What follows belongs to an exercise in optimizing a design on an open flow for small area and a short achievable clock period; a production flow would make more cautious choices.
At most, simulation tests tie the RTL to the original design; equivalence was not proved.
Not every run is shown, and edits may drop behaviour that the tests do not exercise.
For runs 12 to 21, only the layout was checked, not whether the RTL still works.
Power is estimated from default activity; no workload was simulated.

==> flow/design.v <==
module mul8(
    input clk,
    input logic[7:0] a,
    input logic[7:0] b,
    output logic[15:0] r
);
    logic[15:0] r_temp;
    always @(*) begin
        r_temp = a*b;
    end
    always_ff  @(posedge clk) begin
        r <= r_temp;
    end
endmodule
module mul16(
    input clk,
    input logic[15:0] a,
    input logic[15:0] b,
    output logic[31:0] r
);
    wire pp0_0;
    wire pp0_1;
    wire pp0_2;
    wire pp0_3;
    wire pp0_4;
    wire pp0_5;
    wire pp0_6;
    wire pp0_7;
    wire pp0_8;
    wire pp0_9;
    wire pp0_10;
    wire pp0_11;
    wire pp0_12;
    wire pp0_13;
    wire pp0_14;
    wire pp0_15;
    wire pp1_0;
    wire pp1_1;
    wire pp1_2;
    wire pp1_3;
    wire pp1_4;
    wire pp1_5;
    wire pp1_6;
    wire pp1_7;
    wire pp1_8;
    wire pp1_9;
    wire pp1_10;
    wire pp1_11;
    wire pp1_12;
    wire pp1_13;
    wire pp1_14;
    wire pp1_15;
    wire pp2_0;
    wire pp2_1;
    wire pp2_2;
    wire pp2_3;
    wire pp2_4;
    wire pp2_5;
    wire pp2_6;
    wire pp2_7;
    wire pp2_8;
    wire pp2_9;
    wire pp2_10;
    wire pp2_11;
    wire pp2_12;
    wire pp2_13;
    wire pp2_14;
    wire pp2_15;
    wire pp3_0;
    wire pp3_1;
    wire pp3_2;
    wire pp3_3;
    wire pp3_4;
    wire pp3_5;
    wire pp3_6;
    wire pp3_7;
    wire pp3_8;
    wire pp3_9;
    wire pp3_10;
    wire pp3_11;
    wire pp3_12;
    wire pp3_13;
    wire pp3_14;
    wire pp3_15;
    wire pp4_0;
    wire pp4_1;
    wire pp4_2;
    wire pp4_3;
    wire pp4_4;
    wire pp4_5;
    wire pp4_6;
    wire pp4_7;
    wire pp4_8;
    wire pp4_9;
    wire pp4_10;
    wire pp4_11;
    wire pp4_12;
    wire pp4_13;
    wire pp4_14;
    wire pp4_15;
    wire pp5_0;
    wire pp5_1;
    wire pp5_2;
    wire pp5_3;
    wire pp5_4;
    wire pp5_5;
    wire pp5_6;
    wire pp5_7;
    wire pp5_8;
    wire pp5_9;
    wire pp5_10;
    wire pp5_11;
    wire pp5_12;
    wire pp5_13;
    wire pp5_14;
    wire pp5_15;
    wire pp6_0;
    wire pp6_1;
    wire pp6_2;
    wire pp6_3;
    wire pp6_4;
    wire pp6_5;
    wire pp6_6;
    wire pp6_7;
    wire pp6_8;
    wire pp6_9;
    wire pp6_10;
    wire pp6_11;
    wire pp6_12;
    wire pp6_13;
    wire pp6_14;
    wire pp6_15;
    wire pp7_0;
    wire pp7_1;
    wire pp7_2;
    wire pp7_3;
    wire pp7_4;
    wire pp7_5;
    wire pp7_6;
    wire pp7_7;
    wire pp7_8;
    wire pp7_9;
    wire pp7_10;
    wire pp7_11;
    wire pp7_12;
    wire pp7_13;
    wire pp7_14;
    wire pp7_15;
    wire pp8_0;
    wire pp8_1;
    wire pp8_2;
    wire pp8_3;
    wire pp8_4;
    wire pp8_5;
    wire pp8_6;
    wire pp8_7;
    wire pp8_8;
    wire pp8_9;
    wire pp8_10;
    wire pp8_11;
    wire pp8_12;
    wire pp8_13;
    wire pp8_14;
    wire pp8_15;
    wire pp9_0;
    wire pp9_1;
    wire pp9_2;
    wire pp9_3;
    wire pp9_4;
    wire pp9_5;
    wire pp9_6;
    wire pp9_7;
    wire pp9_8;
    wire pp9_9;
    wire pp9_10;
    wire pp9_11;
    wire pp9_12;
    wire pp9_13;
    wire pp9_14;
    wire pp9_15;
    wire pp10_0;
    wire pp10_1;
    wire pp10_2;
    wire pp10_3;
    wire pp10_4;
    wire pp10_5;
    wire pp10_6;
    wire pp10_7;
    wire pp10_8;
    wire pp10_9;
    wire pp10_10;
    wire pp10_11;
    wire pp10_12;
    wire pp10_13;
    wire pp10_14;
    wire pp10_15;
    wire pp11_0;
    wire pp11_1;
    wire pp11_2;
    wire pp11_3;
    wire pp11_4;
    wire pp11_5;
    wire pp11_6;
    wire pp11_7;
    wire pp11_8;
    wire pp11_9;
    wire pp11_10;
    wire pp11_11;
    wire pp11_12;
    wire pp11_13;
    wire pp11_14;
    wire pp11_15;
    wire pp12_0;
    wire pp12_1;
    wire pp12_2;
    wire pp12_3;
    wire pp12_4;
    wire pp12_5;
    wire pp12_6;
    wire pp12_7;
    wire pp12_8;
    wire pp12_9;
    wire pp12_10;
    wire pp12_11;
    wire pp12_12;
    wire pp12_13;
    wire pp12_14;
    wire pp12_15;
    wire pp13_0;
    wire pp13_1;
    wire pp13_2;
    wire pp13_3;
    wire pp13_4;
    wire pp13_5;
    wire pp13_6;
    wire pp13_7;
    wire pp13_8;
    wire pp13_9;
    wire pp13_10;
    wire pp13_11;
    wire pp13_12;
    wire pp13_13;
    wire pp13_14;
    wire pp13_15;
    wire pp14_0;
    wire pp14_1;
    wire pp14_2;
    wire pp14_3;
    wire pp14_4;
    wire pp14_5;
    wire pp14_6;
    wire pp14_7;
    wire pp14_8;
    wire pp14_9;
    wire pp14_10;
    wire pp14_11;
    wire pp14_12;
    wire pp14_13;
    wire pp14_14;
    wire pp14_15;
    wire pp15_0;
    wire pp15_1;
    wire pp15_2;
    wire pp15_3;
    wire pp15_4;
    wire pp15_5;
    wire pp15_6;
    wire pp15_7;
    wire pp15_8;
    wire pp15_9;
    wire pp15_10;
    wire pp15_11;
    wire pp15_12;
    wire pp15_13;
    wire pp15_14;
    wire pp15_15;
    wire s1, c2;
    wire s3, c4;
    wire s5, c6;
    wire s7, c8;
    wire s9, c10;
    wire s11, c12;
    wire s13, c14;
    wire s15, c16;
    wire s17, c18;
    wire s19, c20;
    wire s21, c22;
    wire s23, c24;
    wire s25, c26;
    wire s27, c28;
    wire s29, c30;
    wire s31, c32;
    wire s33, c34;
    wire s35, c36;
    wire s37, c38;
    wire s39, c40;
    wire s41, c42;
    wire s43, c44;
    wire s45, c46;
    wire s47, c48;
    wire s49, c50;
    wire s51, c52;
    wire s53, c54;
    wire s55, c56;
    wire s57, c58;
    wire s59, c60;
    wire s61, c62;
    wire s63, c64;
    wire s65, c66;
    wire s67, c68;
    wire s69, c70;
    wire s71, c72;
    wire s73, c74;
    wire s75, c76;
    wire s77, c78;
    wire s79, c80;
    wire s81, c82;
    wire s83, c84;
    wire s85, c86;
    wire s87, c88;
    wire s89, c90;
    wire s91, c92;
    wire s93, c94;
    wire s95, c96;
    wire s97, c98;
    wire s99, c100;
    wire s101, c102;
    wire s103, c104;
    wire s105, c106;
    wire s107, c108;
    wire s109, c110;
    wire s111, c112;
    wire s113, c114;
    wire s115, c116;
    wire s117, c118;
    wire s119, c120;
    wire s121, c122;
    wire s123, c124;
    wire s125, c126;
    wire s127, c128;
    wire s129, c130;
    wire s131, c132;
    wire s133, c134;
    wire s135, c136;
    wire s137, c138;
    wire s139, c140;
    wire s141, c142;
    wire s143, c144;
    wire s145, c146;
    wire s147, c148;
    wire s149, c150;
    wire s151, c152;
    wire s153, c154;
    wire s155, c156;
    wire s157, c158;
    wire s159, c160;
    wire s161, c162;
    wire s163, c164;
    wire s165, c166;
    wire s167, c168;
    wire s169, c170;
    wire s171, c172;
    wire s173, c174;
    wire s175, c176;
    wire s177, c178;
    wire s179, c180;
    wire s181, c182;
    wire s183, c184;
    wire s185, c186;
    wire s187, c188;
    wire s189, c190;
    wire s191, c192;
    wire s193, c194;
    wire s195, c196;
    wire s197, c198;
    wire s199, c200;
    wire s201, c202;
    wire s203, c204;
    wire s205, c206;
    wire s207, c208;
    wire s209, c210;
    wire s211, c212;
    wire s213, c214;
    wire s215, c216;
    wire s217, c218;
    wire s219, c220;
    wire s221, c222;
    wire s223, c224;
    wire s225, c226;
    wire s227, c228;
    wire s229, c230;
    wire s231, c232;
    wire s233, c234;
    wire s235, c236;
    wire s237, c238;
    wire s239, c240;
    wire s241, c242;
    wire s243, c244;
    wire s245, c246;
    wire s247, c248;
    wire s249, c250;
    wire s251, c252;
    wire s253, c254;
    wire s255, c256;
    wire s257, c258;
    wire s259, c260;
    wire s261, c262;
    wire s263, c264;
    wire s265, c266;
    wire s267, c268;
    wire s269, c270;
    wire s271, c272;
    wire s273, c274;
    wire s275, c276;
    wire s277, c278;
    wire s279, c280;
    wire s281, c282;
    wire s283, c284;
    wire s285, c286;
    wire s287, c288;
    wire s289, c290;
    wire s291, c292;
    wire s293, c294;
    wire s295, c296;
    wire s297, c298;
    wire s299, c300;
    wire s301, c302;
    wire s303, c304;
    wire s305, c306;
    wire s307, c308;
    wire s309, c310;
    wire s311, c312;
    wire s313, c314;
    wire s315, c316;
    wire s317, c318;
    wire s319, c320;
    wire s321, c322;
    wire s323, c324;
    wire s325, c326;
    wire s327, c328;
    wire s329, c330;
    wire s331, c332;
    wire s333, c334;
    wire s335, c336;
    wire s337, c338;
    wire s339, c340;
    wire s341, c342;
    wire s343, c344;
    wire s345, c346;
    wire s347, c348;
    wire s349, c350;
    wire s351, c352;
    wire s353, c354;
    wire s355, c356;
    wire s357, c358;
    wire s359, c360;
    wire s361, c362;
    wire s442, c443;
    wire s444, c445;
    wire s446, c447;
    wire s448, c449;
    wire s450, c451;
    wire s452, c453;
    wire s454, c455;
    wire s456, c457;
    wire s458, c459;
    wire s460, c461;
    wire s462, c463;
    wire s464, c465;
    wire s466, c467;
    wire s468, c469;
    wire s470, c471;
    wire s472, c473;
    wire s474, c475;
    wire s476, c477;
    wire s478, c479;
    wire s480, c481;
    wire s482, c483;
    wire s484, c485;
    wire s486, c487;
    wire s488, c489;
    wire s490, c491;
    wire s492, c493;
    wire s494, c495;
    wire s496, c497;
    wire s498, c499;
    wire s500, c501;
    wire s502, c503;
    wire s504, c505;
    wire s506, c507;
    logic [78:0] q;
    wire q363 = q[0];
    wire q364 = q[1];
    wire q365 = q[2];
    wire q366 = q[3];
    wire q367 = q[4];
    wire q368 = q[5];
    wire q369 = q[6];
    wire q370 = q[7];
    wire q371 = q[8];
    wire q372 = q[9];
    wire q373 = q[10];
    wire q374 = q[11];
    wire q375 = q[12];
    wire q376 = q[13];
    wire q377 = q[14];
    wire q378 = q[15];
    wire q379 = q[16];
    wire q380 = q[17];
    wire q381 = q[18];
    wire q382 = q[19];
    wire q383 = q[20];
    wire q384 = q[21];
    wire q385 = q[22];
    wire q386 = q[23];
    wire q387 = q[24];
    wire q388 = q[25];
    wire q389 = q[26];
    wire q390 = q[27];
    wire q391 = q[28];
    wire q392 = q[29];
    wire q393 = q[30];
    wire q394 = q[31];
    wire q395 = q[32];
    wire q396 = q[33];
    wire q397 = q[34];
    wire q398 = q[35];
    wire q399 = q[36];
    wire q400 = q[37];
    wire q401 = q[38];
    wire q402 = q[39];
    wire q403 = q[40];
    wire q404 = q[41];
    wire q405 = q[42];
    wire q406 = q[43];
    wire q407 = q[44];
    wire q408 = q[45];
    wire q409 = q[46];
    wire q410 = q[47];
    wire q411 = q[48];
    wire q412 = q[49];
    wire q413 = q[50];
    wire q414 = q[51];
    wire q415 = q[52];
    wire q416 = q[53];
    wire q417 = q[54];
    wire q418 = q[55];
    wire q419 = q[56];
    wire q420 = q[57];
    wire q421 = q[58];
    wire q422 = q[59];
    wire q423 = q[60];
    wire q424 = q[61];
    wire q425 = q[62];
    wire q426 = q[63];
    wire q427 = q[64];
    wire q428 = q[65];
    wire q429 = q[66];
    wire q430 = q[67];
    wire q431 = q[68];
    wire q432 = q[69];
    wire q433 = q[70];
    wire q434 = q[71];
    wire q435 = q[72];
    wire q436 = q[73];
    wire q437 = q[74];
    wire q438 = q[75];
    wire q439 = q[76];
    wire q440 = q[77];
    wire q441 = q[78];
    wire [31:0] xn = {1'b1, q440, q438, q436, q434, q433, c505, c503, s502, s500, c495, c491, c487, s486, c479, s476, s472, s468, s464, s460, c453, s452, s448, s446, s444, q372, q368, q367, q366, q365, q364, q363};
    wire [31:0] yn = {1'b1, q441, q439, q437, q435, c507, s506, s504, c501, c499, s498, s494, s490, c483, s482, s478, c469, c465, c461, c457, s456, s450, c447, c445, c443, s442, q369, 1'b1, 1'b1, 1'b1, 1'b1, 1'b1};
    assign pp0_0 = ~(a[0] & b[0]);
    assign pp0_1 = ~(a[0] & b[1]);
    assign pp0_2 = ~(a[0] & b[2]);
    assign pp0_3 = ~(a[0] & b[3]);
    assign pp0_4 = ~(a[0] & b[4]);
    assign pp0_5 = ~(a[0] & b[5]);
    assign pp0_6 = ~(a[0] & b[6]);
    assign pp0_7 = ~(a[0] & b[7]);
    assign pp0_8 = ~(a[0] & b[8]);
    assign pp0_9 = ~(a[0] & b[9]);
    assign pp0_10 = ~(a[0] & b[10]);
    assign pp0_11 = ~(a[0] & b[11]);
    assign pp0_12 = ~(a[0] & b[12]);
    assign pp0_13 = ~(a[0] & b[13]);
    assign pp0_14 = ~(a[0] & b[14]);
    assign pp0_15 = ~(a[0] & b[15]);
    assign pp1_0 = ~(a[1] & b[0]);
    assign pp1_1 = ~(a[1] & b[1]);
    assign pp1_2 = ~(a[1] & b[2]);
    assign pp1_3 = ~(a[1] & b[3]);
    assign pp1_4 = ~(a[1] & b[4]);
    assign pp1_5 = ~(a[1] & b[5]);
    assign pp1_6 = ~(a[1] & b[6]);
    assign pp1_7 = ~(a[1] & b[7]);
    assign pp1_8 = ~(a[1] & b[8]);
    assign pp1_9 = ~(a[1] & b[9]);
    assign pp1_10 = ~(a[1] & b[10]);
    assign pp1_11 = ~(a[1] & b[11]);
    assign pp1_12 = ~(a[1] & b[12]);
    assign pp1_13 = ~(a[1] & b[13]);
    assign pp1_14 = ~(a[1] & b[14]);
    assign pp1_15 = ~(a[1] & b[15]);
    assign pp2_0 = ~(a[2] & b[0]);
    assign pp2_1 = ~(a[2] & b[1]);
    assign pp2_2 = ~(a[2] & b[2]);
    assign pp2_3 = ~(a[2] & b[3]);
    assign pp2_4 = ~(a[2] & b[4]);
    assign pp2_5 = ~(a[2] & b[5]);
    assign pp2_6 = ~(a[2] & b[6]);
    assign pp2_7 = ~(a[2] & b[7]);
    assign pp2_8 = ~(a[2] & b[8]);
    assign pp2_9 = ~(a[2] & b[9]);
    assign pp2_10 = ~(a[2] & b[10]);
    assign pp2_11 = ~(a[2] & b[11]);
    assign pp2_12 = ~(a[2] & b[12]);
    assign pp2_13 = ~(a[2] & b[13]);
    assign pp2_14 = ~(a[2] & b[14]);
    assign pp2_15 = ~(a[2] & b[15]);
    assign pp3_0 = ~(a[3] & b[0]);
    assign pp3_1 = ~(a[3] & b[1]);
    assign pp3_2 = ~(a[3] & b[2]);
    assign pp3_3 = ~(a[3] & b[3]);
    assign pp3_4 = ~(a[3] & b[4]);
    assign pp3_5 = ~(a[3] & b[5]);
    assign pp3_6 = ~(a[3] & b[6]);
    assign pp3_7 = ~(a[3] & b[7]);
    assign pp3_8 = ~(a[3] & b[8]);
    assign pp3_9 = ~(a[3] & b[9]);
    assign pp3_10 = ~(a[3] & b[10]);
    assign pp3_11 = ~(a[3] & b[11]);
    assign pp3_12 = ~(a[3] & b[12]);
    assign pp3_13 = ~(a[3] & b[13]);
    assign pp3_14 = ~(a[3] & b[14]);
    assign pp3_15 = ~(a[3] & b[15]);
    assign pp4_0 = ~(a[4] & b[0]);
    assign pp4_1 = ~(a[4] & b[1]);
    assign pp4_2 = ~(a[4] & b[2]);
    assign pp4_3 = ~(a[4] & b[3]);
    assign pp4_4 = ~(a[4] & b[4]);
    assign pp4_5 = ~(a[4] & b[5]);
    assign pp4_6 = ~(a[4] & b[6]);
    assign pp4_7 = ~(a[4] & b[7]);
    assign pp4_8 = ~(a[4] & b[8]);
    assign pp4_9 = ~(a[4] & b[9]);
    assign pp4_10 = ~(a[4] & b[10]);
    assign pp4_11 = ~(a[4] & b[11]);
    assign pp4_12 = ~(a[4] & b[12]);
    assign pp4_13 = ~(a[4] & b[13]);
    assign pp4_14 = ~(a[4] & b[14]);
    assign pp4_15 = ~(a[4] & b[15]);
    assign pp5_0 = ~(a[5] & b[0]);
    assign pp5_1 = ~(a[5] & b[1]);
    assign pp5_2 = ~(a[5] & b[2]);
    assign pp5_3 = ~(a[5] & b[3]);
    assign pp5_4 = ~(a[5] & b[4]);
    assign pp5_5 = ~(a[5] & b[5]);
    assign pp5_6 = ~(a[5] & b[6]);
    assign pp5_7 = ~(a[5] & b[7]);
    assign pp5_8 = ~(a[5] & b[8]);
    assign pp5_9 = ~(a[5] & b[9]);
    assign pp5_10 = ~(a[5] & b[10]);
    assign pp5_11 = ~(a[5] & b[11]);
    assign pp5_12 = ~(a[5] & b[12]);
    assign pp5_13 = ~(a[5] & b[13]);
    assign pp5_14 = ~(a[5] & b[14]);
    assign pp5_15 = ~(a[5] & b[15]);
    assign pp6_0 = ~(a[6] & b[0]);
    assign pp6_1 = ~(a[6] & b[1]);
    assign pp6_2 = ~(a[6] & b[2]);
    assign pp6_3 = ~(a[6] & b[3]);
    assign pp6_4 = ~(a[6] & b[4]);
    assign pp6_5 = ~(a[6] & b[5]);
    assign pp6_6 = ~(a[6] & b[6]);
    assign pp6_7 = ~(a[6] & b[7]);
    assign pp6_8 = ~(a[6] & b[8]);
    assign pp6_9 = ~(a[6] & b[9]);
    assign pp6_10 = ~(a[6] & b[10]);
    assign pp6_11 = ~(a[6] & b[11]);
    assign pp6_12 = ~(a[6] & b[12]);
    assign pp6_13 = ~(a[6] & b[13]);
    assign pp6_14 = ~(a[6] & b[14]);
    assign pp6_15 = ~(a[6] & b[15]);
    assign pp7_0 = ~(a[7] & b[0]);
    assign pp7_1 = ~(a[7] & b[1]);
    assign pp7_2 = ~(a[7] & b[2]);
    assign pp7_3 = ~(a[7] & b[3]);
    assign pp7_4 = ~(a[7] & b[4]);
    assign pp7_5 = ~(a[7] & b[5]);
    assign pp7_6 = ~(a[7] & b[6]);
    assign pp7_7 = ~(a[7] & b[7]);
    assign pp7_8 = ~(a[7] & b[8]);
    assign pp7_9 = ~(a[7] & b[9]);
    assign pp7_10 = ~(a[7] & b[10]);
    assign pp7_11 = ~(a[7] & b[11]);
    assign pp7_12 = ~(a[7] & b[12]);
    assign pp7_13 = ~(a[7] & b[13]);
    assign pp7_14 = ~(a[7] & b[14]);
    assign pp7_15 = ~(a[7] & b[15]);
    assign pp8_0 = ~(a[8] & b[0]);
    assign pp8_1 = ~(a[8] & b[1]);
    assign pp8_2 = ~(a[8] & b[2]);
    assign pp8_3 = ~(a[8] & b[3]);
    assign pp8_4 = ~(a[8] & b[4]);
    assign pp8_5 = ~(a[8] & b[5]);
    assign pp8_6 = ~(a[8] & b[6]);
    assign pp8_7 = ~(a[8] & b[7]);
    assign pp8_8 = ~(a[8] & b[8]);
    assign pp8_9 = ~(a[8] & b[9]);
    assign pp8_10 = ~(a[8] & b[10]);
    assign pp8_11 = ~(a[8] & b[11]);
    assign pp8_12 = ~(a[8] & b[12]);
    assign pp8_13 = ~(a[8] & b[13]);
    assign pp8_14 = ~(a[8] & b[14]);
    assign pp8_15 = ~(a[8] & b[15]);
    assign pp9_0 = ~(a[9] & b[0]);
    assign pp9_1 = ~(a[9] & b[1]);
    assign pp9_2 = ~(a[9] & b[2]);
    assign pp9_3 = ~(a[9] & b[3]);
    assign pp9_4 = ~(a[9] & b[4]);
    assign pp9_5 = ~(a[9] & b[5]);
    assign pp9_6 = ~(a[9] & b[6]);
    assign pp9_7 = ~(a[9] & b[7]);
    assign pp9_8 = ~(a[9] & b[8]);
    assign pp9_9 = ~(a[9] & b[9]);
    assign pp9_10 = ~(a[9] & b[10]);
    assign pp9_11 = ~(a[9] & b[11]);
    assign pp9_12 = ~(a[9] & b[12]);
    assign pp9_13 = ~(a[9] & b[13]);
    assign pp9_14 = ~(a[9] & b[14]);
    assign pp9_15 = ~(a[9] & b[15]);
    assign pp10_0 = ~(a[10] & b[0]);
    assign pp10_1 = ~(a[10] & b[1]);
    assign pp10_2 = ~(a[10] & b[2]);
    assign pp10_3 = ~(a[10] & b[3]);
    assign pp10_4 = ~(a[10] & b[4]);
    assign pp10_5 = ~(a[10] & b[5]);
    assign pp10_6 = ~(a[10] & b[6]);
    assign pp10_7 = ~(a[10] & b[7]);
    assign pp10_8 = ~(a[10] & b[8]);
    assign pp10_9 = ~(a[10] & b[9]);
    assign pp10_10 = ~(a[10] & b[10]);
    assign pp10_11 = ~(a[10] & b[11]);
    assign pp10_12 = ~(a[10] & b[12]);
    assign pp10_13 = ~(a[10] & b[13]);
    assign pp10_14 = ~(a[10] & b[14]);
    assign pp10_15 = ~(a[10] & b[15]);
    assign pp11_0 = ~(a[11] & b[0]);
    assign pp11_1 = ~(a[11] & b[1]);
    assign pp11_2 = ~(a[11] & b[2]);
    assign pp11_3 = ~(a[11] & b[3]);
    assign pp11_4 = ~(a[11] & b[4]);
    assign pp11_5 = ~(a[11] & b[5]);
    assign pp11_6 = ~(a[11] & b[6]);
    assign pp11_7 = ~(a[11] & b[7]);
    assign pp11_8 = ~(a[11] & b[8]);
    assign pp11_9 = ~(a[11] & b[9]);
    assign pp11_10 = ~(a[11] & b[10]);
    assign pp11_11 = ~(a[11] & b[11]);
    assign pp11_12 = ~(a[11] & b[12]);
    assign pp11_13 = ~(a[11] & b[13]);
    assign pp11_14 = ~(a[11] & b[14]);
    assign pp11_15 = ~(a[11] & b[15]);
    assign pp12_0 = ~(a[12] & b[0]);
    assign pp12_1 = ~(a[12] & b[1]);
    assign pp12_2 = ~(a[12] & b[2]);
    assign pp12_3 = ~(a[12] & b[3]);
    assign pp12_4 = ~(a[12] & b[4]);
    assign pp12_5 = ~(a[12] & b[5]);
    assign pp12_6 = ~(a[12] & b[6]);
    assign pp12_7 = ~(a[12] & b[7]);
    assign pp12_8 = ~(a[12] & b[8]);
    assign pp12_9 = ~(a[12] & b[9]);
    assign pp12_10 = ~(a[12] & b[10]);
    assign pp12_11 = ~(a[12] & b[11]);
    assign pp12_12 = ~(a[12] & b[12]);
    assign pp12_13 = ~(a[12] & b[13]);
    assign pp12_14 = ~(a[12] & b[14]);
    assign pp12_15 = ~(a[12] & b[15]);
    assign pp13_0 = ~(a[13] & b[0]);
    assign pp13_1 = ~(a[13] & b[1]);
    assign pp13_2 = ~(a[13] & b[2]);
    assign pp13_3 = ~(a[13] & b[3]);
    assign pp13_4 = ~(a[13] & b[4]);
    assign pp13_5 = ~(a[13] & b[5]);
    assign pp13_6 = ~(a[13] & b[6]);
    assign pp13_7 = ~(a[13] & b[7]);
    assign pp13_8 = ~(a[13] & b[8]);
    assign pp13_9 = ~(a[13] & b[9]);
    assign pp13_10 = ~(a[13] & b[10]);
    assign pp13_11 = ~(a[13] & b[11]);
    assign pp13_12 = ~(a[13] & b[12]);
    assign pp13_13 = ~(a[13] & b[13]);
    assign pp13_14 = ~(a[13] & b[14]);
    assign pp13_15 = ~(a[13] & b[15]);
    assign pp14_0 = ~(a[14] & b[0]);
    assign pp14_1 = ~(a[14] & b[1]);
    assign pp14_2 = ~(a[14] & b[2]);
    assign pp14_3 = ~(a[14] & b[3]);
    assign pp14_4 = ~(a[14] & b[4]);
    assign pp14_5 = ~(a[14] & b[5]);
    assign pp14_6 = ~(a[14] & b[6]);
    assign pp14_7 = ~(a[14] & b[7]);
    assign pp14_8 = ~(a[14] & b[8]);
    assign pp14_9 = ~(a[14] & b[9]);
    assign pp14_10 = ~(a[14] & b[10]);
    assign pp14_11 = ~(a[14] & b[11]);
    assign pp14_12 = ~(a[14] & b[12]);
    assign pp14_13 = ~(a[14] & b[13]);
    assign pp14_14 = ~(a[14] & b[14]);
    assign pp14_15 = ~(a[14] & b[15]);
    assign pp15_0 = ~(a[15] & b[0]);
    assign pp15_1 = ~(a[15] & b[1]);
    assign pp15_2 = ~(a[15] & b[2]);
    assign pp15_3 = ~(a[15] & b[3]);
    assign pp15_4 = ~(a[15] & b[4]);
    assign pp15_5 = ~(a[15] & b[5]);
    assign pp15_6 = ~(a[15] & b[6]);
    assign pp15_7 = ~(a[15] & b[7]);
    assign pp15_8 = ~(a[15] & b[8]);
    assign pp15_9 = ~(a[15] & b[9]);
    assign pp15_10 = ~(a[15] & b[10]);
    assign pp15_11 = ~(a[15] & b[11]);
    assign pp15_12 = ~(a[15] & b[12]);
    assign pp15_13 = ~(a[15] & b[13]);
    assign pp15_14 = ~(a[15] & b[14]);
    assign pp15_15 = ~(a[15] & b[15]);
    mul16_xnor us1 (.x(pp0_1), .y(pp1_0), .s(s1));
    assign c2 = pp0_1 | pp1_0;
    mul16_fa us3 (.x(pp0_2), .y(pp1_1), .z(pp2_0), .s(s3), .c(c4));
    mul16_xnor us5 (.x(c2), .y(s3), .s(s5));
    assign c6 = c2 | s3;
    mul16_fa us7 (.x(pp0_3), .y(pp1_2), .z(pp2_1), .s(s7), .c(c8));
    mul16_fa us9 (.x(pp3_0), .y(c4), .z(s7), .s(s9), .c(c10));
    mul16_xnor us11 (.x(c6), .y(s9), .s(s11));
    assign c12 = c6 | s9;
    mul16_fa us13 (.x(pp0_4), .y(pp1_3), .z(pp2_2), .s(s13), .c(c14));
    mul16_fa us15 (.x(pp3_1), .y(pp4_0), .z(c8), .s(s15), .c(c16));
    mul16_fa us17 (.x(s13), .y(s15), .z(c10), .s(s17), .c(c18));
    mul16_xnor us19 (.x(c12), .y(s17), .s(s19));
    assign c20 = c12 | s17;
    mul16_fa us21 (.x(pp0_5), .y(pp1_4), .z(pp2_3), .s(s21), .c(c22));
    mul16_fa us23 (.x(pp3_2), .y(pp4_1), .z(pp5_0), .s(s23), .c(c24));
    mul16_fa us25 (.x(c14), .y(s21), .z(s23), .s(s25), .c(c26));
    mul16_fa us27 (.x(c16), .y(s25), .z(c18), .s(s27), .c(c28));
    mul16_fa us29 (.x(pp0_6), .y(pp1_5), .z(pp2_4), .s(s29), .c(c30));
    mul16_fa us31 (.x(pp3_3), .y(pp4_2), .z(pp5_1), .s(s31), .c(c32));
    mul16_fa us33 (.x(pp6_0), .y(c22), .z(c24), .s(s33), .c(c34));
    mul16_fa us35 (.x(s29), .y(s31), .z(c26), .s(s35), .c(c36));
    mul16_fa us37 (.x(pp0_7), .y(pp1_6), .z(pp2_5), .s(s37), .c(c38));
    mul16_fa us39 (.x(pp3_4), .y(pp4_3), .z(pp5_2), .s(s39), .c(c40));
    mul16_fa us41 (.x(pp6_1), .y(pp7_0), .z(c30), .s(s41), .c(c42));
    mul16_fa us43 (.x(c32), .y(s37), .z(s39), .s(s43), .c(c44));
    mul16_fa us45 (.x(c34), .y(s41), .z(s43), .s(s45), .c(c46));
    mul16_fa us47 (.x(pp0_8), .y(pp1_7), .z(pp2_6), .s(s47), .c(c48));
    mul16_fa us49 (.x(pp3_5), .y(pp4_4), .z(pp5_3), .s(s49), .c(c50));
    mul16_fa us51 (.x(pp6_2), .y(pp7_1), .z(pp8_0), .s(s51), .c(c52));
    mul16_fa us53 (.x(c38), .y(c40), .z(s47), .s(s53), .c(c54));
    mul16_fa us55 (.x(s49), .y(s51), .z(c42), .s(s55), .c(c56));
    mul16_fa us57 (.x(c44), .y(s53), .z(s55), .s(s57), .c(c58));
    mul16_fa us59 (.x(pp0_9), .y(pp1_8), .z(pp2_7), .s(s59), .c(c60));
    mul16_fa us61 (.x(pp3_6), .y(pp4_5), .z(pp5_4), .s(s61), .c(c62));
    mul16_fa us63 (.x(pp6_3), .y(pp7_2), .z(pp8_1), .s(s63), .c(c64));
    mul16_fa us65 (.x(pp9_0), .y(c48), .z(c50), .s(s65), .c(c66));
    mul16_fa us67 (.x(c52), .y(s59), .z(s61), .s(s67), .c(c68));
    mul16_fa us69 (.x(s63), .y(c54), .z(s65), .s(s69), .c(c70));
    mul16_fa us71 (.x(s67), .y(c56), .z(s69), .s(s71), .c(c72));
    mul16_fa us73 (.x(pp0_10), .y(pp1_9), .z(pp2_8), .s(s73), .c(c74));
    mul16_fa us75 (.x(pp3_7), .y(pp4_6), .z(pp5_5), .s(s75), .c(c76));
    mul16_fa us77 (.x(pp6_4), .y(pp7_3), .z(pp8_2), .s(s77), .c(c78));
    mul16_fa us79 (.x(pp9_1), .y(pp10_0), .z(c60), .s(s79), .c(c80));
    mul16_fa us81 (.x(c62), .y(c64), .z(s73), .s(s81), .c(c82));
    mul16_fa us83 (.x(s75), .y(s77), .z(c66), .s(s83), .c(c84));
    mul16_fa us85 (.x(s79), .y(c68), .z(s81), .s(s85), .c(c86));
    mul16_fa us87 (.x(pp0_11), .y(pp1_10), .z(pp2_9), .s(s87), .c(c88));
    mul16_fa us89 (.x(pp3_8), .y(pp4_7), .z(pp5_6), .s(s89), .c(c90));
    mul16_fa us91 (.x(pp6_5), .y(pp7_4), .z(pp8_3), .s(s91), .c(c92));
    mul16_fa us93 (.x(pp9_2), .y(pp10_1), .z(pp11_0), .s(s93), .c(c94));
    mul16_fa us95 (.x(c74), .y(c76), .z(c78), .s(s95), .c(c96));
    mul16_fa us97 (.x(s87), .y(s89), .z(s91), .s(s97), .c(c98));
    mul16_fa us99 (.x(s93), .y(c80), .z(c82), .s(s99), .c(c100));
    mul16_fa us101 (.x(s95), .y(s97), .z(c84), .s(s101), .c(c102));
    mul16_fa us103 (.x(pp0_12), .y(pp1_11), .z(pp2_10), .s(s103), .c(c104));
    mul16_fa us105 (.x(pp3_9), .y(pp4_8), .z(pp5_7), .s(s105), .c(c106));
    mul16_fa us107 (.x(pp6_6), .y(pp7_5), .z(pp8_4), .s(s107), .c(c108));
    mul16_fa us109 (.x(pp9_3), .y(pp10_2), .z(pp11_1), .s(s109), .c(c110));
    mul16_fa us111 (.x(pp12_0), .y(c88), .z(c90), .s(s111), .c(c112));
    mul16_fa us113 (.x(c92), .y(c94), .z(s103), .s(s113), .c(c114));
    mul16_fa us115 (.x(s105), .y(s107), .z(s109), .s(s115), .c(c116));
    mul16_fa us117 (.x(c96), .y(s111), .z(c98), .s(s117), .c(c118));
    mul16_fa us119 (.x(s113), .y(s115), .z(c100), .s(s119), .c(c120));
    mul16_fa us121 (.x(pp0_13), .y(pp1_12), .z(pp2_11), .s(s121), .c(c122));
    mul16_fa us123 (.x(pp3_10), .y(pp4_9), .z(pp5_8), .s(s123), .c(c124));
    mul16_fa us125 (.x(pp6_7), .y(pp7_6), .z(pp8_5), .s(s125), .c(c126));
    mul16_fa us127 (.x(pp9_4), .y(pp10_3), .z(pp11_2), .s(s127), .c(c128));
    mul16_fa us129 (.x(pp12_1), .y(pp13_0), .z(c104), .s(s129), .c(c130));
    mul16_fa us131 (.x(c106), .y(c108), .z(c110), .s(s131), .c(c132));
    mul16_fa us133 (.x(s121), .y(s123), .z(s125), .s(s133), .c(c134));
    mul16_fa us135 (.x(s127), .y(c112), .z(s129), .s(s135), .c(c136));
    mul16_fa us137 (.x(c114), .y(c116), .z(s131), .s(s137), .c(c138));
    mul16_fa us139 (.x(s133), .y(c118), .z(s135), .s(s139), .c(c140));
    mul16_fa us141 (.x(pp0_14), .y(pp1_13), .z(pp2_12), .s(s141), .c(c142));
    mul16_fa us143 (.x(pp3_11), .y(pp4_10), .z(pp5_9), .s(s143), .c(c144));
    mul16_fa us145 (.x(pp6_8), .y(pp7_7), .z(pp8_6), .s(s145), .c(c146));
    mul16_fa us147 (.x(pp9_5), .y(pp10_4), .z(pp11_3), .s(s147), .c(c148));
    mul16_fa us149 (.x(pp12_2), .y(pp13_1), .z(pp14_0), .s(s149), .c(c150));
    mul16_fa us151 (.x(c122), .y(c124), .z(c126), .s(s151), .c(c152));
    mul16_fa us153 (.x(c128), .y(s141), .z(s143), .s(s153), .c(c154));
    mul16_fa us155 (.x(s145), .y(s147), .z(s149), .s(s155), .c(c156));
    mul16_fa us157 (.x(c130), .y(c132), .z(c134), .s(s157), .c(c158));
    mul16_fa us159 (.x(s151), .y(s153), .z(s155), .s(s159), .c(c160));
    mul16_fa us161 (.x(c136), .y(c138), .z(s157), .s(s161), .c(c162));
    mul16_fa us163 (.x(pp0_15), .y(pp1_14), .z(pp2_13), .s(s163), .c(c164));
    mul16_fa us165 (.x(pp3_12), .y(pp4_11), .z(pp5_10), .s(s165), .c(c166));
    mul16_fa us167 (.x(pp6_9), .y(pp7_8), .z(pp8_7), .s(s167), .c(c168));
    mul16_fa us169 (.x(pp9_6), .y(pp10_5), .z(pp11_4), .s(s169), .c(c170));
    mul16_fa us171 (.x(pp12_3), .y(pp13_2), .z(pp14_1), .s(s171), .c(c172));
    mul16_fa us173 (.x(pp15_0), .y(c142), .z(c144), .s(s173), .c(c174));
    mul16_fa us175 (.x(c146), .y(c148), .z(c150), .s(s175), .c(c176));
    mul16_fa us177 (.x(s163), .y(s165), .z(s167), .s(s177), .c(c178));
    mul16_fa us179 (.x(s169), .y(s171), .z(c152), .s(s179), .c(c180));
    mul16_fa us181 (.x(c154), .y(s173), .z(c156), .s(s181), .c(c182));
    mul16_fa us183 (.x(s175), .y(s177), .z(s179), .s(s183), .c(c184));
    mul16_fa us185 (.x(c158), .y(c160), .z(s181), .s(s185), .c(c186));
    mul16_fa us187 (.x(pp1_15), .y(pp2_14), .z(pp3_13), .s(s187), .c(c188));
    mul16_fa us189 (.x(pp4_12), .y(pp5_11), .z(pp6_10), .s(s189), .c(c190));
    mul16_fa us191 (.x(pp7_9), .y(pp8_8), .z(pp9_7), .s(s191), .c(c192));
    mul16_fa us193 (.x(pp10_6), .y(pp11_5), .z(pp12_4), .s(s193), .c(c194));
    mul16_fa us195 (.x(pp13_3), .y(pp14_2), .z(pp15_1), .s(s195), .c(c196));
    mul16_fa us197 (.x(c164), .y(c166), .z(c168), .s(s197), .c(c198));
    mul16_fa us199 (.x(c170), .y(c172), .z(s187), .s(s199), .c(c200));
    mul16_fa us201 (.x(s189), .y(s191), .z(s193), .s(s201), .c(c202));
    mul16_fa us203 (.x(s195), .y(c174), .z(c176), .s(s203), .c(c204));
    mul16_fa us205 (.x(c178), .y(s197), .z(s199), .s(s205), .c(c206));
    mul16_fa us207 (.x(s201), .y(c180), .z(s203), .s(s207), .c(c208));
    mul16_fa us209 (.x(pp2_15), .y(pp3_14), .z(pp4_13), .s(s209), .c(c210));
    mul16_fa us211 (.x(pp5_12), .y(pp6_11), .z(pp7_10), .s(s211), .c(c212));
    mul16_fa us213 (.x(pp8_9), .y(pp9_8), .z(pp10_7), .s(s213), .c(c214));
    mul16_fa us215 (.x(pp11_6), .y(pp12_5), .z(pp13_4), .s(s215), .c(c216));
    mul16_fa us217 (.x(pp14_3), .y(pp15_2), .z(c188), .s(s217), .c(c218));
    mul16_fa us219 (.x(c190), .y(c192), .z(c194), .s(s219), .c(c220));
    mul16_fa us221 (.x(c196), .y(s209), .z(s211), .s(s221), .c(c222));
    mul16_fa us223 (.x(s213), .y(s215), .z(c198), .s(s223), .c(c224));
    mul16_fa us225 (.x(s217), .y(c200), .z(c202), .s(s225), .c(c226));
    mul16_fa us227 (.x(s219), .y(s221), .z(c204), .s(s227), .c(c228));
    mul16_fa us229 (.x(s223), .y(c206), .z(s225), .s(s229), .c(c230));
    mul16_fa us231 (.x(pp3_15), .y(pp4_14), .z(pp5_13), .s(s231), .c(c232));
    mul16_fa us233 (.x(pp6_12), .y(pp7_11), .z(pp8_10), .s(s233), .c(c234));
    mul16_fa us235 (.x(pp9_9), .y(pp10_8), .z(pp11_7), .s(s235), .c(c236));
    mul16_fa us237 (.x(pp12_6), .y(pp13_5), .z(pp14_4), .s(s237), .c(c238));
    mul16_fa us239 (.x(pp15_3), .y(c210), .z(c212), .s(s239), .c(c240));
    mul16_fa us241 (.x(c214), .y(c216), .z(s231), .s(s241), .c(c242));
    mul16_fa us243 (.x(s233), .y(s235), .z(s237), .s(s243), .c(c244));
    mul16_fa us245 (.x(c218), .y(c220), .z(c222), .s(s245), .c(c246));
    mul16_fa us247 (.x(s239), .y(s241), .z(s243), .s(s247), .c(c248));
    mul16_fa us249 (.x(c224), .y(c226), .z(s245), .s(s249), .c(c250));
    mul16_fa us251 (.x(pp4_15), .y(pp5_14), .z(pp6_13), .s(s251), .c(c252));
    mul16_fa us253 (.x(pp7_12), .y(pp8_11), .z(pp9_10), .s(s253), .c(c254));
    mul16_fa us255 (.x(pp10_9), .y(pp11_8), .z(pp12_7), .s(s255), .c(c256));
    mul16_fa us257 (.x(pp13_6), .y(pp14_5), .z(pp15_4), .s(s257), .c(c258));
    mul16_fa us259 (.x(c232), .y(c234), .z(c236), .s(s259), .c(c260));
    mul16_fa us261 (.x(c238), .y(s251), .z(s253), .s(s261), .c(c262));
    mul16_fa us263 (.x(s255), .y(s257), .z(c240), .s(s263), .c(c264));
    mul16_fa us265 (.x(c242), .y(c244), .z(s259), .s(s265), .c(c266));
    mul16_fa us267 (.x(s261), .y(s263), .z(c246), .s(s267), .c(c268));
    mul16_fa us269 (.x(pp5_15), .y(pp6_14), .z(pp7_13), .s(s269), .c(c270));
    mul16_fa us271 (.x(pp8_12), .y(pp9_11), .z(pp10_10), .s(s271), .c(c272));
    mul16_fa us273 (.x(pp11_9), .y(pp12_8), .z(pp13_7), .s(s273), .c(c274));
    mul16_fa us275 (.x(pp14_6), .y(pp15_5), .z(c252), .s(s275), .c(c276));
    mul16_fa us277 (.x(c254), .y(c256), .z(c258), .s(s277), .c(c278));
    mul16_fa us279 (.x(s269), .y(s271), .z(s273), .s(s279), .c(c280));
    mul16_fa us281 (.x(c260), .y(s275), .z(c262), .s(s281), .c(c282));
    mul16_fa us283 (.x(s277), .y(s279), .z(c264), .s(s283), .c(c284));
    mul16_fa us285 (.x(pp6_15), .y(pp7_14), .z(pp8_13), .s(s285), .c(c286));
    mul16_fa us287 (.x(pp9_12), .y(pp10_11), .z(pp11_10), .s(s287), .c(c288));
    mul16_fa us289 (.x(pp12_9), .y(pp13_8), .z(pp14_7), .s(s289), .c(c290));
    mul16_fa us291 (.x(pp15_6), .y(c270), .z(c272), .s(s291), .c(c292));
    mul16_fa us293 (.x(c274), .y(s285), .z(s287), .s(s293), .c(c294));
    mul16_fa us295 (.x(s289), .y(c276), .z(c278), .s(s295), .c(c296));
    mul16_fa us297 (.x(s291), .y(c280), .z(s293), .s(s297), .c(c298));
    mul16_fa us299 (.x(pp7_15), .y(pp8_14), .z(pp9_13), .s(s299), .c(c300));
    mul16_fa us301 (.x(pp10_12), .y(pp11_11), .z(pp12_10), .s(s301), .c(c302));
    mul16_fa us303 (.x(pp13_9), .y(pp14_8), .z(pp15_7), .s(s303), .c(c304));
    mul16_fa us305 (.x(c286), .y(c288), .z(c290), .s(s305), .c(c306));
    mul16_fa us307 (.x(s299), .y(s301), .z(s303), .s(s307), .c(c308));
    mul16_fa us309 (.x(c292), .y(c294), .z(s305), .s(s309), .c(c310));
    mul16_fa us311 (.x(s307), .y(c296), .z(c298), .s(s311), .c(c312));
    mul16_fa us313 (.x(pp8_15), .y(pp9_14), .z(pp10_13), .s(s313), .c(c314));
    mul16_fa us315 (.x(pp11_12), .y(pp12_11), .z(pp13_10), .s(s315), .c(c316));
    mul16_fa us317 (.x(pp14_9), .y(pp15_8), .z(c300), .s(s317), .c(c318));
    mul16_fa us319 (.x(c302), .y(c304), .z(s313), .s(s319), .c(c320));
    mul16_fa us321 (.x(s315), .y(c306), .z(s317), .s(s321), .c(c322));
    mul16_fa us323 (.x(c308), .y(s319), .z(c310), .s(s323), .c(c324));
    mul16_fa us325 (.x(pp9_15), .y(pp10_14), .z(pp11_13), .s(s325), .c(c326));
    mul16_fa us327 (.x(pp12_12), .y(pp13_11), .z(pp14_10), .s(s327), .c(c328));
    mul16_fa us329 (.x(pp15_9), .y(c314), .z(c316), .s(s329), .c(c330));
    mul16_fa us331 (.x(s325), .y(s327), .z(c318), .s(s331), .c(c332));
    mul16_fa us333 (.x(c320), .y(s329), .z(c322), .s(s333), .c(c334));
    mul16_fa us335 (.x(pp10_15), .y(pp11_14), .z(pp12_13), .s(s335), .c(c336));
    mul16_fa us337 (.x(pp13_12), .y(pp14_11), .z(pp15_10), .s(s337), .c(c338));
    mul16_fa us339 (.x(c326), .y(c328), .z(s335), .s(s339), .c(c340));
    mul16_fa us341 (.x(s337), .y(c330), .z(s339), .s(s341), .c(c342));
    mul16_fa us343 (.x(pp11_15), .y(pp12_14), .z(pp13_13), .s(s343), .c(c344));
    mul16_fa us345 (.x(pp14_12), .y(pp15_11), .z(c336), .s(s345), .c(c346));
    mul16_fa us347 (.x(c338), .y(s343), .z(s345), .s(s347), .c(c348));
    mul16_fa us349 (.x(c340), .y(s347), .z(c342), .s(s349), .c(c350));
    mul16_fa us351 (.x(pp12_15), .y(pp13_14), .z(pp14_13), .s(s351), .c(c352));
    mul16_fa us353 (.x(pp15_12), .y(c344), .z(s351), .s(s353), .c(c354));
    mul16_fa us355 (.x(c346), .y(s353), .z(c348), .s(s355), .c(c356));
    mul16_fa us357 (.x(pp13_15), .y(pp14_14), .z(pp15_13), .s(s357), .c(c358));
    mul16_fa us359 (.x(c352), .y(s357), .z(c354), .s(s359), .c(c360));
    mul16_fa us361 (.x(pp14_15), .y(pp15_14), .z(c358), .s(s361), .c(c362));
    mul16_xnor us442 (.x(q370), .y(q371), .s(s442));
    assign c443 = q370 | q371;
    mul16_xnor us444 (.x(q373), .y(q374), .s(s444));
    assign c445 = q373 | q374;
    mul16_xnor us446 (.x(q375), .y(q376), .s(s446));
    assign c447 = q375 | q376;
    mul16_xnor us448 (.x(q377), .y(q378), .s(s448));
    assign c449 = q377 | q378;
    mul16_fa us450 (.x(q379), .y(q380), .z(q381), .s(s450), .c(c451));
    mul16_xnor us452 (.x(q382), .y(c449), .s(s452));
    assign c453 = q382 | c449;
    mul16_fa us454 (.x(q383), .y(q384), .z(q385), .s(s454), .c(c455));
    mul16_xnor us456 (.x(c451), .y(s454), .s(s456));
    assign c457 = c451 | s454;
    mul16_fa us458 (.x(q386), .y(q387), .z(q388), .s(s458), .c(c459));
    mul16_xnor us460 (.x(c455), .y(s458), .s(s460));
    assign c461 = c455 | s458;
    mul16_fa us462 (.x(q389), .y(q390), .z(q391), .s(s462), .c(c463));
    mul16_xnor us464 (.x(c459), .y(s462), .s(s464));
    assign c465 = c459 | s462;
    mul16_fa us466 (.x(q392), .y(q393), .z(q394), .s(s466), .c(c467));
    mul16_xnor us468 (.x(c463), .y(s466), .s(s468));
    assign c469 = c463 | s466;
    mul16_fa us470 (.x(q395), .y(q396), .z(q397), .s(s470), .c(c471));
    mul16_xnor us472 (.x(c467), .y(s470), .s(s472));
    assign c473 = c467 | s470;
    mul16_fa us474 (.x(q398), .y(q399), .z(q400), .s(s474), .c(c475));
    mul16_fa us476 (.x(q401), .y(q402), .z(c471), .s(s476), .c(c477));
    mul16_xnor us478 (.x(s474), .y(c473), .s(s478));
    assign c479 = s474 | c473;
    mul16_fa us480 (.x(q403), .y(q404), .z(q405), .s(s480), .c(c481));
    mul16_fa us482 (.x(c475), .y(s480), .z(c477), .s(s482), .c(c483));
    mul16_fa us484 (.x(q406), .y(q407), .z(q408), .s(s484), .c(c485));
    mul16_fa us486 (.x(q409), .y(c481), .z(s484), .s(s486), .c(c487));
    mul16_fa us488 (.x(q410), .y(q411), .z(q412), .s(s488), .c(c489));
    mul16_fa us490 (.x(q413), .y(c485), .z(s488), .s(s490), .c(c491));
    mul16_fa us492 (.x(q414), .y(q415), .z(q416), .s(s492), .c(c493));
    mul16_fa us494 (.x(q417), .y(c489), .z(s492), .s(s494), .c(c495));
    mul16_fa us496 (.x(q418), .y(q419), .z(q420), .s(s496), .c(c497));
    mul16_fa us498 (.x(q421), .y(c493), .z(s496), .s(s498), .c(c499));
    mul16_fa us500 (.x(q422), .y(q423), .z(c497), .s(s500), .c(c501));
    mul16_fa us502 (.x(q424), .y(q425), .z(q426), .s(s502), .c(c503));
    mul16_fa us504 (.x(q427), .y(q428), .z(q429), .s(s504), .c(c505));
    mul16_fa us506 (.x(q430), .y(q431), .z(q432), .s(s506), .c(c507));
    wire [26:0] cg, cp, cs;
    assign cg[0] = xn[5] & yn[5];
    assign cp[0] = xn[5] ^ yn[5];
    assign cg[1] = xn[6] & yn[6];
    assign cp[1] = xn[6] ^ yn[6];
    assign cg[2] = xn[7] & yn[7];
    assign cp[2] = xn[7] ^ yn[7];
    assign cg[3] = xn[8] & yn[8];
    assign cp[3] = xn[8] ^ yn[8];
    assign cg[4] = xn[9] & yn[9];
    assign cp[4] = xn[9] ^ yn[9];
    assign cg[5] = xn[10] & yn[10];
    assign cp[5] = xn[10] ^ yn[10];
    assign cg[6] = xn[11] & yn[11];
    assign cp[6] = xn[11] ^ yn[11];
    assign cg[7] = xn[12] & yn[12];
    assign cp[7] = xn[12] ^ yn[12];
    assign cg[8] = xn[13] & yn[13];
    assign cp[8] = xn[13] ^ yn[13];
    assign cg[9] = xn[14] & yn[14];
    assign cp[9] = xn[14] ^ yn[14];
    assign cg[10] = xn[15] & yn[15];
    assign cp[10] = xn[15] ^ yn[15];
    assign cg[11] = xn[16] & yn[16];
    assign cp[11] = xn[16] ^ yn[16];
    assign cg[12] = xn[17] & yn[17];
    assign cp[12] = xn[17] ^ yn[17];
    assign cg[13] = xn[18] & yn[18];
    assign cp[13] = xn[18] ^ yn[18];
    assign cg[14] = xn[19] & yn[19];
    assign cp[14] = xn[19] ^ yn[19];
    assign cg[15] = xn[20] & yn[20];
    assign cp[15] = xn[20] ^ yn[20];
    assign cg[16] = xn[21] & yn[21];
    assign cp[16] = xn[21] ^ yn[21];
    assign cg[17] = xn[22] & yn[22];
    assign cp[17] = xn[22] ^ yn[22];
    assign cg[18] = xn[23] & yn[23];
    assign cp[18] = xn[23] ^ yn[23];
    assign cg[19] = xn[24] & yn[24];
    assign cp[19] = xn[24] ^ yn[24];
    assign cg[20] = xn[25] & yn[25];
    assign cp[20] = xn[25] ^ yn[25];
    assign cg[21] = xn[26] & yn[26];
    assign cp[21] = xn[26] ^ yn[26];
    assign cg[22] = xn[27] & yn[27];
    assign cp[22] = xn[27] ^ yn[27];
    assign cg[23] = xn[28] & yn[28];
    assign cp[23] = xn[28] ^ yn[28];
    assign cg[24] = xn[29] & yn[29];
    assign cp[24] = xn[29] ^ yn[29];
    assign cg[25] = xn[30] & yn[30];
    assign cp[25] = xn[30] ^ yn[30];
    assign cg[26] = xn[31] & yn[31];
    assign cp[26] = xn[31] ^ yn[31];
    mul16_cpa ucpa (.gi(cg), .pi(cp), .s(cs));
    wire [31:0] sum = {cs, ~xn[4], ~xn[3], ~xn[2], ~xn[1], ~xn[0]};
    always_ff @(posedge clk) begin
        q <= {c362, pp15_15, c360, s361, c356, s359, c350, s355, s349, c334, s341, c332, s333, c324, s331, s323, c312, s321, s311, s309, c284, s297, s295, c282, c268, s283, s281, c266, s267, c250, s265, c248, s249, c230, c228, s247, s229, s227, c208, c186, s207, c184, s205, c182, s185, c162, s183, s161, c140, s159, s139, c120, s137, s119, c102, s117, s101, s99, c86, c72, s85, c70, s83, s71, c58, s57, c46, s45, c36, c28, s35, s33, s27, c20, s19, s11, s5, s1, pp0_0};
        r <= sum;
    end
endmodule
module mul16_fa(input x, input y, input z, output s, output c);
    assign s = x ^ y ^ z;
    assign c = (x & y) | (x & z) | (y & z);
endmodule
module mul16_cpa(input [26:0] gi, input [26:0] pi, output [26:0] s);
    wire g0 = gi[0] | pi[0];
    wire p0 = pi[0];
    wire g1 = gi[1];
    wire p1 = pi[1];
    wire g2 = gi[2];
    wire p2 = pi[2];
    wire g3 = gi[3];
    wire p3 = pi[3];
    wire g4 = gi[4];
    wire p4 = pi[4];
    wire g5 = gi[5];
    wire p5 = pi[5];
    wire g6 = gi[6];
    wire p6 = pi[6];
    wire g7 = gi[7];
    wire p7 = pi[7];
    wire g8 = gi[8];
    wire p8 = pi[8];
    wire g9 = gi[9];
    wire p9 = pi[9];
    wire g10 = gi[10];
    wire p10 = pi[10];
    wire g11 = gi[11];
    wire p11 = pi[11];
    wire g12 = gi[12];
    wire p12 = pi[12];
    wire g13 = gi[13];
    wire p13 = pi[13];
    wire g14 = gi[14];
    wire p14 = pi[14];
    wire g15 = gi[15];
    wire p15 = pi[15];
    wire g16 = gi[16];
    wire p16 = pi[16];
    wire g17 = gi[17];
    wire p17 = pi[17];
    wire g18 = gi[18];
    wire p18 = pi[18];
    wire g19 = gi[19];
    wire p19 = pi[19];
    wire g20 = gi[20];
    wire p20 = pi[20];
    wire g21 = gi[21];
    wire p21 = pi[21];
    wire g22 = gi[22];
    wire p22 = pi[22];
    wire g23 = gi[23];
    wire p23 = pi[23];
    wire g24 = gi[24];
    wire p24 = pi[24];
    wire g25 = gi[25];
    wire p25 = pi[25];
    wire g26 = gi[26];
    wire p26 = pi[26];
    wire G1 = g1 | (p1 & g0);
    wire P1 = p1 & p0;
    wire G2 = g3 | (p3 & g2);
    wire P2 = p3 & p2;
    wire G3 = g5 | (p5 & g4);
    wire P3 = p5 & p4;
    wire G4 = g7 | (p7 & g6);
    wire P4 = p7 & p6;
    wire G5 = g9 | (p9 & g8);
    wire P5 = p9 & p8;
    wire G6 = g11 | (p11 & g10);
    wire P6 = p11 & p10;
    wire G7 = g13 | (p13 & g12);
    wire P7 = p13 & p12;
    wire G8 = g15 | (p15 & g14);
    wire P8 = p15 & p14;
    wire G9 = g17 | (p17 & g16);
    wire P9 = p17 & p16;
    wire G10 = g19 | (p19 & g18);
    wire P10 = p19 & p18;
    wire G11 = g21 | (p21 & g20);
    wire P11 = p21 & p20;
    wire G12 = g23 | (p23 & g22);
    wire P12 = p23 & p22;
    wire G13 = g25 | (p25 & g24);
    wire P13 = p25 & p24;
    wire G14 = G2 | (P2 & G1);
    wire P14 = P2 & P1;
    wire G15 = G4 | (P4 & G3);
    wire P15 = P4 & P3;
    wire G16 = G6 | (P6 & G5);
    wire P16 = P6 & P5;
    wire G17 = G8 | (P8 & G7);
    wire P17 = P8 & P7;
    wire G18 = G10 | (P10 & G9);
    wire P18 = P10 & P9;
    wire G19 = G12 | (P12 & G11);
    wire P19 = P12 & P11;
    wire G20 = G15 | (P15 & G14);
    wire P20 = P15 & P14;
    wire G21 = G17 | (P17 & G16);
    wire P21 = P17 & P16;
    wire G22 = G19 | (P19 & G18);
    wire P22 = P19 & P18;
    wire G23 = G21 | (P21 & G20);
    wire P23 = P21 & P20;
    wire G24 = G22 | (P22 & G23);
    wire P24 = P22 & P23;
    wire G25 = G16 | (P16 & G20);
    wire P25 = P16 & P20;
    wire G26 = G18 | (P18 & G23);
    wire P26 = P18 & P23;
    wire G27 = G3 | (P3 & G14);
    wire P27 = P3 & P14;
    wire G28 = G5 | (P5 & G20);
    wire P28 = P5 & P20;
    wire G29 = G7 | (P7 & G25);
    wire P29 = P7 & P25;
    wire G30 = G9 | (P9 & G23);
    wire P30 = P9 & P23;
    wire G31 = G11 | (P11 & G26);
    wire P31 = P11 & P26;
    wire G32 = G13 | (P13 & G24);
    wire P32 = P13 & P24;
    wire G33 = g2 | (p2 & G1);
    wire P33 = p2 & P1;
    wire G34 = g4 | (p4 & G14);
    wire P34 = p4 & P14;
    wire G35 = g6 | (p6 & G27);
    wire P35 = p6 & P27;
    wire G36 = g8 | (p8 & G20);
    wire P36 = p8 & P20;
    wire G37 = g10 | (p10 & G28);
    wire P37 = p10 & P28;
    wire G38 = g12 | (p12 & G25);
    wire P38 = p12 & P25;
    wire G39 = g14 | (p14 & G29);
    wire P39 = p14 & P29;
    wire G40 = g16 | (p16 & G23);
    wire P40 = p16 & P23;
    wire G41 = g18 | (p18 & G30);
    wire P41 = p18 & P30;
    wire G42 = g20 | (p20 & G26);
    wire P42 = p20 & P26;
    wire G43 = g22 | (p22 & G31);
    wire P43 = p22 & P31;
    wire G44 = g24 | (p24 & G24);
    wire P44 = p24 & P24;
    wire G45 = g26 | (p26 & G32);
    wire P45 = p26 & P32;
    assign s = {~(p26 ^ G32), ~(p25 ^ G44), ~(p24 ^ G24), ~(p23 ^ G43), ~(p22 ^ G31), ~(p21 ^ G42), ~(p20 ^ G26), ~(p19 ^ G41), ~(p18 ^ G30), ~(p17 ^ G40), ~(p16 ^ G23), ~(p15 ^ G39), ~(p14 ^ G29), ~(p13 ^ G38), ~(p12 ^ G25), ~(p11 ^ G37), ~(p10 ^ G28), ~(p9 ^ G36), ~(p8 ^ G20), ~(p7 ^ G35), ~(p6 ^ G27), ~(p5 ^ G34), ~(p4 ^ G14), ~(p3 ^ G33), ~(p2 ^ G1), ~(p1 ^ g0), p0};
endmodule
module mul16_xnor(input x, input y, output s);
    assign s = ~(x ^ y);
endmodule
==> flow/flow/run.sh <==
#!/bin/bash
# The standard layout (standard.sh, standard synthesis unchanged), except that
# the port buffers are sky130_fd_sc_hd__buf_1 cells instead of the resizer's default pick
# (a clkdlybuf4s50_1 delay cell). Every input and output port still gets its buffer.
set -uo pipefail
export BUFFER_PORTS_ARGS="-buffer_cell sky130_fd_sc_hd__buf_1"
bash standard.sh > standard.log 2>&1
==> flow/standard.sh <==
#!/bin/bash
# synth_recipe.tcl (not shown) runs the flow's synth.tcl, then flattens the netlist and writes it again
# the make line also repeats each setting of config.mk as NAME=value (left out here)
make -C /OpenROAD-flow-scripts/flow DESIGN_CONFIG=/design/flow/config.mk WORK_HOME=/design/flow/orfs CLKGATE_MAP_FILE= SYNTH_SCRIPT=/design/flow/synth_recipe.tcl "${@:-finish}"
==> flow/config.mk <==
export PLATFORM = sky130hd
export DESIGN_NAME = mul16
export DESIGN_NICKNAME = mul16
export VERILOG_FILES = /design/flow/design.v
export SDC_FILE = /design/flow/constraint.sdc
export NUM_CORES = 4
export LEC_CHECK = 0
export CAP_MARGIN = 20
export CORE_MARGIN = 2
export CORE_UTILIZATION = 40
export SETUP_SLACK_MARGIN = 2.0
export SLEW_MARGIN = 20
export SYNTH_HIERARCHICAL = 1
export SYNTH_MINIMUM_KEEP_SIZE = 0
==> flow/constraint.sdc <==
create_clock -name core_clock -period 5.5 [get_ports {clk}]
set_input_delay 1.1000 -clock core_clock [delete_from_list [all_inputs] [get_ports {clk}]]
set_output_delay 1.1000 -clock core_clock [all_outputs]
set_load 0.01 [all_outputs]
Fig. 1: run 1, power grid
Pins as bars on the die edge.
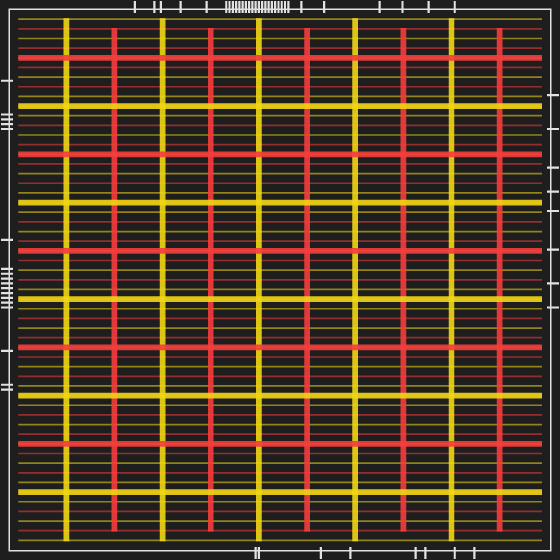
VSS -> yellow
VDD -> red
rows = 54
met1 rails = 55
met4 straps = 10
maximum VDD drop: 341 uV
core footprint: 21700 um2
Die W: 152 um
Die Y: 152 um

Fig. 2: run 1, placed cells, one color a class
Scale bar: 50 um.
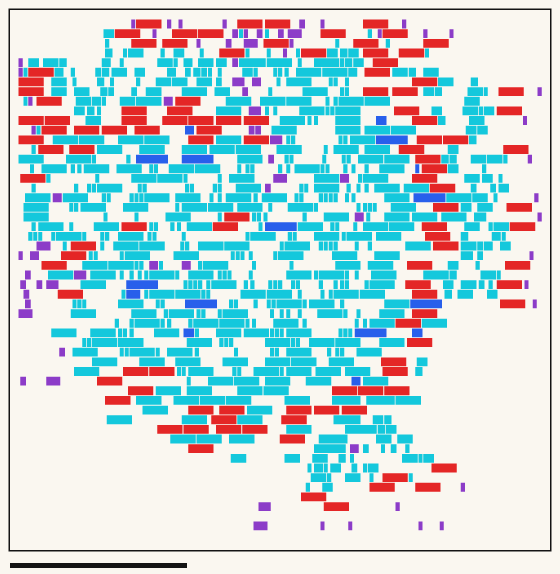
other buffers and delay cells -> purple  # cells 73, share of their area 4.6%
flops -> red  # cells 111, share of their area 24%
combinational and other logic -> cyan  # cells 624, share of their area 68%
clock drivers and dummy loads -> blue  # cells 16, share of their area 3.0%
# rows: 54
Finished Cell Area: 9590 um2
final cell utilization of the core: 44.2%
Seq/total area: 23.2%

Fig. 3: run 1, routed clock nets over the placement
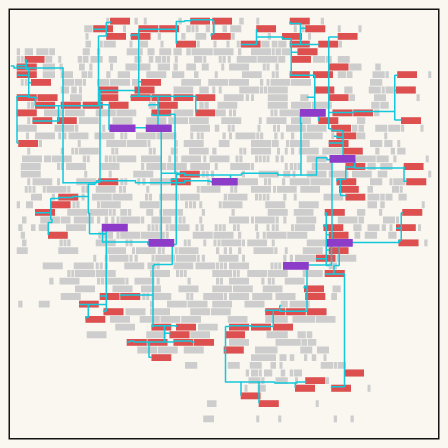
clock drivers -> purple  # count 9
clock wires -> cyan  # length 1430 um
flip-flops -> red  # count 111
routed clock nets = 10
Clock Power: 629 uW
Clock power frac: 10.4%

-- run 1: worst min-delay path by stage --
stage | to | slack (ns)
finish | r[4] | 0.36
global route | r[4] | 0.38
CTS | r[4] | 0.36
detailed placement | r[4] | 0.34
global placement | r[3] | 0.34
floorplan | r[0] | 0.34
-- run 1: sequential cells by signal (all words and copies together) (netlist names) --
signal and cells:
r 32, q 79
-- run 1: per-stage QoR --
stage	cell area, um2	hold WS (ns)	util, %	setup WS, ns
finish	9590	0.356	44.2	2.07
global route	9590	0.375	44.2	1.99
CTS	9610	0.362	44.3	2.01
detailed placement	9130	0.345	42.1	1.37
global placement	9130	0.340	42.1	1.37
floorplan	8890	0.338	-	1.98
-- run 1: layout by cell type, fill, tap and decap left out, types with 3 or more instances in the layout --
| cell | count |
|---|---|
| a21oi_2 | 3 |
| or2_2 | 12 |
| a21o_1 | 4 |
| clkdlybuf4s15_2 | 7 |
| dfxtp_1 | 111 |
| or3_1 | 3 |
| inv_1 | 21 |
| xnor2_1 | 15 |
| o21ai_1 | 4 |
| clkdlybuf4s18_2 | 6 |
| fa_1 | 196 |
| xor2_1 | 13 |
| nor2_1 | 14 |
| buf_2 | 17 |
| fa_2 | 3 |
| buf_1 | 33 |
| nand2_1 | 264 |
| ha_1 | 37 |
| a21oi_1 | 6 |
| nand3_1 | 3 |
| clkbuf_16 | 9 |
| buf_4 | 9 |
-- run 1: layout make-up --
cell class / instances / area (um2)
Antenna cell: 1 / 2.50
Inverter: 21 / 78.8
Clock buffer: 10 / 229
Sequential cell: 111 / 2220
Fill cell: 2032 / 12100
Timing Repair Buffer: 73 / 420
Multi-Input combinational cell: 603 / 6230
Clock inverter: 6 / 52.6
Tap cell: 280 / 350
-- run 1: per-layer routing --
metal,vias to the layer above,wire [um],share of wire [%]
li1,2457,-,-
met1,2889,8040,41
met2,189,9910,51
met3,25,1090,5.6
met4,0,350,1.8
met5,-,0,0
-- run 1: power by group --
group / leakage (nW) / internal, mW / total (mW) / switching (mW)
logic: 2.51 / 1.84 / 4.07 / 2.23
registers: 0.933 / 1.23 / 1.37 / 0.138
clock network: 0.132 / 0.315 / 0.629 / 0.314
-- run 1: worst max-delay path, delay by kind of cell --
family,cells,cell delay (ns)
buf+inv,1,0.47
fa+ha+maj,4,2.00
simple gates,1,0.15
-- run 1: what timing repair did --
item / CTS / global route
endpoints found under the setup margin: 48 / 16
hold buffers: 0 / 0
buffers inserted: 2 / 0
cloned: 0 / 0
pin swaps: 4 / 7
endpoints found under the hold margin: 0 / 0
resized for setup: 54 / 23
==> impl_metrics.py, run 1 <==
metrics = {
    "global_route": {
        "grt_pass1_vias": 6129,
        "grtUsageTotal_pct": 17.6,
        "grt.busiest_layer": "met2",
        "gr-usage-met2_pct": 29.5,
        "grt_pass1_wl_um": 32000,
        "antenna_found_initial": 1,
        "met1_usage_pct": 23.8,
        "met3_usage_pct": 3.07,
        "grt_max_degree": 20,
    },
    "placement": {
        "gp_congestion": 0.838,
        "dp.cells": 1086,
        "dp_hpwl_um": 14600,
    },
    "yosys": {
        "ys_warn_count": 7,
        "synth_cells": 800,
        "synth_area_per_cell_um2": 11.0,
        "syn_area_um2": 8780,
    },
    "timing": {
        "setup_violations": 0,
        "fmax_ghz": 0.291,
        "setup_tns_ns": 0,
        "hold_violations": 0,
        "finalClockSkew_ns": 0.00973,
        "rsz0062_at_grt": "true",
        "finalMaxSlewViolations": 0,
    },
    "worst_setup_path": {
        "cp.arrival_ns": 3.73,
        "path_class": "in2reg",
        "path_cells": "clkdlybuf4s18_2 > nand2_1 > fa_1 > fa_1 > fa_1 > fa_1",
        "reg2regPathDepth": 12,
        "end_kind": "register",
        "slowest_stage": "fa_1",
        "slowest_delay_ns": 0.54,
        "worst_setup_path_start_kind": "primary input",
        "cp_data_required_time_ns": 5.80,
        "crit_path_end": "q[31]",
        "startpoint": "b[5]",
    },
    "drt": {
        "routed_wl_um": 19400,
        "vias": 5560,
        "viasPerCell": 5.03,
        "remaining_drc_errors": 0,
        "firstDrtPassIters": 5,
        "drtAntennaViolNets": 0,
    },
    "hold_path": {
        "min_path_cells": 1,
        "min_from": "q[4]",
    },
    "die": {
        "ios": 65,
        "dieArea_um2": 23200,
    },
    "layout": {
        "nets": 1090,
        "fin_cells": 1105,
        "drive_gt1_share_pct": 10.4,
    },
    "outcome": {
        "status": "no timing/DRC/antenna violations",
    },
    "clocking": {
        "cts.sinks": 111,
        "cts_inserted_buffers": 9,
        "clock-root-buffer": "clkbuf_16",
        "cts_buffer_depth": 2,
        "cts.clk_slew.worst_paths_ns": 0.07,
    },
    "power": {
        "power_density_nw_per_um2": 633,
        "power_mw": 6.07,
    },
    "job": {
        "cap_violations": 0,
    },
}
Fig. 4: run 1, routing view
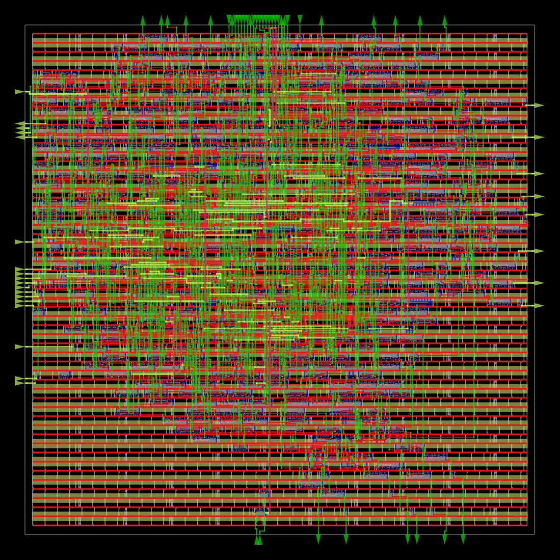

## Run 2: what changed since run 1
==> flow/flow/run.sh (replaced) <==
#!/bin/bash
# The standard layout (standard.sh, standard synthesis unchanged), except that
# the port buffers are sky130_fd_sc_hd__buf_2 cells instead of the resizer's default pick
# (a clkdlybuf4s50_1 delay cell). Every input and output port still gets its buffer.
set -uo pipefail
export BUFFER_PORTS_ARGS="-buffer_cell sky130_fd_sc_hd__buf_2"
bash standard.sh > standard.log 2>&1
Fig. 5: run 2, routing view
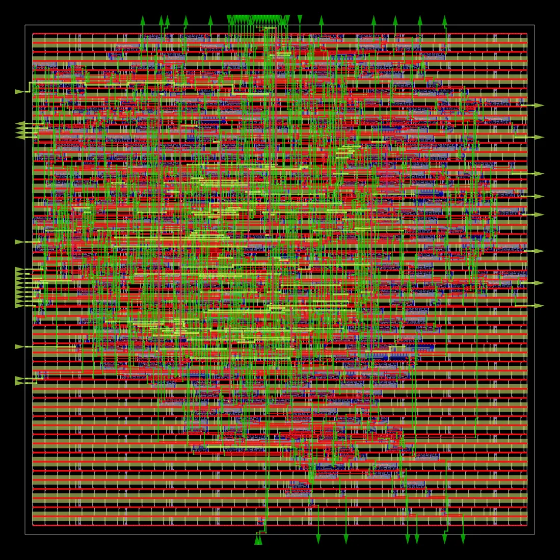
highest routed layer: met4
met3 wire len: 1340 um
Routed met1 length: 7970 um

Fig. 6: run 2, placed cells, one color a class
Scale bar: 50 um.
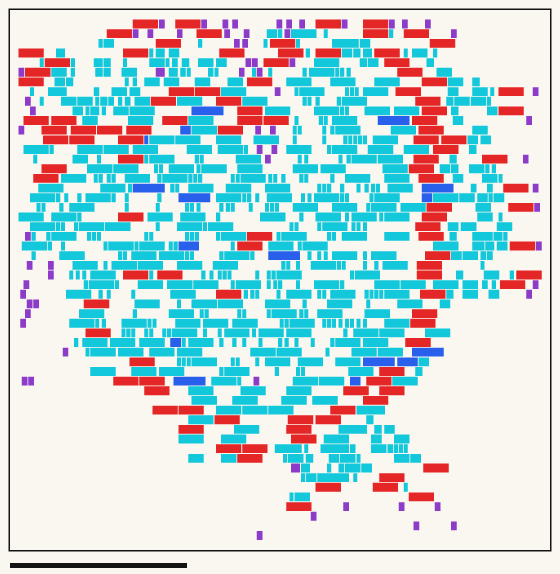
clock drivers and dummy loads -> blue  # cells 16, share of their area 3.2%
flops -> red  # cells 111, share of their area 24%
other buffers and delay cells -> purple  # cells 66, share of their area 3.7%
combinational and other logic -> cyan  # cells 624, share of their area 69%
final cell utilization of the core: 43.8%
Finished Cell Area: 9510 um2
Seq/total area: 23.4%

==> run 2 against run 1 <==
Against the previous run: flip-flop and latch count did not move; sequential share of layout area rose by 0.19 points; worst setup slack improved by 0.082 ns; total power rose by 0.30%; register-to-register slack improved by 0.05 ns; via count fell by 0.41%; critical path depth did not move; synthesized area did not move; hold slack improved by 0.0037 ns; cell count fell by 0.63%; wire length barely moved; non-clock buffer count fell by 7; critical endpoint is now q[34]; largest cell class unchanged.
==> impl_metrics.py, run 2 <==
metrics = {
    "power": {
        "intPower_mw": 3.38,
        "power_density_nw_per_um2": 640,
        "power_mw": 6.09,
        "clockPowerShare_pct": 10.7,
        "netSwitchingFraction_pct": 44.5,
        "comb_power_share_pct": 66.8,
    },
    "timing": {
        "setup_violations": 0,
        "rsz0062_at_grt": "false",
        "finalClockSkew_ns": 0.0102,
        "fmax_ghz": 0.298,
        "fin_ws_ns": 2.15,
    },
    "die": {
        "core_area_um2": 21700,
        "dieArea_um2": 23200,
        "ios": 65,
        "rows": 54,
    },
    "clocking": {
        "cts_inserted_buffers": 9,
        "cts.clk_slew.worst_paths_ns": 0.08,
        "cts.sinks": 111,
        "clock-root-buffer": "clkbuf_16",
    },
    "worst_setup_path": {
        "end_kind": "register",
        "path_class": "in2reg",
    },
    "global_route": {
        "grt_max_degree": 21,
        "grt_pass1_vias": 6233,
        "grt_pass1_wl_um": 32700,
    },
    "drt": {
        "firstDrtPassIters": 7,
    },
    "placement": {
        "dp_slack_ns": 1.77,
        "gp_congestion": 0.818,
    },
    "layout": {
        "multiInputGateArea_um2": 6220,
        "nFillCells": 2040,
        "largestRegisters": "q x79, r x32",
        "final_cell_mix": "264 x nand2_1, 196 x fa_1, 111 x dfxtp_1, 64 x buf_2, 37 x ha_1",
        "layout_commonest_cell": "nand2_1",
        "register_area_um2": 2220,
    },
    "yosys": {
        "syn_area_um2": 8780,
        "synth_cells": 800,
    },
    "outcome": {
        "status": "no timing/DRC/antenna violations",
    },
}
[run 2: per-stage QoR]
| stage | hold slack (ns) | instances | utilization [%] |
|---|---|---|---|
| global route | 0.360 | 1098 | 43.8 |
| CTS | 0.362 | 1097 | 43.8 |
| finish | 0.360 | 1098 | 43.8 |
| detailed placement | 0.342 | 1079 | 42.2 |
| global placement | 0.340 | 1079 | 42.2 |
| floorplan | 0.338 | 800 | - |
[run 2: layout make-up]
type,instances,area share (%)
Sequential cell,111,23.4
Clock buffer,10,2.41
Antenna cell,1,0.0263
Tap cell,280,3.68
Multi-Input combinational cell,603,65.4
Inverter,21,0.829
Clock inverter,6,0.711
Timing Repair Buffer,66,3.53
[run 2: per-layer routing]
metal / share of wire (%) / wire, um / GRT usage [%]
met1: 41 / 7970 / 23.4
met2: 50 / 9680 / 30.7
met3: 6.9 / 1340 / 3.24
met4: 2.1 / 414 / 5.79
met5: 0 / 0 / 0
[run 2: what timing repair did]
item | CTS | global route
setup buffers | 2 | 0
endpoints found under the setup margin | 8 | 4
gates resized for setup | 4 | 5
pin swaps | 3 | 6
[run 2: worst max-delay path, cell delays in order]
cell and delay (ns):
buf_2 0.34, nand2_1 0.14, fa_1 0.47, fa_1 0.53, fa_1 0.57, fa_1 0.42
[run 2: worst max-delay path by stage]
stage               startpoint    end  slack [ns]  cells after the start
floorplan                b[13]  q[34]        1.98                      7
global placement         q[33]  r[28]        1.80                     13
detailed placement        a[1]  q[34]        1.77                      6
CTS                      q[33]  r[30]        2.02                     13
global route             q[21]  r[30]        2.00                     12
finish                    a[1]  q[34]        2.15                      6
[run 2: power groups by stage]
stage          clock network [mW]  registers, mW  logic (mW)
2_1_floorplan                   0           1.43        2.90
3_3_place_gp                    0           1.39        3.87
3_5_place_dp                    0           1.39        3.90
4_1_cts                     0.672           1.38        4.10
5_1_grt                     0.701           1.41        4.75
6_report                    0.651           1.37        4.07
Fig. 7: run 2, metal layers overlaid
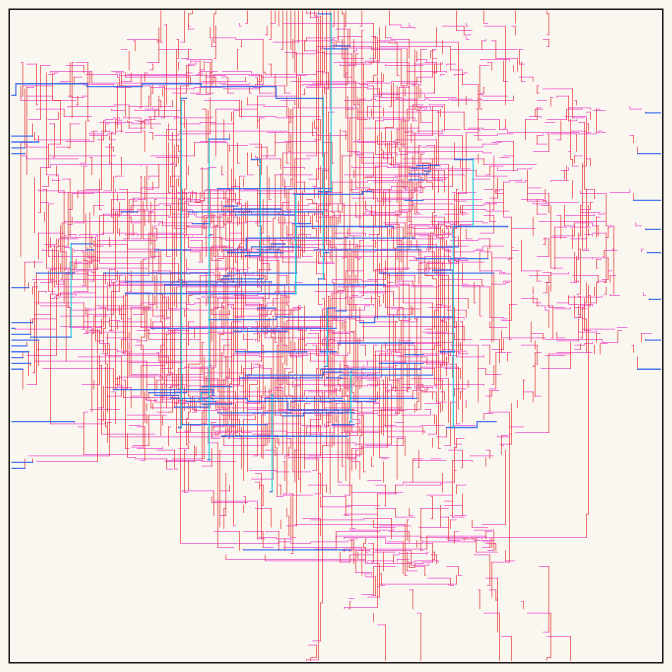

## Run 3: what changed since run 2
--- a/flow/config.mk
+++ b/flow/config.mk
@@ -8,6 +8,8 @@
 export CAP_MARGIN = 20
 export CORE_MARGIN = 2
 export CORE_UTILIZATION = 40
+export CTS_BUF_LIST = sky130_fd_sc_hd__clkbuf_4 sky130_fd_sc_hd__clkbuf_8
+export CTS_CLUSTER_SIZE = 10
 export SETUP_SLACK_MARGIN = 2.0
 export SLEW_MARGIN = 20
 export SYNTH_HIERARCHICAL = 1
Fig. 8: run 3, metal layers overlaid
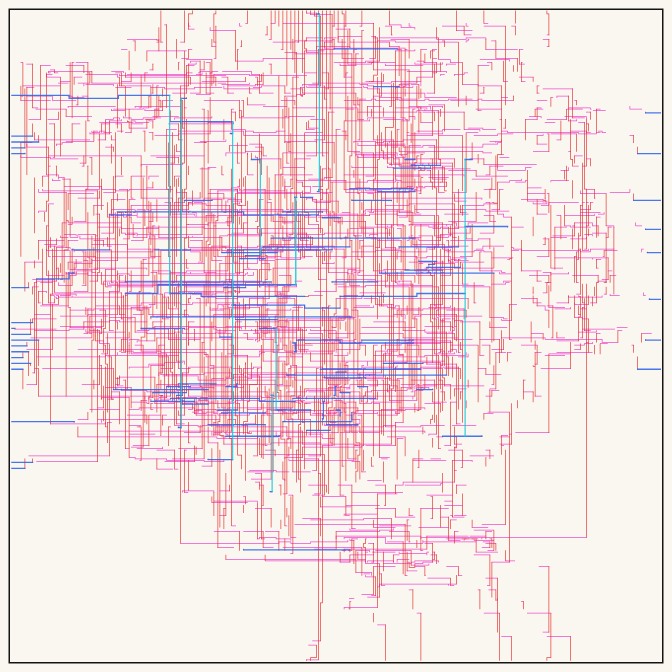
metal 3 -> blue  # wire length 1140 um
metal 4 -> cyan  # wire length 392 um
metal 1 -> magenta  # wire length 8130 um
metal 2 -> red  # wire length 9640 um
DR vias: 5503
Final Routed Wirelength: 19300 um
routed len/inst: 17.6 um

==> run 3 against run 2 <==
Against the previous run: global-route usage down 0.081 points; die area unchanged; synthesized cell count unchanged; critical path depth up 7; sequential power about the same; total power down 2.9%; register-to-register slack about the same; flip-flop and latch count unchanged; synthesized area unchanged; cell count unchanged; critical path type is now reg2reg.
==> impl_metrics.py, run 3 <==
metrics = {
    "yosys": {
        "synth_cells": 800,
        "synth_area_per_cell_um2": 11.0,
        "syn_area_um2": 8780,
    },
    "die": {
        "core_area_um2": 21700,
        "dieArea_um2": 23200,
        "rows": 54,
        "ios": 65,
    },
    "drt": {
        "firstDrtPassIters": 5,
    },
    "timing": {
        "fmax_ghz": 0.302,
        "finalClockSkew_ns": 0.0130,
        "setup_violations": 0,
        "rsz0062_at_grt": "false",
    },
    "power": {
        "intPower_mw": 3.23,
        "clockPowerShare_pct": 8.4,
        "comb_power_share_pct": 68.5,
        "netSwitchingFraction_pct": 45.3,
        "power_density_nw_per_um2": 628,
    },
    "placement": {
        "gp_congestion": 0.818,
        "dp.cells": 1079,
    },
    "worst_setup_path": {
        "path_class": "reg2reg",
        "end_kind": "register",
        "worst_setup_path_start_kind": "register",
    },
    "layout": {
        "largestRegisters": "q x79, r x32",
        "drive_gt1_share_pct": 13.8,
        "design_area_um2": 9410,
        "fin_cells": 1098,
        "nFillCells": 2054,
        "syn_to_final_growth_pct": 7.09,
        "multiInputGateArea_um2": 6220,
        "final_cell_mix": "264 x nand2_1, 196 x fa_1, 111 x dfxtp_1, 64 x buf_2, 37 x ha_1",
        "register_area_um2": 2220,
        "utilization_pct": 43.4,
    },
    "global_route": {
        "grt_pass1_wl_um": 32600,
        "grt_overflow": 0,
        "grt_pass1_vias": 6206,
        "grt_max_degree": 21,
    },
    "clocking": {
        "cts.sinks": 111,
        "cts_inserted_buffers": 9,
        "cts_htree_levels": 3,
        "cts.clk_slew.worst_paths_ns": 0.11,
        "clock-root-buffer": "clkbuf_8",
    },
    "outcome": {
        "status": "no timing/DRC/antenna violations",
    },
}
Fig. 9: run 3, routing view
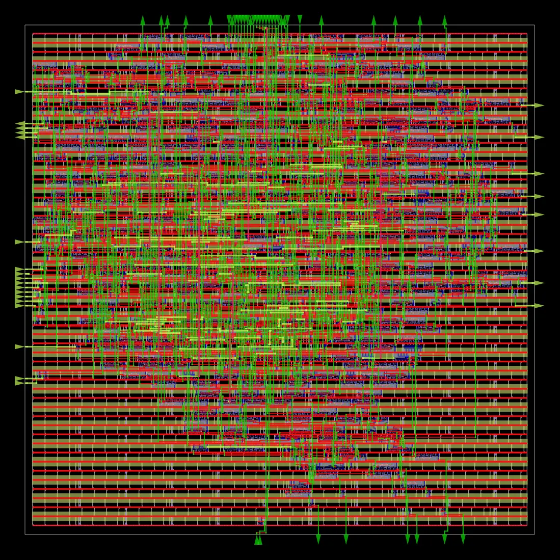
met3 wire len: 1140 um
GRT Overall Usage: 17.9%
Routed met1 length: 8130 um

## run 3: cell types whose count changed in the layout (fill, tap and decap cells not counted)
cell / previous run / this run
nor2_1: 15 / 14
clkbuf_4: 0 / 1
nor3_2: 0 / 1
nor3_4: 1 / 0
clkbuf_16: 9 / 0
clkbuf_8: 0 / 9
nor2_2: 1 / 2
clkbuf_1: 1 / 0
## run 3: worst max-delay path, cell delays in order, from the launching register on
cell and delay, ns:
dfxtp_1 0.33, fa_2 0.38, fa_2 0.35, fa_2 0.53
ha_1 0.25, nand4_1 0.11, nor2_1 0.06, a211oi_2 0.22
o31ai_4 0.17, a31oi_2 0.27, o21ai_1 0.11, ha_1 0.19
nor2_2 0.11, xor2_1 0.15
## run 3: final timing paths
| path | from | endpoint | slack (ns) | depth (start not counted) |
|---|---|---|---|---|
| min reg2reg | q[1] | r[1] | 0.37 | 1 |
| min | q[1] | r[1] | 0.37 | 1 |
| max reg2reg | q[33] | r[28] | 2.19 | 13 |
| max | q[33] | r[28] | 2.19 | 13 |
## run 3: final cells by class
| cell class | count | share of cell area [%] |
|---|---|---|
| Antenna cell | 1 | 0.0266 |
| Clock buffer | 10 | 1.40 |
| Clock inverter | 6 | 0.718 |
| Inverter | 21 | 0.838 |
| Multi-Input combinational cell | 603 | 66.1 |
| Sequential cell | 111 | 23.6 |
| Tap cell | 280 | 3.72 |
| Timing Repair Buffer | 66 | 3.56 |
## run 3: power by group through the flow
stage,logic [mW],clock network [mW],registers [mW]
after floorplan,2.90,0,1.43
after global placement,3.87,0,1.39
after detailed placement,3.90,0,1.39
after CTS,4.10,0.514,1.37
after global routing,4.73,0.542,1.41
final,4.05,0.495,1.37
## run 3: through the flow
stage	hold slack, ns	power [mW]	setup WS [ns]
detailed placement	0.342	5.29	1.77
CTS	0.365	5.98	2.01
floorplan	0.338	4.33	1.98
global placement	0.340	5.26	1.80
finish	0.371	5.91	2.19
global route	0.368	6.68	2.01
## run 3: what timing repair did
action / 4_1_cts / 5_1_grt
pin swaps: 3 / 6
setup endpoints to repair: 8 / 5
resized for setup: 4 / 5
buffers inserted: 2 / 0
hold buffers: 0 / 0
## run 3: routing by layer
layer | up-vias | GRT usage [%] | share of wire (%)
met1 | 2847 | 23.6 | 42
met2 | 194 | 30.3 | 50
li1 | 2439 | - | -
met3 | 23 | 2.99 | 5.9
met4 | 0 | 6.05 | 2.0
met5 | - | 0 | 0
Fig. 10: run 3, routed clock nets over the placement
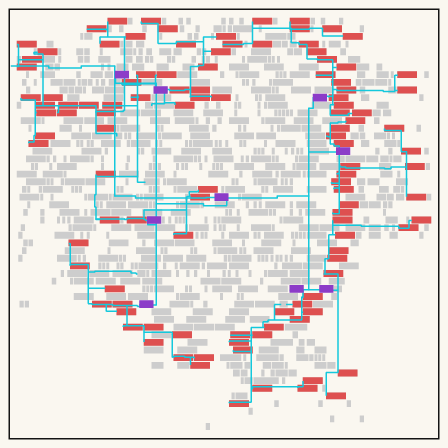

## Run 4: what changed since run 3
--- a/flow/config.mk
+++ b/flow/config.mk
@@ -8,9 +8,9 @@
 export CAP_MARGIN = 20
 export CORE_MARGIN = 2
 export CORE_UTILIZATION = 40
-export CTS_BUF_LIST = sky130_fd_sc_hd__clkbuf_4 sky130_fd_sc_hd__clkbuf_8
+export CTS_BUF_LIST = sky130_fd_sc_hd__clkbuf_8
 export CTS_CLUSTER_SIZE = 10
-export SETUP_SLACK_MARGIN = 2.0
+export SETUP_SLACK_MARGIN = 2.2
 export SLEW_MARGIN = 20
 export SYNTH_HIERARCHICAL = 1
 export SYNTH_MINIMUM_KEEP_SIZE = 0
Fig. 11: run 4, routed clock nets over the placement
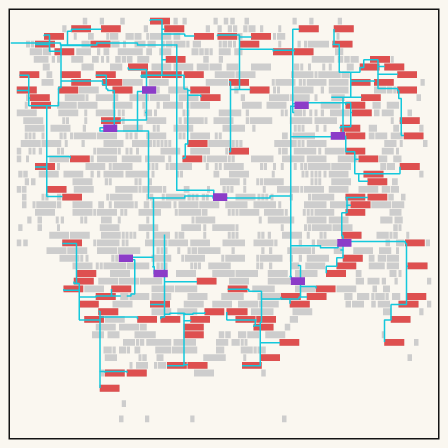
flip-flops -> red  # count 111
clock drivers -> purple  # count 9
clock wires -> cyan  # length 1480 um
flops lie = all over the die
routed clock nets = 10
Clock Power: 498 uW
Clock power frac: 8.0%
worst-skew pair later-pin latency: 0.41 ns

Fig. 12: run 4, routing view
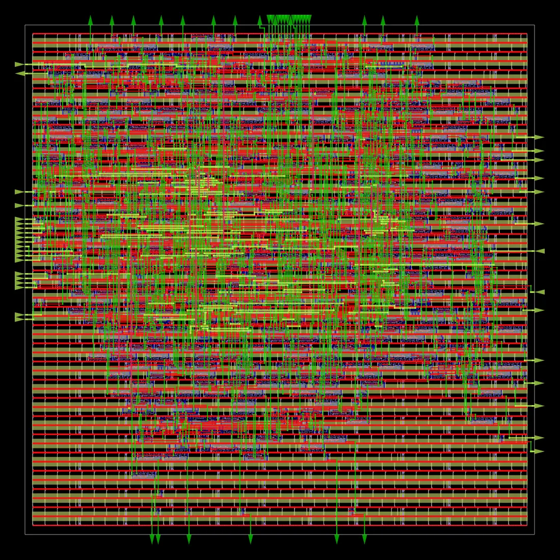
met3 wire len: 1280 um
GRT Overall Usage: 18.0%
DR vias: 5619
routed len/inst: 17.9 um

==> run 4 against run 3 <==
Against the previous run: core utilization rose by 1.1 points; synthesized area did not move; critical path type unchanged; hold slack got worse by 0.0039 ns; worst setup slack improved by 0.00059 ns; combinational power rose by 7.4%; still clean; clock power barely moved; total power rose by 5.2%; final area rose by 2.5%; via count rose by 2.1%; largest cell class unchanged; non-clock buffer count rose by 1; sequential power barely moved.
==> impl_metrics.py, run 4 <==
metrics = {
    "outcome": {
        "status": "no timing/DRC/antenna violations",
    },
    "global_route": {
        "grt_overflow": 0,
    },
    "clocking": {
        "cts.clk_slew.worst_paths_ns": 0.12,
        "cts_inserted_buffers": 9,
        "cts.sinks": 111,
    },
    "layout": {
        "final_cell_mix": "253 x nand2_1, 145 x fa_1, 110 x dfxtp_1, 63 x buf_2, 54 x fa_2",
        "syn_to_final_growth_pct": 9.78,
        "drive_gt1_share_pct": 22.6,
        "largestRegisters": "q x79, r x32",
    },
    "yosys": {
        "synth_area_per_cell_um2": 11.0,
        "synth_cells": 800,
        "syn_area_um2": 8780,
    },
    "worst_setup_path": {
        "crit_family": "adder cells",
        "startpoint": "q[52]",
        "slowest_stage": "fa_1",
        "slowest_delay_ns": 0.56,
        "critPathBufInv": 1,
        "critPathMostFrequentCell": "fa_1",
        "cp_num_cells": 11,
        "reg2regPathDepth": 11,
        "path_class": "reg2reg",
    },
    "timing": {
        "fin_ws_ns": 2.19,
        "setup_violations": 0,
    },
    "die": {
        "core_area_um2": 21700,
        "ios": 65,
    },
    "hold_path": {
        "min_from": "q[4]",
        "min_to": "r[4]",
    },
    "placement": {
        "gp_congestion": 0.812,
    },
}
## run 4: timing repair
action                     CTS  global route
gates resized for setup      7            14
pin swaps                   10             8
cloned                       0             0
setup endpoints to repair    8             7
setup buffers                2             1
## run 4: cell type report
cell class              count  area [um2]  share of cell area (%)
multi-input cells         603        6450                    66.9
repair buffers             67         345                    3.58
clock buffers              10         138                    1.43
flip-flops and latches    111        2220                    23.1
clock inverters             6        60.1                   0.623
inverters                  21        78.8                   0.817
well taps                 280         350                    3.63
## run 4: worst max-delay path by stage
stage / end / slack [ns]
after floorplan: q[34] / 2.14
after global placement: r[30] / 1.86
after detailed placement: q[34] / 1.85
after CTS: r[30] / 2.20
after global routing: r[24] / 2.01
final: r[30] / 2.19
## run 4: worst reg2reg max path, cell delays in order, from the launching register on
cell     delay, ns
dfxtp_1       0.34
fa_1          0.56
fa_1          0.47
ha_1          0.38
nand4_1       0.13
buf_4         0.16
o31ai_4       0.42
a31oi_4       0.17
o21ai_2       0.19
ha_2          0.20
nor2_2        0.04
xor2_1        0.15
## run 4: where the power goes
| part | internal [mW] | total, mW | switching [mW] |
|---|---|---|---|
| Combinational | 2.00 | 4.35 | 2.35 |
| Clock | 0.188 | 0.498 | 0.310 |
| Sequential | 1.23 | 1.37 | 0.139 |
| Total | 3.42 | 6.22 | 2.79 |
## run 4: through the flow
step	instance area (um2)	total power, mW	std cells	util, %
2_1_floorplan	9430	4.46	800	-
3_3_place_gp	9330	5.34	1079	43.0
3_5_place_dp	9330	5.38	1079	43.0
4_1_cts	9580	6.11	1097	44.2
5_1_grt	9640	6.98	1098	44.5
6_report	9640	6.22	1098	44.5
## run 4: layer usage
metal  track usage [%]  vias up  share of wire (%)
met1              24.0     2917                 41
met4              4.85        0                1.6
li1                  -     2444                  -
met5                 0        -                  0
met3              2.99       30                6.5
met2              30.8      228                 51
Fig. 13: run 4, placed cells, one color a class
Scale bar: 50 um.
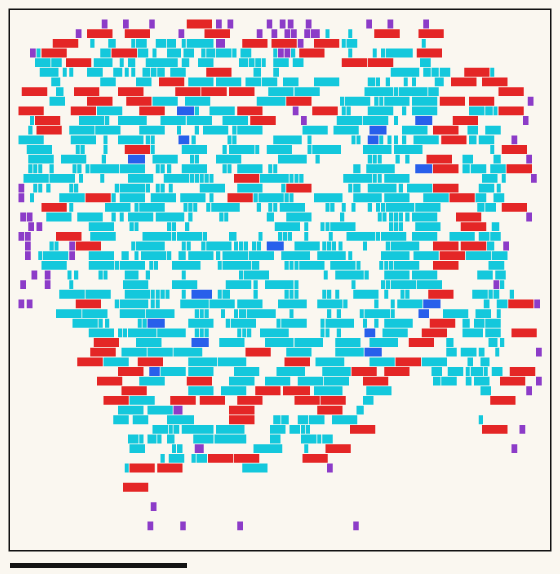

## Run 5: what changed since run 4
--- a/flow/config.mk
+++ b/flow/config.mk
@@ -10,7 +10,7 @@
 export CORE_UTILIZATION = 40
 export CTS_BUF_LIST = sky130_fd_sc_hd__clkbuf_8
 export CTS_CLUSTER_SIZE = 10
-export SETUP_SLACK_MARGIN = 2.2
+export SETUP_SLACK_MARGIN = 2.4
 export SLEW_MARGIN = 20
 export SYNTH_HIERARCHICAL = 1
 export SYNTH_MINIMUM_KEEP_SIZE = 0
Fig. 14: run 5, placed cells, one color a class
Scale bar: 50 um.
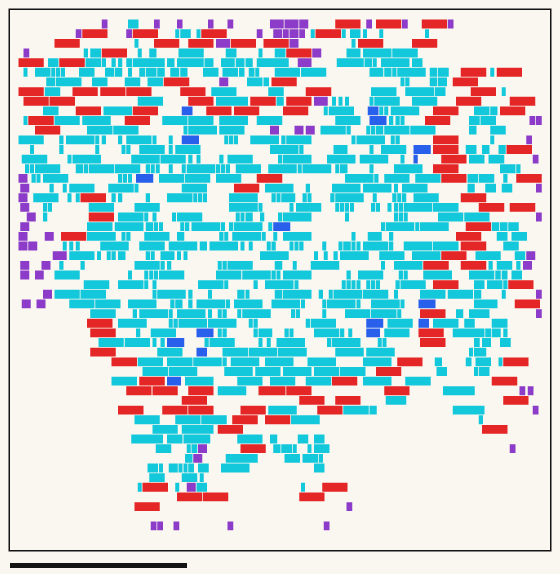
other buffers and delay cells -> purple  # cells 69, share of their area 4.8%
combinational and other logic -> cyan  # cells 624, share of their area 70%
flops -> red  # cells 111, share of their area 23%
clock drivers and dummy loads -> blue  # cells 16, share of their area 1.9%
Seq/total area: 22.3%
final cell utilization of the core: 46.0%
Finished Cell Area: 9970 um2

Fig. 15: run 5, routing view
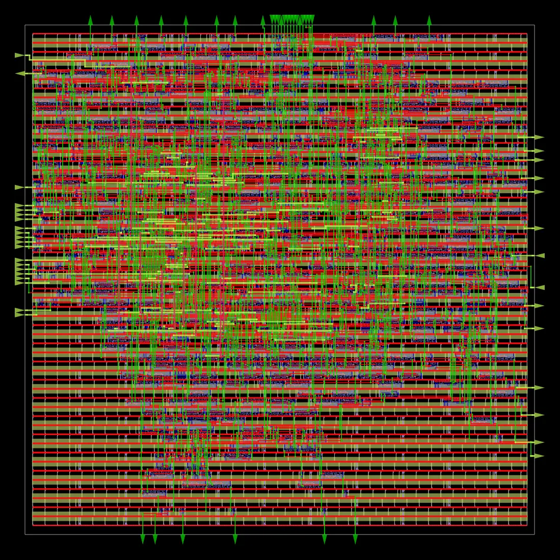
routed len/inst: 17.5 um
Final Routed Wirelength: 19300 um
GRT Overall Usage: 17.5%
DR WL met2: 9640 um

==> run 5 against run 4 <==
Against the previous run: non-clock buffer count is 2 higher; core utilization up 1.5 points; still clean; total power grew 7.2%; synthesized cell count is the same; count of clock-buffer cells in the layout down 1; hold slack barely moved; die area did not move; sequential share of layout area down 0.75 points.
==> impl_metrics.py, run 5 <==
metrics = {
    "outcome": {
        "status": "no timing/DRC/antenna violations",
    },
    "worst_setup_path": {
        "reg2regPathDepth": 13,
        "r2r_start": "q[32]",
        "cp.arrival_ns": 3.63,
        "path_class": "reg2reg",
    },
    "job": {
        "cap_violations": 0,
    },
    "drt": {
        "vias": 5583,
        "drt-initial-drc-count": 335,
    },
    "hold_path": {
        "min_to": "r[1]",
        "min_from": "q[1]",
        "min_path_cells": 1,
    },
    "timing": {
        "setup_violations": 0,
        "finalCritPeriodShare_pct": 59.8,
        "fmax_ghz": 0.304,
    },
    "placement": {
        "dpl_cell_area_um2": 9500,
        "dp_hpwl_um": 14500,
        "dp.cells": 1079,
        "gp_congestion": 0.804,
    },
    "yosys": {
        "synth_cells": 800,
        "syn_area_um2": 8780,
        "synth_area_per_cell_um2": 11.0,
    },
    "clocking": {
        "cts_inserted_buffers": 9,
        "cts.clk_slew.worst_paths_ns": 0.11,
        "worstSkewPairLatency_ns": 0.41,
        "cts.sinks": 111,
    },
    "power": {
        "seqPwrFrac_pct": 20.5,
        "intPower_mw": 3.72,
        "clockPowerShare_pct": 7.2,
        "netSwitchingFraction_pct": 44.2,
        "p_sw_mw": 2.95,
        "comb_power_share_pct": 72.3,
        "power_density_nw_per_um2": 669,
    },
    "layout": {
        "antenna_cells": 0,
        "drive_gt1_share_pct": 28.7,
        "layout_commonest_cell": "nand2_1",
        "syn_to_final_growth_pct": 13.5,
        "largestRegisters": "q x79, r x32",
        "final_cell_mix": "242 x nand2_1, 112 x fa_1, 110 x dfxtp_1, 87 x fa_2, 32 x buf_2",
        "fin_cells": 1100,
    },
    "die": {
        "ios": 65,
        "initial_core_util_pct": 40.5,
        "core_area_um2": 21700,
    },
    "global_route": {
        "grt_overflow": 0,
        "grt_pass1_wl_um": 32000,
        "antenna_found_initial": 0,
    },
}
-- run 5: per-layer routing --
metal	vias to the layer above	wire (um)	share of wire [%]	track usage [%]
met4	0	342	1.8	4.63
met2	205	9640	50	29.2
li1	2448	-	-	-
met5	-	0	0	0
met3	25	1110	5.8	3.10
met1	2905	8180	42	23.9
-- run 5: timing repair --
action / 4_1_cts / 5_1_grt
pin swaps: 7 / 11
endpoints found under the setup margin: 24 / 23
hold buffers: 0 / 0
endpoints found under the hold margin: 0 / 0
resized for setup: 34 / 26
setup buffers: 4 / 1
-- run 5: worst max-delay path by stage --
stage / from / cells after the start / to / slack [ns]
after floorplan: b[10] / 7 / q[42] / 2.14
after global placement: b[5] / 6 / q[42] / 1.89
after detailed placement: b[5] / 6 / q[42] / 1.85
after CTS: q[32] / 13 / r[28] / 2.24
after global routing: q[32] / 13 / r[30] / 2.09
final: q[32] / 13 / r[24] / 2.21
-- run 5: area by class of cell --
cell class,instances,area (um2)
clock buffer,9,124
clock inverter,7,61.3
fill,1972,11700
inverter,21,78.8
multi-input combinational,603,6670
sequential,111,2220
tap,280,350
timing repair buffer,69,460
-- run 5: through the flow --
stage	worst slack, ns	hold WS (ns)	total power, mW
2_1_floorplan	2.14	0.338	4.56
3_3_place_gp	1.89	0.339	5.46
3_5_place_dp	1.85	0.343	5.50
4_1_cts	2.24	0.370	6.30
5_1_grt	2.09	0.387	7.48
6_report	2.21	0.368	6.67
-- run 5: power groups by stage --
| stage | sequential [mW] | combinational, mW | clock, mW |
|---|---|---|---|
| after global routing | 1.41 | 5.54 | 0.535 |
| after global placement | 1.39 | 4.08 | 0 |
| after detailed placement | 1.39 | 4.11 | 0 |
| final | 1.36 | 4.82 | 0.483 |
| after CTS | 1.37 | 4.42 | 0.507 |
| after floorplan | 1.43 | 3.13 | 0 |
-- run 5: critical path, stage by stage (launching register included) --
cell and delay, ns:
dfxtp_2 0.34, fa_2 0.38, fa_2 0.35, fa_2 0.55
ha_4 0.20, nand4_1 0.09, nor2_1 0.07, a211oi_2 0.27
o31ai_4 0.18, a21o_1 0.21, a21o_1 0.20, ha_4 0.16
nor2_2 0.09, xor2_1 0.14
Fig. 16: run 5, metal layers overlaid
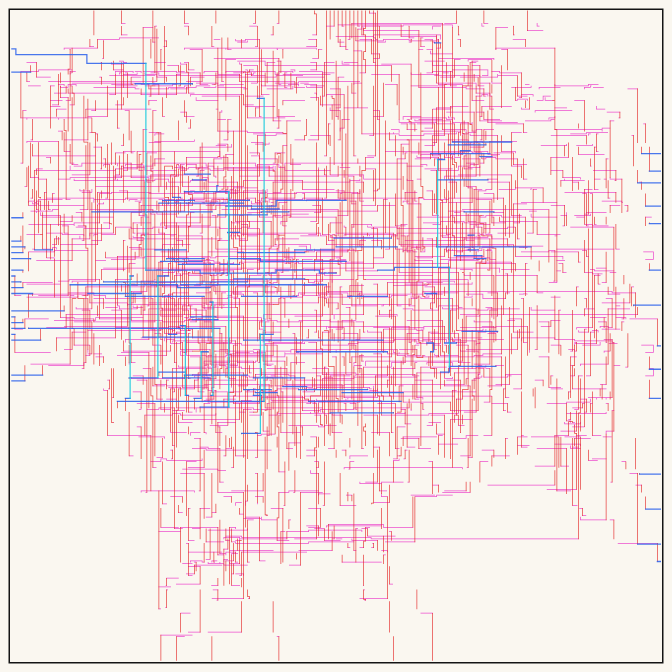

## Run 6: what changed since run 5
--- a/flow/config.mk
+++ b/flow/config.mk
@@ -9,8 +9,8 @@
 export CORE_MARGIN = 2
 export CORE_UTILIZATION = 40
 export CTS_BUF_LIST = sky130_fd_sc_hd__clkbuf_8
-export CTS_CLUSTER_SIZE = 10
-export SETUP_SLACK_MARGIN = 2.4
+export CTS_CLUSTER_SIZE = 12
+export SETUP_SLACK_MARGIN = 1.5
 export SLEW_MARGIN = 20
 export SYNTH_HIERARCHICAL = 1
 export SYNTH_MINIMUM_KEEP_SIZE = 0
Fig. 17: run 6, metal layers overlaid
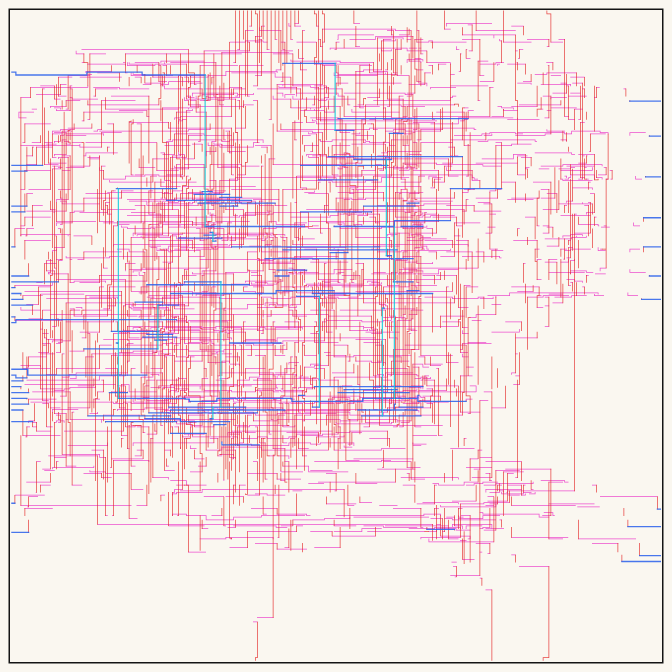
metal 3 -> blue  # wire length 1180 um
metal 2 -> red  # wire length 9580 um
metal 1 -> magenta  # wire length 8510 um
metal 4 -> cyan  # wire length 258 um
routed len/inst: 17.8 um
Final Routed Wirelength: 19500 um
GRT Overall Usage: 17.8%
DR vias: 5470

Fig. 18: run 6, routing view
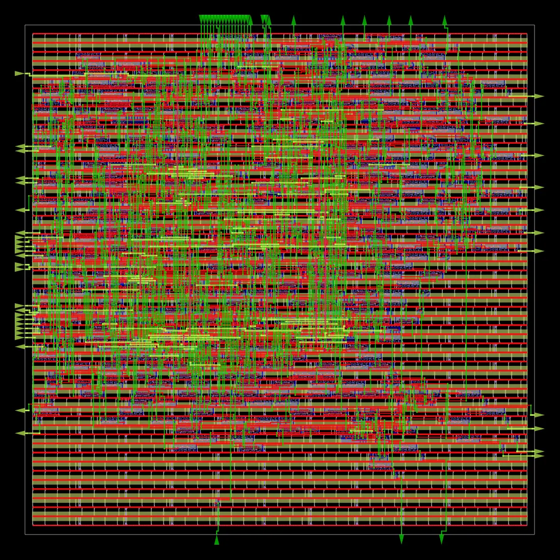
Routed met1 length: 8510 um
met3 wire len: 1180 um
DR WL met2: 9580 um

==> run 6 against run 5 <==
Against the previous run: largest power group unchanged; via count shrank 2.0%; clock skew fell by 0.0067 ns; first-iteration DRC count up 33%.
==> impl_metrics.py, run 6 <==
metrics = {
    "layout": {
        "layout_commonest_cell": "nand2_1",
        "fin_cells": 1095,
        "drive_gt1_share_pct": 12.5,
        "utilization_pct": 43.2,
        "syn_to_final_growth_pct": 6.59,
        "nFillCells": 2075,
        "largestRegisters": "q x79, r x32",
        "antenna_cells": 0,
    },
    "power": {
        "seqPwrFrac_pct": 23.4,
        "intPower_mw": 3.18,
        "p_sw_mw": 2.68,
        "comb_power_share_pct": 67.4,
        "clockPowerShare_pct": 9.1,
    },
    "die": {
        "ios": 65,
    },
    "timing": {
        "finalCritPeriodShare_pct": 68.3,
        "setup_violations": 0,
        "fmax_ghz": 0.266,
    },
    "yosys": {
        "syn_area_um2": 8780,
    },
    "clocking": {
        "cts-resized-gates": 0,
        "ctsHoldBuffers": 0,
        "worstSkewPairLatency_ns": 0.41,
        "cts.sinks": 111,
        "post_cts_buffers": 0,
    },
    "global_route": {
        "gr-usage-met2_pct": 28.5,
        "grt_pass1_wl_um": 32300,
        "met1_usage_pct": 24.3,
    },
    "placement": {
        "gp_congestion": 0.804,
        "dp.cells": 1079,
    },
    "outcome": {
        "status": "no timing/DRC/antenna violations",
    },
    "worst_setup_path": {
        "cp.arrival_ns": 4.10,
    },
    "drt": {
        "drt-initial-drc-count": 444,
    },
}
==> run 6: final timing paths <==
| check | startpoint | slack, ns | cells after the start | to |
|---|---|---|---|---|
| worst max-delay path | q[33] | 1.74 | 13 | r[30] |
| worst min-delay path | q[4] | 0.36 | 1 | r[4] |
| worst max register to register | q[33] | 1.74 | 13 | r[30] |
| worst min register to register | q[4] | 0.36 | 1 | r[4] |
==> run 6: final cells by class <==
class	count	area (um2)	share of cell area, %
Multi-Input combinational cell	603	6180	66.0
Sequential cell	111	2220	23.7
Tap cell	280	350	3.74
Timing Repair Buffer	64	320	3.42
Clock buffer	9	124	1.32
Clock inverter	7	86.3	0.922
Inverter	21	78.8	0.842
==> run 6: layer usage <==
layer  share of wire, %  routed length, um  up-vias
li1                   -                  -     2433
met1                 44               8510     2837
met2                 49               9580      177
met3                6.0               1180       23
met4                1.3                257        0
met5                  0                  0        -
==> run 6: critical path: stages (launching register included) <==
cell and delay, ns:
dfxtp_1 0.33, fa_1 0.44, fa_1 0.43, fa_1 0.41, ha_1 0.37, a21oi_1 0.21
o21bai_1 0.09, a211oi_2 0.29, o31ai_4 0.19, a31oi_1 0.33, o21ai_1 0.14, ha_1 0.20
nor2_1 0.12, xor2_1 0.15
==> run 6: metrics by stage <==
stage               setup WS, ns  power, mW  hold slack (ns)  instance area (um2)
global route                1.60       6.59            0.366                 9360
finish                      1.74       5.85            0.363                 9360
detailed placement          1.75       5.38            0.342                 9150
floorplan                   1.86       4.32            0.338                 8780
CTS                         1.72       5.97            0.362                 9360
global placement            1.77       5.33            0.338                 9150
==> run 6: power by group through the flow <==
| stage | sequential, mW | combinational, mW | clock, mW |
|---|---|---|---|
| 2_1_floorplan | 1.43 | 2.89 | 0 |
| 3_3_place_gp | 1.39 | 3.94 | 0 |
| 3_5_place_dp | 1.40 | 3.99 | 0 |
| 4_1_cts | 1.38 | 4.04 | 0.553 |
| 5_1_grt | 1.41 | 4.59 | 0.586 |
| 6_report | 1.37 | 3.95 | 0.535 |
Fig. 19: run 6, placed cells, one color a class
Scale bar: 50 um.
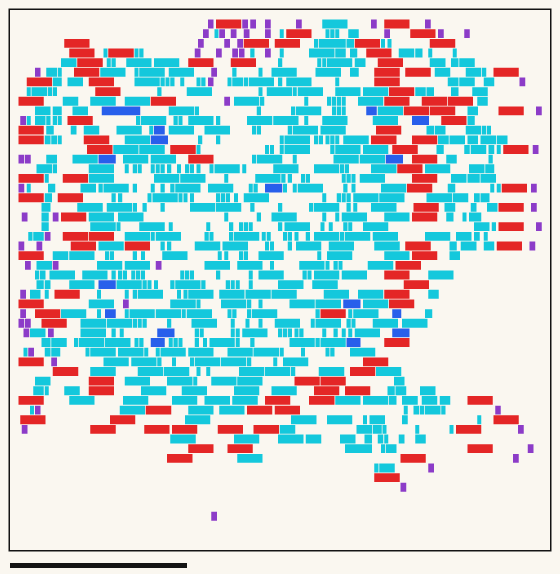

## Run 7: what changed since run 6
--- a/flow/config.mk
+++ b/flow/config.mk
@@ -10,7 +10,7 @@
 export CORE_UTILIZATION = 40
 export CTS_BUF_LIST = sky130_fd_sc_hd__clkbuf_8
 export CTS_CLUSTER_SIZE = 12
-export SETUP_SLACK_MARGIN = 1.5
+export SETUP_SLACK_MARGIN = 2.0
 export SLEW_MARGIN = 20
 export SYNTH_HIERARCHICAL = 1
 export SYNTH_MINIMUM_KEEP_SIZE = 0
Fig. 20: run 7, placed cells, one color a class
Scale bar: 50 um.
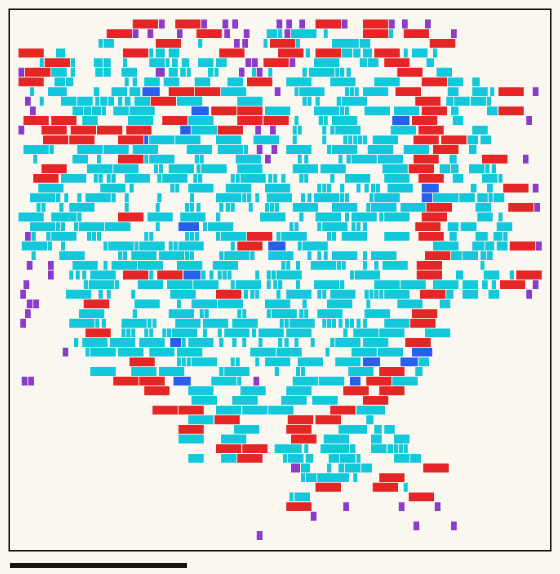
combinational and other logic -> cyan  # cells 624, share of their area 70%
flops -> red  # cells 111, share of their area 25%
other buffers and delay cells -> purple  # cells 66, share of their area 3.7%
clock drivers and dummy loads -> blue  # cells 16, share of their area 2.2%
Seq/total area: 23.6%
Finished Cell Area: 9400 um2
final cell utilization of the core: 43.4%

Fig. 21: run 7, metal layers overlaid
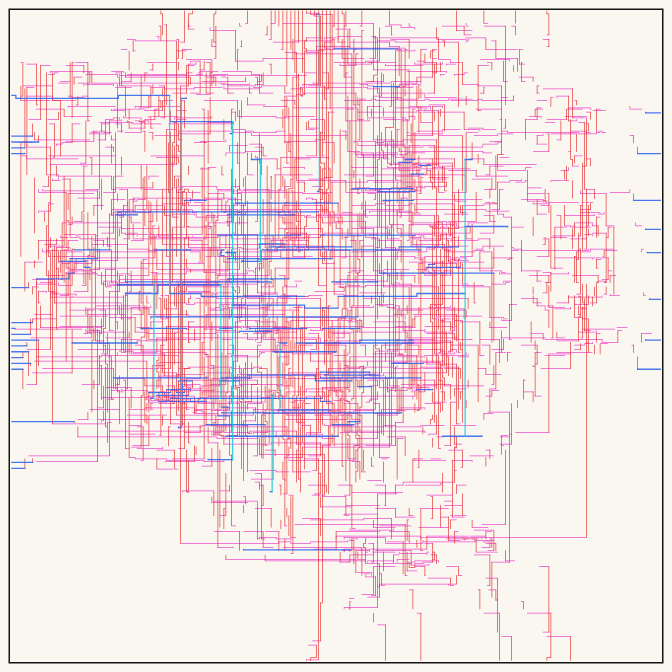
metal 2 -> red  # wire length 9580 um
metal 1 -> magenta  # wire length 8050 um
metal 4 -> cyan  # wire length 423 um
metal 3 -> blue  # wire length 1250 um
routed len/inst: 17.6 um
GRT Overall Usage: 17.9%
Final Routed Wirelength: 19300 um

==> run 7 against run 6 <==
Against the previous run: still clean; non-clock buffer count is 2 higher; cell count up 0.27%; count of clock-buffer cells in the layout unchanged; synthesized cell count unchanged; global-route usage grew 0.15 points; combinational power up 3%; worst setup slack improved by 0.44 ns; critical path type is now in2reg; critical endpoint is now q[34]; largest cell class unchanged; largest power group unchanged; highest routed layer unchanged.
==> impl_metrics.py, run 7 <==
metrics = {
    "worst_setup_path": {
        "worst_setup_path_start_kind": "primary input",
        "critPathMostFrequentCell": "fa_1",
        "path_cells": "buf_2 > nand2_1 > fa_1 > fa_1 > fa_1 > fa_1",
        "cp.arrival_ns": 3.59,
        "slowest_stage": "fa_1",
        "slowest_delay_ns": 0.58,
        "crit_path_max_fanout": 17,
    },
    "power": {
        "p_sw_mw": 2.68,
        "comb_power_share_pct": 68.6,
        "seqPwrFrac_pct": 23.2,
        "power_mw": 5.91,
        "clockPowerShare_pct": 8.2,
        "intPower_mw": 3.22,
    },
    "placement": {
        "gp_congestion": 0.818,
        "dp.cells": 1079,
    },
    "die": {
        "dieArea_um2": 23200,
        "initial_core_util_pct": 40.5,
        "rows": 54,
        "ios": 65,
    },
    "drt": {
        "drtAntennaViolNets": 0,
        "vias": 5515,
        "drt-initial-drc-count": 332,
        "remaining_drc_errors": 0,
    },
    "yosys": {
        "syn_area_um2": 8780,
    },
    "timing": {
        "fmax_ghz": 0.302,
        "finalCritPeriodShare_pct": 60.3,
        "setup_violations": 0,
        "fin_hold_ws_ns": 0.371,
        "finalMaxSlewViolations": 0,
    },
    "layout": {
        "nFillCells": 2052,
        "largest_register_ffs": 79,
        "fin_cells": 1098,
        "drive_gt1_share_pct": 13.7,
        "largestRegisters": "q x79, r x32",
        "multiInputGateArea_um2": 6220,
        "syn_to_final_growth_pct": 7.05,
        "layout_commonest_cell": "nand2_1",
        "register_area_um2": 2220,
    },
    "global_route": {
        "grt_pass1_wl_um": 32600,
        "grt_pass1_vias": 6204,
    },
    "clocking": {
        "worstSkewPairLatency_ns": 0.40,
        "cts.sinks": 111,
    },
    "outcome": {
        "status": "no timing/DRC/antenna violations",
    },
}
-- run 7: through the flow --
stage	setup WS, ns	cell area, um2
2_1_floorplan	1.98	8890
3_3_place_gp	1.80	9150
3_5_place_dp	1.77	9150
4_1_cts	2.01	9390
5_1_grt	2.01	9400
6_report	2.18	9400
-- run 7: final timing paths --
| kind | slack (ns) | from | endpoint | cells past startpoint |
|---|---|---|---|---|
| min | 0.37 | q[1] | r[1] | 1 |
| min reg2reg | 0.37 | q[1] | r[1] | 1 |
| max reg2reg | 2.18 | q[33] | r[28] | 13 |
| max | 2.18 | a[1] | q[34] | 6 |
-- run 7: critical path: cells and delay by family --
family,cells,cell delay (ns)
AND/OR/NAND/NOR,1,0.14
buffers and inverters,1,0.33
adder cells (fa/ha/maj),4,2.01
-- run 7: per-layer routing --
metal	track usage, %	vias up	wire (um)
met1	23.6	2837	8050
met4	6.05	0	422
met3	2.99	26	1250
met2	30.3	212	9580
li1	-	2440	-
met5	0	-	0
-- run 7: power groups by stage --
stage                     Sequential (mW)  Combinational, mW  Clock [mW]
after floorplan                      1.43               2.90           0
after global routing                 1.41               4.73       0.535
after detailed placement             1.39               3.90           0
final                                1.37               4.05       0.487
after CTS                            1.37               4.10       0.506
after global placement               1.39               3.87           0
-- run 7: what timing repair did --
| item | in CTS | in global routing |
|---|---|---|
| setup buffers | 2 | 0 |
| setup endpoints to repair | 8 | 5 |
| hold buffers | 0 | 0 |
| gates resized for setup | 4 | 5 |
| pin swaps | 3 | 6 |
-- run 7: layout make-up --
| type | count | area share (%) |
|---|---|---|
| clock inverters | 7 | 0.758 |
| well taps | 280 | 3.73 |
| clock buffers | 9 | 1.32 |
| flip-flops and latches | 111 | 23.6 |
| multi-input cells | 603 | 66.1 |
| diodes | 1 | 0.0266 |
| inverters | 21 | 0.838 |
| repair buffers | 66 | 3.57 |
## Run 8: what changed since run 7
--- a/flow/config.mk
+++ b/flow/config.mk
@@ -9,7 +9,7 @@
 export CORE_MARGIN = 2
 export CORE_UTILIZATION = 40
 export CTS_BUF_LIST = sky130_fd_sc_hd__clkbuf_8
-export CTS_CLUSTER_SIZE = 12
+export CTS_CLUSTER_SIZE = 8
 export SETUP_SLACK_MARGIN = 2.0
 export SLEW_MARGIN = 20
 export SYNTH_HIERARCHICAL = 1
Fig. 22: run 8, routed clock nets over the placement
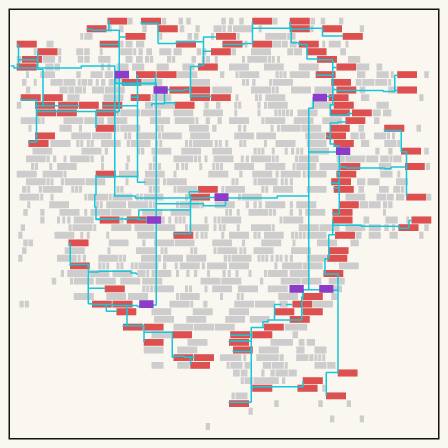
clock wires -> cyan  # length 1460 um
clock drivers -> purple  # count 9
flip-flops -> red  # count 111
flops lie = all over the die
routed clock nets = 10
post-route clock skew: 0.0138 ns
worst-skew pair later-pin latency: 0.40 ns
Clock Power: 487 uW
Clock power frac: 8.2%

Fig. 23: run 8, routing view
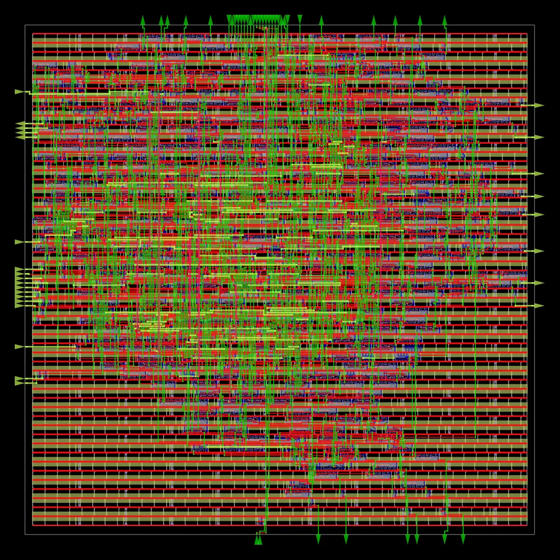
DR WL met2: 9580 um
Routed met1 length: 8050 um
DR vias: 5515

==> run 8 against run 7 <==
Against the previous run: still clean on timing, DRC and antenna; clock power about the same; sequential share of layout area unchanged; worst setup slack unchanged; cell count unchanged; non-clock buffer count unchanged; clock skew unchanged; core utilization unchanged; global-route usage unchanged; count of clock-buffer cells in the layout unchanged; critical endpoint unchanged.
==> impl_metrics.py, run 8 <==
metrics = {
    "layout": {
        "layout_commonest_cell": "nand2_1",
        "top_register": "q",
        "largestRegisters": "q x79, r x32",
        "drive_gt1_share_pct": 13.7,
        "nFillCells": 2052,
        "final_cell_mix": "264 x nand2_1, 196 x fa_1, 111 x dfxtp_1, 64 x buf_2, 37 x ha_1",
        "fin_cells": 1098,
        "largest_register_ffs": 79,
        "syn_to_final_growth_pct": 7.05,
        "nets": 1083,
    },
    "global_route": {
        "grt_pass1_wl_um": 32600,
        "grt_pass1_vias": 6204,
        "antenna_found_initial": 1,
        "grtUsageTotal_pct": 17.9,
        "grt_overflow": 0,
    },
    "clocking": {
        "cts_tree": "built",
        "clock-root-buffer": "clkbuf_8",
        "ctsHoldBuffers": 0,
        "cts.sinks": 111,
        "cts_inserted_buffers": 9,
    },
    "power": {
        "p_sw_mw": 2.68,
        "ir_worst_vdd_uv": 442,
        "intPower_mw": 3.22,
        "comb_power_share_pct": 68.6,
        "seqPwrFrac_pct": 23.2,
        "p_leak_nw": 3.59,
    },
    "drt": {
        "drt-initial-drc-count": 332,
        "remaining_drc_errors": 0,
        "firstDrtPassIters": 5,
        "routed_wl_um": 19300,
        "drtAntennaViolNets": 0,
        "wl_per_cell_um": 17.6,
    },
    "yosys": {
        "syn_area_um2": 8780,
    },
    "hold_path": {
        "min_path_cells": 1,
    },
    "die": {
        "initial_core_util_pct": 40.5,
        "rows": 54,
        "dieArea_um2": 23200,
        "core_area_um2": 21700,
        "ios": 65,
    },
    "placement": {
        "portBuffers": 64,
        "dp.cells": 1079,
        "dp_hpwl_um": 14400,
        "gp_congestion": 0.818,
    },
    "timing": {
        "slew_headroom_pct": 65.5,
        "finalMaxSlewViolations": 0,
        "setup_tns_ns": 0,
        "hold_violations": 0,
        "setup_violations": 0,
        "tightestPinTransition_ns": 0.515,
        "rsz0062_at_grt": "false",
        "fmax_ghz": 0.302,
        "finalCritPeriodShare_pct": 60.3,
    },
    "worst_setup_path": {
        "cp_data_required_time_ns": 5.78,
        "cp.arrival_ns": 3.59,
        "worst_setup_path_start_kind": "primary input",
        "crit_path_max_fanout": 17,
        "reg2regPathDepth": 13,
    },
    "outcome": {
        "status": "no timing/DRC/antenna violations",
    },
}
run 8: cell counts in the layout (fill, tap and decap cells not counted):
Identical to the previous run, type by type.
run 8: repair_timing:
action,CTS,global route
resized for setup,4,5
setup buffers,2,0
setup endpoints to repair,8,5
gates cloned,0,0
pin swaps,3,6
run 8: final cells by class:
type                       count  area (um2)  area share [%]
multi-input combinational    603        6220            66.1
sequential                   111        2220            23.6
tap                          280         350            3.73
timing repair buffer          66         335            3.57
clock buffer                   9         124            1.32
inverter                      21        78.8           0.838
clock inverter                 7        71.3           0.758
antenna                        1        2.50          0.0266
run 8: worst max-delay path, stage by stage:
cell	delay, ns
buf_2	0.33
nand2_1	0.14
fa_1	0.47
fa_1	0.54
fa_1	0.58
fa_1	0.42
run 8: worst paths after layout:
kind	slack, ns	from	to
setup reg to reg	2.18	q[33]	r[28]
hold reg to reg	0.37	q[1]	r[1]
hold / removal	0.37	q[1]	r[1]
setup / recovery	2.18	a[1]	q[34]
run 8: layer usage:
layer	GRT usage [%]	up-vias	wire length (um)
met3	2.99	26	1250
met5	0	-	0
met2	30.3	212	9580
li1	-	2440	-
met4	6.05	0	422
met1	23.6	2837	8050
run 8: through the flow:
step | utilization (%) | worst slack (ns) | cell area [um2] | power (mW) | hold slack (ns)
final | 43.4 | 2.18 | 9400 | 5.91 | 0.371
after global routing | 43.4 | 2.01 | 9400 | 6.67 | 0.368
after detailed placement | 42.2 | 1.77 | 9150 | 5.29 | 0.342
after global placement | 42.2 | 1.80 | 9150 | 5.26 | 0.340
after floorplan | - | 1.98 | 8890 | 4.33 | 0.338
after CTS | 43.3 | 2.01 | 9390 | 5.98 | 0.365
run 8: power by group through the flow:
stage,Sequential [mW],Combinational [mW],Clock (mW)
5_1_grt,1.41,4.73,0.535
2_1_floorplan,1.43,2.90,0
6_report,1.37,4.05,0.487
3_5_place_dp,1.39,3.90,0
4_1_cts,1.37,4.10,0.506
3_3_place_gp,1.39,3.87,0
## Run 9: what changed since run 8
--- a/flow/config.mk
+++ b/flow/config.mk
@@ -7,9 +7,9 @@
 export LEC_CHECK = 0
 export CAP_MARGIN = 20
 export CORE_MARGIN = 2
-export CORE_UTILIZATION = 40
+export CORE_UTILIZATION = 60
 export CTS_BUF_LIST = sky130_fd_sc_hd__clkbuf_8
-export CTS_CLUSTER_SIZE = 8
+export CTS_CLUSTER_SIZE = 12
 export SETUP_SLACK_MARGIN = 2.0
 export SLEW_MARGIN = 20
 export SYNTH_HIERARCHICAL = 1
Fig. 24: run 9, power grid
Pins as bars on the die edge.
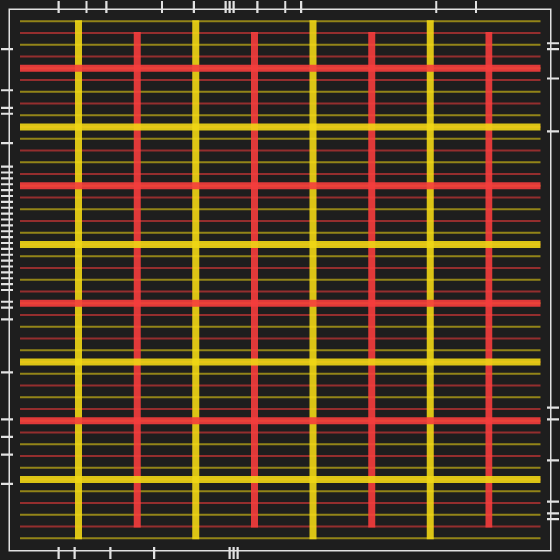
VDD -> red
VSS -> yellow
met1 rails = 45
met4 straps = 8
met5 straps = 8
signal pins = 65
Die W: 125 um
Die Y: 125 um
maximum VDD drop: 417 uV
core footprint: 14400 um2

Fig. 25: run 9, placed cells, one color a class
Scale bar: 50 um.
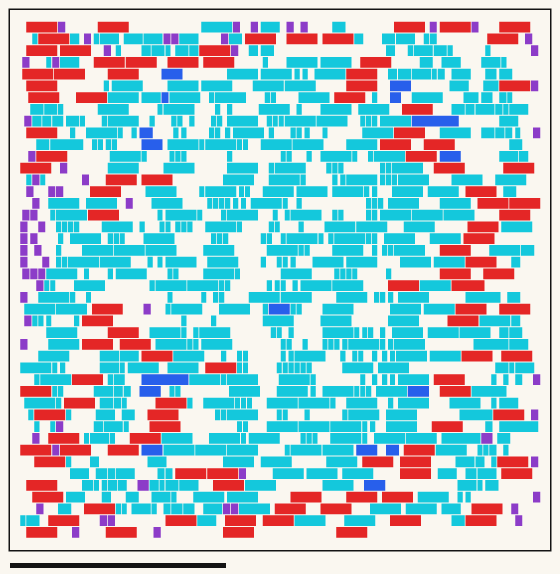
other buffers and delay cells -> purple  # cells 66, share of their area 3.7%
flops -> red  # cells 111, share of their area 24%
combinational and other logic -> cyan  # cells 624, share of their area 69%
clock drivers and dummy loads -> blue  # cells 16, share of their area 2.5%
final cell utilization of the core: 64.7%
Finished Cell Area: 9330 um2
Seq/total area: 23.8%
# rows: 44

==> run 9 against run 8 <==
Against the previous run: synthesized area is the same; flip-flop and latch count is the same; sequential share of layout area grew 0.21 points; critical path depth grew 7; total power grew 2.2%; synthesized cell count is the same; clock power grew 14%; register-to-register slack lost 0.02 ns; sequential power is essentially flat.
==> impl_metrics.py, run 9 <==
metrics = {
    "layout": {
        "multiInputGateArea_um2": 6230,
        "register_area_um2": 2220,
        "final_cell_mix": "264 x nand2_1, 196 x fa_1, 110 x dfxtp_1, 64 x buf_2, 37 x ha_1",
        "nets": 1083,
        "largestRegisters": "q x79, r x32",
        "antenna_cells": 0,
        "drive_gt1_share_pct": 14.0,
        "nFillCells": 1155,
        "syn_to_final_growth_pct": 6.15,
        "layout_commonest_cell": "nand2_1",
    },
    "global_route": {
        "grtUsageTotal_pct": 26.8,
        "grt_pass1_vias": 6370,
        "antenna_found_initial": 0,
        "grt_pass1_wl_um": 32300,
        "grt_overflow": 0,
    },
    "power": {
        "p_leak_nw": 3.61,
    },
    "clocking": {
        "cts.sinks": 111,
        "worstSkewPairLatency_ns": 0.40,
    },
    "timing": {
        "fmax_ghz": 0.299,
        "rsz0062_at_grt": "true",
        "fin_ws_ns": 2.16,
        "setup_tns_ns": 0,
        "finalCritPeriodShare_pct": 60.7,
        "hold_violations": 0,
    },
    "worst_setup_path": {
        "path_cells": "fa_2 > fa_2 > fa_2 > ha_4 > nand4_1 > nor2_1 > a211oi_2 > o31ai_4 > a31oi_2 > o21ai_1 > ha_1 > nor2_2 > xor2_1",
        "crit_path_max_fanout": 3,
        "cp.arrival_ns": 3.66,
        "slowest_delay_ns": 0.55,
        "worst_setup_path_start_kind": "register",
        "critPathBufInv": 0,
        "startpoint": "q[33]",
        "cp_data_required_time_ns": 5.82,
    },
    "die": {
        "dieArea_um2": 15600,
        "initial_core_util_pct": 60.9,
    },
    "drt": {
        "wl_per_cell_um": 19.5,
        "routed_wl_um": 19500,
        "remaining_drc_errors": 0,
    },
    "placement": {
        "dp_slack_ns": 1.75,
        "dp_hpwl_um": 14400,
        "gp_congestion": 0.856,
        "portBuffers": 64,
    },
    "outcome": {
        "status": "no timing/DRC/antenna violations",
    },
    "hold_path": {
        "min_from": "q[0]",
    },
}
[run 9: path summary, 6_finish.rpt]
| check | to | cells after the start | slack, ns |
|---|---|---|---|
| worst max-delay path | r[28] | 13 | 2.16 |
| worst min-delay path | r[0] | 1 | 0.37 |
| worst max register to register | r[28] | 13 | 2.16 |
| worst min register to register | r[0] | 1 | 0.37 |
[run 9: metrics by stage]
stage	total power, mW	cells	instance area [um2]	hold WS (ns)	utilization, %
after CTS	6.06	1001	9310	0.374	64.5
final	6.04	1001	9330	0.368	64.7
after detailed placement	5.28	983	9030	0.342	62.6
after global placement	5.17	983	9030	0.346	62.6
after floorplan	4.33	800	8890	0.338	-
after global routing	6.76	1001	9330	0.389	64.7
[run 9: timing repair]
| item | 4_1_cts | 5_1_grt |
|---|---|---|
| pin swaps | 5 | 9 |
| buffers inserted | 2 | 0 |
| endpoints found under the setup margin | 8 | 4 |
| hold buffers | 0 | 0 |
| resized for setup | 7 | 3 |
[run 9: layout make-up]
class                           count  share of cell area (%)
Clock buffer                       10                    1.48
Sequential cell                   111                    23.8
Tap cell                          184                    2.47
Timing Repair Buffer               66                    3.60
Inverter                           21                   0.845
Clock inverter                      6                   0.966
Multi-Input combinational cell    603                    66.8
[run 9: where the power goes]
group          leakage [nW]  total [mW]  switching (mW)  internal (mW)
registers             0.933        1.38           0.145           1.23
logic                  2.56        4.10            2.23           1.87
clock network         0.113       0.556           0.285          0.271
[run 9: routing by layer]
layer	vias to the layer above	share of wire, %	track usage, %
li1	2441	-	-
met1	2927	41	36.8
met2	292	48	43.5
met3	32	8.7	5.95
met4	0	2.3	8.37
met5	-	0	0
Fig. 26: run 9, routing view
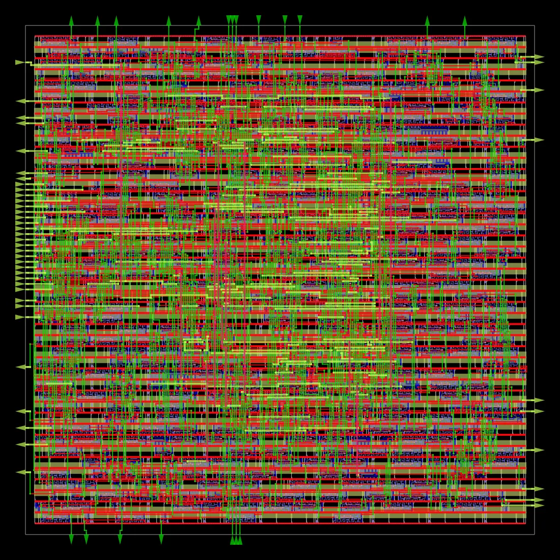

## Run 10: what changed since run 9
--- a/flow/config.mk
+++ b/flow/config.mk
@@ -7,7 +7,7 @@
 export LEC_CHECK = 0
 export CAP_MARGIN = 20
 export CORE_MARGIN = 2
-export CORE_UTILIZATION = 60
+export CORE_UTILIZATION = 75
 export CTS_BUF_LIST = sky130_fd_sc_hd__clkbuf_8
 export CTS_CLUSTER_SIZE = 12
 export SETUP_SLACK_MARGIN = 2.0
Fig. 27: run 10, routing view
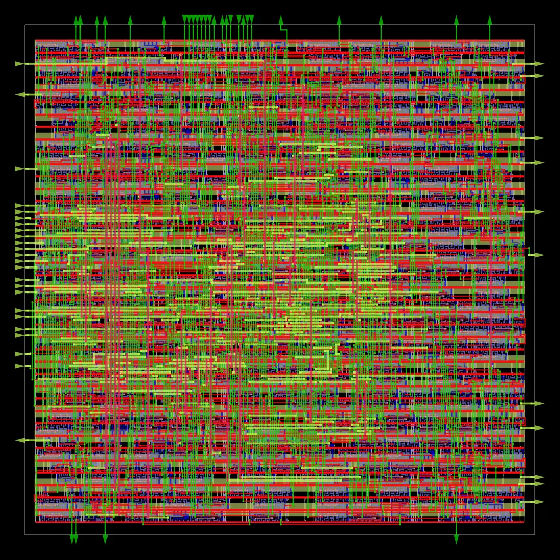
GRT Overall Usage: 33.8%
routed len/inst: 20.2 um

==> run 10 against run 9 <==
Against the previous run: clock power fell by 17%; synthesized cell count unchanged; global-route usage grew 7.0 points; first-iteration DRC count rose by 52%; final area fell by 0.78%; die area is 19% lower; critical endpoint unchanged; largest cell class unchanged.
==> impl_metrics.py, run 10 <==
metrics = {
    "die": {
        "dieArea_um2": 12600,
        "die_h_um": 112,
        "die_w_um": 112,
        "initial_core_util_pct": 76.9,
        "rows": 39,
    },
    "timing": {
        "rsz0062_at_grt": "true",
        "fin_ws_ns": 1.95,
        "hold_violations": 0,
        "fin_hold_ws_ns": 0.370,
    },
    "placement": {
        "dp_hpwl_um": 14400,
        "dp.cells": 942,
        "portBuffers": 64,
    },
    "power": {
        "p_leak_nw": 3.59,
    },
    "hold_path": {
        "min_to": "r[1]",
        "min_path_cells": 1,
        "min_from": "q[1]",
    },
    "worst_setup_path": {
        "rrSetupSlack_ns": 1.95,
        "reg2regPathDepth": 13,
        "crit_path_max_fanout": 3,
        "rr_endpoint": "r[28]",
        "cp.arrival_ns": 3.83,
    },
    "clocking": {
        "ctsHoldBuffers": 0,
        "worstSkewPairLatency_ns": 0.39,
    },
    "drt": {
        "topRoutingLayerUsed": "met4",
        "met2WireLength_um": 9370,
        "wl_met3_um": 2140,
        "wl_met1_um": 6870,
    },
    "layout": {
        "antenna_cells": 0,
        "nets": 1085,
        "final_cell_mix": "264 x nand2_1, 196 x fa_1, 109 x dfxtp_1, 64 x buf_2, 36 x ha_1",
        "drive_gt1_share_pct": 14.3,
        "largestRegisters": "q x79, r x32",
        "syn_to_final_growth_pct": 5.33,
    },
    "global_route": {
        "grt_pass1_vias": 6643,
        "antenna_found_initial": 1,
        "grt_pass1_wl_um": 32300,
    },
    "outcome": {
        "status": "no timing/DRC/antenna violations",
    },
}
Fig. 28: run 10, metal layers overlaid
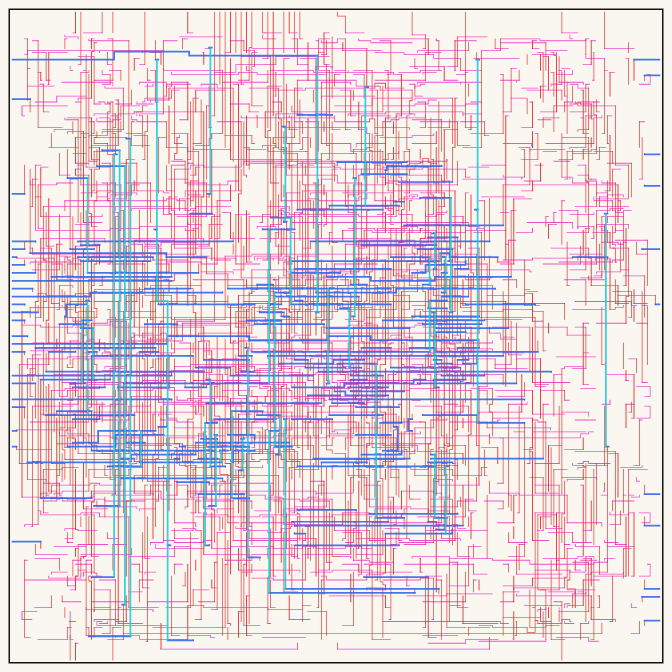
metal 3 -> blue  # wire length 2140 um
metal 4 -> cyan  # wire length 1070 um
metal 2 -> red  # wire length 9370 um
metal 1 -> magenta  # wire length 6870 um
Final Routed Wirelength: 19400 um
DR vias: 5890

-- run 10: cell types whose count changed in the layout (fill, tap and decap cells not counted) --
cell        delta
clkinv_4       +1
inv_1          +1
buf_6          +1
inv_6          -2
dfxtp_1        -1
bufinv_16      -2
inv_8          +1
ha_2           +1
clkinvlp_4     +2
buf_4          +1
clkinv_2       -1
ha_1           -1
dfxtp_2        +1
-- run 10: where the power goes --
group          internal, mW  switching (mW)  leakage (nW)
logic                  1.94            2.41          2.57
clock network         0.179           0.280        0.0878
registers              1.23           0.138         0.933
-- run 10: per-layer routing --
metal	up-vias	track usage (%)
li1	2443	-
met1	2927	43.0
met2	428	53.1
met3	92	8.53
met4	0	20.7
met5	-	1.18
-- run 10: cell type report --
type | count | area (um2)
clock buffer | 10 | 138
tap | 143 | 179
inverter | 21 | 78.8
fill | 693 | 2170
clock inverter | 6 | 46.3
timing repair buffer | 68 | 354
sequential | 111 | 2220
multi-input combinational | 603 | 6230
-- run 10: timing repair --
action	4_1_cts	5_1_grt
pin swaps	7	12
setup endpoints to repair	8	5
buffers inserted	2	2
resized for setup	6	7
-- run 10: worst max-delay path, stage by stage, from the launching register on --
cell     delay (ns)
dfxtp_2        0.34
fa_2           0.39
fa_2           0.37
fa_2           0.45
ha_4           0.29
nand4_1        0.11
buf_4          0.16
buf_6          0.11
o31ai_4        0.47
a31oi_2        0.19
o21ai_1        0.19
ha_2           0.19
nor2_2         0.03
xor2_1         0.14
-- run 10: worst max-delay path by stage --
stage,start,to
2_1_floorplan,b[13],q[34]
3_3_place_gp,q[33],r[28]
3_5_place_dp,q[33],r[28]
4_1_cts,q[33],r[28]
5_1_grt,q[32],r[28]
6_report,q[32],r[28]
-- run 10: through the flow --
stage	area, um2	total power, mW
floorplan	8890	4.33
global placement	8980	5.14
detailed placement	8980	5.35
CTS	9210	6.06
global route	9250	6.82
finish	9250	6.18
Fig. 29: run 10, placed cells, one color a class
Scale bar: 20 um.
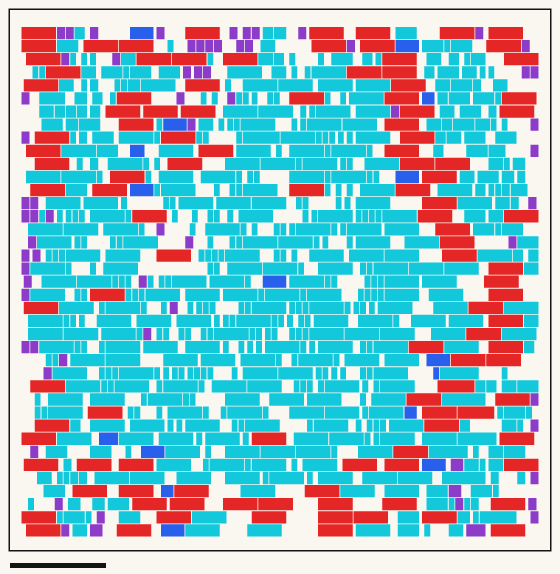

## Run 11: what changed since run 10
==> flow/flow/run.sh (replaced) <==
#!/bin/bash
set -uo pipefail
here=$(pwd)
export PRE_GLOBAL_PLACE_TCL="$here/flow/inbuf.tcl"
export BUFFER_PORTS_ARGS="-outputs -buffer_cell sky130_fd_sc_hd__buf_1"
bash standard.sh > standard.log 2>&1
==> flow/flow/inbuf.tcl (new file) <==
# Sourced by ORFS's global_place.tcl just before its buffer_ports call (which then buffers
# the outputs only): buffer the input ports with buf_4 cells.
buffer_ports -inputs -buffer_cell sky130_fd_sc_hd__buf_4
--- a/flow/config.mk
+++ b/flow/config.mk
@@ -7,7 +7,7 @@
 export LEC_CHECK = 0
 export CAP_MARGIN = 20
 export CORE_MARGIN = 2
-export CORE_UTILIZATION = 75
+export CORE_UTILIZATION = 40
 export CTS_BUF_LIST = sky130_fd_sc_hd__clkbuf_8
 export CTS_CLUSTER_SIZE = 12
 export SETUP_SLACK_MARGIN = 2.0
Fig. 30: run 11, placed cells, one color a class
Scale bar: 50 um.
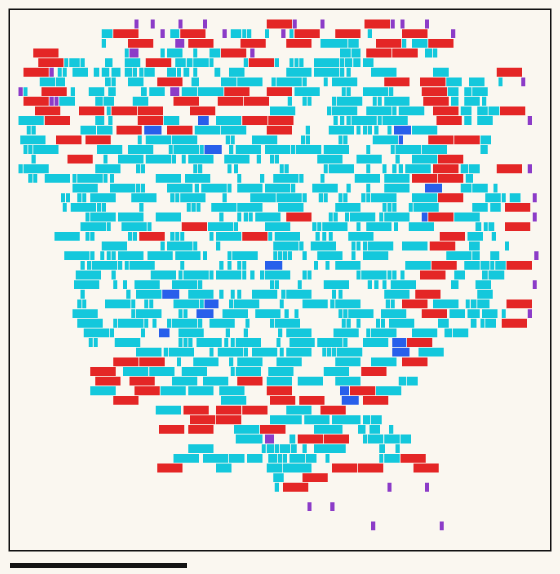
flops -> red  # cells 111, share of their area 25%
clock drivers and dummy loads -> blue  # cells 16, share of their area 2.0%
other buffers and delay cells -> purple  # cells 36, share of their area 1.7%
combinational and other logic -> cyan  # cells 624, share of their area 71%
final cell utilization of the core: 42.5%
Seq/total area: 24.1%
# rows: 54
core footprint: 21700 um2
Finished Cell Area: 9210 um2

Fig. 31: run 11, metal layers overlaid
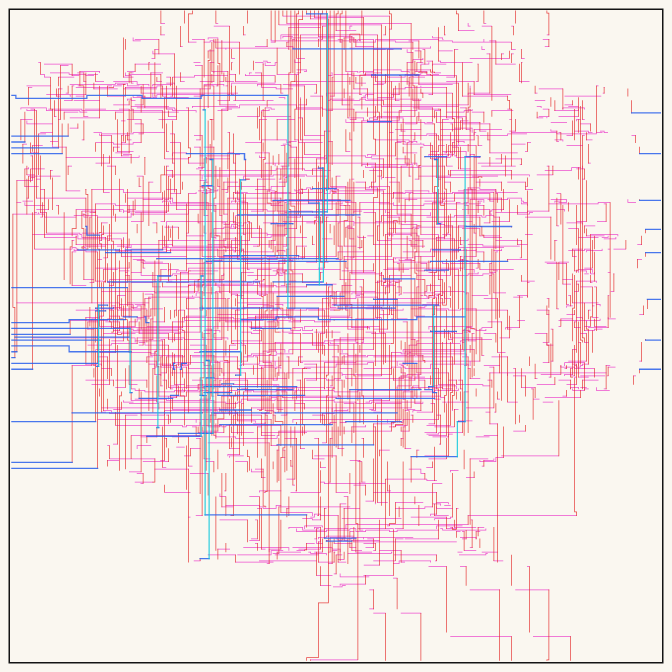
metal 2 -> red  # wire length 9930 um
metal 1 -> magenta  # wire length 7960 um
metal 4 -> cyan  # wire length 598 um
metal 3 -> blue  # wire length 1300 um
GRT Overall Usage: 18.1%
Final Routed Wirelength: 19800 um

==> run 11 against run 10 <==
Against the previous run: still clean; total power fell by 3.2%; count of clock-buffer cells in the layout fell by 1; critical path depth did not move; die area rose by 84%; final area fell by 0.47%; first-iteration DRC count fell by 37%; via count fell by 7.6%; highest routed layer unchanged.
==> impl_metrics.py, run 11 <==
metrics = {
    "timing": {
        "rsz0062_at_grt": "false",
        "finalCritPeriodShare_pct": 60.7,
        "fmax_ghz": 0.300,
        "hold_violations": 0,
        "finalClockSkew_ns": 0.0176,
    },
    "worst_setup_path": {
        "slowest_stage": "fa_2",
        "slowest_delay_ns": 0.39,
        "critPathBufInv": 0,
        "end_kind": "register",
        "cp.arrival_ns": 3.67,
        "startpoint": "q[33]",
        "path_cells": "fa_2 > fa_2 > fa_2 > ha_4 > a21oi_2 > o21bai_1 > a211oi_2 > o31ai_4 > a31oi_2 > o21ai_1 > ha_1 > nor2_1 > xor2_1",
        "crit_family": "adder cells",
        "crit_path_max_fanout": 4,
        "critPathMostFrequentCell": "fa_2",
    },
    "clocking": {
        "cts_tree": "built",
        "worstSkewPairLatency_ns": 0.40,
    },
    "global_route": {
        "grt_pass1_vias": 6191,
        "grt_max_degree": 20,
        "antenna_found_initial": 0,
        "grt_overflow": 0,
        "grt_pass1_wl_um": 32600,
    },
    "yosys": {
        "ys_warn_count": 7,
        "synth_area_per_cell_um2": 11.0,
    },
    "die": {
        "initial_core_util_pct": 40.5,
        "dieArea_um2": 23200,
        "die_h_um": 152,
        "die_w_um": 152,
    },
    "drt": {
        "wl_per_cell_um": 18.5,
        "drtAntennaViolNets": 0,
        "vias": 5445,
    },
    "layout": {
        "antenna_cells": 0,
        "largestRegisters": "q x79, r x32",
        "nFillCells": 2071,
        "top_register": "q",
        "final_cell_mix": "264 x nand2_1, 196 x fa_1, 111 x dfxtp_1, 37 x ha_1, 32 x buf_1",
        "nets": 1053,
        "syn_to_final_growth_pct": 4.83,
        "drive_gt1_share_pct": 6.23,
    },
    "placement": {
        "dp_hpwl_um": 14500,
        "portBuffers": 32,
    },
    "power": {
        "power_density_nw_per_um2": 649,
        "p_leak_nw": 3.38,
    },
    "hold_path": {
        "min_from": "q[3]",
        "hp-class": "reg2reg",
    },
    "outcome": {
        "status": "no timing/DRC/antenna violations",
    },
}
-- run 11: final timing paths --
kind	endpoint	cells past startpoint	slack, ns
worst max-delay path	r[30]	13	2.16
worst max register to register	r[30]	13	2.16
worst min-delay path	r[3]	1	0.37
worst min register to register	r[3]	1	0.37
-- run 11: per-layer routing --
metal  track usage [%]  share of wire [%]  up-vias
met4              7.03                3.0        0
met2              30.6                 50      181
li1                  -                  -     2379
met5                 0                  0        -
met3              4.49                6.6       36
met1              22.5                 40     2849
-- run 11: area by class of cell --
type,count,area [um2],area share (%)
Inverter,21,78.8,0.856
Clock inverter,7,56.3,0.611
Timing Repair Buffer,36,150,1.63
Multi-Input combinational cell,603,6230,67.6
Clock buffer,9,124,1.35
Tap cell,280,350,3.80
Sequential cell,111,2220,24.1
-- run 11: where the power goes --
part	internal, mW	switching [mW]
Clock	0.171	0.302
Sequential	1.23	0.137
Combinational	1.91	2.22
Total	3.32	2.66
-- run 11: what timing repair did --
action	CTS	global route
hold buffers	0	0
gates resized for setup	5	3
setup endpoints to repair	8	7
setup buffers	3	1
pin swaps	4	4
-- run 11: through the flow --
step | hold WS, ns | cells | power (mW) | setup slack (ns) | cell area [um2]
2_1_floorplan | 0.338 | 800 | 4.33 | 1.98 | 8890
5_1_grt | 0.390 | 1067 | 6.70 | 2.00 | 9210
3_5_place_dp | 0.344 | 1047 | 5.23 | 1.84 | 8950
4_1_cts | 0.370 | 1066 | 6.00 | 2.01 | 9190
3_3_place_gp | 0.338 | 1047 | 5.18 | 1.89 | 8950
6_report | 0.369 | 1067 | 5.98 | 2.16 | 9210
Fig. 32: run 11, routing view
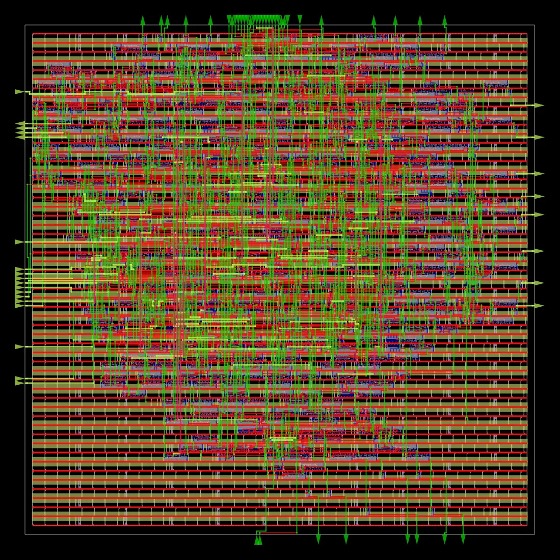

## Run 12: what changed since run 11
--- a/flow/design.v
+++ b/flow/design.v
@@ -1202,71 +1202,101 @@
     wire P12 = p23 & p22;
     wire G13 = g25 | (p25 & g24);
     wire P13 = p25 & p24;
-    wire G14 = G2 | (P2 & G1);
-    wire P14 = P2 & P1;
-    wire G15 = G4 | (P4 & G3);
-    wire P15 = P4 & P3;
-    wire G16 = G6 | (P6 & G5);
-    wire P16 = P6 & P5;
-    wire G17 = G8 | (P8 & G7);
-    wire P17 = P8 & P7;
-    wire G18 = G10 | (P10 & G9);
-    wire P18 = P10 & P9;
-    wire G19 = G12 | (P12 & G11);
-    wire P19 = P12 & P11;
-    wire G20 = G15 | (P15 & G14);
-    wire P20 = P15 & P14;
-    wire G21 = G17 | (P17 & G16);
-    wire P21 = P17 & P16;
-    wire G22 = G19 | (P19 & G18);
-    wire P22 = P19 & P18;
-    wire G23 = G21 | (P21 & G20);
-    wire P23 = P21 & P20;
-    wire G24 = G22 | (P22 & G23);
-    wire P24 = P22 & P23;
-    wire G25 = G16 | (P16 & G20);
-    wire P25 = P16 & P20;
-    wire G26 = G18 | (P18 & G23);
-    wire P26 = P18 & P23;
-    wire G27 = G3 | (P3 & G14);
-    wire P27 = P3 & P14;
-    wire G28 = G5 | (P5 & G20);
-    wire P28 = P5 & P20;
-    wire G29 = G7 | (P7 & G25);
-    wire P29 = P7 & P25;
-    wire G30 = G9 | (P9 & G23);
-    wire P30 = P9 & P23;
-    wire G31 = G11 | (P11 & G26);
-    wire P31 = P11 & P26;
-    wire G32 = G13 | (P13 & G24);
-    wire P32 = P13 & P24;
-    wire G33 = g2 | (p2 & G1);
-    wire P33 = p2 & P1;
-    wire G34 = g4 | (p4 & G14);
-    wire P34 = p4 & P14;
-    wire G35 = g6 | (p6 & G27);
-    wire P35 = p6 & P27;
-    wire G36 = g8 | (p8 & G20);
-    wire P36 = p8 & P20;
-    wire G37 = g10 | (p10 & G28);
-    wire P37 = p10 & P28;
-    wire G38 = g12 | (p12 & G25);
-    wire P38 = p12 & P25;
-    wire G39 = g14 | (p14 & G29);
-    wire P39 = p14 & P29;
-    wire G40 = g16 | (p16 & G23);
-    wire P40 = p16 & P23;
-    wire G41 = g18 | (p18 & G30);
-    wire P41 = p18 & P30;
-    wire G42 = g20 | (p20 & G26);
-    wire P42 = p20 & P26;
-    wire G43 = g22 | (p22 & G31);
-    wire P43 = p22 & P31;
-    wire G44 = g24 | (p24 & G24);
-    wire P44 = p24 & P24;
-    wire G45 = g26 | (p26 & G32);
-    wire P45 = p26 & P32;
-    assign s = {~(p26 ^ G32), ~(p25 ^ G44), ~(p24 ^ G24), ~(p23 ^ G43), ~(p22 ^ G31), ~(p21 ^ G42), ~(p20 ^ G26), ~(p19 ^ G41), ~(p18 ^ G30), ~(p17 ^ G40), ~(p16 ^ G23), ~(p15 ^ G39), ~(p14 ^ G29), ~(p13 ^ G38), ~(p12 ^ G25), ~(p11 ^ G37), ~(p10 ^ G28), ~(p9 ^ G36), ~(p8 ^ G20), ~(p7 ^ G35), ~(p6 ^ G27), ~(p5 ^ G34), ~(p4 ^ G14), ~(p3 ^ G33), ~(p2 ^ G1), ~(p1 ^ g0), p0};
+    wire G14 = g2 | (p2 & G1);
+    wire P14 = p2 & P1;
+    wire G15 = G2 | (P2 & G1);
+    wire P15 = P2 & P1;
+    wire G16 = g6 | (p6 & G3);
+    wire P16 = p6 & P3;
+    wire G17 = G4 | (P4 & G3);
+    wire P17 = P4 & P3;
+    wire G18 = g10 | (p10 & G5);
+    wire P18 = p10 & P5;
+    wire G19 = G6 | (P6 & G5);
+    wire P19 = P6 & P5;
+    wire G20 = g14 | (p14 & G7);
+    wire P20 = p14 & P7;
+    wire G21 = G8 | (P8 & G7);
+    wire P21 = P8 & P7;
+    wire G22 = g18 | (p18 & G9);
+    wire P22 = p18 & P9;
+    wire G23 = G10 | (P10 & G9);
+    wire P23 = P10 & P9;
+    wire G24 = g22 | (p22 & G11);
+    wire P24 = p22 & P11;
+    wire G25 = G12 | (P12 & G11);
+    wire P25 = P12 & P11;
+    wire G26 = g26 | (p26 & G13);
+    wire P26 = p26 & P13;
+    wire G27 = g4 | (p4 & G15);
+    wire P27 = p4 & P15;
+    wire G28 = G3 | (P3 & G15);
+    wire P28 = P3 & P15;
+    wire G29 = G16 | (P16 & G15);
+    wire P29 = P16 & P15;
+    wire G30 = G17 | (P17 & G15);
+    wire P30 = P17 & P15;
+    wire G31 = g12 | (p12 & G19);
+    wire P31 = p12 & P19;
+    wire G32 = G7 | (P7 & G19);
+    wire P32 = P7 & P19;
+    wire G33 = G20 | (P20 & G19);
+    wire P33 = P20 & P19;
+    wire G34 = G21 | (P21 & G19);
+    wire P34 = P21 & P19;
+    wire G35 = g20 | (p20 & G23);
+    wire P35 = p20 & P23;
+    wire G36 = G11 | (P11 & G23);
+    wire P36 = P11 & P23;
+    wire G37 = G24 | (P24 & G23);
+    wire P37 = P24 & P23;
+    wire G38 = G25 | (P25 & G23);
+    wire P38 = P25 & P23;
+    wire G39 = g8 | (p8 & G30);
+    wire P39 = p8 & P30;
+    wire G40 = G5 | (P5 & G30);
+    wire P40 = P5 & P30;
+    wire G41 = G18 | (P18 & G30);
+    wire P41 = P18 & P30;
+    wire G42 = G19 | (P19 & G30);
+    wire P42 = P19 & P30;
+    wire G43 = G31 | (P31 & G30);
+    wire P43 = P31 & P30;
+    wire G44 = G32 | (P32 & G30);
+    wire P44 = P32 & P30;
+    wire G45 = G33 | (P33 & G30);
+    wire P45 = P33 & P30;
+    wire G46 = G34 | (P34 & G30);
+    wire P46 = P34 & P30;
+    wire G47 = g24 | (p24 & G38);
+    wire P47 = p24 & P38;
+    wire G48 = G13 | (P13 & G38);
+    wire P48 = P13 & P38;
+    wire G49 = G26 | (P26 & G38);
+    wire P49 = P26 & P38;
+    wire G50 = g16 | (p16 & G46);
+    wire P50 = p16 & P46;
+    wire G51 = G9 | (P9 & G46);
+    wire P51 = P9 & P46;
+    wire G52 = G22 | (P22 & G46);
+    wire P52 = P22 & P46;
+    wire G53 = G23 | (P23 & G46);
+    wire P53 = P23 & P46;
+    wire G54 = G35 | (P35 & G46);
+    wire P54 = P35 & P46;
+    wire G55 = G36 | (P36 & G46);
+    wire P55 = P36 & P46;
+    wire G56 = G37 | (P37 & G46);
+    wire P56 = P37 & P46;
+    wire G57 = G38 | (P38 & G46);
+    wire P57 = P38 & P46;
+    wire G58 = G47 | (P47 & G46);
+    wire P58 = P47 & P46;
+    wire G59 = G48 | (P48 & G46);
+    wire P59 = P48 & P46;
+    wire G60 = G49 | (P49 & G46);
+    wire P60 = P49 & P46;
+    assign s = {~(p26 ^ G59), ~(p25 ^ G58), ~(p24 ^ G57), ~(p23 ^ G56), ~(p22 ^ G55), ~(p21 ^ G54), ~(p20 ^ G53), ~(p19 ^ G52), ~(p18 ^ G51), ~(p17 ^ G50), ~(p16 ^ G46), ~(p15 ^ G45), ~(p14 ^ G44), ~(p13 ^ G43), ~(p12 ^ G42), ~(p11 ^ G41), ~(p10 ^ G40), ~(p9 ^ G39), ~(p8 ^ G30), ~(p7 ^ G29), ~(p6 ^ G28), ~(p5 ^ G27), ~(p4 ^ G15), ~(p3 ^ G14), ~(p2 ^ G1), ~(p1 ^ g0), p0};
 endmodule
 module mul16_xnor(input x, input y, output s);
     assign s = ~(x ^ y);
==> flow/flow/run.sh (replaced) <==
#!/bin/bash
# The standard layout (standard.sh, standard synthesis unchanged), except that
# the port buffers are sky130_fd_sc_hd__buf_2 cells instead of the resizer's default pick
# (a clkdlybuf4s50_1 delay cell). Every input and output port still gets its buffer.
set -uo pipefail
export BUFFER_PORTS_ARGS="-buffer_cell sky130_fd_sc_hd__buf_2"
bash standard.sh > standard.log 2>&1
--- a/flow/config.mk
+++ b/flow/config.mk
@@ -8,8 +8,6 @@
 export CAP_MARGIN = 20
 export CORE_MARGIN = 2
 export CORE_UTILIZATION = 40
-export CTS_BUF_LIST = sky130_fd_sc_hd__clkbuf_8
-export CTS_CLUSTER_SIZE = 12
 export SETUP_SLACK_MARGIN = 2.0
 export SLEW_MARGIN = 20
 export SYNTH_HIERARCHICAL = 1
removed: flow/flow/inbuf.tcl
Fig. 33: run 12, routing view
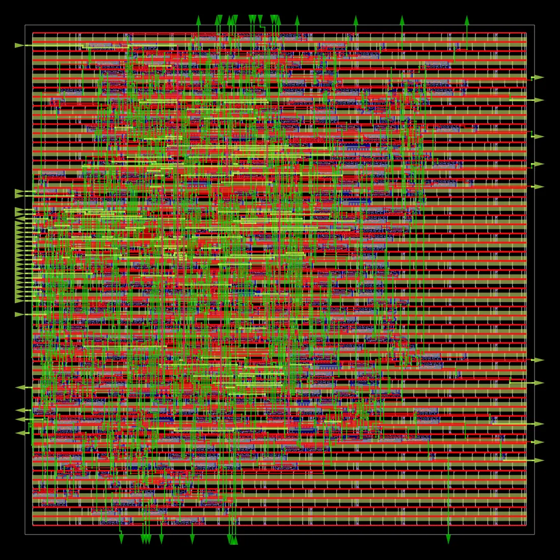
Final Routed Wirelength: 20100 um
Routed met1 length: 8630 um
GRT Overall Usage: 18.3%
met3 wire len: 1400 um
routed len/inst: 18.4 um

Fig. 34: run 12, metal layers overlaid
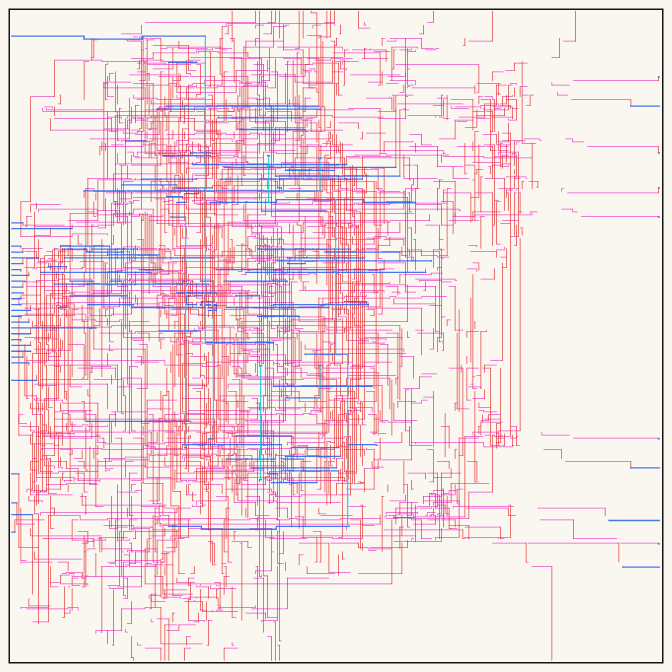
metal 3 -> blue  # wire length 1400 um
metal 4 -> cyan  # wire length 290 um
metal 1 -> magenta  # wire length 8630 um
metal 2 -> red  # wire length 9810 um
DR vias: 5593

==> run 12 against run 11 <==
Against the previous run: still clean; cell count is 2.4% higher; non-clock buffer count rose by 29; count of clock-buffer cells in the layout is 1 higher; register-to-register slack lost 0.04 ns; total power is 3.8% higher; final area grew 2.9%; synthesized area decreased by 0.33%; sequential power is essentially flat; combinational power increased by 1%; global-route usage increased by 0.15 points; highest routed layer unchanged.
==> impl_metrics.py, run 12 <==
metrics = {
    "global_route": {
        "grt_pass1_vias": 6166,
        "grt_overflow": 0,
        "antenna_found_initial": 0,
        "met3_usage_pct": 4.34,
        "gr-usage-met2_pct": 29.9,
    },
    "worst_setup_path": {
        "reg2regPathDepth": 11,
        "end_kind": "register",
        "slowest_delay_ns": 0.59,
        "cp.arrival_ns": 3.62,
        "startpoint": "b[7]",
        "critPathMostFrequentCell": "fa_1",
        "slowest_stage": "fa_1",
    },
    "die": {
        "die_w_um": 152,
        "dieArea_um2": 23100,
        "die_h_um": 152,
        "rows": 54,
        "core_area_um2": 21600,
    },
    "layout": {
        "fin_cells": 1093,
        "antenna_cells": 0,
        "largestRegisters": "q x79, r x32",
        "top_register": "q",
    },
    "clocking": {
        "cts_tree": "built",
        "worstSkewPairLatency_ns": 0.36,
    },
    "placement": {
        "portBuffers": 64,
        "dp.cells": 1076,
        "dp_hpwl_um": 15100,
    },
    "hold_path": {
        "hp-class": "reg2reg",
        "min_path_cells": 1,
        "min_to": "r[2]",
    },
    "timing": {
        "hold_violations": 0,
        "fmax_ghz": 0.294,
        "finalCritPeriodShare_pct": 61.8,
        "finalClockSkew_ns": 0.0120,
    },
    "power": {
        "p_leak_nw": 3.57,
    },
    "outcome": {
        "status": "no timing/DRC/antenna violations",
    },
}
-- run 12: routing by layer --
metal / share of wire (%) / up-vias
met1: 43 / 2918
li1: - / 2451
met4: 1.4 / 0
met5: 0 / -
met3: 6.9 / 21
met2: 49 / 203
-- run 12: area by class of cell --
class | instances | area [um2]
tap | 280 | 350
timing repair buffer | 65 | 328
clock buffer | 10 | 229
clock inverter | 6 | 62.6
sequential | 111 | 2220
fill | 2085 | 12100
inverter | 14 | 52.6
multi-input combinational | 607 | 6230
-- run 12: how the worst max path moves through the flow --
stage | to | slack (ns)
after detailed placement | r[28] | 1.72
after floorplan | q[34] | 1.98
after CTS | r[28] | 2.04
after global routing | r[28] | 2.00
after global placement | r[28] | 1.76
final | q[15] | 2.10
-- run 12: critical path, delay by kind of cell --
kind / cells / cell delay (ns)
fa+ha+maj: 4 / 2.01
buf+inv: 1 / 0.35
simple gates: 1 / 0.14
-- run 12: per-stage QoR --
stage	power (mW)	setup WS, ns	cell area (um2)	util (%)	hold slack, ns
final	6.20	2.10	9480	43.8	0.366
after global routing	6.91	2.00	9480	43.8	0.381
after CTS	6.30	2.04	9460	43.8	0.365
after detailed placement	5.40	1.72	9130	42.2	0.345
after global placement	5.32	1.76	9130	42.2	0.339
after floorplan	4.42	1.98	8860	-	0.338
-- run 12: power by group --
part           total (mW)  leakage, nW  internal, mW  switching, mW
Combinational        4.19         2.49          1.91           2.27
Sequential           1.37        0.933          1.23          0.142
Clock               0.643        0.143         0.321          0.323
-- run 12: repair_timing --
| action | in CTS | in global routing |
|---|---|---|
| pin swaps | 3 | 5 |
| hold buffers | 0 | 0 |
| gates resized for setup | 5 | 3 |
| endpoints found under the setup margin | 9 | 1 |
| buffers inserted | 0 | 1 |
Fig. 35: run 12, power grid
Pins as bars on the die edge.
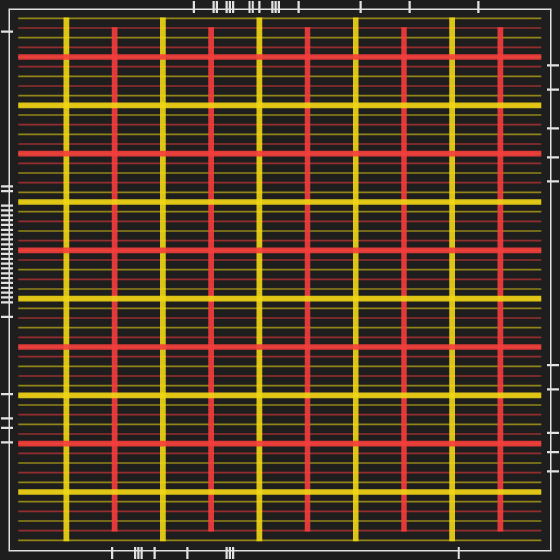

## Run 13: what changed since run 12
--- a/flow/design.v
+++ b/flow/design.v
@@ -1110,7 +1110,9 @@
     assign cp[25] = xn[30] ^ yn[30];
     assign cg[26] = xn[31] & yn[31];
     assign cp[26] = xn[31] ^ yn[31];
-    mul16_cpa ucpa (.gi(cg), .pi(cp), .s(cs));
+    mul16_cpa ucpa (.gi(cg), .pi(cp), .co(cco));
+    wire [25:0] cco;
+    assign cs = {~(cp[26] ^ cco[25]), ~(cp[25] ^ cco[24]), ~(cp[24] ^ cco[23]), ~(cp[23] ^ cco[22]), ~(cp[22] ^ cco[21]), ~(cp[21] ^ cco[20]), ~(cp[20] ^ cco[19]), ~(cp[19] ^ cco[18]), ~(cp[18] ^ cco[17]), ~(cp[17] ^ cco[16]), ~(cp[16] ^ cco[15]), ~(cp[15] ^ cco[14]), ~(cp[14] ^ cco[13]), ~(cp[13] ^ cco[12]), ~(cp[12] ^ cco[11]), ~(cp[11] ^ cco[10]), ~(cp[10] ^ cco[9]), ~(cp[9] ^ cco[8]), ~(cp[8] ^ cco[7]), ~(cp[7] ^ cco[6]), ~(cp[6] ^ cco[5]), ~(cp[5] ^ cco[4]), ~(cp[4] ^ cco[3]), ~(cp[3] ^ cco[2]), ~(cp[2] ^ cco[1]), ~(cp[1] ^ cco[0]), cp[0]};
     wire [31:0] sum = {cs, ~xn[4], ~xn[3], ~xn[2], ~xn[1], ~xn[0]};
     always_ff @(posedge clk) begin
         q <= {c362, pp15_15, c360, s361, c356, s359, c350, s355, s349, c334, s341, c332, s333, c324, s331, s323, c312, s321, s311, s309, c284, s297, s295, c282, c268, s283, s281, c266, s267, c250, s265, c248, s249, c230, c228, s247, s229, s227, c208, c186, s207, c184, s205, c182, s185, c162, s183, s161, c140, s159, s139, c120, s137, s119, c102, s117, s101, s99, c86, c72, s85, c70, s83, s71, c58, s57, c46, s45, c36, c28, s35, s33, s27, c20, s19, s11, s5, s1, pp0_0};
@@ -1121,7 +1123,7 @@
     assign s = x ^ y ^ z;
     assign c = (x & y) | (x & z) | (y & z);
 endmodule
-module mul16_cpa(input [26:0] gi, input [26:0] pi, output [26:0] s);
+module mul16_cpa(input [26:0] gi, input [26:0] pi, output [25:0] co);
     wire g0 = gi[0] | pi[0];
     wire p0 = pi[0];
     wire g1 = gi[1];
@@ -1178,125 +1180,121 @@
     wire p26 = pi[26];
     wire G1 = g1 | (p1 & g0);
     wire P1 = p1 & p0;
-    wire G2 = g3 | (p3 & g2);
-    wire P2 = p3 & p2;
-    wire G3 = g5 | (p5 & g4);
-    wire P3 = p5 & p4;
-    wire G4 = g7 | (p7 & g6);
-    wire P4 = p7 & p6;
-    wire G5 = g9 | (p9 & g8);
-    wire P5 = p9 & p8;
-    wire G6 = g11 | (p11 & g10);
-    wire P6 = p11 & p10;
-    wire G7 = g13 | (p13 & g12);
-    wire P7 = p13 & p12;
-    wire G8 = g15 | (p15 & g14);
-    wire P8 = p15 & p14;
-    wire G9 = g17 | (p17 & g16);
-    wire P9 = p17 & p16;
-    wire G10 = g19 | (p19 & g18);
-    wire P10 = p19 & p18;
-    wire G11 = g21 | (p21 & g20);
-    wire P11 = p21 & p20;
-    wire G12 = g23 | (p23 & g22);
-    wire P12 = p23 & p22;
-    wire G13 = g25 | (p25 & g24);
-    wire P13 = p25 & p24;
-    wire G14 = g2 | (p2 & G1);
-    wire P14 = p2 & P1;
-    wire G15 = G2 | (P2 & G1);
-    wire P15 = P2 & P1;
-    wire G16 = g6 | (p6 & G3);
-    wire P16 = p6 & P3;
-    wire G17 = G4 | (P4 & G3);
-    wire P17 = P4 & P3;
-    wire G18 = g10 | (p10 & G5);
-    wire P18 = p10 & P5;
-    wire G19 = G6 | (P6 & G5);
-    wire P19 = P6 & P5;
-    wire G20 = g14 | (p14 & G7);
-    wire P20 = p14 & P7;
-    wire G21 = G8 | (P8 & G7);
-    wire P21 = P8 & P7;
-    wire G22 = g18 | (p18 & G9);
-    wire P22 = p18 & P9;
-    wire G23 = G10 | (P10 & G9);
-    wire P23 = P10 & P9;
-    wire G24 = g22 | (p22 & G11);
-    wire P24 = p22 & P11;
-    wire G25 = G12 | (P12 & G11);
-    wire P25 = P12 & P11;
-    wire G26 = g26 | (p26 & G13);
-    wire P26 = p26 & P13;
-    wire G27 = g4 | (p4 & G15);
-    wire P27 = p4 & P15;
-    wire G28 = G3 | (P3 & G15);
-    wire P28 = P3 & P15;
-    wire G29 = G16 | (P16 & G15);
-    wire P29 = P16 & P15;
-    wire G30 = G17 | (P17 & G15);
-    wire P30 = P17 & P15;
-    wire G31 = g12 | (p12 & G19);
-    wire P31 = p12 & P19;
-    wire G32 = G7 | (P7 & G19);
-    wire P32 = P7 & P19;
-    wire G33 = G20 | (P20 & G19);
-    wire P33 = P20 & P19;
-    wire G34 = G21 | (P21 & G19);
-    wire P34 = P21 & P19;
-    wire G35 = g20 | (p20 & G23);
-    wire P35 = p20 & P23;
-    wire G36 = G11 | (P11 & G23);
-    wire P36 = P11 & P23;
-    wire G37 = G24 | (P24 & G23);
-    wire P37 = P24 & P23;
-    wire G38 = G25 | (P25 & G23);
-    wire P38 = P25 & P23;
-    wire G39 = g8 | (p8 & G30);
-    wire P39 = p8 & P30;
-    wire G40 = G5 | (P5 & G30);
-    wire P40 = P5 & P30;
-    wire G41 = G18 | (P18 & G30);
-    wire P41 = P18 & P30;
-    wire G42 = G19 | (P19 & G30);
-    wire P42 = P19 & P30;
-    wire G43 = G31 | (P31 & G30);
-    wire P43 = P31 & P30;
-    wire G44 = G32 | (P32 & G30);
-    wire P44 = P32 & P30;
-    wire G45 = G33 | (P33 & G30);
-    wire P45 = P33 & P30;
-    wire G46 = G34 | (P34 & G30);
-    wire P46 = P34 & P30;
-    wire G47 = g24 | (p24 & G38);
-    wire P47 = p24 & P38;
-    wire G48 = G13 | (P13 & G38);
-    wire P48 = P13 & P38;
-    wire G49 = G26 | (P26 & G38);
-    wire P49 = P26 & P38;
-    wire G50 = g16 | (p16 & G46);
-    wire P50 = p16 & P46;
-    wire G51 = G9 | (P9 & G46);
-    wire P51 = P9 & P46;
-    wire G52 = G22 | (P22 & G46);
-    wire P52 = P22 & P46;
-    wire G53 = G23 | (P23 & G46);
-    wire P53 = P23 & P46;
-    wire G54 = G35 | (P35 & G46);
-    wire P54 = P35 & P46;
-    wire G55 = G36 | (P36 & G46);
-    wire P55 = P36 & P46;
-    wire G56 = G37 | (P37 & G46);
-    wire P56 = P37 & P46;
-    wire G57 = G38 | (P38 & G46);
-    wire P57 = P38 & P46;
-    wire G58 = G47 | (P47 & G46);
-    wire P58 = P47 & P46;
-    wire G59 = G48 | (P48 & G46);
-    wire P59 = P48 & P46;
-    wire G60 = G49 | (P49 & G46);
-    wire P60 = P49 & P46;
-    assign s = {~(p26 ^ G59), ~(p25 ^ G58), ~(p24 ^ G57), ~(p23 ^ G56), ~(p22 ^ G55), ~(p21 ^ G54), ~(p20 ^ G53), ~(p19 ^ G52), ~(p18 ^ G51), ~(p17 ^ G50), ~(p16 ^ G46), ~(p15 ^ G45), ~(p14 ^ G44), ~(p13 ^ G43), ~(p12 ^ G42), ~(p11 ^ G41), ~(p10 ^ G40), ~(p9 ^ G39), ~(p8 ^ G30), ~(p7 ^ G29), ~(p6 ^ G28), ~(p5 ^ G27), ~(p4 ^ G15), ~(p3 ^ G14), ~(p2 ^ G1), ~(p1 ^ g0), p0};
+    wire G2 = g2 | (p2 & G1);
+    wire P2 = p2 & P1;
+    wire G3 = g4 | (p4 & g3);
+    wire P3 = p4 & p3;
+    wire G4 = g5 | (p5 & G3);
+    wire P4 = p5 & P3;
+    wire G5 = g3 | (p3 & G2);
+    wire P5 = p3 & P2;
+    wire G6 = G3 | (P3 & G2);
+    wire P6 = P3 & P2;
+    wire G7 = G4 | (P4 & G2);
+    wire P7 = P4 & P2;
+    wire G8 = g6 | (p6 & G7);
+    wire P8 = p6 & P7;
+    wire G9 = g8 | (p8 & g7);
+    wire P9 = p8 & p7;
+    wire G10 = g7 | (p7 & G8);
+    wire P10 = p7 & P8;
+    wire G11 = G9 | (P9 & G8);
+    wire P11 = P9 & P8;
+    wire G12 = g10 | (p10 & g9);
+    wire P12 = p10 & p9;
+    wire G13 = g11 | (p11 & G12);
+    wire P13 = p11 & P12;
+    wire G14 = g9 | (p9 & G11);
+    wire P14 = p9 & P11;
+    wire G15 = G12 | (P12 & G11);
+    wire P15 = P12 & P11;
+    wire G16 = G13 | (P13 & G11);
+    wire P16 = P13 & P11;
+    wire G17 = g12 | (p12 & G16);
+    wire P17 = p12 & P16;
+    wire G18 = g15 | (p15 & g14);
+    wire P18 = p15 & p14;
+    wire G19 = g18 | (p18 & g17);
+    wire P19 = p18 & p17;
+    wire G20 = g17 | (p17 & g16);
+    wire P20 = p17 & p16;
+    wire G21 = G19 | (P19 & g16);
+    wire P21 = P19 & p16;
+    wire G22 = g16 | (p16 & G18);
+    wire P22 = p16 & P18;
+    wire G23 = G20 | (P20 & G18);
+    wire P23 = P20 & P18;
+    wire G24 = G21 | (P21 & G18);
+    wire P24 = P21 & P18;
+    wire G25 = g14 | (p14 & g13);
+    wire P25 = p14 & p13;
+    wire G26 = G18 | (P18 & g13);
+    wire P26 = P18 & p13;
+    wire G27 = G22 | (P22 & g13);
+    wire P27 = P22 & p13;
+    wire G28 = G23 | (P23 & g13);
+    wire P28 = P23 & p13;
+    wire G29 = G24 | (P24 & g13);
+    wire P29 = P24 & p13;
+    wire G30 = g20 | (p20 & g19);
+    wire P30 = p20 & p19;
+    wire G31 = g21 | (p21 & G30);
+    wire P31 = p21 & P30;
+    wire G32 = g22 | (p22 & G31);
+    wire P32 = p22 & P31;
+    wire G33 = g23 | (p23 & G32);
+    wire P33 = p23 & P32;
+    wire G34 = g24 | (p24 & G33);
+    wire P34 = p24 & P33;
+    wire G35 = g25 | (p25 & G34);
+    wire P35 = p25 & P34;
+    wire G36 = g26 | (p26 & G35);
+    wire P36 = p26 & P35;
+    wire G37 = g19 | (p19 & G29);
+    wire P37 = p19 & P29;
+    wire G38 = G30 | (P30 & G29);
+    wire P38 = P30 & P29;
+    wire G39 = G31 | (P31 & G29);
+    wire P39 = P31 & P29;
+    wire G40 = G32 | (P32 & G29);
+    wire P40 = P32 & P29;
+    wire G41 = G33 | (P33 & G29);
+    wire P41 = P33 & P29;
+    wire G42 = G34 | (P34 & G29);
+    wire P42 = P34 & P29;
+    wire G43 = G35 | (P35 & G29);
+    wire P43 = P35 & P29;
+    wire G44 = G36 | (P36 & G29);
+    wire P44 = P36 & P29;
+    wire G45 = g13 | (p13 & G17);
+    wire P45 = p13 & P17;
+    wire G46 = G25 | (P25 & G17);
+    wire P46 = P25 & P17;
+    wire G47 = G26 | (P26 & G17);
+    wire P47 = P26 & P17;
+    wire G48 = G27 | (P27 & G17);
+    wire P48 = P27 & P17;
+    wire G49 = G28 | (P28 & G17);
+    wire P49 = P28 & P17;
+    wire G50 = G29 | (P29 & G17);
+    wire P50 = P29 & P17;
+    wire G51 = G37 | (P37 & G17);
+    wire P51 = P37 & P17;
+    wire G52 = G38 | (P38 & G17);
+    wire P52 = P38 & P17;
+    wire G53 = G39 | (P39 & G17);
+    wire P53 = P39 & P17;
+    wire G54 = G40 | (P40 & G17);
+    wire P54 = P40 & P17;
+    wire G55 = G41 | (P41 & G17);
+    wire P55 = P41 & P17;
+    wire G56 = G42 | (P42 & G17);
+    wire P56 = P42 & P17;
+    wire G57 = G43 | (P43 & G17);
+    wire P57 = P43 & P17;
+    wire G58 = G44 | (P44 & G17);
+    wire P58 = P44 & P17;
+    assign co = {G57, G56, G55, G54, G53, G52, G51, G50, G49, G48, G47, G46, G45, G17, G16, G15, G14, G11, G10, G8, G7, G6, G5, G2, G1, g0};
 endmodule
 module mul16_xnor(input x, input y, output s);
     assign s = ~(x ^ y);
--- a/flow/config.mk
+++ b/flow/config.mk
@@ -8,7 +8,9 @@
 export CAP_MARGIN = 20
 export CORE_MARGIN = 2
 export CORE_UTILIZATION = 40
-export SETUP_SLACK_MARGIN = 2.0
+export CTS_BUF_LIST = sky130_fd_sc_hd__clkbuf_8
+export CTS_CLUSTER_SIZE = 12
+export SETUP_SLACK_MARGIN = 2.2
 export SLEW_MARGIN = 20
 export SYNTH_HIERARCHICAL = 1
 export SYNTH_MINIMUM_KEEP_SIZE = 0
Fig. 36: run 13, power grid
Pins as bars on the die edge.
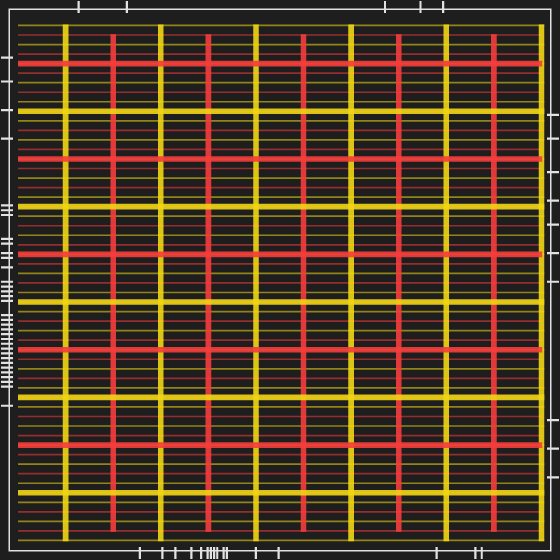
VSS -> yellow
VDD -> red
met1 rails = 55
rows = 54
signal pins = 65
Die Y: 154 um
Die W: 154 um
core footprint: 22000 um2
maximum VDD drop: 351 uV

Fig. 37: run 13, routed clock nets over the placement
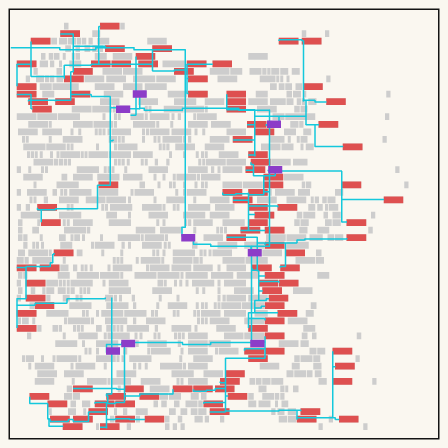
clock drivers -> purple  # count 9
flip-flops -> red  # count 111
clock wires -> cyan  # length 1530 um
flops lie = all over the die
worst-skew pair later-pin latency: 0.39 ns
Clock power frac: 8.1%
post-route clock skew: 0.00915 ns
Clock Power: 525 uW

==> run 13 against run 12 <==
Against the previous run: hold slack worse by 0.0012 ns; clock power shrank 18%; flip-flop and latch count unchanged; cell count is 0.91% higher; register-to-register slack gained 0.19 ns; non-clock buffer count rose by 1; combinational power is 9.1% higher; worst setup slack improved by 0.15 ns; fmax rose by 4.8%; count of clock-buffer cells in the layout up 1; final area rose by 1.5%; die area is 2.7% higher; largest power group unchanged.
==> impl_metrics.py, run 13 <==
metrics = {
    "placement": {
        "dp_hpwl_um": 15400,
        "portBuffers": 64,
        "dpl_cell_area_um2": 9340,
        "dp_slack_ns": 1.84,
    },
    "drt": {
        "wl_per_cell_um": 18.5,
        "vias": 5646,
        "routed_wl_um": 20400,
    },
    "global_route": {
        "grtUsageTotal_pct": 18.2,
        "antenna_found_initial": 0,
        "grt_overflow": 0,
        "met3_usage_pct": 3.75,
        "grt_pass1_vias": 6159,
    },
    "layout": {
        "design_area_um2": 9620,
        "antenna_cells": 0,
        "top_register": "q",
    },
    "power": {
        "netSwitchingFraction_pct": 43.6,
        "comb_power_share_pct": 70.6,
        "p_leak_nw": 3.52,
    },
    "die": {
        "rows": 54,
        "dieArea_um2": 23700,
    },
    "worst_setup_path": {
        "end_kind": "register",
        "startpoint": "a[0]",
        "reg2regPathDepth": 10,
    },
    "timing": {
        "finalCritPeriodShare_pct": 59.0,
        "fmax_ghz": 0.308,
        "fin_ws_ns": 2.25,
    },
    "clocking": {
        "cts_tree": "built",
    },
    "outcome": {
        "status": "no timing/DRC/antenna violations",
    },
}
## run 13: cell type report
cell class | count | area [um2]
Clock buffer | 11 | 151
Fill cell | 2045 | 12300
Tap cell | 280 | 350
Inverter | 8 | 30.0
Timing Repair Buffer | 66 | 350
Multi-Input combinational cell | 622 | 6460
Sequential cell | 111 | 2220
Clock inverter | 5 | 56.3
## run 13: what timing repair did
item	CTS	global route
endpoints found under the setup margin	3	7
gates resized for setup	2	11
hold buffers	0	0
buffers inserted	0	2
pin swaps	1	4
## run 13: how the worst min path moves through the flow
stage | start | endpoint | slack [ns] | cells past startpoint
floorplan | q[0] | r[0] | 0.34 | 1
global placement | q[3] | r[3] | 0.34 | 1
detailed placement | q[0] | r[0] | 0.35 | 1
CTS | q[2] | r[2] | 0.37 | 1
global route | q[2] | r[2] | 0.37 | 1
finish | q[2] | r[2] | 0.37 | 1
## run 13: routing by layer
layer	share of wire [%]	wire length, um
met1	46	9390
met2	45	9160
met3	7.5	1530
met4	1.8	376
met5	0	0
## run 13: worst max-delay path: stages
cell and delay (ns):
buf_2 0.34, nand2_1 0.15, fa_1 0.55, fa_2 0.41, fa_1 0.53, fa_1 0.43
## run 13: metrics by stage
step	power, mW	cells
floorplan	5.63	831
global placement	5.80	1085
detailed placement	5.89	1085
CTS	6.46	1101
global route	7.16	1103
finish	6.47	1103
## run 13: power groups by stage
| stage | Clock (mW) | Combinational, mW | Sequential (mW) |
|---|---|---|---|
| global placement | 0 | 4.40 | 1.40 |
| global route | 0.575 | 5.17 | 1.41 |
| CTS | 0.547 | 4.53 | 1.38 |
| detailed placement | 0 | 4.48 | 1.40 |
| finish | 0.525 | 4.57 | 1.37 |
| floorplan | 0 | 4.20 | 1.43 |
Fig. 38: run 13, placed cells, one color a class
Scale bar: 50 um.
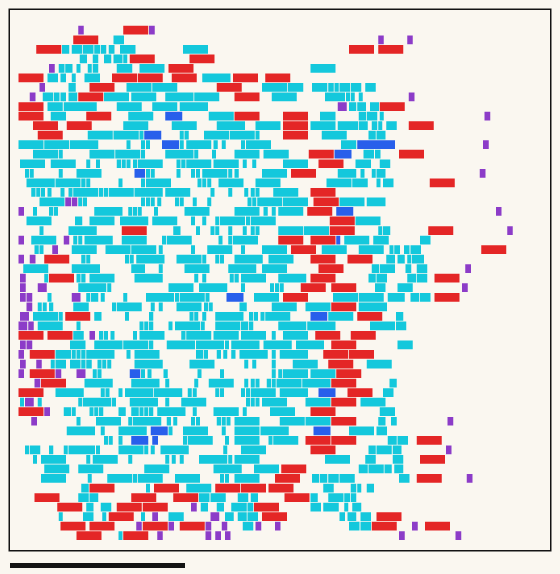

## Run 14: what changed since run 13
--- a/flow/config.mk
+++ b/flow/config.mk
@@ -10,7 +10,7 @@
 export CORE_UTILIZATION = 40
 export CTS_BUF_LIST = sky130_fd_sc_hd__clkbuf_8
 export CTS_CLUSTER_SIZE = 12
-export SETUP_SLACK_MARGIN = 2.2
+export SETUP_SLACK_MARGIN = 2.0
 export SLEW_MARGIN = 20
 export SYNTH_HIERARCHICAL = 1
 export SYNTH_MINIMUM_KEEP_SIZE = 0
Fig. 39: run 14, placed cells, one color a class
Scale bar: 50 um.
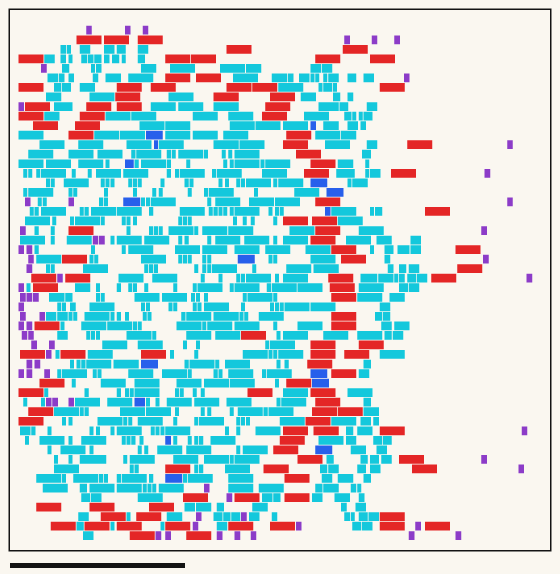
combinational and other logic -> cyan  # cells 630, share of their area 70%
clock drivers and dummy loads -> blue  # cells 16, share of their area 1.9%
flops -> red  # cells 111, share of their area 25%
other buffers and delay cells -> purple  # cells 64, share of their area 3.6%
Seq/total area: 23.7%
Finished Cell Area: 9360 um2

==> run 14 against run 13 <==
Against the previous run: still clean; synthesized area unchanged; sequential power about the same; combinational power down 4%; count of clock-buffer cells in the layout down 1; cell count down 0.18%; worst setup slack worse by 0.098 ns; critical endpoint is now r[30]; largest cell class unchanged; highest routed layer unchanged.
==> impl_metrics.py, run 14 <==
metrics = {
    "outcome": {
        "status": "no timing/DRC/antenna violations",
    },
    "worst_setup_path": {
        "r2r_start": "q[33]",
        "reg2regPathDepth": 10,
        "end_kind": "register",
    },
    "layout": {
        "antenna_cells": 0,
        "register_area_um2": 2220,
        "syn_to_final_growth_pct": 4.00,
        "drive_gt1_share_pct": 12.3,
        "largest_register_ffs": 79,
        "nFillCells": 2102,
        "fin_cells": 1101,
        "multiInputGateArea_um2": 6270,
        "top_register": "q",
    },
    "yosys": {
        "ys_warn_count": 7,
    },
    "placement": {
        "portBuffers": 64,
        "dp_hpwl_um": 14800,
        "dp.cells": 1085,
    },
    "global_route": {
        "grt_overflow": 0,
        "antenna_found_initial": 0,
        "grt_pass1_vias": 6105,
        "grt_max_degree": 18,
    },
    "clocking": {
        "cts_tree": "built",
        "post_cts_buffers": 0,
        "cts_buffer_depth": 2,
    },
    "drt": {
        "topRoutingLayerUsed": "met4",
        "wl_met3_um": 1370,
        "wl_met1_um": 8910,
        "met2WireLength_um": 9110,
    },
    "power": {
        "power_mw": 6.24,
        "p_leak_nw": 3.48,
        "ir_worst_vdd_uv": 401,
    },
    "timing": {
        "finalCritPeriodShare_pct": 60.8,
        "hold_violations": 0,
        "finalClockSkew_ns": 0.00583,
        "finalMaxSlewViolations": 0,
        "fmax_ghz": 0.299,
        "slew_headroom_pct": 70.7,
    },
    "die": {
        "die_w_um": 154,
        "die_h_um": 154,
        "rows": 54,
        "core_area_um2": 22000,
        "dieArea_um2": 23700,
    },
    "hold_path": {
        "min_to": "r[3]",
        "min_path_cells": 1,
        "min_from": "q[3]",
    },
}
Fig. 40: run 14, metal layers overlaid
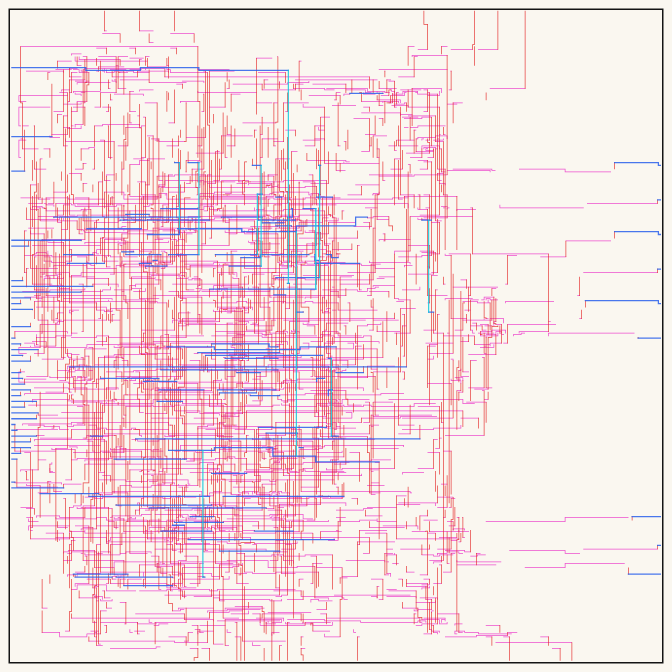
metal 3 -> blue  # wire length 1370 um
metal 4 -> cyan  # wire length 294 um
metal 2 -> red  # wire length 9110 um
metal 1 -> magenta  # wire length 8910 um
DR vias: 5626
GRT Overall Usage: 17.7%
Final Routed Wirelength: 19700 um
routed len/inst: 17.9 um

## run 14: layout make-up
class	count	area share, %
multi-input cells	622	66.9
flip-flops and latches	111	23.7
well taps	280	3.74
repair buffers	64	3.42
clock buffers	10	1.47
clock inverters	6	0.374
inverters	8	0.321
## run 14: routing by layer
metal | vias to the layer above | GRT usage [%]
met5 | - | 0
met2 | 210 | 28.2
met4 | 0 | 4.85
li1 | 2483 | -
met3 | 23 | 3.92
met1 | 2910 | 24.6
## run 14: worst max path at each step
stage / startpoint / endpoint / slack (ns) / cells after the start
finish: q[33] / r[30] / 2.16 / 10
global route: q[33] / r[31] / 2.01 / 9
CTS: q[33] / r[31] / 2.08 / 9
detailed placement: a[1] / q[15] / 1.77 / 6
global placement: a[1] / q[15] / 1.78 / 6
floorplan: b[13] / q[34] / 1.98 / 7
## run 14: repair_timing
item | 4_1_cts | 5_1_grt
endpoints found under the setup margin | 0 | 2
resized for setup | 0 | 1
hold buffers | 0 | 0
## run 14: power breakdown
part | switching, mW | total (mW) | internal, mW
clock | 0.279 | 0.455 | 0.175
combinational | 2.32 | 4.41 | 2.09
sequential | 0.146 | 1.38 | 1.23
total | 2.74 | 6.24 | 3.50
## run 14: worst max-delay path, stage by stage (launching register included)
cell	delay, ns
dfxtp_1	0.33
fa_1	0.45
fa_1	0.44
fa_1	0.42
ha_1	0.24
a211o_1	0.30
a21oi_4	0.16
o21ai_2	0.15
a221oi_2	0.42
a31oi_1	0.18
xnor2_1	0.15
## run 14: stage by stage
step	worst slack [ns]	area, um2
2_1_floorplan	1.98	9100
3_3_place_gp	1.78	9180
3_5_place_dp	1.77	9180
4_1_cts	2.08	9360
5_1_grt	2.01	9360
6_report	2.16	9360
Fig. 41: run 14, routed clock nets over the placement
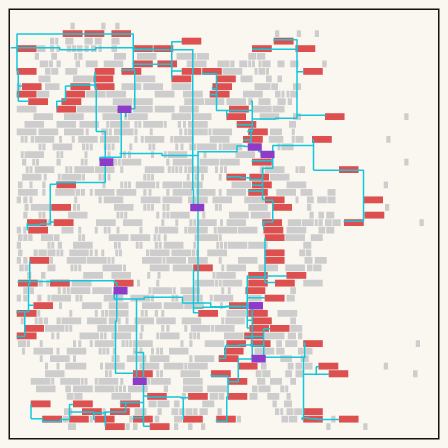

## Run 15: what changed since run 14
==> flow/flow/run.sh (replaced) <==
#!/bin/bash
set -uo pipefail
here=$(pwd)
export PRE_GLOBAL_PLACE_TCL="$here/flow/inbuf.tcl"
export BUFFER_PORTS_ARGS="-outputs -buffer_cell sky130_fd_sc_hd__buf_1"
bash standard.sh > standard.log 2>&1
==> flow/flow/inbuf.tcl (new file) <==
# Sourced by ORFS's global_place.tcl just before its buffer_ports call (which then buffers
# the outputs only): buffer the input ports with buf_4 cells.
buffer_ports -inputs -buffer_cell sky130_fd_sc_hd__buf_4
Fig. 42: run 15, routed clock nets over the placement
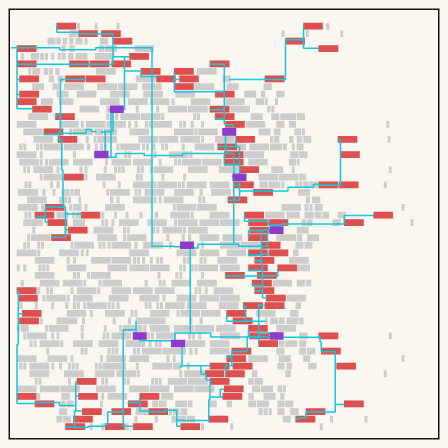
clock drivers -> purple  # count 9
flip-flops -> red  # count 111
clock wires -> cyan  # length 1430 um
routed clock nets = 10
flops lie = all over the die
Clock Power: 508 uW
post-route clock skew: 0.0138 ns

Fig. 43: run 15, power grid
Pins as bars on the die edge.
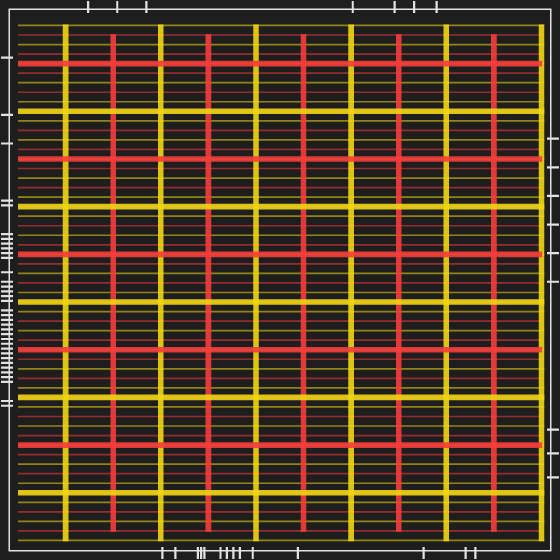
VSS -> yellow
VDD -> red
met4 straps = 11
met1 rails = 55
rows = 54
signal pins = 65
met5 straps = 10
maximum VDD drop: 354 uV

==> run 15 against run 14 <==
Against the previous run: worst setup slack improved by 0.051 ns; critical path depth unchanged; via count decreased by 2.5%; critical path type unchanged; highest routed layer unchanged.
==> impl_metrics.py, run 15 <==
metrics = {
    "placement": {
        "portBuffers": 32,
        "dp_slack_ns": 2.11,
        "dpl_cell_area_um2": 8980,
        "dp_hpwl_um": 14900,
    },
    "clocking": {
        "cts_tree": "built",
        "cts_inserted_buffers": 9,
        "cts_buffer_depth": 2,
        "ctsHoldBuffers": 0,
        "post_cts_buffers": 0,
        "cts-resized-gates": 0,
    },
    "timing": {
        "fin_ws_ns": 2.21,
        "fmax_ghz": 0.304,
        "finalMaxSlewViolations": 0,
        "setup_tns_ns": 0,
        "hold_violations": 0,
        "fin_crit_ns": 3.29,
        "finalCritPeriodShare_pct": 59.9,
        "setup_violations": 0,
        "slew_headroom_pct": 66.8,
    },
    "layout": {
        "final_cell_mix": "264 x nand2_1, 199 x fa_1, 111 x dfxtp_1, 40 x xnor2_1, 32 x buf_1",
        "syn_to_final_growth_pct": 2.09,
        "top_register": "q",
        "design_area_um2": 9190,
        "antenna_cells": 0,
        "drive_gt1_share_pct": 4.56,
        "largest_register_ffs": 79,
    },
    "global_route": {
        "antenna_found_initial": 0,
        "grtUsageTotal_pct": 18.1,
        "grt_pass1_vias": 5971,
        "grt_max_degree": 19,
        "grt_overflow": 0,
    },
    "hold_path": {
        "min_from": "q[0]",
        "min_to": "r[0]",
        "min_path_cells": 1,
    },
    "drt": {
        "vias": 5486,
        "remaining_drc_errors": 0,
        "wl_per_cell_um": 18.6,
        "routed_wl_um": 19900,
    },
    "worst_setup_path": {
        "rrSetupSlack_ns": 2.21,
        "reg2regPathDepth": 10,
        "r2r_start": "q[33]",
        "cp_data_required_time_ns": 5.79,
        "end_kind": "register",
    },
    "die": {
        "die_w_um": 154,
        "dieArea_um2": 23700,
        "die_h_um": 154,
        "core_area_um2": 22000,
        "rows": 54,
    },
    "power": {
        "intPower_mw": 3.52,
        "clockPowerShare_pct": 8.1,
        "netSwitchingFraction_pct": 43.6,
        "seqPwrFrac_pct": 22.1,
        "comb_power_share_pct": 69.8,
        "p_sw_mw": 2.72,
        "power_mw": 6.24,
        "p_leak_nw": 3.28,
    },
    "outcome": {
        "status": "no timing/DRC/antenna violations",
    },
    "yosys": {
        "ys_warn_count": 7,
    },
    "job": {
        "cap_violations": 0,
    },
}
## run 15: changes by cell type in the layout (fill, tap and decap cells not counted), sizes merged
cell and delta:
clkinvlp -1, bufinv +1, buf -32
## run 15: critical path: stages, from the launching register on
cell      delay [ns]
dfxtp_1         0.33
fa_1            0.45
fa_1            0.44
fa_1            0.41
ha_1            0.24
a211o_1         0.30
a21oi_4         0.17
o21ai_2         0.16
a221oi_2        0.39
a31oi_1         0.16
xnor2_1         0.15
## run 15: worst max path at each step
| stage | from | to | cells past startpoint |
|---|---|---|---|
| floorplan | b[13] | q[34] | 7 |
| global placement | a[1] | q[34] | 5 |
| detailed placement | a[1] | q[34] | 5 |
| CTS | q[33] | r[30] | 10 |
| global route | q[33] | r[30] | 10 |
| finish | q[33] | r[30] | 10 |
## run 15: layout make-up
| cell class | instances | area [um2] |
|---|---|---|
| fill | 2085 | 12800 |
| multi-input combinational | 622 | 6260 |
| sequential | 111 | 2220 |
| tap | 280 | 350 |
| clock buffer | 10 | 138 |
| timing repair buffer | 32 | 120 |
| clock inverter | 6 | 68.8 |
| inverter | 8 | 30.0 |
## run 15: power groups by stage
stage                     Combinational, mW  Sequential, mW  Clock, mW
after floorplan                        4.15            1.43          0
after global placement                 4.35            1.41          0
after detailed placement               4.42            1.41          0
after CTS                              4.43            1.39      0.538
after global routing                   4.97            1.42      0.564
final                                  4.36            1.38      0.508
## run 15: through the flow
step / cells / util (%)
floorplan: 831 / -
global placement: 1053 / 40.9
detailed placement: 1053 / 40.9
CTS: 1069 / 41.8
global route: 1069 / 41.8
finish: 1069 / 41.8
## run 15: per-layer routing
metal / global-route usage (%) / part of all wire, % / up-vias
met4: 4.05 / 1.1 / 0
met3: 6.09 / 10 / 23
met1: 24.3 / 43 / 2808
li1: - / - / 2427
met5: 0 / 0 / -
met2: 28.5 / 46 / 228
Fig. 44: run 15, routing view
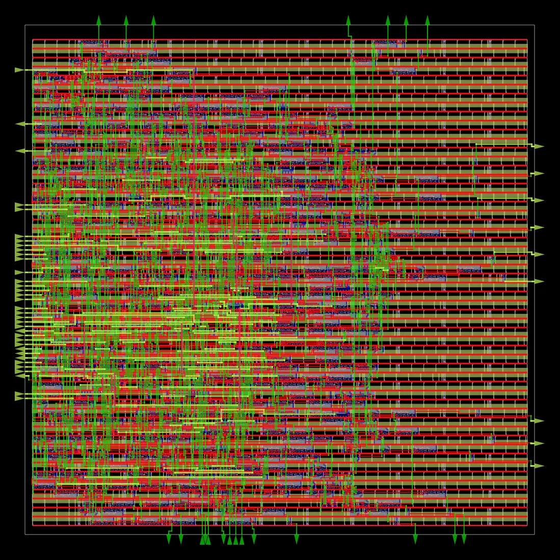

## Run 16: what changed since run 15
==> flow/flow/run.sh (replaced) <==
#!/bin/bash
set -uo pipefail
here=$(pwd)
export BUFFER_PORTS_ARGS="-buffer_cell sky130_fd_sc_hd__buf_4"
export PRE_RESIZE_TCL="$here/flow/outbuf.tcl"
bash standard.sh > standard.log 2>&1
==> flow/flow/outbuf.tcl (new file) <==
# Sourced by ORFS's resize.tcl before repair_design: the buffer that buffer_ports put on
# each output port becomes a sky130_fd_sc_hd__buf_1.
set n 0
foreach port [get_ports -filter "direction==output"] {
  set net [get_nets [get_full_name $port]]
  foreach pin [get_pins -of_objects $net -filter "direction==output"] {
    set inst [get_cells -of_objects $pin]
    if {[get_property $inst ref_name] eq "sky130_fd_sc_hd__buf_4"} {
      replace_cell $inst sky130_fd_sc_hd__buf_1
      incr n
    }
  }
}
puts "outbuf.tcl: $n output buffers made buf_1"
removed: flow/flow/inbuf.tcl
Fig. 45: run 16, routing view
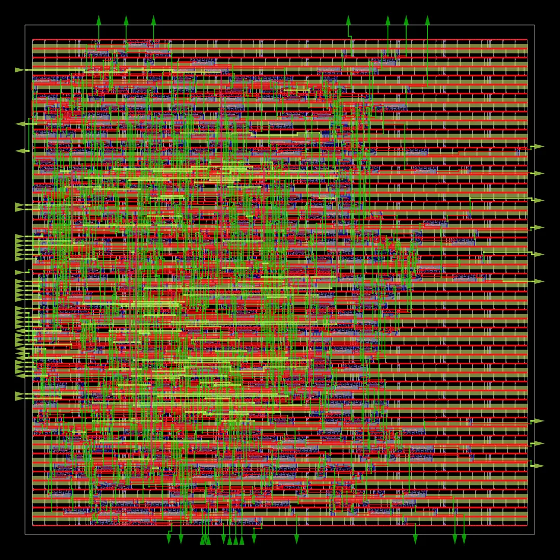
GRT Overall Usage: 18.0%
DR vias: 5641
Routed met1 length: 8920 um
met3 wire len: 1650 um
DR WL met2: 8900 um

==> run 16 against run 15 <==
Against the previous run: still clean; first-iteration DRC count fell by 6.8%; sequential share of layout area fell by 0.59 points; count of clock-buffer cells in the layout did not move; global-route usage fell by 0.062 points; critical path type unchanged; largest power group unchanged.
==> impl_metrics.py, run 16 <==
metrics = {
    "worst_setup_path": {
        "reg2regPathDepth": 10,
        "path_cells": "fa_1 > fa_1 > fa_1 > ha_1 > a211o_1 > a21oi_4 > o21ai_2 > a221oi_2 > a31oi_1 > xnor2_1",
        "slowest_stage": "fa_1",
        "slowest_delay_ns": 0.44,
        "end_kind": "register",
        "cp_data_required_time_ns": 5.80,
        "rrSetupSlack_ns": 2.12,
        "critPathMostFrequentCell": "fa_1",
        "worst_setup_path_start_kind": "register",
        "path_class": "reg2reg",
        "r2r_start": "q[34]",
    },
    "timing": {
        "setup_tns_ns": 0,
        "slew_headroom_pct": 71.0,
        "finalCritPeriodShare_pct": 61.4,
        "fin_ws_ns": 2.12,
        "fmax_ghz": 0.296,
        "finalClockSkew_ns": 0.0156,
        "hold_violations": 0,
        "fin_crit_ns": 3.38,
        "setup_violations": 0,
        "finalMaxSlewViolations": 0,
    },
    "die": {
        "rows": 54,
        "core_area_um2": 22000,
        "initial_core_util_pct": 41.0,
        "die_h_um": 154,
        "die_w_um": 154,
        "dieArea_um2": 23700,
    },
    "hold_path": {
        "min_to": "r[4]",
        "min_path_cells": 1,
        "min_from": "q[4]",
    },
    "drt": {
        "remaining_drc_errors": 0,
        "routed_wl_um": 19800,
        "wl_per_cell_um": 17.9,
        "drt-initial-drc-count": 354,
    },
    "global_route": {
        "antenna_found_initial": 0,
        "grt_max_degree": 20,
        "grt_pass1_vias": 6137,
        "grt_overflow": 0,
    },
    "power": {
        "p_leak_nw": 3.42,
        "ir_worst_vdd_uv": 351,
        "power_density_nw_per_um2": 664,
    },
    "layout": {
        "top_register": "q",
        "drive_gt1_share_pct": 8.53,
        "nFillCells": 2082,
        "antenna_cells": 0,
        "final_cell_mix": "264 x nand2_1, 199 x fa_1, 111 x dfxtp_1, 40 x xnor2_1",
        "syn_to_final_growth_pct": 4.66,
        "largest_register_ffs": 79,
    },
    "clocking": {
        "cts_inserted_buffers": 9,
        "cts_tree": "built",
        "cts_buffer_depth": 2,
        "post_cts_buffers": 0,
    },
    "yosys": {
        "synth_area_per_cell_um2": 10.8,
        "ys_warn_count": 7,
    },
    "placement": {
        "dp_slack_ns": 1.93,
        "portBuffers": 64,
        "dp_hpwl_um": 15100,
    },
    "outcome": {
        "status": "no timing/DRC/antenna violations",
    },
    "job": {
        "cap_violations": 0,
    },
}
Fig. 46: run 16, placed cells, one color a class
Scale bar: 50 um.
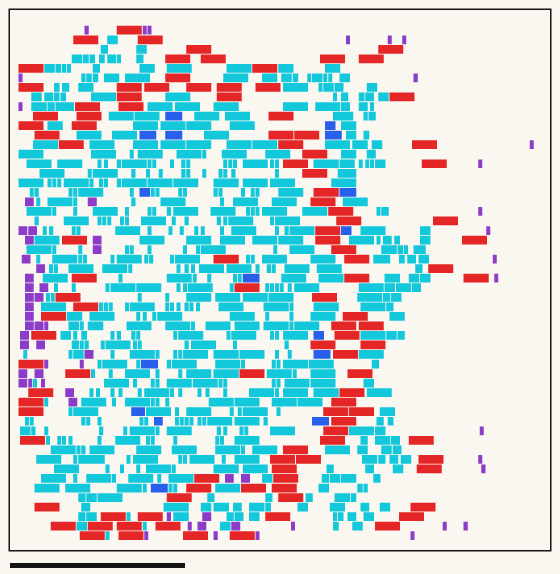
flops -> red  # cells 111, share of their area 24%
other buffers and delay cells -> purple  # cells 64, share of their area 4.0%
combinational and other logic -> cyan  # cells 630, share of their area 69%
clock drivers and dummy loads -> blue  # cells 16, share of their area 2.1%
final cell utilization of the core: 42.9%
Finished Cell Area: 9420 um2
Seq/total area: 23.6%

[run 16: cell types whose count changed in the layout (fill, tap and decap cells not counted), sizes merged]
cell / previous run / this run
bufinv: 1 / 0
buf: 32 / 64
clkinvlp: 0 / 1
[run 16: metal layers]
metal | vias to the layer above | GRT usage, % | share of wire, %
met2 | 199 | 27.1 | 45
li1 | 2486 | - | -
met5 | - | 0 | 0
met1 | 2938 | 25.5 | 45
met4 | 0 | 4.85 | 1.5
met3 | 18 | 5.36 | 8.3
[run 16: final cells by class]
| class | count | area (um2) | share of cell area (%) |
|---|---|---|---|
| multi-input combinational | 622 | 6270 | 66.5 |
| sequential | 111 | 2220 | 23.6 |
| timing repair buffer | 64 | 360 | 3.83 |
| tap | 280 | 350 | 3.72 |
| clock buffer | 10 | 138 | 1.46 |
| clock inverter | 6 | 53.8 | 0.571 |
| inverter | 8 | 30.0 | 0.319 |
[run 16: worst max path at each step]
stage / startpoint / endpoint / cells after the start / slack [ns]
2_1_floorplan: b[13] / q[34] / 7 / 1.98
4_1_cts: q[34] / r[31] / 9 / 2.04
3_5_place_dp: a[1] / q[15] / 6 / 1.93
5_1_grt: q[34] / r[31] / 9 / 2.02
6_report: q[34] / r[30] / 10 / 2.12
3_3_place_gp: b[7] / q[15] / 6 / 1.94
[run 16: what timing repair did]
item / CTS / global route
hold buffers: 0 / 0
gates resized for setup: 0 / 1
endpoints found under the setup margin: 0 / 2
[run 16: power breakdown]
| group | internal, mW | switching, mW | leakage [nW] |
|---|---|---|---|
| sequential | 1.23 | 0.143 | 0.933 |
| combinational | 2.07 | 2.32 | 2.39 |
| clock | 0.185 | 0.307 | 0.0950 |
[run 16: worst max-delay path, delay by kind of cell, from the launching register on]
| family | cells | cell delay [ns] |
|---|---|---|
| compound gates | 5 | 1.23 |
| xor+xnor | 1 | 0.15 |
| fa+ha+maj | 4 | 1.53 |
| flops | 1 | 0.35 |
[run 16: metrics by stage]
stage	hold WS [ns]	cell area [um2]	utilization, %	total power [mW]	cells
final	0.367	9420	42.9	6.26	1101
after global routing	0.388	9420	42.9	6.98	1101
after floorplan	0.338	9100	-	5.58	831
after CTS	0.368	9410	42.9	6.36	1101
after detailed placement	0.343	9220	42.0	5.84	1085
after global placement	0.343	9340	42.5	5.85	1085
Fig. 47: run 16, metal layers overlaid
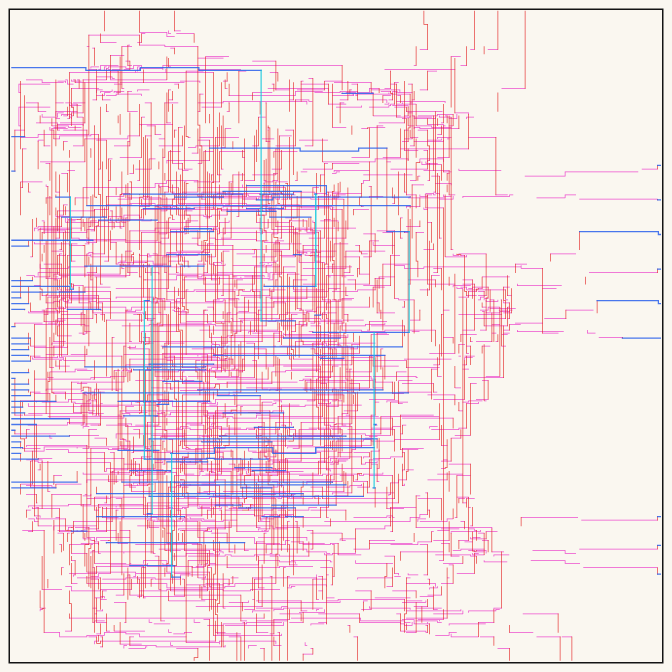

==> run 17: too many edits to list; what changed since run 16 <==
flow/design.v: 1301 -> 1263 lines; modules unchanged: 3
  mul16: edited, 1107 -> 1105 lines
  mul16_cpa: edited, 173 -> 137 lines
==> module mul16_cpa as of run 17 <==
module mul16_cpa(input [24:0] gi, input [24:0] pi, output [24:0] s);
    wire g0 = gi[0] | pi[0];
    wire p0 = pi[0];
    wire g1 = gi[1];
    wire p1 = pi[1];
    wire g2 = gi[2];
    wire p2 = pi[2];
    wire g3 = gi[3];
    wire p3 = pi[3];
    wire g4 = gi[4];
    wire p4 = pi[4];
    wire g5 = gi[5];
    wire p5 = pi[5];
    wire g6 = gi[6];
    wire p6 = pi[6];
    wire g7 = gi[7];
    wire p7 = pi[7];
    wire g8 = gi[8];
    wire p8 = pi[8];
    wire g9 = gi[9];
    wire p9 = pi[9];
    wire g10 = gi[10];
    wire p10 = pi[10];
    wire g11 = gi[11];
    wire p11 = pi[11];
    wire g12 = gi[12];
    wire p12 = pi[12];
    wire g13 = gi[13];
    wire p13 = pi[13];
    wire g14 = gi[14];
    wire p14 = pi[14];
    wire g15 = gi[15];
    wire p15 = pi[15];
    wire g16 = gi[16];
    wire p16 = pi[16];
    wire g17 = gi[17];
    wire p17 = pi[17];
    wire g18 = gi[18];
    wire p18 = pi[18];
    wire g19 = gi[19];
    wire p19 = pi[19];
    wire g20 = gi[20];
    wire p20 = pi[20];
    wire g21 = gi[21];
    wire p21 = pi[21];
    wire g22 = gi[22];
    wire p22 = pi[22];
    wire g23 = gi[23];
    wire p23 = pi[23];
    wire g24 = gi[24];
    wire p24 = pi[24];
    wire G1 = g1 | (p1 & g0);
    wire P1 = p1 & p0;
    wire G2 = g3 | (p3 & g2);
    wire P2 = p3 & p2;
    wire G3 = g5 | (p5 & g4);
    wire P3 = p5 & p4;
    wire G4 = g7 | (p7 & g6);
    wire P4 = p7 & p6;
    wire G5 = g9 | (p9 & g8);
    wire P5 = p9 & p8;
    wire G6 = g11 | (p11 & g10);
    wire P6 = p11 & p10;
    wire G7 = g13 | (p13 & g12);
    wire P7 = p13 & p12;
    wire G8 = g15 | (p15 & g14);
    wire P8 = p15 & p14;
    wire G9 = g17 | (p17 & g16);
    wire P9 = p17 & p16;
    wire G10 = g19 | (p19 & g18);
    wire P10 = p19 & p18;
    wire G11 = g21 | (p21 & g20);
    wire P11 = p21 & p20;
    wire G12 = g23 | (p23 & g22);
    wire P12 = p23 & p22;
    wire G13 = G2 | (P2 & G1);
    wire P13 = P2 & P1;
    wire G14 = G4 | (P4 & G3);
    wire P14 = P4 & P3;
    wire G15 = G6 | (P6 & G5);
    wire P15 = P6 & P5;
    wire G16 = G8 | (P8 & G7);
    wire P16 = P8 & P7;
    wire G17 = G10 | (P10 & G9);
    wire P17 = P10 & P9;
    wire G18 = G12 | (P12 & G11);
    wire P18 = P12 & P11;
    wire G19 = G14 | (P14 & G13);
    wire P19 = P14 & P13;
    wire G20 = G16 | (P16 & G15);
    wire P20 = P16 & P15;
    wire G21 = G18 | (P18 & G17);
    wire P21 = P18 & P17;
    wire G22 = G20 | (P20 & G19);
    wire P22 = P20 & P19;
    wire G23 = G21 | (P21 & G22);
    wire P23 = P21 & P22;
    wire G24 = G15 | (P15 & G19);
    wire P24 = P15 & P19;
    wire G25 = G17 | (P17 & G22);
    wire P25 = P17 & P22;
    wire G26 = G3 | (P3 & G13);
    wire P26 = P3 & P13;
    wire G27 = G5 | (P5 & G19);
    wire P27 = P5 & P19;
    wire G28 = G7 | (P7 & G24);
    wire P28 = P7 & P24;
    wire G29 = G9 | (P9 & G22);
    wire P29 = P9 & P22;
    wire G30 = G11 | (P11 & G25);
    wire P30 = P11 & P25;
    wire G31 = g2 | (p2 & G1);
    wire P31 = p2 & P1;
    wire G32 = g4 | (p4 & G13);
    wire P32 = p4 & P13;
    wire G33 = g6 | (p6 & G26);
    wire P33 = p6 & P26;
    wire G34 = g8 | (p8 & G19);
    wire P34 = p8 & P19;
    wire G35 = g10 | (p10 & G27);
    wire P35 = p10 & P27;
    wire G36 = g12 | (p12 & G24);
    wire P36 = p12 & P24;
    wire G37 = g14 | (p14 & G28);
    wire P37 = p14 & P28;
    wire G38 = g16 | (p16 & G22);
    wire P38 = p16 & P22;
    wire G39 = g18 | (p18 & G29);
    wire P39 = p18 & P29;
    wire G40 = g20 | (p20 & G25);
    wire P40 = p20 & P25;
    wire G41 = g22 | (p22 & G30);
    wire P41 = p22 & P30;
    wire G42 = g24 | (p24 & G23);
    wire P42 = p24 & P23;
    assign s = {~(p24 ^ G23), ~(p23 ^ G41), ~(p22 ^ G30), ~(p21 ^ G40), ~(p20 ^ G25), ~(p19 ^ G39), ~(p18 ^ G29), ~(p17 ^ G38), ~(p16 ^ G22), ~(p15 ^ G37), ~(p14 ^ G28), ~(p13 ^ G36), ~(p12 ^ G24), ~(p11 ^ G35), ~(p10 ^ G27), ~(p9 ^ G34), ~(p8 ^ G19), ~(p7 ^ G33), ~(p6 ^ G26), ~(p5 ^ G32), ~(p4 ^ G13), ~(p3 ^ G31), ~(p2 ^ G1), ~(p1 ^ g0), p0};
endmodule
==> flow/flow/run.sh (replaced) <==
#!/bin/bash
# The standard layout (standard.sh, standard synthesis unchanged), except that
# the port buffers are sky130_fd_sc_hd__buf_2 cells instead of the resizer's default pick
# (a clkdlybuf4s50_1 delay cell). Every input and output port still gets its buffer.
set -uo pipefail
export BUFFER_PORTS_ARGS="-buffer_cell sky130_fd_sc_hd__buf_2"
bash standard.sh > standard.log 2>&1
removed: flow/flow/outbuf.tcl
Fig. 48: run 17, metal layers overlaid
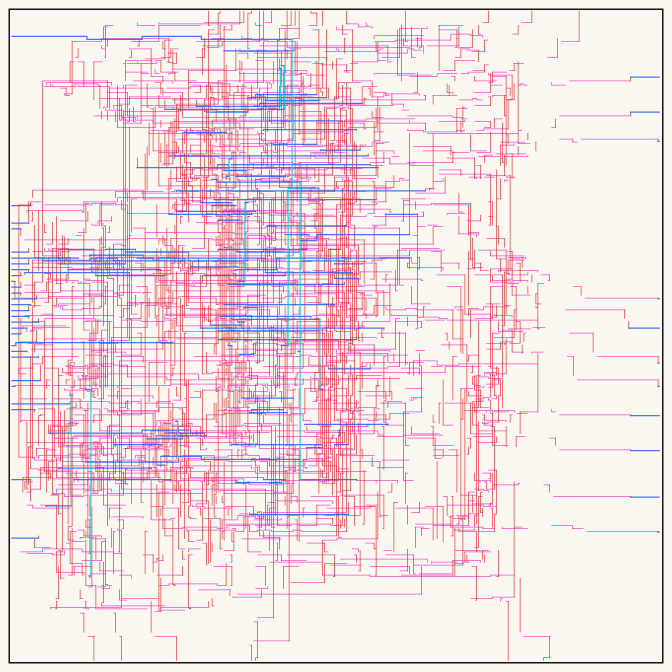
metal 4 -> cyan  # wire length 277 um
metal 1 -> magenta  # wire length 8760 um
metal 2 -> red  # wire length 8990 um
metal 3 -> blue  # wire length 1760 um
GRT Overall Usage: 18.0%
Final Routed Wirelength: 19800 um
DR vias: 5634

Fig. 49: run 17, routed clock nets over the placement
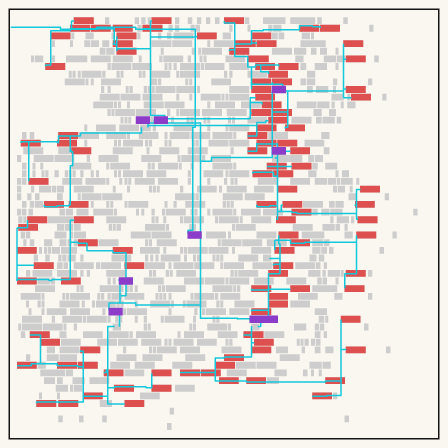
clock drivers -> purple  # count 9
clock wires -> cyan  # length 1490 um
flip-flops -> red  # count 111
flops lie = all over the die
routed clock nets = 10
post-route clock skew: 0.0154 ns
Clock power frac: 8.8%
Clock Power: 533 uW

==> run 17 against run 16 <==
Against the previous run: first-iteration DRC count rose by 0.85%; combinational power fell by 5.2%; wire length rose by 0.15%; critical path depth rose by 5; via count fell by 0.12%; count of clock-buffer cells in the layout fell by 1; non-clock buffer count rose by 4; largest cell class unchanged; largest power group unchanged; highest routed layer unchanged.
==> impl_metrics.py, run 17 <==
metrics = {
    "worst_setup_path": {
        "end_kind": "register",
        "r2r_start": "q[7]",
        "worst_setup_path_start_kind": "register",
        "reg2regPathDepth": 15,
    },
    "yosys": {
        "ys_warn_count": 7,
    },
    "global_route": {
        "grt_overflow": 0,
        "grt_pass1_vias": 6252,
    },
    "outcome": {
        "status": "no timing/DRC/antenna violations",
    },
    "layout": {
        "largest_register_ffs": 79,
        "nFillCells": 2031,
        "multiInputGateArea_um2": 6260,
    },
    "die": {
        "core_area_um2": 21700,
        "rows": 54,
    },
    "clocking": {
        "cts_buffer_depth": 2,
        "cts_tree": "built",
    },
    "power": {
        "p_leak_nw": 3.62,
        "power_density_nw_per_um2": 640,
        "power_mw": 6.07,
    },
    "timing": {
        "finalMaxSlewViolations": 0,
        "setup_tns_ns": 0,
        "setup_violations": 0,
        "finalCritPeriodShare_pct": 63.7,
        "fin_crit_ns": 3.50,
    },
    "drt": {
        "wl_per_cell_um": 18.0,
        "remaining_drc_errors": 0,
    },
    "placement": {
        "dp_hpwl_um": 14500,
        "portBuffers": 64,
    },
    "hold_path": {
        "min_to": "r[0]",
    },
}
run 17: final cells by class:
cell class	instances	share of cell area, %
Multi-Input combinational cell	604	66.0
Sequential cell	111	23.5
Timing Repair Buffer	68	3.73
Tap cell	280	3.69
Clock buffer	9	1.31
Inverter	23	0.937
Clock inverter	7	0.910
run 17: power by group:
group	internal, mW	total (mW)	leakage (nW)	switching [mW]
Sequential	1.23	1.37	0.933	0.140
Combinational	1.96	4.16	2.58	2.20
Clock	0.221	0.533	0.104	0.311
run 17: through the flow:
step,setup WS [ns],utilization [%],cell area [um2],std cells
final,2.00,43.7,9480,1102
after global routing,1.86,43.7,9480,1102
after CTS,1.98,43.5,9440,1100
after detailed placement,1.60,42.1,9140,1082
after global placement,1.69,42.1,9140,1082
after floorplan,1.98,-,8870,803
run 17: worst max-delay path by stage:
stage	startpoint	to	depth (start not counted)
detailed placement	q[8]	r[30]	14
global route	q[7]	r[30]	15
finish	q[7]	r[30]	15
global placement	q[8]	r[26]	14
floorplan	b[13]	q[34]	7
CTS	q[7]	r[30]	15
run 17: metal layers:
metal / share of wire [%] / GRT usage [%] / up-vias / routed length [um]
met3: 8.9 / 5.16 / 23 / 1760
li1: - / - / 2459 / -
met5: 0 / 0 / - / 0
met2: 45 / 27.8 / 247 / 8990
met4: 1.4 / 5.12 / 0 / 277
met1: 44 / 25.0 / 2905 / 8760
run 17: what timing repair did:
| item | CTS | global route |
|---|---|---|
| resized for setup | 19 | 4 |
| hold buffers | 0 | 0 |
| pin swaps | 13 | 6 |
| setup endpoints to repair | 12 | 9 |
| buffers inserted | 2 | 2 |
| gates cloned | 0 | 0 |
run 17: worst max-delay path: stages, from the launching register on:
cell	delay [ns]
dfxtp_2	0.35
fa_2	0.39
fa_1	0.49
ha_4	0.29
or2_4	0.11
ha_4	0.11
o211ai_1	0.11
a21o_1	0.22
a211o_1	0.30
o31a_1	0.26
buf_6	0.14
o21ai_4	0.13
a31o_1	0.20
ha_4	0.14
nor2_2	0.03
xor2_1	0.15
Fig. 50: run 17, routing view
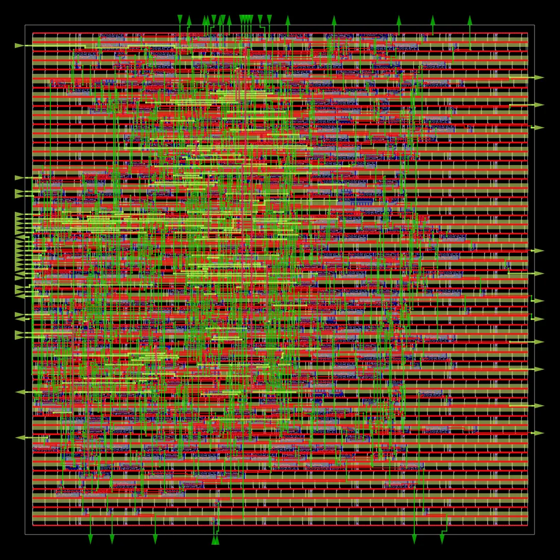

--- run 18: outline of the changes from run 17 ---
flow/design.v: 1263 -> 1286 lines; modules unchanged: 3
  mul16: edited, 1105 -> 1118 lines
  mul16_cpa: edited, 137 -> 147 lines
==> module mul16_cpa as of run 18 <==
module mul16_cpa(input [26:0] gi, input [26:0] pi, output [26:0] s);
    wire g0 = gi[0] | pi[0];
    wire p0 = pi[0];
    wire g1 = gi[1];
    wire p1 = pi[1];
    wire g2 = gi[2];
    wire p2 = pi[2];
    wire g3 = gi[3];
    wire p3 = pi[3];
    wire g4 = gi[4];
    wire p4 = pi[4];
    wire g5 = gi[5];
    wire p5 = pi[5];
    wire g6 = gi[6];
    wire p6 = pi[6];
    wire g7 = gi[7];
    wire p7 = pi[7];
    wire g8 = gi[8];
    wire p8 = pi[8];
    wire g9 = gi[9];
    wire p9 = pi[9];
    wire g10 = gi[10];
    wire p10 = pi[10];
    wire g11 = gi[11];
    wire p11 = pi[11];
    wire g12 = gi[12];
    wire p12 = pi[12];
    wire g13 = gi[13];
    wire p13 = pi[13];
    wire g14 = gi[14];
    wire p14 = pi[14];
    wire g15 = gi[15];
    wire p15 = pi[15];
    wire g16 = gi[16];
    wire p16 = pi[16];
    wire g17 = gi[17];
    wire p17 = pi[17];
    wire g18 = gi[18];
    wire p18 = pi[18];
    wire g19 = gi[19];
    wire p19 = pi[19];
    wire g20 = gi[20];
    wire p20 = pi[20];
    wire g21 = gi[21];
    wire p21 = pi[21];
    wire g22 = gi[22];
    wire p22 = pi[22];
    wire g23 = gi[23];
    wire p23 = pi[23];
    wire g24 = gi[24];
    wire p24 = pi[24];
    wire g25 = gi[25];
    wire p25 = pi[25];
    wire g26 = gi[26];
    wire p26 = pi[26];
    wire G1 = g1 | (p1 & g0);
    wire P1 = p1 & p0;
    wire G2 = g3 | (p3 & g2);
    wire P2 = p3 & p2;
    wire G3 = g5 | (p5 & g4);
    wire P3 = p5 & p4;
    wire G4 = g7 | (p7 & g6);
    wire P4 = p7 & p6;
    wire G5 = g9 | (p9 & g8);
    wire P5 = p9 & p8;
    wire G6 = g11 | (p11 & g10);
    wire P6 = p11 & p10;
    wire G7 = g13 | (p13 & g12);
    wire P7 = p13 & p12;
    wire G8 = g15 | (p15 & g14);
    wire P8 = p15 & p14;
    wire G9 = g17 | (p17 & g16);
    wire P9 = p17 & p16;
    wire G10 = g19 | (p19 & g18);
    wire P10 = p19 & p18;
    wire G11 = g21 | (p21 & g20);
    wire P11 = p21 & p20;
    wire G12 = g23 | (p23 & g22);
    wire P12 = p23 & p22;
    wire G13 = g25 | (p25 & g24);
    wire P13 = p25 & p24;
    wire G14 = G2 | (P2 & G1);
    wire P14 = P2 & P1;
    wire G15 = G4 | (P4 & G3);
    wire P15 = P4 & P3;
    wire G16 = G6 | (P6 & G5);
    wire P16 = P6 & P5;
    wire G17 = G8 | (P8 & G7);
    wire P17 = P8 & P7;
    wire G18 = G10 | (P10 & G9);
    wire P18 = P10 & P9;
    wire G19 = G12 | (P12 & G11);
    wire P19 = P12 & P11;
    wire G20 = G15 | (P15 & G14);
    wire P20 = P15 & P14;
    wire G21 = G17 | (P17 & G16);
    wire P21 = P17 & P16;
    wire G22 = G19 | (P19 & G18);
    wire P22 = P19 & P18;
    wire G23 = G21 | (P21 & G20);
    wire P23 = P21 & P20;
    wire G24 = G22 | (P22 & G23);
    wire P24 = P22 & P23;
    wire G25 = G16 | (P16 & G20);
    wire P25 = P16 & P20;
    wire G26 = G18 | (P18 & G23);
    wire P26 = P18 & P23;
    wire G27 = G3 | (P3 & G14);
    wire P27 = P3 & P14;
    wire G28 = G5 | (P5 & G20);
    wire P28 = P5 & P20;
    wire G29 = G7 | (P7 & G25);
    wire P29 = P7 & P25;
    wire G30 = G9 | (P9 & G23);
    wire P30 = P9 & P23;
    wire G31 = G11 | (P11 & G26);
    wire P31 = P11 & P26;
    wire G32 = G13 | (P13 & G24);
    wire P32 = P13 & P24;
    wire G33 = g2 | (p2 & G1);
    wire P33 = p2 & P1;
    wire G34 = g4 | (p4 & G14);
    wire P34 = p4 & P14;
    wire G35 = g6 | (p6 & G27);
    wire P35 = p6 & P27;
    wire G36 = g8 | (p8 & G20);
    wire P36 = p8 & P20;
    wire G37 = g10 | (p10 & G28);
    wire P37 = p10 & P28;
    wire G38 = g12 | (p12 & G25);
    wire P38 = p12 & P25;
    wire G39 = g14 | (p14 & G29);
    wire P39 = p14 & P29;
    wire G40 = g16 | (p16 & G23);
    wire P40 = p16 & P23;
    wire G41 = g18 | (p18 & G30);
    wire P41 = p18 & P30;
    wire G42 = g20 | (p20 & G26);
    wire P42 = p20 & P26;
    wire G43 = g22 | (p22 & G31);
    wire P43 = p22 & P31;
    wire G44 = g24 | (p24 & G24);
    wire P44 = p24 & P24;
    wire G45 = g26 | (p26 & G32);
    wire P45 = p26 & P32;
    assign s = {~(p26 ^ G32), ~(p25 ^ G44), ~(p24 ^ G24), ~(p23 ^ G43), ~(p22 ^ G31), ~(p21 ^ G42), ~(p20 ^ G26), ~(p19 ^ G41), ~(p18 ^ G30), ~(p17 ^ G40), ~(p16 ^ G23), ~(p15 ^ G39), ~(p14 ^ G29), ~(p13 ^ G38), ~(p12 ^ G25), ~(p11 ^ G37), ~(p10 ^ G28), ~(p9 ^ G36), ~(p8 ^ G20), ~(p7 ^ G35), ~(p6 ^ G27), ~(p5 ^ G34), ~(p4 ^ G14), ~(p3 ^ G33), ~(p2 ^ G1), ~(p1 ^ g0), p0};
endmodule
--- a/flow/config.mk
+++ b/flow/config.mk
@@ -9,6 +9,4 @@
 export CORE_MARGIN = 2
 export CORE_UTILIZATION = 40
-export CTS_BUF_LIST = sky130_fd_sc_hd__clkbuf_8
-export CTS_CLUSTER_SIZE = 12
 export SETUP_SLACK_MARGIN = 2.0
 export SLEW_MARGIN = 20
Fig. 51: run 18, routing view
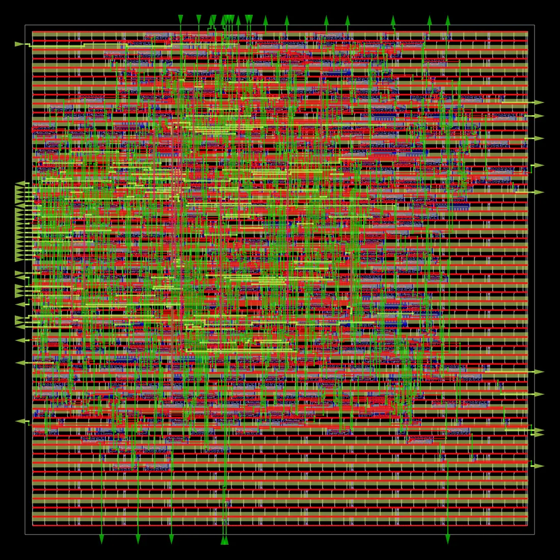
Final Routed Wirelength: 20900 um
DR vias: 5746

==> run 18 against run 17 <==
Against the previous run: total power grew 25%; sequential power rose by 8%; worst setup slack got worse by 0.23 ns; critical path type unchanged.
==> impl_metrics.py, run 18 <==
metrics = {
    "yosys": {
        "ys_warn_count": 7,
    },
    "drt": {
        "remaining_drc_errors": 0,
        "wl_per_cell_um": 18.4,
    },
    "layout": {
        "fin_cells": 1134,
        "largest_register_ffs": 92,
    },
    "clocking": {
        "cts_tree": "built",
        "ctsHoldBuffers": 0,
        "cts_buffer_depth": 2,
    },
    "timing": {
        "finalMaxSlewViolations": 0,
        "finalClockSkew_ns": 0.00851,
        "finalCritPeriodShare_pct": 67.8,
        "fin_crit_ns": 3.73,
    },
    "placement": {
        "portBuffers": 64,
        "dp.cells": 1097,
    },
    "worst_setup_path": {
        "r2r_start": "q[37]",
        "critPathBufInv": 0,
        "end_kind": "register",
        "slowest_stage": "fa_1",
        "critPathMostFrequentCell": "fa_2",
        "path_cells": "fa_2 > fa_1 > fa_2 > fa_2 > ha_4 > a21oi_2 > o21bai_1 > a211oi_2 > o31ai_4 > a31oi_4 > o21ai_1 > ha_2 > nor2_2 > xor2_1",
    },
    "power": {
        "p_leak_nw": 3.89,
        "power_mw": 7.59,
    },
    "global_route": {
        "grtUsageTotal_pct": 18.9,
        "grt_pass1_vias": 6389,
    },
    "outcome": {
        "status": "no timing/DRC/antenna violations",
    },
}
Fig. 52: run 18, placed cells, one color a class
Scale bar: 50 um.
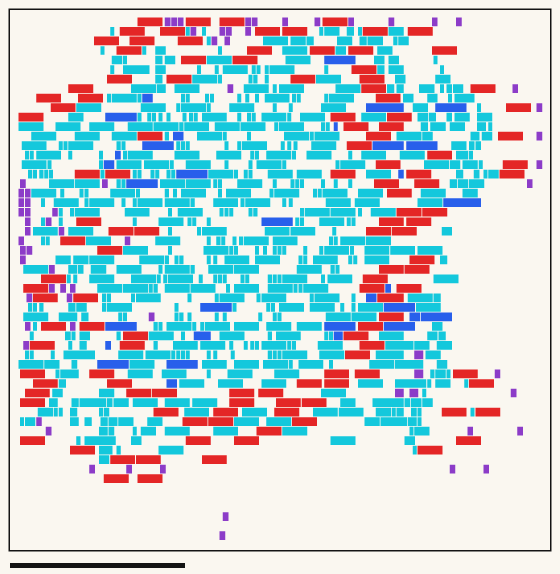
other buffers and delay cells -> purple  # cells 68, share of their area 3.6%
clock drivers and dummy loads -> blue  # cells 32, share of their area 6.0%
combinational and other logic -> cyan  # cells 624, share of their area 65%
flops -> red  # cells 124, share of their area 25%
final cell utilization of the core: 45.2%
Seq/total area: 24.5%
core footprint: 22400 um2
# rows: 55

[run 18: cell types whose count changed in the layout (fill, tap and decap cells not counted), moves of 4 or more]
cell	delta
a21oi_1	-5
a21oi_2	+4
clkbuf_16	+17
clkbuf_8	-8
clkinv_2	+4
dfxtp_1	+14
[run 18: area by class of cell]
cell class                      count  area [um2]
Timing Repair Buffer               68         350
Clock inverter                     13         140
Sequential cell                   124        2480
Inverter                           21        78.8
Multi-Input combinational cell    603        6290
Fill cell                        2100       12300
Tap cell                          285         357
Clock buffer                       19         443
Antenna cell                        1        2.50
[run 18: power breakdown]
part           leakage, nW  internal [mW]  switching (mW)
Clock                0.288          0.681           0.430
Combinational         2.56           2.32            2.68
Sequential            1.04           1.34           0.144
Total                 3.89           4.34            3.25
[run 18: path summary, 6_finish.rpt]
kind	endpoint	slack, ns	cells after the start
hold / removal	r[2]	0.35	1
setup reg to reg	r[30]	1.77	14
setup / recovery	r[30]	1.77	14
hold reg to reg	r[2]	0.35	1
[run 18: through the flow]
| stage | area [um2] | hold WS, ns | setup WS (ns) |
|---|---|---|---|
| after floorplan | 9120 | 0.338 | 1.96 |
| final | 10100 | 0.355 | 1.77 |
| after global routing | 10100 | 0.360 | 1.65 |
| after detailed placement | 9480 | 0.342 | 1.73 |
| after global placement | 9480 | 0.340 | 1.78 |
| after CTS | 10100 | 0.356 | 1.80 |
[run 18: timing repair]
item / 4_1_cts / 5_1_grt
setup endpoints to repair: 9 / 11
gates resized for setup: 6 / 4
pin swaps: 8 / 4
setup buffers: 3 / 1
hold endpoints to repair: 0 / 0
[run 18: worst register-to-register path: cells and delay by family (launching register included)]
kind | cells | cell delay [ns]
adder cells (fa/ha/maj) | 6 | 2.05
AO/OA/AOI/OAI | 6 | 1.04
flip-flops | 1 | 0.32
XOR/XNOR | 1 | 0.14
AND/OR/NAND/NOR | 1 | 0.11
[run 18: layer usage]
| metal | track usage [%] | wire [um] | vias up |
|---|---|---|---|
| met5 | 0 | 0 | - |
| met4 | 5.64 | 484 | 0 |
| met3 | 4.99 | 1530 | 38 |
| met2 | 30.5 | 10200 | 235 |
| met1 | 25.2 | 8690 | 2962 |
| li1 | - | - | 2511 |
Fig. 53: run 18, power grid
Pins as bars on the die edge.
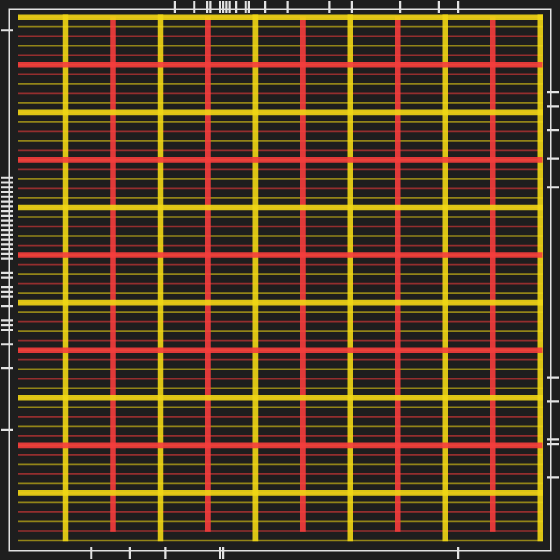

## Run 19: what changed since run 18
--- a/flow/design.v
+++ b/flow/design.v
@@ -1123,7 +1123,9 @@
     assign cp[25] = xn[30] ^ yn[30];
     assign cg[26] = xn[31] & yn[31];
     assign cp[26] = xn[31] ^ yn[31];
-    mul16_cpa ucpa (.gi(cg), .pi(cp), .s(cs));
+    mul16_cpa ucpa (.gi(cg), .pi(cp), .co(cco));
+    wire [25:0] cco;
+    assign cs = {~(cp[26] ^ cco[25]), ~(cp[25] ^ cco[24]), ~(cp[24] ^ cco[23]), ~(cp[23] ^ cco[22]), ~(cp[22] ^ cco[21]), ~(cp[21] ^ cco[20]), ~(cp[20] ^ cco[19]), ~(cp[19] ^ cco[18]), ~(cp[18] ^ cco[17]), ~(cp[17] ^ cco[16]), ~(cp[16] ^ cco[15]), ~(cp[15] ^ cco[14]), ~(cp[14] ^ cco[13]), ~(cp[13] ^ cco[12]), ~(cp[12] ^ cco[11]), ~(cp[11] ^ cco[10]), ~(cp[10] ^ cco[9]), ~(cp[9] ^ cco[8]), ~(cp[8] ^ cco[7]), ~(cp[7] ^ cco[6]), ~(cp[6] ^ cco[5]), ~(cp[5] ^ cco[4]), ~(cp[4] ^ cco[3]), ~(cp[3] ^ cco[2]), ~(cp[2] ^ cco[1]), ~(cp[1] ^ cco[0]), cp[0]};
     wire [31:0] sum = {cs, ~xn[4], ~xn[3], ~xn[2], ~xn[1], ~xn[0]};
     always_ff @(posedge clk) begin
         q <= {c336, pp15_15, c334, s335, c330, s333, s329, c318, s323, c316, c310, s317, c308, s309, s307, s299, c290, s297, c288, s289, c278, c276, s287, c264, s277, s275, c262, s263, s261, c248, s247, c232, c230, s245, s243, c214, s231, s229, c212, c210, s213, s211, c194, s209, s193, c174, s191, c172, s189, s173, c154, c152, s171, s169, s167, s153, s151, c134, c132, c116, s133, s131, c114, s129, s115, c98, s113, s97, s95, c82, s81, c68, s79, c56, s67, c54, s65, s55, c44, s43, c34, s33, s31, c20, c18, s25, c16, s19, s11, s5, s1, pp0_0};
@@ -1134,7 +1136,7 @@
     assign s = x ^ y ^ z;
     assign c = (x & y) | (x & z) | (y & z);
 endmodule
-module mul16_cpa(input [26:0] gi, input [26:0] pi, output [26:0] s);
+module mul16_cpa(input [26:0] gi, input [26:0] pi, output [25:0] co);
     wire g0 = gi[0] | pi[0];
     wire p0 = pi[0];
     wire g1 = gi[1];
@@ -1191,95 +1193,119 @@
     wire p26 = pi[26];
     wire G1 = g1 | (p1 & g0);
     wire P1 = p1 & p0;
-    wire G2 = g3 | (p3 & g2);
-    wire P2 = p3 & p2;
-    wire G3 = g5 | (p5 & g4);
-    wire P3 = p5 & p4;
-    wire G4 = g7 | (p7 & g6);
-    wire P4 = p7 & p6;
-    wire G5 = g9 | (p9 & g8);
-    wire P5 = p9 & p8;
-    wire G6 = g11 | (p11 & g10);
-    wire P6 = p11 & p10;
-    wire G7 = g13 | (p13 & g12);
-    wire P7 = p13 & p12;
-    wire G8 = g15 | (p15 & g14);
-    wire P8 = p15 & p14;
-    wire G9 = g17 | (p17 & g16);
-    wire P9 = p17 & p16;
-    wire G10 = g19 | (p19 & g18);
-    wire P10 = p19 & p18;
-    wire G11 = g21 | (p21 & g20);
-    wire P11 = p21 & p20;
-    wire G12 = g23 | (p23 & g22);
-    wire P12 = p23 & p22;
-    wire G13 = g25 | (p25 & g24);
-    wire P13 = p25 & p24;
-    wire G14 = G2 | (P2 & G1);
-    wire P14 = P2 & P1;
-    wire G15 = G4 | (P4 & G3);
-    wire P15 = P4 & P3;
-    wire G16 = G6 | (P6 & G5);
-    wire P16 = P6 & P5;
-    wire G17 = G8 | (P8 & G7);
-    wire P17 = P8 & P7;
-    wire G18 = G10 | (P10 & G9);
-    wire P18 = P10 & P9;
-    wire G19 = G12 | (P12 & G11);
-    wire P19 = P12 & P11;
-    wire G20 = G15 | (P15 & G14);
-    wire P20 = P15 & P14;
-    wire G21 = G17 | (P17 & G16);
-    wire P21 = P17 & P16;
+    wire G2 = g2 | (p2 & G1);
+    wire P2 = p2 & P1;
+    wire G3 = g4 | (p4 & g3);
+    wire P3 = p4 & p3;
+    wire G4 = g5 | (p5 & G3);
+    wire P4 = p5 & P3;
+    wire G5 = g3 | (p3 & G2);
+    wire P5 = p3 & P2;
+    wire G6 = G3 | (P3 & G2);
+    wire P6 = P3 & P2;
+    wire G7 = G4 | (P4 & G2);
+    wire P7 = P4 & P2;
+    wire G8 = g7 | (p7 & g6);
+    wire P8 = p7 & p6;
+    wire G9 = g8 | (p8 & G8);
+    wire P9 = p8 & P8;
+    wire G10 = g6 | (p6 & G7);
+    wire P10 = p6 & P7;
+    wire G11 = G8 | (P8 & G7);
+    wire P11 = P8 & P7;
+    wire G12 = G9 | (P9 & G7);
+    wire P12 = P9 & P7;
+    wire G13 = g10 | (p10 & g9);
+    wire P13 = p10 & p9;
+    wire G14 = g9 | (p9 & G12);
+    wire P14 = p9 & P12;
+    wire G15 = G13 | (P13 & G12);
+    wire P15 = P13 & P12;
+    wire G16 = g11 | (p11 & G15);
+    wire P16 = p11 & P15;
+    wire G17 = g12 | (p12 & G16);
+    wire P17 = p12 & P16;
+    wire G18 = g15 | (p15 & g14);
+    wire P18 = p15 & p14;
+    wire G19 = g17 | (p17 & g16);
+    wire P19 = p17 & p16;
+    wire G20 = g18 | (p18 & G19);
+    wire P20 = p18 & P19;
+    wire G21 = g16 | (p16 & G18);
+    wire P21 = p16 & P18;
     wire G22 = G19 | (P19 & G18);
     wire P22 = P19 & P18;
-    wire G23 = G21 | (P21 & G20);
-    wire P23 = P21 & P20;
-    wire G24 = G22 | (P22 & G23);
-    wire P24 = P22 & P23;
-    wire G25 = G16 | (P16 & G20);
-    wire P25 = P16 & P20;
-    wire G26 = G18 | (P18 & G23);
-    wire P26 = P18 & P23;
-    wire G27 = G3 | (P3 & G14);
-    wire P27 = P3 & P14;
-    wire G28 = G5 | (P5 & G20);
-    wire P28 = P5 & P20;
-    wire G29 = G7 | (P7 & G25);
-    wire P29 = P7 & P25;
-    wire G30 = G9 | (P9 & G23);
-    wire P30 = P9 & P23;
-    wire G31 = G11 | (P11 & G26);
-    wire P31 = P11 & P26;
-    wire G32 = G13 | (P13 & G24);
-    wire P32 = P13 & P24;
-    wire G33 = g2 | (p2 & G1);
-    wire P33 = p2 & P1;
-    wire G34 = g4 | (p4 & G14);
-    wire P34 = p4 & P14;
-    wire G35 = g6 | (p6 & G27);
-    wire P35 = p6 & P27;
-    wire G36 = g8 | (p8 & G20);
-    wire P36 = p8 & P20;
-    wire G37 = g10 | (p10 & G28);
-    wire P37 = p10 & P28;
-    wire G38 = g12 | (p12 & G25);
-    wire P38 = p12 & P25;
-    wire G39 = g14 | (p14 & G29);
-    wire P39 = p14 & P29;
-    wire G40 = g16 | (p16 & G23);
-    wire P40 = p16 & P23;
-    wire G41 = g18 | (p18 & G30);
-    wire P41 = p18 & P30;
-    wire G42 = g20 | (p20 & G26);
-    wire P42 = p20 & P26;
-    wire G43 = g22 | (p22 & G31);
-    wire P43 = p22 & P31;
-    wire G44 = g24 | (p24 & G24);
-    wire P44 = p24 & P24;
-    wire G45 = g26 | (p26 & G32);
-    wire P45 = p26 & P32;
-    assign s = {~(p26 ^ G32), ~(p25 ^ G44), ~(p24 ^ G24), ~(p23 ^ G43), ~(p22 ^ G31), ~(p21 ^ G42), ~(p20 ^ G26), ~(p19 ^ G41), ~(p18 ^ G30), ~(p17 ^ G40), ~(p16 ^ G23), ~(p15 ^ G39), ~(p14 ^ G29), ~(p13 ^ G38), ~(p12 ^ G25), ~(p11 ^ G37), ~(p10 ^ G28), ~(p9 ^ G36), ~(p8 ^ G20), ~(p7 ^ G35), ~(p6 ^ G27), ~(p5 ^ G34), ~(p4 ^ G14), ~(p3 ^ G33), ~(p2 ^ G1), ~(p1 ^ g0), p0};
+    wire G23 = G20 | (P20 & G18);
+    wire P23 = P20 & P18;
+    wire G24 = g14 | (p14 & g13);
+    wire P24 = p14 & p13;
+    wire G25 = G18 | (P18 & g13);
+    wire P25 = P18 & p13;
+    wire G26 = G21 | (P21 & g13);
+    wire P26 = P21 & p13;
+    wire G27 = G22 | (P22 & g13);
+    wire P27 = P22 & p13;
+    wire G28 = G23 | (P23 & g13);
+    wire P28 = P23 & p13;
+    wire G29 = g20 | (p20 & g19);
+    wire P29 = p20 & p19;
+    wire G30 = g21 | (p21 & G29);
+    wire P30 = p21 & P29;
+    wire G31 = g22 | (p22 & G30);
+    wire P31 = p22 & P30;
+    wire G32 = g23 | (p23 & G31);
+    wire P32 = p23 & P31;
+    wire G33 = g24 | (p24 & G32);
+    wire P33 = p24 & P32;
+    wire G34 = g25 | (p25 & G33);
+    wire P34 = p25 & P33;
+    wire G35 = g26 | (p26 & G34);
+    wire P35 = p26 & P34;
+    wire G36 = g19 | (p19 & G28);
+    wire P36 = p19 & P28;
+    wire G37 = G29 | (P29 & G28);
+    wire P37 = P29 & P28;
+    wire G38 = G30 | (P30 & G28);
+    wire P38 = P30 & P28;
+    wire G39 = G31 | (P31 & G28);
+    wire P39 = P31 & P28;
+    wire G40 = G32 | (P32 & G28);
+    wire P40 = P32 & P28;
+    wire G41 = G33 | (P33 & G28);
+    wire P41 = P33 & P28;
+    wire G42 = G34 | (P34 & G28);
+    wire P42 = P34 & P28;
+    wire G43 = G35 | (P35 & G28);
+    wire P43 = P35 & P28;
+    wire G44 = g13 | (p13 & G17);
+    wire P44 = p13 & P17;
+    wire G45 = G24 | (P24 & G17);
+    wire P45 = P24 & P17;
+    wire G46 = G25 | (P25 & G17);
+    wire P46 = P25 & P17;
+    wire G47 = G26 | (P26 & G17);
+    wire P47 = P26 & P17;
+    wire G48 = G27 | (P27 & G17);
+    wire P48 = P27 & P17;
+    wire G49 = G28 | (P28 & G17);
+    wire P49 = P28 & P17;
+    wire G50 = G36 | (P36 & G17);
+    wire P50 = P36 & P17;
+    wire G51 = G37 | (P37 & G17);
+    wire P51 = P37 & P17;
+    wire G52 = G38 | (P38 & G17);
+    wire P52 = P38 & P17;
+    wire G53 = G39 | (P39 & G17);
+    wire P53 = P39 & P17;
+    wire G54 = G40 | (P40 & G17);
+    wire P54 = P40 & P17;
+    wire G55 = G41 | (P41 & G17);
+    wire P55 = P41 & P17;
+    wire G56 = G42 | (P42 & G17);
+    wire P56 = P42 & P17;
+    wire G57 = G43 | (P43 & G17);
+    wire P57 = P43 & P17;
+    assign co = {G56, G55, G54, G53, G52, G51, G50, G49, G48, G47, G46, G45, G44, G17, G16, G15, G14, G12, G11, G10, G7, G6, G5, G2, G1, g0};
 endmodule
 module mul16_xnor(input x, input y, output s);
     assign s = ~(x ^ y);
--- a/flow/config.mk
+++ b/flow/config.mk
@@ -8,7 +8,9 @@
 export CAP_MARGIN = 20
 export CORE_MARGIN = 2
 export CORE_UTILIZATION = 40
-export SETUP_SLACK_MARGIN = 2.0
+export CTS_BUF_LIST = sky130_fd_sc_hd__clkbuf_8
+export CTS_CLUSTER_SIZE = 12
+export SETUP_SLACK_MARGIN = 2.2
 export SLEW_MARGIN = 20
 export SYNTH_HIERARCHICAL = 1
 export SYNTH_MINIMUM_KEEP_SIZE = 0
Fig. 54: run 19, power grid
Pins as bars on the die edge.
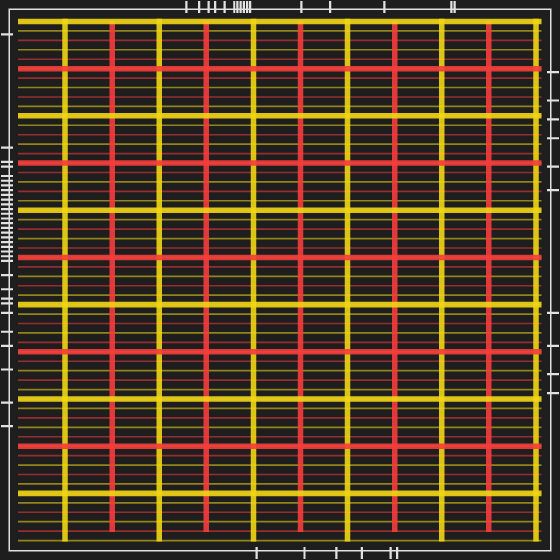
VSS -> yellow
VDD -> red
rows = 55
signal pins = 65
met4 straps = 11
met1 rails = 56
Die W: 156 um
core footprint: 22600 um2
maximum VDD drop: 448 uV
Die Y: 156 um

Fig. 55: run 19, placed cells, one color a class
Scale bar: 50 um.
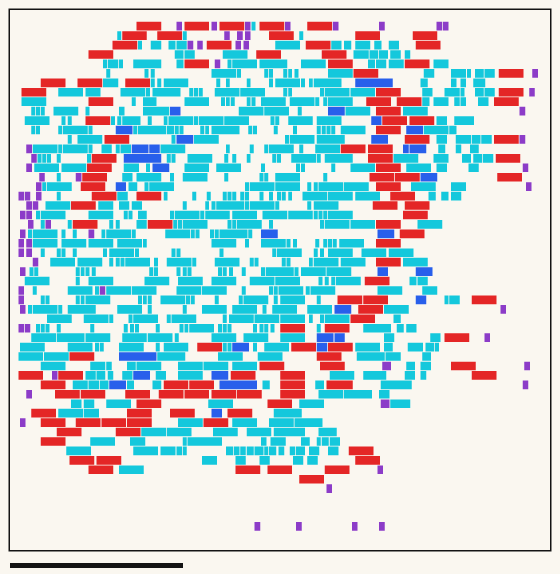
other buffers and delay cells -> purple  # cells 66, share of their area 3.5%
clock drivers and dummy loads -> blue  # cells 32, share of their area 4.7%
flops -> red  # cells 124, share of their area 26%
combinational and other logic -> cyan  # cells 615, share of their area 66%
Finished Cell Area: 9990 um2
Seq/total area: 24.9%
final cell utilization of the core: 44.3%

==> run 19 against run 18 <==
Against the previous run: final area shrank 1.5%; global-route usage shrank 0.97 points; highest routed layer unchanged; critical endpoint is now r[29]; sequential share of layout area grew 0.38 points; cell count shrank 1.1%; count of clock-buffer cells in the layout shrank 1; sequential power is essentially flat; total power grew 0.64%; register-to-register slack gained 0.099 ns; first-iteration DRC count grew 5.9%; die area grew 1.6%.
==> impl_metrics.py, run 19 <==
metrics = {
    "power": {
        "p_leak_nw": 3.74,
    },
    "timing": {
        "fin_hold_ws_ns": 0.361,
        "finalCritPeriodShare_pct": 66.0,
        "finalMaxSlewViolations": 0,
        "fin_crit_ns": 3.63,
    },
    "placement": {
        "dp.cells": 1088,
        "dpl_cell_area_um2": 9480,
        "portBuffers": 64,
        "dp_slack_ns": 1.82,
    },
    "clocking": {
        "cts_tree": "built",
        "cts_buffer_depth": 2,
        "ctsHoldBuffers": 0,
    },
    "global_route": {
        "grt_pass1_vias": 6145,
        "grtUsageTotal_pct": 17.9,
    },
    "drt": {
        "routed_wl_um": 20500,
        "vias": 5708,
        "wl_per_cell_um": 18.3,
    },
    "yosys": {
        "ys_warn_count": 7,
    },
    "outcome": {
        "status": "no timing/DRC/antenna violations",
    },
    "worst_setup_path": {
        "critPathBufInv": 0,
        "path_cells": "fa_2 > fa_1 > fa_2 > fa_2 > ha_4 > a21oi_4 > nor3b_4 > a211o_1 > o211ai_1 > a31o_1 > xnor2_1",
        "end_kind": "register",
        "slowest_stage": "fa_2",
    },
    "layout": {
        "largest_register_ffs": 92,
        "nFillCells": 2109,
    },
}
[run 19: repair_timing]
item / CTS / global route
resized for setup: 6 / 3
hold endpoints to repair: 0 / 0
pin swaps: 5 / 2
endpoints found under the setup margin: 13 / 15
setup buffers: 0 / 2
[run 19: power by group]
group,internal (mW),switching (mW),leakage [nW]
clock network,0.516,0.400,0.229
registers,1.33,0.142,1.04
logic,2.59,2.65,2.47
total,4.44,3.20,3.74
[run 19: area by class of cell]
class                           count  area (um2)  area share, %
Clock inverter                     14         204           2.04
Tap cell                          285         357           3.57
Inverter                            9        33.8          0.338
Clock buffer                       18         248           2.48
Multi-Input combinational cell    606        6330           63.4
Timing Repair Buffer               66         335           3.36
Sequential cell                   124        2480           24.9
[run 19: path summary, 6_finish.rpt]
check                           startpoint    end  cells past startpoint
worst max-delay path                 q[37]  r[29]                     11
worst min-delay path                  q[1]   r[1]                      1
worst max register to register       q[37]  r[29]                     11
worst min register to register        q[1]   r[1]                      1
[run 19: routing by layer]
metal / part of all wire (%) / GRT usage [%]
met1: 42 / 24.8
met5: 0 / 0
met4: 1.9 / 6.12
met2: 48 / 28.0
met3: 8.1 / 3.92
Fig. 56: run 19, routing view
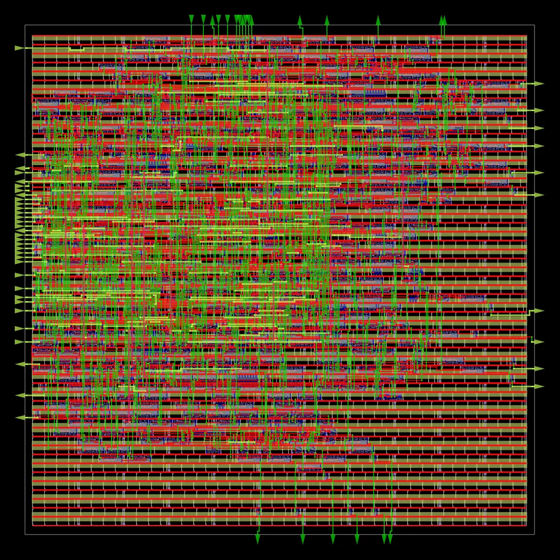

==> run 20: too many edits to list; what changed since run 19 <==
flow/design.v: 1312 -> 1266 lines; modules unchanged: 3
  mul16: edited, 1120 -> 1102 lines
  mul16_cpa: edited, 171 -> 143 lines
--- a/flow/config.mk
+++ b/flow/config.mk
@@ -9,7 +9,5 @@
 export CORE_MARGIN = 2
 export CORE_UTILIZATION = 40
-export CTS_BUF_LIST = sky130_fd_sc_hd__clkbuf_8
-export CTS_CLUSTER_SIZE = 12
-export SETUP_SLACK_MARGIN = 2.2
+export SETUP_SLACK_MARGIN = 2.0
 export SLEW_MARGIN = 20
 export SYNTH_HIERARCHICAL = 1
Fig. 57: run 20, routing view
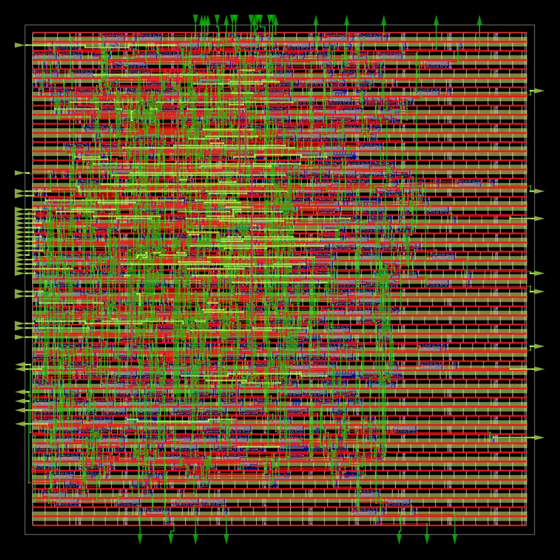
GRT Overall Usage: 18.6%
routed len/inst: 18.5 um
Routed met1 length: 8810 um
DR vias: 5563
met3 wire len: 1720 um

==> run 20 against run 19 <==
Against the previous run: non-clock buffer count unchanged; via count down 2.5%; total power is 19% lower.
==> impl_metrics.py, run 20 <==
metrics = {
    "layout": {
        "top_register": "q",
        "largest_register_ffs": 76,
        "syn_to_final_growth_pct": 9.00,
        "utilization_pct": 44.1,
        "nFillCells": 2058,
    },
    "worst_setup_path": {
        "rrSetupSlack_ns": 2.17,
        "end_kind": "register",
        "rr_endpoint": "r[27]",
        "slowest_stage": "fa_1",
        "crit_path_max_fanout": 16,
        "r2r_start": "q[32]",
        "path_cells": "buf_2 > nand2_1 > fa_2 > fa_2 > fa_2 > fa_2 > fa_1",
        "reg2regPathDepth": 13,
        "critPathBufInv": 1,
    },
    "power": {
        "seqPwrFrac_pct": 21.7,
        "intPower_mw": 3.39,
        "p_leak_nw": 3.65,
        "ir_worst_vdd_uv": 333,
        "netSwitchingFraction_pct": 45.4,
        "comb_power_share_pct": 67.9,
    },
    "die": {
        "die_h_um": 152,
        "core_area_um2": 21600,
        "die_w_um": 152,
    },
    "hold_path": {
        "min_from": "q[1]",
        "min_path_cells": 1,
        "min_to": "r[1]",
    },
    "clocking": {
        "ctsHoldBuffers": 0,
        "cts_buffer_depth": 2,
        "cts_tree": "built",
    },
    "timing": {
        "slew_headroom_pct": 67.0,
        "setup_violations": 0,
        "fin_crit_ns": 3.45,
        "fin_hold_ws_ns": 0.359,
        "finalMaxSlewViolations": 0,
    },
    "drt": {
        "routed_wl_um": 20300,
    },
    "outcome": {
        "status": "no timing/DRC/antenna violations",
    },
    "yosys": {
        "ys_warn_count": 7,
    },
    "placement": {
        "portBuffers": 64,
    },
    "global_route": {
        "grt_pass1_vias": 6052,
        "grt_overflow": 0,
    },
}
Fig. 58: run 20, routed clock nets over the placement
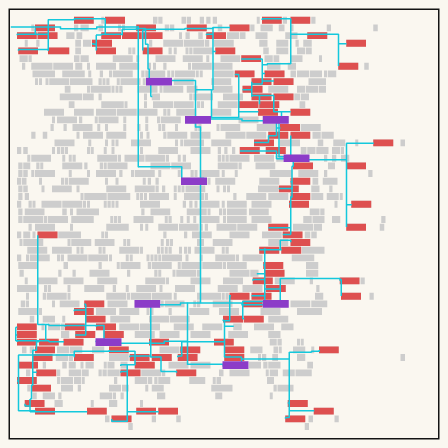
clock drivers -> purple  # count 9
flip-flops -> red  # count 108
clock wires -> cyan  # length 1450 um
flops lie = all over the die
routed clock nets = 10
worst-skew pair later-pin latency: 0.36 ns
post-route clock skew: 0.00728 ns
Clock power frac: 10.4%

-- run 20: worst max-delay path by stage --
| stage | cells past startpoint | endpoint | startpoint | slack, ns |
|---|---|---|---|---|
| floorplan | 8 | q[65] | a[14] | 1.97 |
| global placement | 7 | q[65] | b[14] | 1.71 |
| detailed placement | 7 | q[65] | a[13] | 1.67 |
| CTS | 13 | r[29] | q[32] | 2.02 |
| global route | 7 | q[65] | a[13] | 2.00 |
| finish | 7 | q[65] | a[13] | 2.05 |
-- run 20: stage by stage --
step | cells | instance area, um2
2_1_floorplan | 799 | 9010
3_3_place_gp | 1078 | 9160
3_5_place_dp | 1078 | 9160
4_1_cts | 1094 | 9480
5_1_grt | 1096 | 9530
6_report | 1096 | 9530
-- run 20: cell type report --
type                       count  area (um2)  share of cell area, %
multi-input combinational    601        6290                   66.0
timing repair buffer          66         340                   3.57
tap                          280         350                   3.67
sequential                   108        2160                   22.7
inverter                      25        93.8                  0.984
clock inverter                 6        52.6                  0.551
clock buffer                  10         239                   2.51
-- run 20: power by group through the flow --
| stage | logic (mW) | clock network [mW] | registers, mW |
|---|---|---|---|
| after global placement | 3.92 | 0 | 1.36 |
| after detailed placement | 3.99 | 0 | 1.37 |
| after floorplan | 2.92 | 0 | 1.41 |
| final | 4.21 | 0.644 | 1.35 |
| after global routing | 4.82 | 0.708 | 1.39 |
| after CTS | 4.14 | 0.670 | 1.35 |
-- run 20: layer usage --
metal | up-vias | global-route usage [%] | wire [um]
li1 | 2432 | - | -
met1 | 2902 | 26.9 | 8810
met2 | 214 | 28.3 | 9480
met3 | 15 | 5.13 | 1720
met4 | 0 | 4.09 | 245
met5 | - | 0 | 0
-- run 20: worst reg2reg max path, cell delays in order, from the launching register on --
cell and delay (ns):
dfxtp_1 0.33, fa_2 0.39, fa_2 0.37, fa_1 0.49, ha_4 0.30, a21oi_4 0.18
o21ai_4 0.09, a21oi_4 0.21, nor3_4 0.06, a211oi_2 0.29, inv_1 0.09, ha_1 0.18
nor2_1 0.12, xor2_1 0.16
-- run 20: what timing repair did --
item,CTS,global route
pin swaps,2,7
buffers inserted,0,2
gates cloned,0,0
setup endpoints to repair,7,10
resized for setup,5,11
Fig. 59: run 20, power grid
Pins as bars on the die edge.
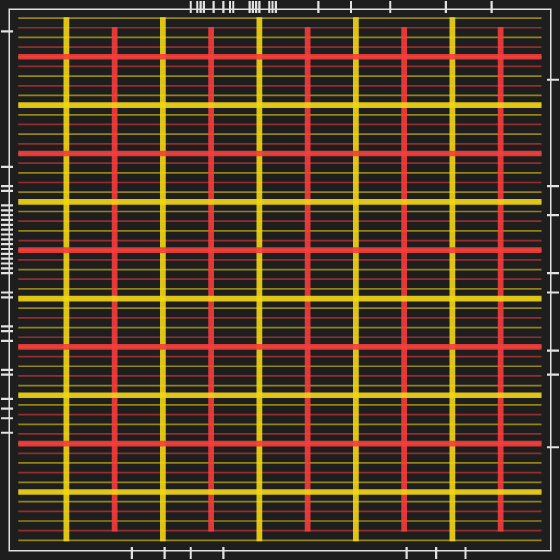

## Run 21: what changed since run 20
--- a/flow/design.v
+++ b/flow/design.v
@@ -1107,7 +1107,9 @@
     assign cp[24] = xn[30] ^ yn[30];
     assign cg[25] = xn[31] & yn[31];
     assign cp[25] = xn[31] ^ yn[31];
-    mul16_cpa ucpa (.gi(cg), .pi(cp), .s(cs));
+    mul16_cpa ucpa (.gi(cg), .pi(cp), .co(cco));
+    wire [24:0] cco;
+    assign cs = {~(cp[25] ^ cco[24]), ~(cp[24] ^ cco[23]), ~(cp[23] ^ cco[22]), ~(cp[22] ^ cco[21]), ~(cp[21] ^ cco[20]), ~(cp[20] ^ cco[19]), ~(cp[19] ^ cco[18]), ~(cp[18] ^ cco[17]), ~(cp[17] ^ cco[16]), ~(cp[16] ^ cco[15]), ~(cp[15] ^ cco[14]), ~(cp[14] ^ cco[13]), ~(cp[13] ^ cco[12]), ~(cp[12] ^ cco[11]), ~(cp[11] ^ cco[10]), ~(cp[10] ^ cco[9]), ~(cp[9] ^ cco[8]), ~(cp[8] ^ cco[7]), ~(cp[7] ^ cco[6]), ~(cp[6] ^ cco[5]), ~(cp[5] ^ cco[4]), ~(cp[4] ^ cco[3]), ~(cp[3] ^ cco[2]), ~(cp[2] ^ cco[1]), ~(cp[1] ^ cco[0]), cp[0]};
     wire [31:0] sum = {cs, ~xn[5], ~xn[4], ~xn[3], ~xn[2], ~xn[1], ~xn[0]};
     always_ff @(posedge clk) begin
         q <= {c370, pp15_15, c368, s369, c364, s367, c358, s363, c350, s357, s349, s339, c330, s337, s329, c318, s327, s317, c304, s315, s303, c288, c272, s287, s285, c270, s271, c254, s269, c252, s253, c234, c232, s251, s233, s231, c212, c190, s211, c188, s209, c186, s189, c166, s187, s165, c144, s163, s143, c124, s141, s123, c106, s121, c90, s105, s103, c88, s89, c74, s73, c60, s59, c48, s47, c38, c30, c28, s37, s35, s29, s19, s11, s5, s1, pp0_0};
@@ -1118,7 +1120,7 @@
     assign s = x ^ y ^ z;
     assign c = (x & y) | (x & z) | (y & z);
 endmodule
-module mul16_cpa(input [25:0] gi, input [25:0] pi, output [25:0] s);
+module mul16_cpa(input [25:0] gi, input [25:0] pi, output [24:0] co);
     wire g0 = gi[0] | pi[0];
     wire p0 = pi[0];
     wire g1 = gi[1];
@@ -1259,7 +1261,7 @@
     wire P43 = p22 & P31;
     wire G44 = g24 | (p24 & G24);
     wire P44 = p24 & P24;
-    assign s = {~(p25 ^ G44), ~(p24 ^ G24), ~(p23 ^ G43), ~(p22 ^ G31), ~(p21 ^ G42), ~(p20 ^ G26), ~(p19 ^ G41), ~(p18 ^ G30), ~(p17 ^ G40), ~(p16 ^ G23), ~(p15 ^ G39), ~(p14 ^ G29), ~(p13 ^ G38), ~(p12 ^ G25), ~(p11 ^ G37), ~(p10 ^ G28), ~(p9 ^ G36), ~(p8 ^ G20), ~(p7 ^ G35), ~(p6 ^ G27), ~(p5 ^ G34), ~(p4 ^ G14), ~(p3 ^ G33), ~(p2 ^ G1), ~(p1 ^ g0), p0};
+    assign co = {G44, G24, G43, G31, G42, G26, G41, G30, G40, G23, G39, G29, G38, G25, G37, G28, G36, G20, G35, G27, G34, G14, G33, G1, g0};
 endmodule
 module mul16_xnor(input x, input y, output s);
     assign s = ~(x ^ y);
==> flow/flow/run.sh (replaced) <==
#!/bin/bash
set -uo pipefail
here=$(pwd)
export BUFFER_PORTS_ARGS="-buffer_cell sky130_fd_sc_hd__buf_4"
export PRE_RESIZE_TCL="$here/flow/outbuf.tcl"
bash standard.sh > standard.log 2>&1
==> flow/flow/outbuf.tcl (new file) <==
# Sourced by ORFS's resize.tcl before repair_design: the buffer that buffer_ports put on
# each output port becomes a sky130_fd_sc_hd__buf_1.
set n 0
foreach port [get_ports -filter "direction==output"] {
  set net [get_nets [get_full_name $port]]
  foreach pin [get_pins -of_objects $net -filter "direction==output"] {
    set inst [get_cells -of_objects $pin]
    if {[get_property $inst ref_name] eq "sky130_fd_sc_hd__buf_4"} {
      replace_cell $inst sky130_fd_sc_hd__buf_1
      incr n
    }
  }
}
puts "outbuf.tcl: $n output buffers made buf_1"
--- a/flow/config.mk
+++ b/flow/config.mk
@@ -8,6 +8,8 @@
 export CAP_MARGIN = 20
 export CORE_MARGIN = 2
 export CORE_UTILIZATION = 40
+export CTS_BUF_LIST = sky130_fd_sc_hd__clkbuf_8
+export CTS_CLUSTER_SIZE = 12
 export SETUP_SLACK_MARGIN = 2.0
 export SLEW_MARGIN = 20
 export SYNTH_HIERARCHICAL = 1
Fig. 60: run 21, power grid
Pins as bars on the die edge.
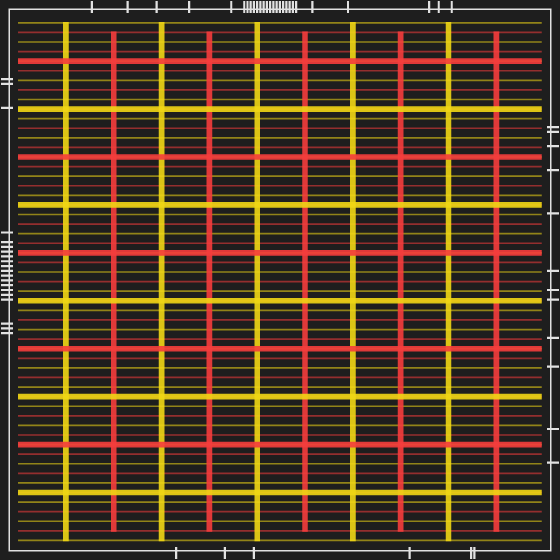
VSS -> yellow
VDD -> red
met4 straps = 10
met1 rails = 55
maximum VDD drop: 418 uV
Die W: 153 um

Fig. 61: run 21, routed clock nets over the placement
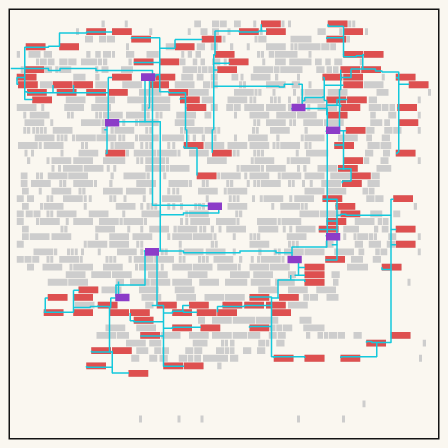
flip-flops -> red  # count 108
clock drivers -> purple  # count 9
clock wires -> cyan  # length 1420 um
flops lie = all over the die
worst-skew pair later-pin latency: 0.40 ns
post-route clock skew: 0.0167 ns
Clock Power: 463 uW
Clock power frac: 7.4%

==> run 21 against run 20 <==
Against the previous run: sequential share of layout area grew 0.21 points; fmax grew 3.9%; combinational power grew 5.2%; core utilization shrank 0.84 points; critical path depth grew 5; worst setup slack gained 0.13 ns.
==> impl_metrics.py, run 21 <==
metrics = {
    "global_route": {
        "grt_pass1_wl_um": 31900,
        "grt_pass1_vias": 5977,
        "grt_overflow": 0,
        "grtUsageTotal_pct": 17.5,
    },
    "layout": {
        "utilization_pct": 43.3,
        "syn_to_final_growth_pct": 5.97,
        "design_area_um2": 9440,
        "largest_register_ffs": 76,
        "fin_cells": 1087,
        "top_register": "q",
    },
    "timing": {
        "finalMaxSlewViolations": 0,
        "fin_hold_ws_ns": 0.366,
        "setup_violations": 0,
    },
    "power": {
        "seqPwrFrac_pct": 21.6,
        "netSwitchingFraction_pct": 44.4,
        "p_leak_nw": 3.41,
    },
    "worst_setup_path": {
        "slowest_stage": "fa_1",
        "end_kind": "register",
        "crit_path_max_fanout": 5,
        "rr_endpoint": "r[30]",
        "path_cells": "fa_2 > fa_2 > fa_1 > ha_4 > nand4_1 > buf_4 > nor4_4 > a32oi_2 > a21o_4 > o21ai_2 > a21o_1 > xnor2_1",
        "r2r_start": "q[32]",
        "reg2regPathDepth": 12,
        "critPathBufInv": 1,
    },
    "drt": {
        "wl_met3_um": 1540,
        "topRoutingLayerUsed": "met4",
        "routed_wl_um": 19700,
        "wl_per_cell_um": 18.1,
        "met2WireLength_um": 9520,
        "wl_met1_um": 8200,
    },
    "placement": {
        "portBuffers": 64,
        "dpl_cell_area_um2": 9180,
    },
    "hold_path": {
        "min_to": "r[3]",
        "min_path_cells": 1,
        "min_from": "q[3]",
    },
    "yosys": {
        "ys_warn_count": 7,
    },
    "clocking": {
        "cts_buffer_depth": 2,
        "ctsHoldBuffers": 0,
        "cts_tree": "built",
        "cts_inserted_buffers": 9,
    },
    "outcome": {
        "status": "no timing/DRC/antenna violations",
    },
}
[run 21: worst max path at each step]
stage | startpoint | to | slack [ns] | depth (start not counted)
global route | q[32] | r[30] | 2.01 | 12
detailed placement | q[32] | r[30] | 1.57 | 11
CTS | q[32] | r[30] | 2.02 | 12
global placement | q[32] | r[30] | 1.64 | 11
floorplan | a[14] | q[65] | 1.97 | 8
finish | q[32] | r[30] | 2.18 | 12
[run 21: layer usage]
metal	up-vias	track usage (%)
li1	2433	-
met1	2900	23.4
met2	229	27.9
met3	35	4.99
met4	0	5.38
met5	-	0
[run 21: cell type report]
type	count	area [um2]
Fill cell	2043	12400
Tap cell	280	350
Sequential cell	108	2160
Clock inverter	7	57.6
Inverter	12	45.0
Multi-Input combinational cell	605	6330
Clock buffer	9	124
Timing Repair Buffer	66	375
[run 21: worst register-to-register path, cell delays in order, from the launching register on]
cell,delay (ns)
dfxtp_1,0.33
fa_2,0.39
fa_2,0.37
fa_1,0.44
ha_4,0.31
nand4_1,0.07
buf_4,0.17
nor4_4,0.28
a32oi_2,0.17
a21o_4,0.29
o21ai_2,0.16
a21o_1,0.14
xnor2_1,0.12
[run 21: repair_timing]
action,in CTS,in global routing
pin swaps,2,2
setup endpoints to repair,10,9
resized for setup,6,6
buffers inserted,2,0
cloned,0,0
[run 21: power groups by stage]
stage | Clock [mW] | Sequential (mW) | Combinational (mW)
after floorplan | 0 | 1.40 | 3.89
after global placement | 0 | 1.37 | 4.29
after detailed placement | 0 | 1.37 | 4.22
after CTS | 0.489 | 1.35 | 4.39
after global routing | 0.521 | 1.39 | 5.00
final | 0.463 | 1.35 | 4.43

==> notes/layouts.md <==
Pictures saved along the way, in no particular order.

Placed cells, one color a class.
Scale bar: 50 um.
panel A
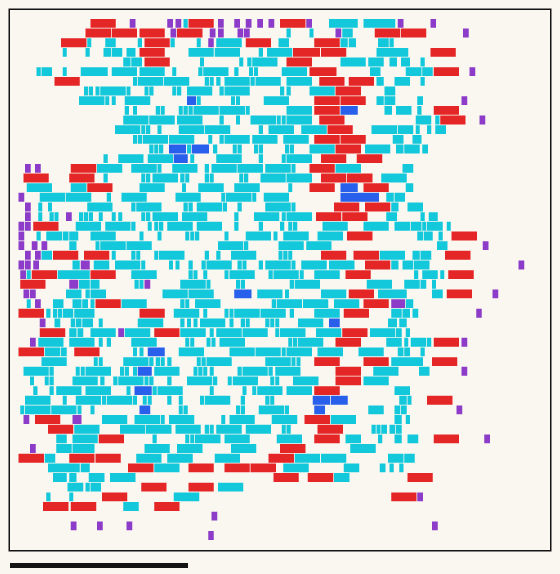
panel B
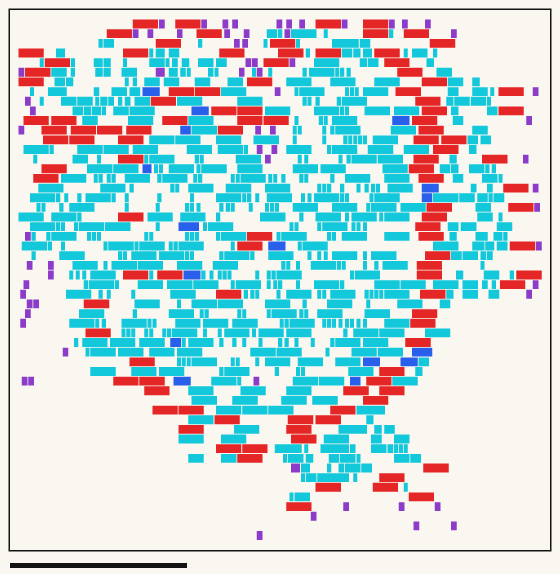
panel C
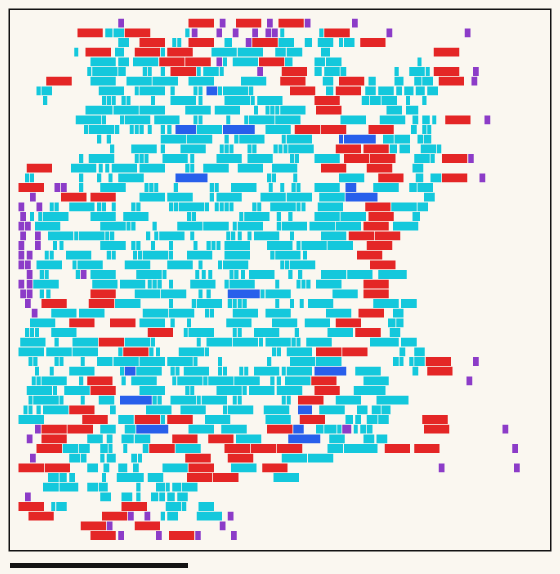
panel D
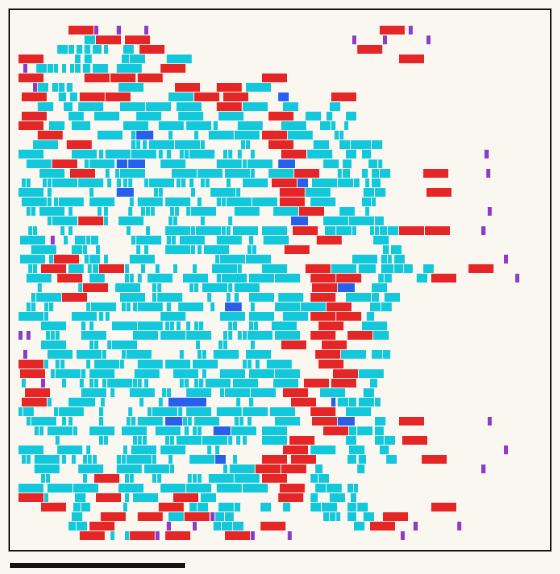
Run 3 is panel B.
Run 12 is panel C.
Run 17 is panel A.
Run 15 is panel D.

Key to panel D:
clock drivers and dummy loads -> blue  # cells 16, share of their area 2.3%
other buffers and delay cells -> purple  # cells 32, share of their area 1.4%
combinational and other logic -> cyan  # cells 630, share of their area 71%
flops -> red  # cells 111, share of their area 25%

==> separate check: timing with driven ports <==
Ports are ideal in the flow. The routed layouts listed here were re-timed in OpenROAD.
Step 1 (the two cells are an assumption about what drives the block):
set clk [get_ports {clk}]
set_driving_cell -lib_cell sky130_fd_sc_hd__clkbuf_16 $clk
set_driving_cell -lib_cell sky130_fd_sc_hd__buf_2 [delete_from_list [all_inputs] $clk]
Step 2, shift: input delay + t, output delay - t, t = (earliest + latest rising clock arrival at the registers) / 2. This alone moves slack from input paths to output paths.
a / b / c = ideal / step 1 / step 2; a / b = the first two.
run	t, ns	slack for setup (ns)	slew at the worst register clock pin (ns)
run 1	0.395	2.065 / 2.070 / 1.675	0.08 / 0.08
run 2	0.407	2.147 / 2.147 / 1.740	0.08 / 0.08
run 3	0.436	2.189 / 2.170 / 1.734	0.12 / 0.12
run 4	0.442	2.189 / 2.189 / 1.875	0.12 / 0.12
run 5	0.438	2.208 / 2.208 / 2.034	0.12 / 0.12
run 6	0.439	1.744 / 1.744 / 1.744	0.12 / 0.12
run 7	0.434	2.185 / 2.168 / 1.734	0.12 / 0.12
run 8	0.434	2.185 / 2.168 / 1.734	0.12 / 0.12
run 9	0.435	2.161 / 2.161 / 1.752	0.11 / 0.11
run 10	0.423	1.950 / 1.950 / 1.778	0.10 / 0.10
run 11	0.432	2.162 / 2.162 / 1.774	0.12 / 0.12
run 12	0.402	2.099 / 2.115 / 1.713	0.08 / 0.08
run 13	0.424	2.254 / 2.275 / 1.851	0.11 / 0.11
run 14	0.428	2.156 / 2.156 / 1.784	0.10 / 0.10
run 15	0.423	2.206 / 2.183 / 1.759	0.11 / 0.11
run 16	0.437	2.125 / 2.124 / 1.913	0.12 / 0.12
run 17	0.426	1.997 / 1.997 / 1.719	0.12 / 0.12
run 18	0.460	1.772 / 1.772 / 1.772	0.06 / 0.06
run 19	0.484	1.872 / 1.872 / 1.872	0.08 / 0.08
run 20	0.400	2.052 / 2.074 / 1.674	0.08 / 0.08
run 21	0.434	2.183 / 2.183 / 1.806	0.11 / 0.11
After both steps every run listed still meets setup and hold. For run 3, which loses most, drivers alone change the setup slack by -0.019 ns; drivers and shift together by -0.455 ns.
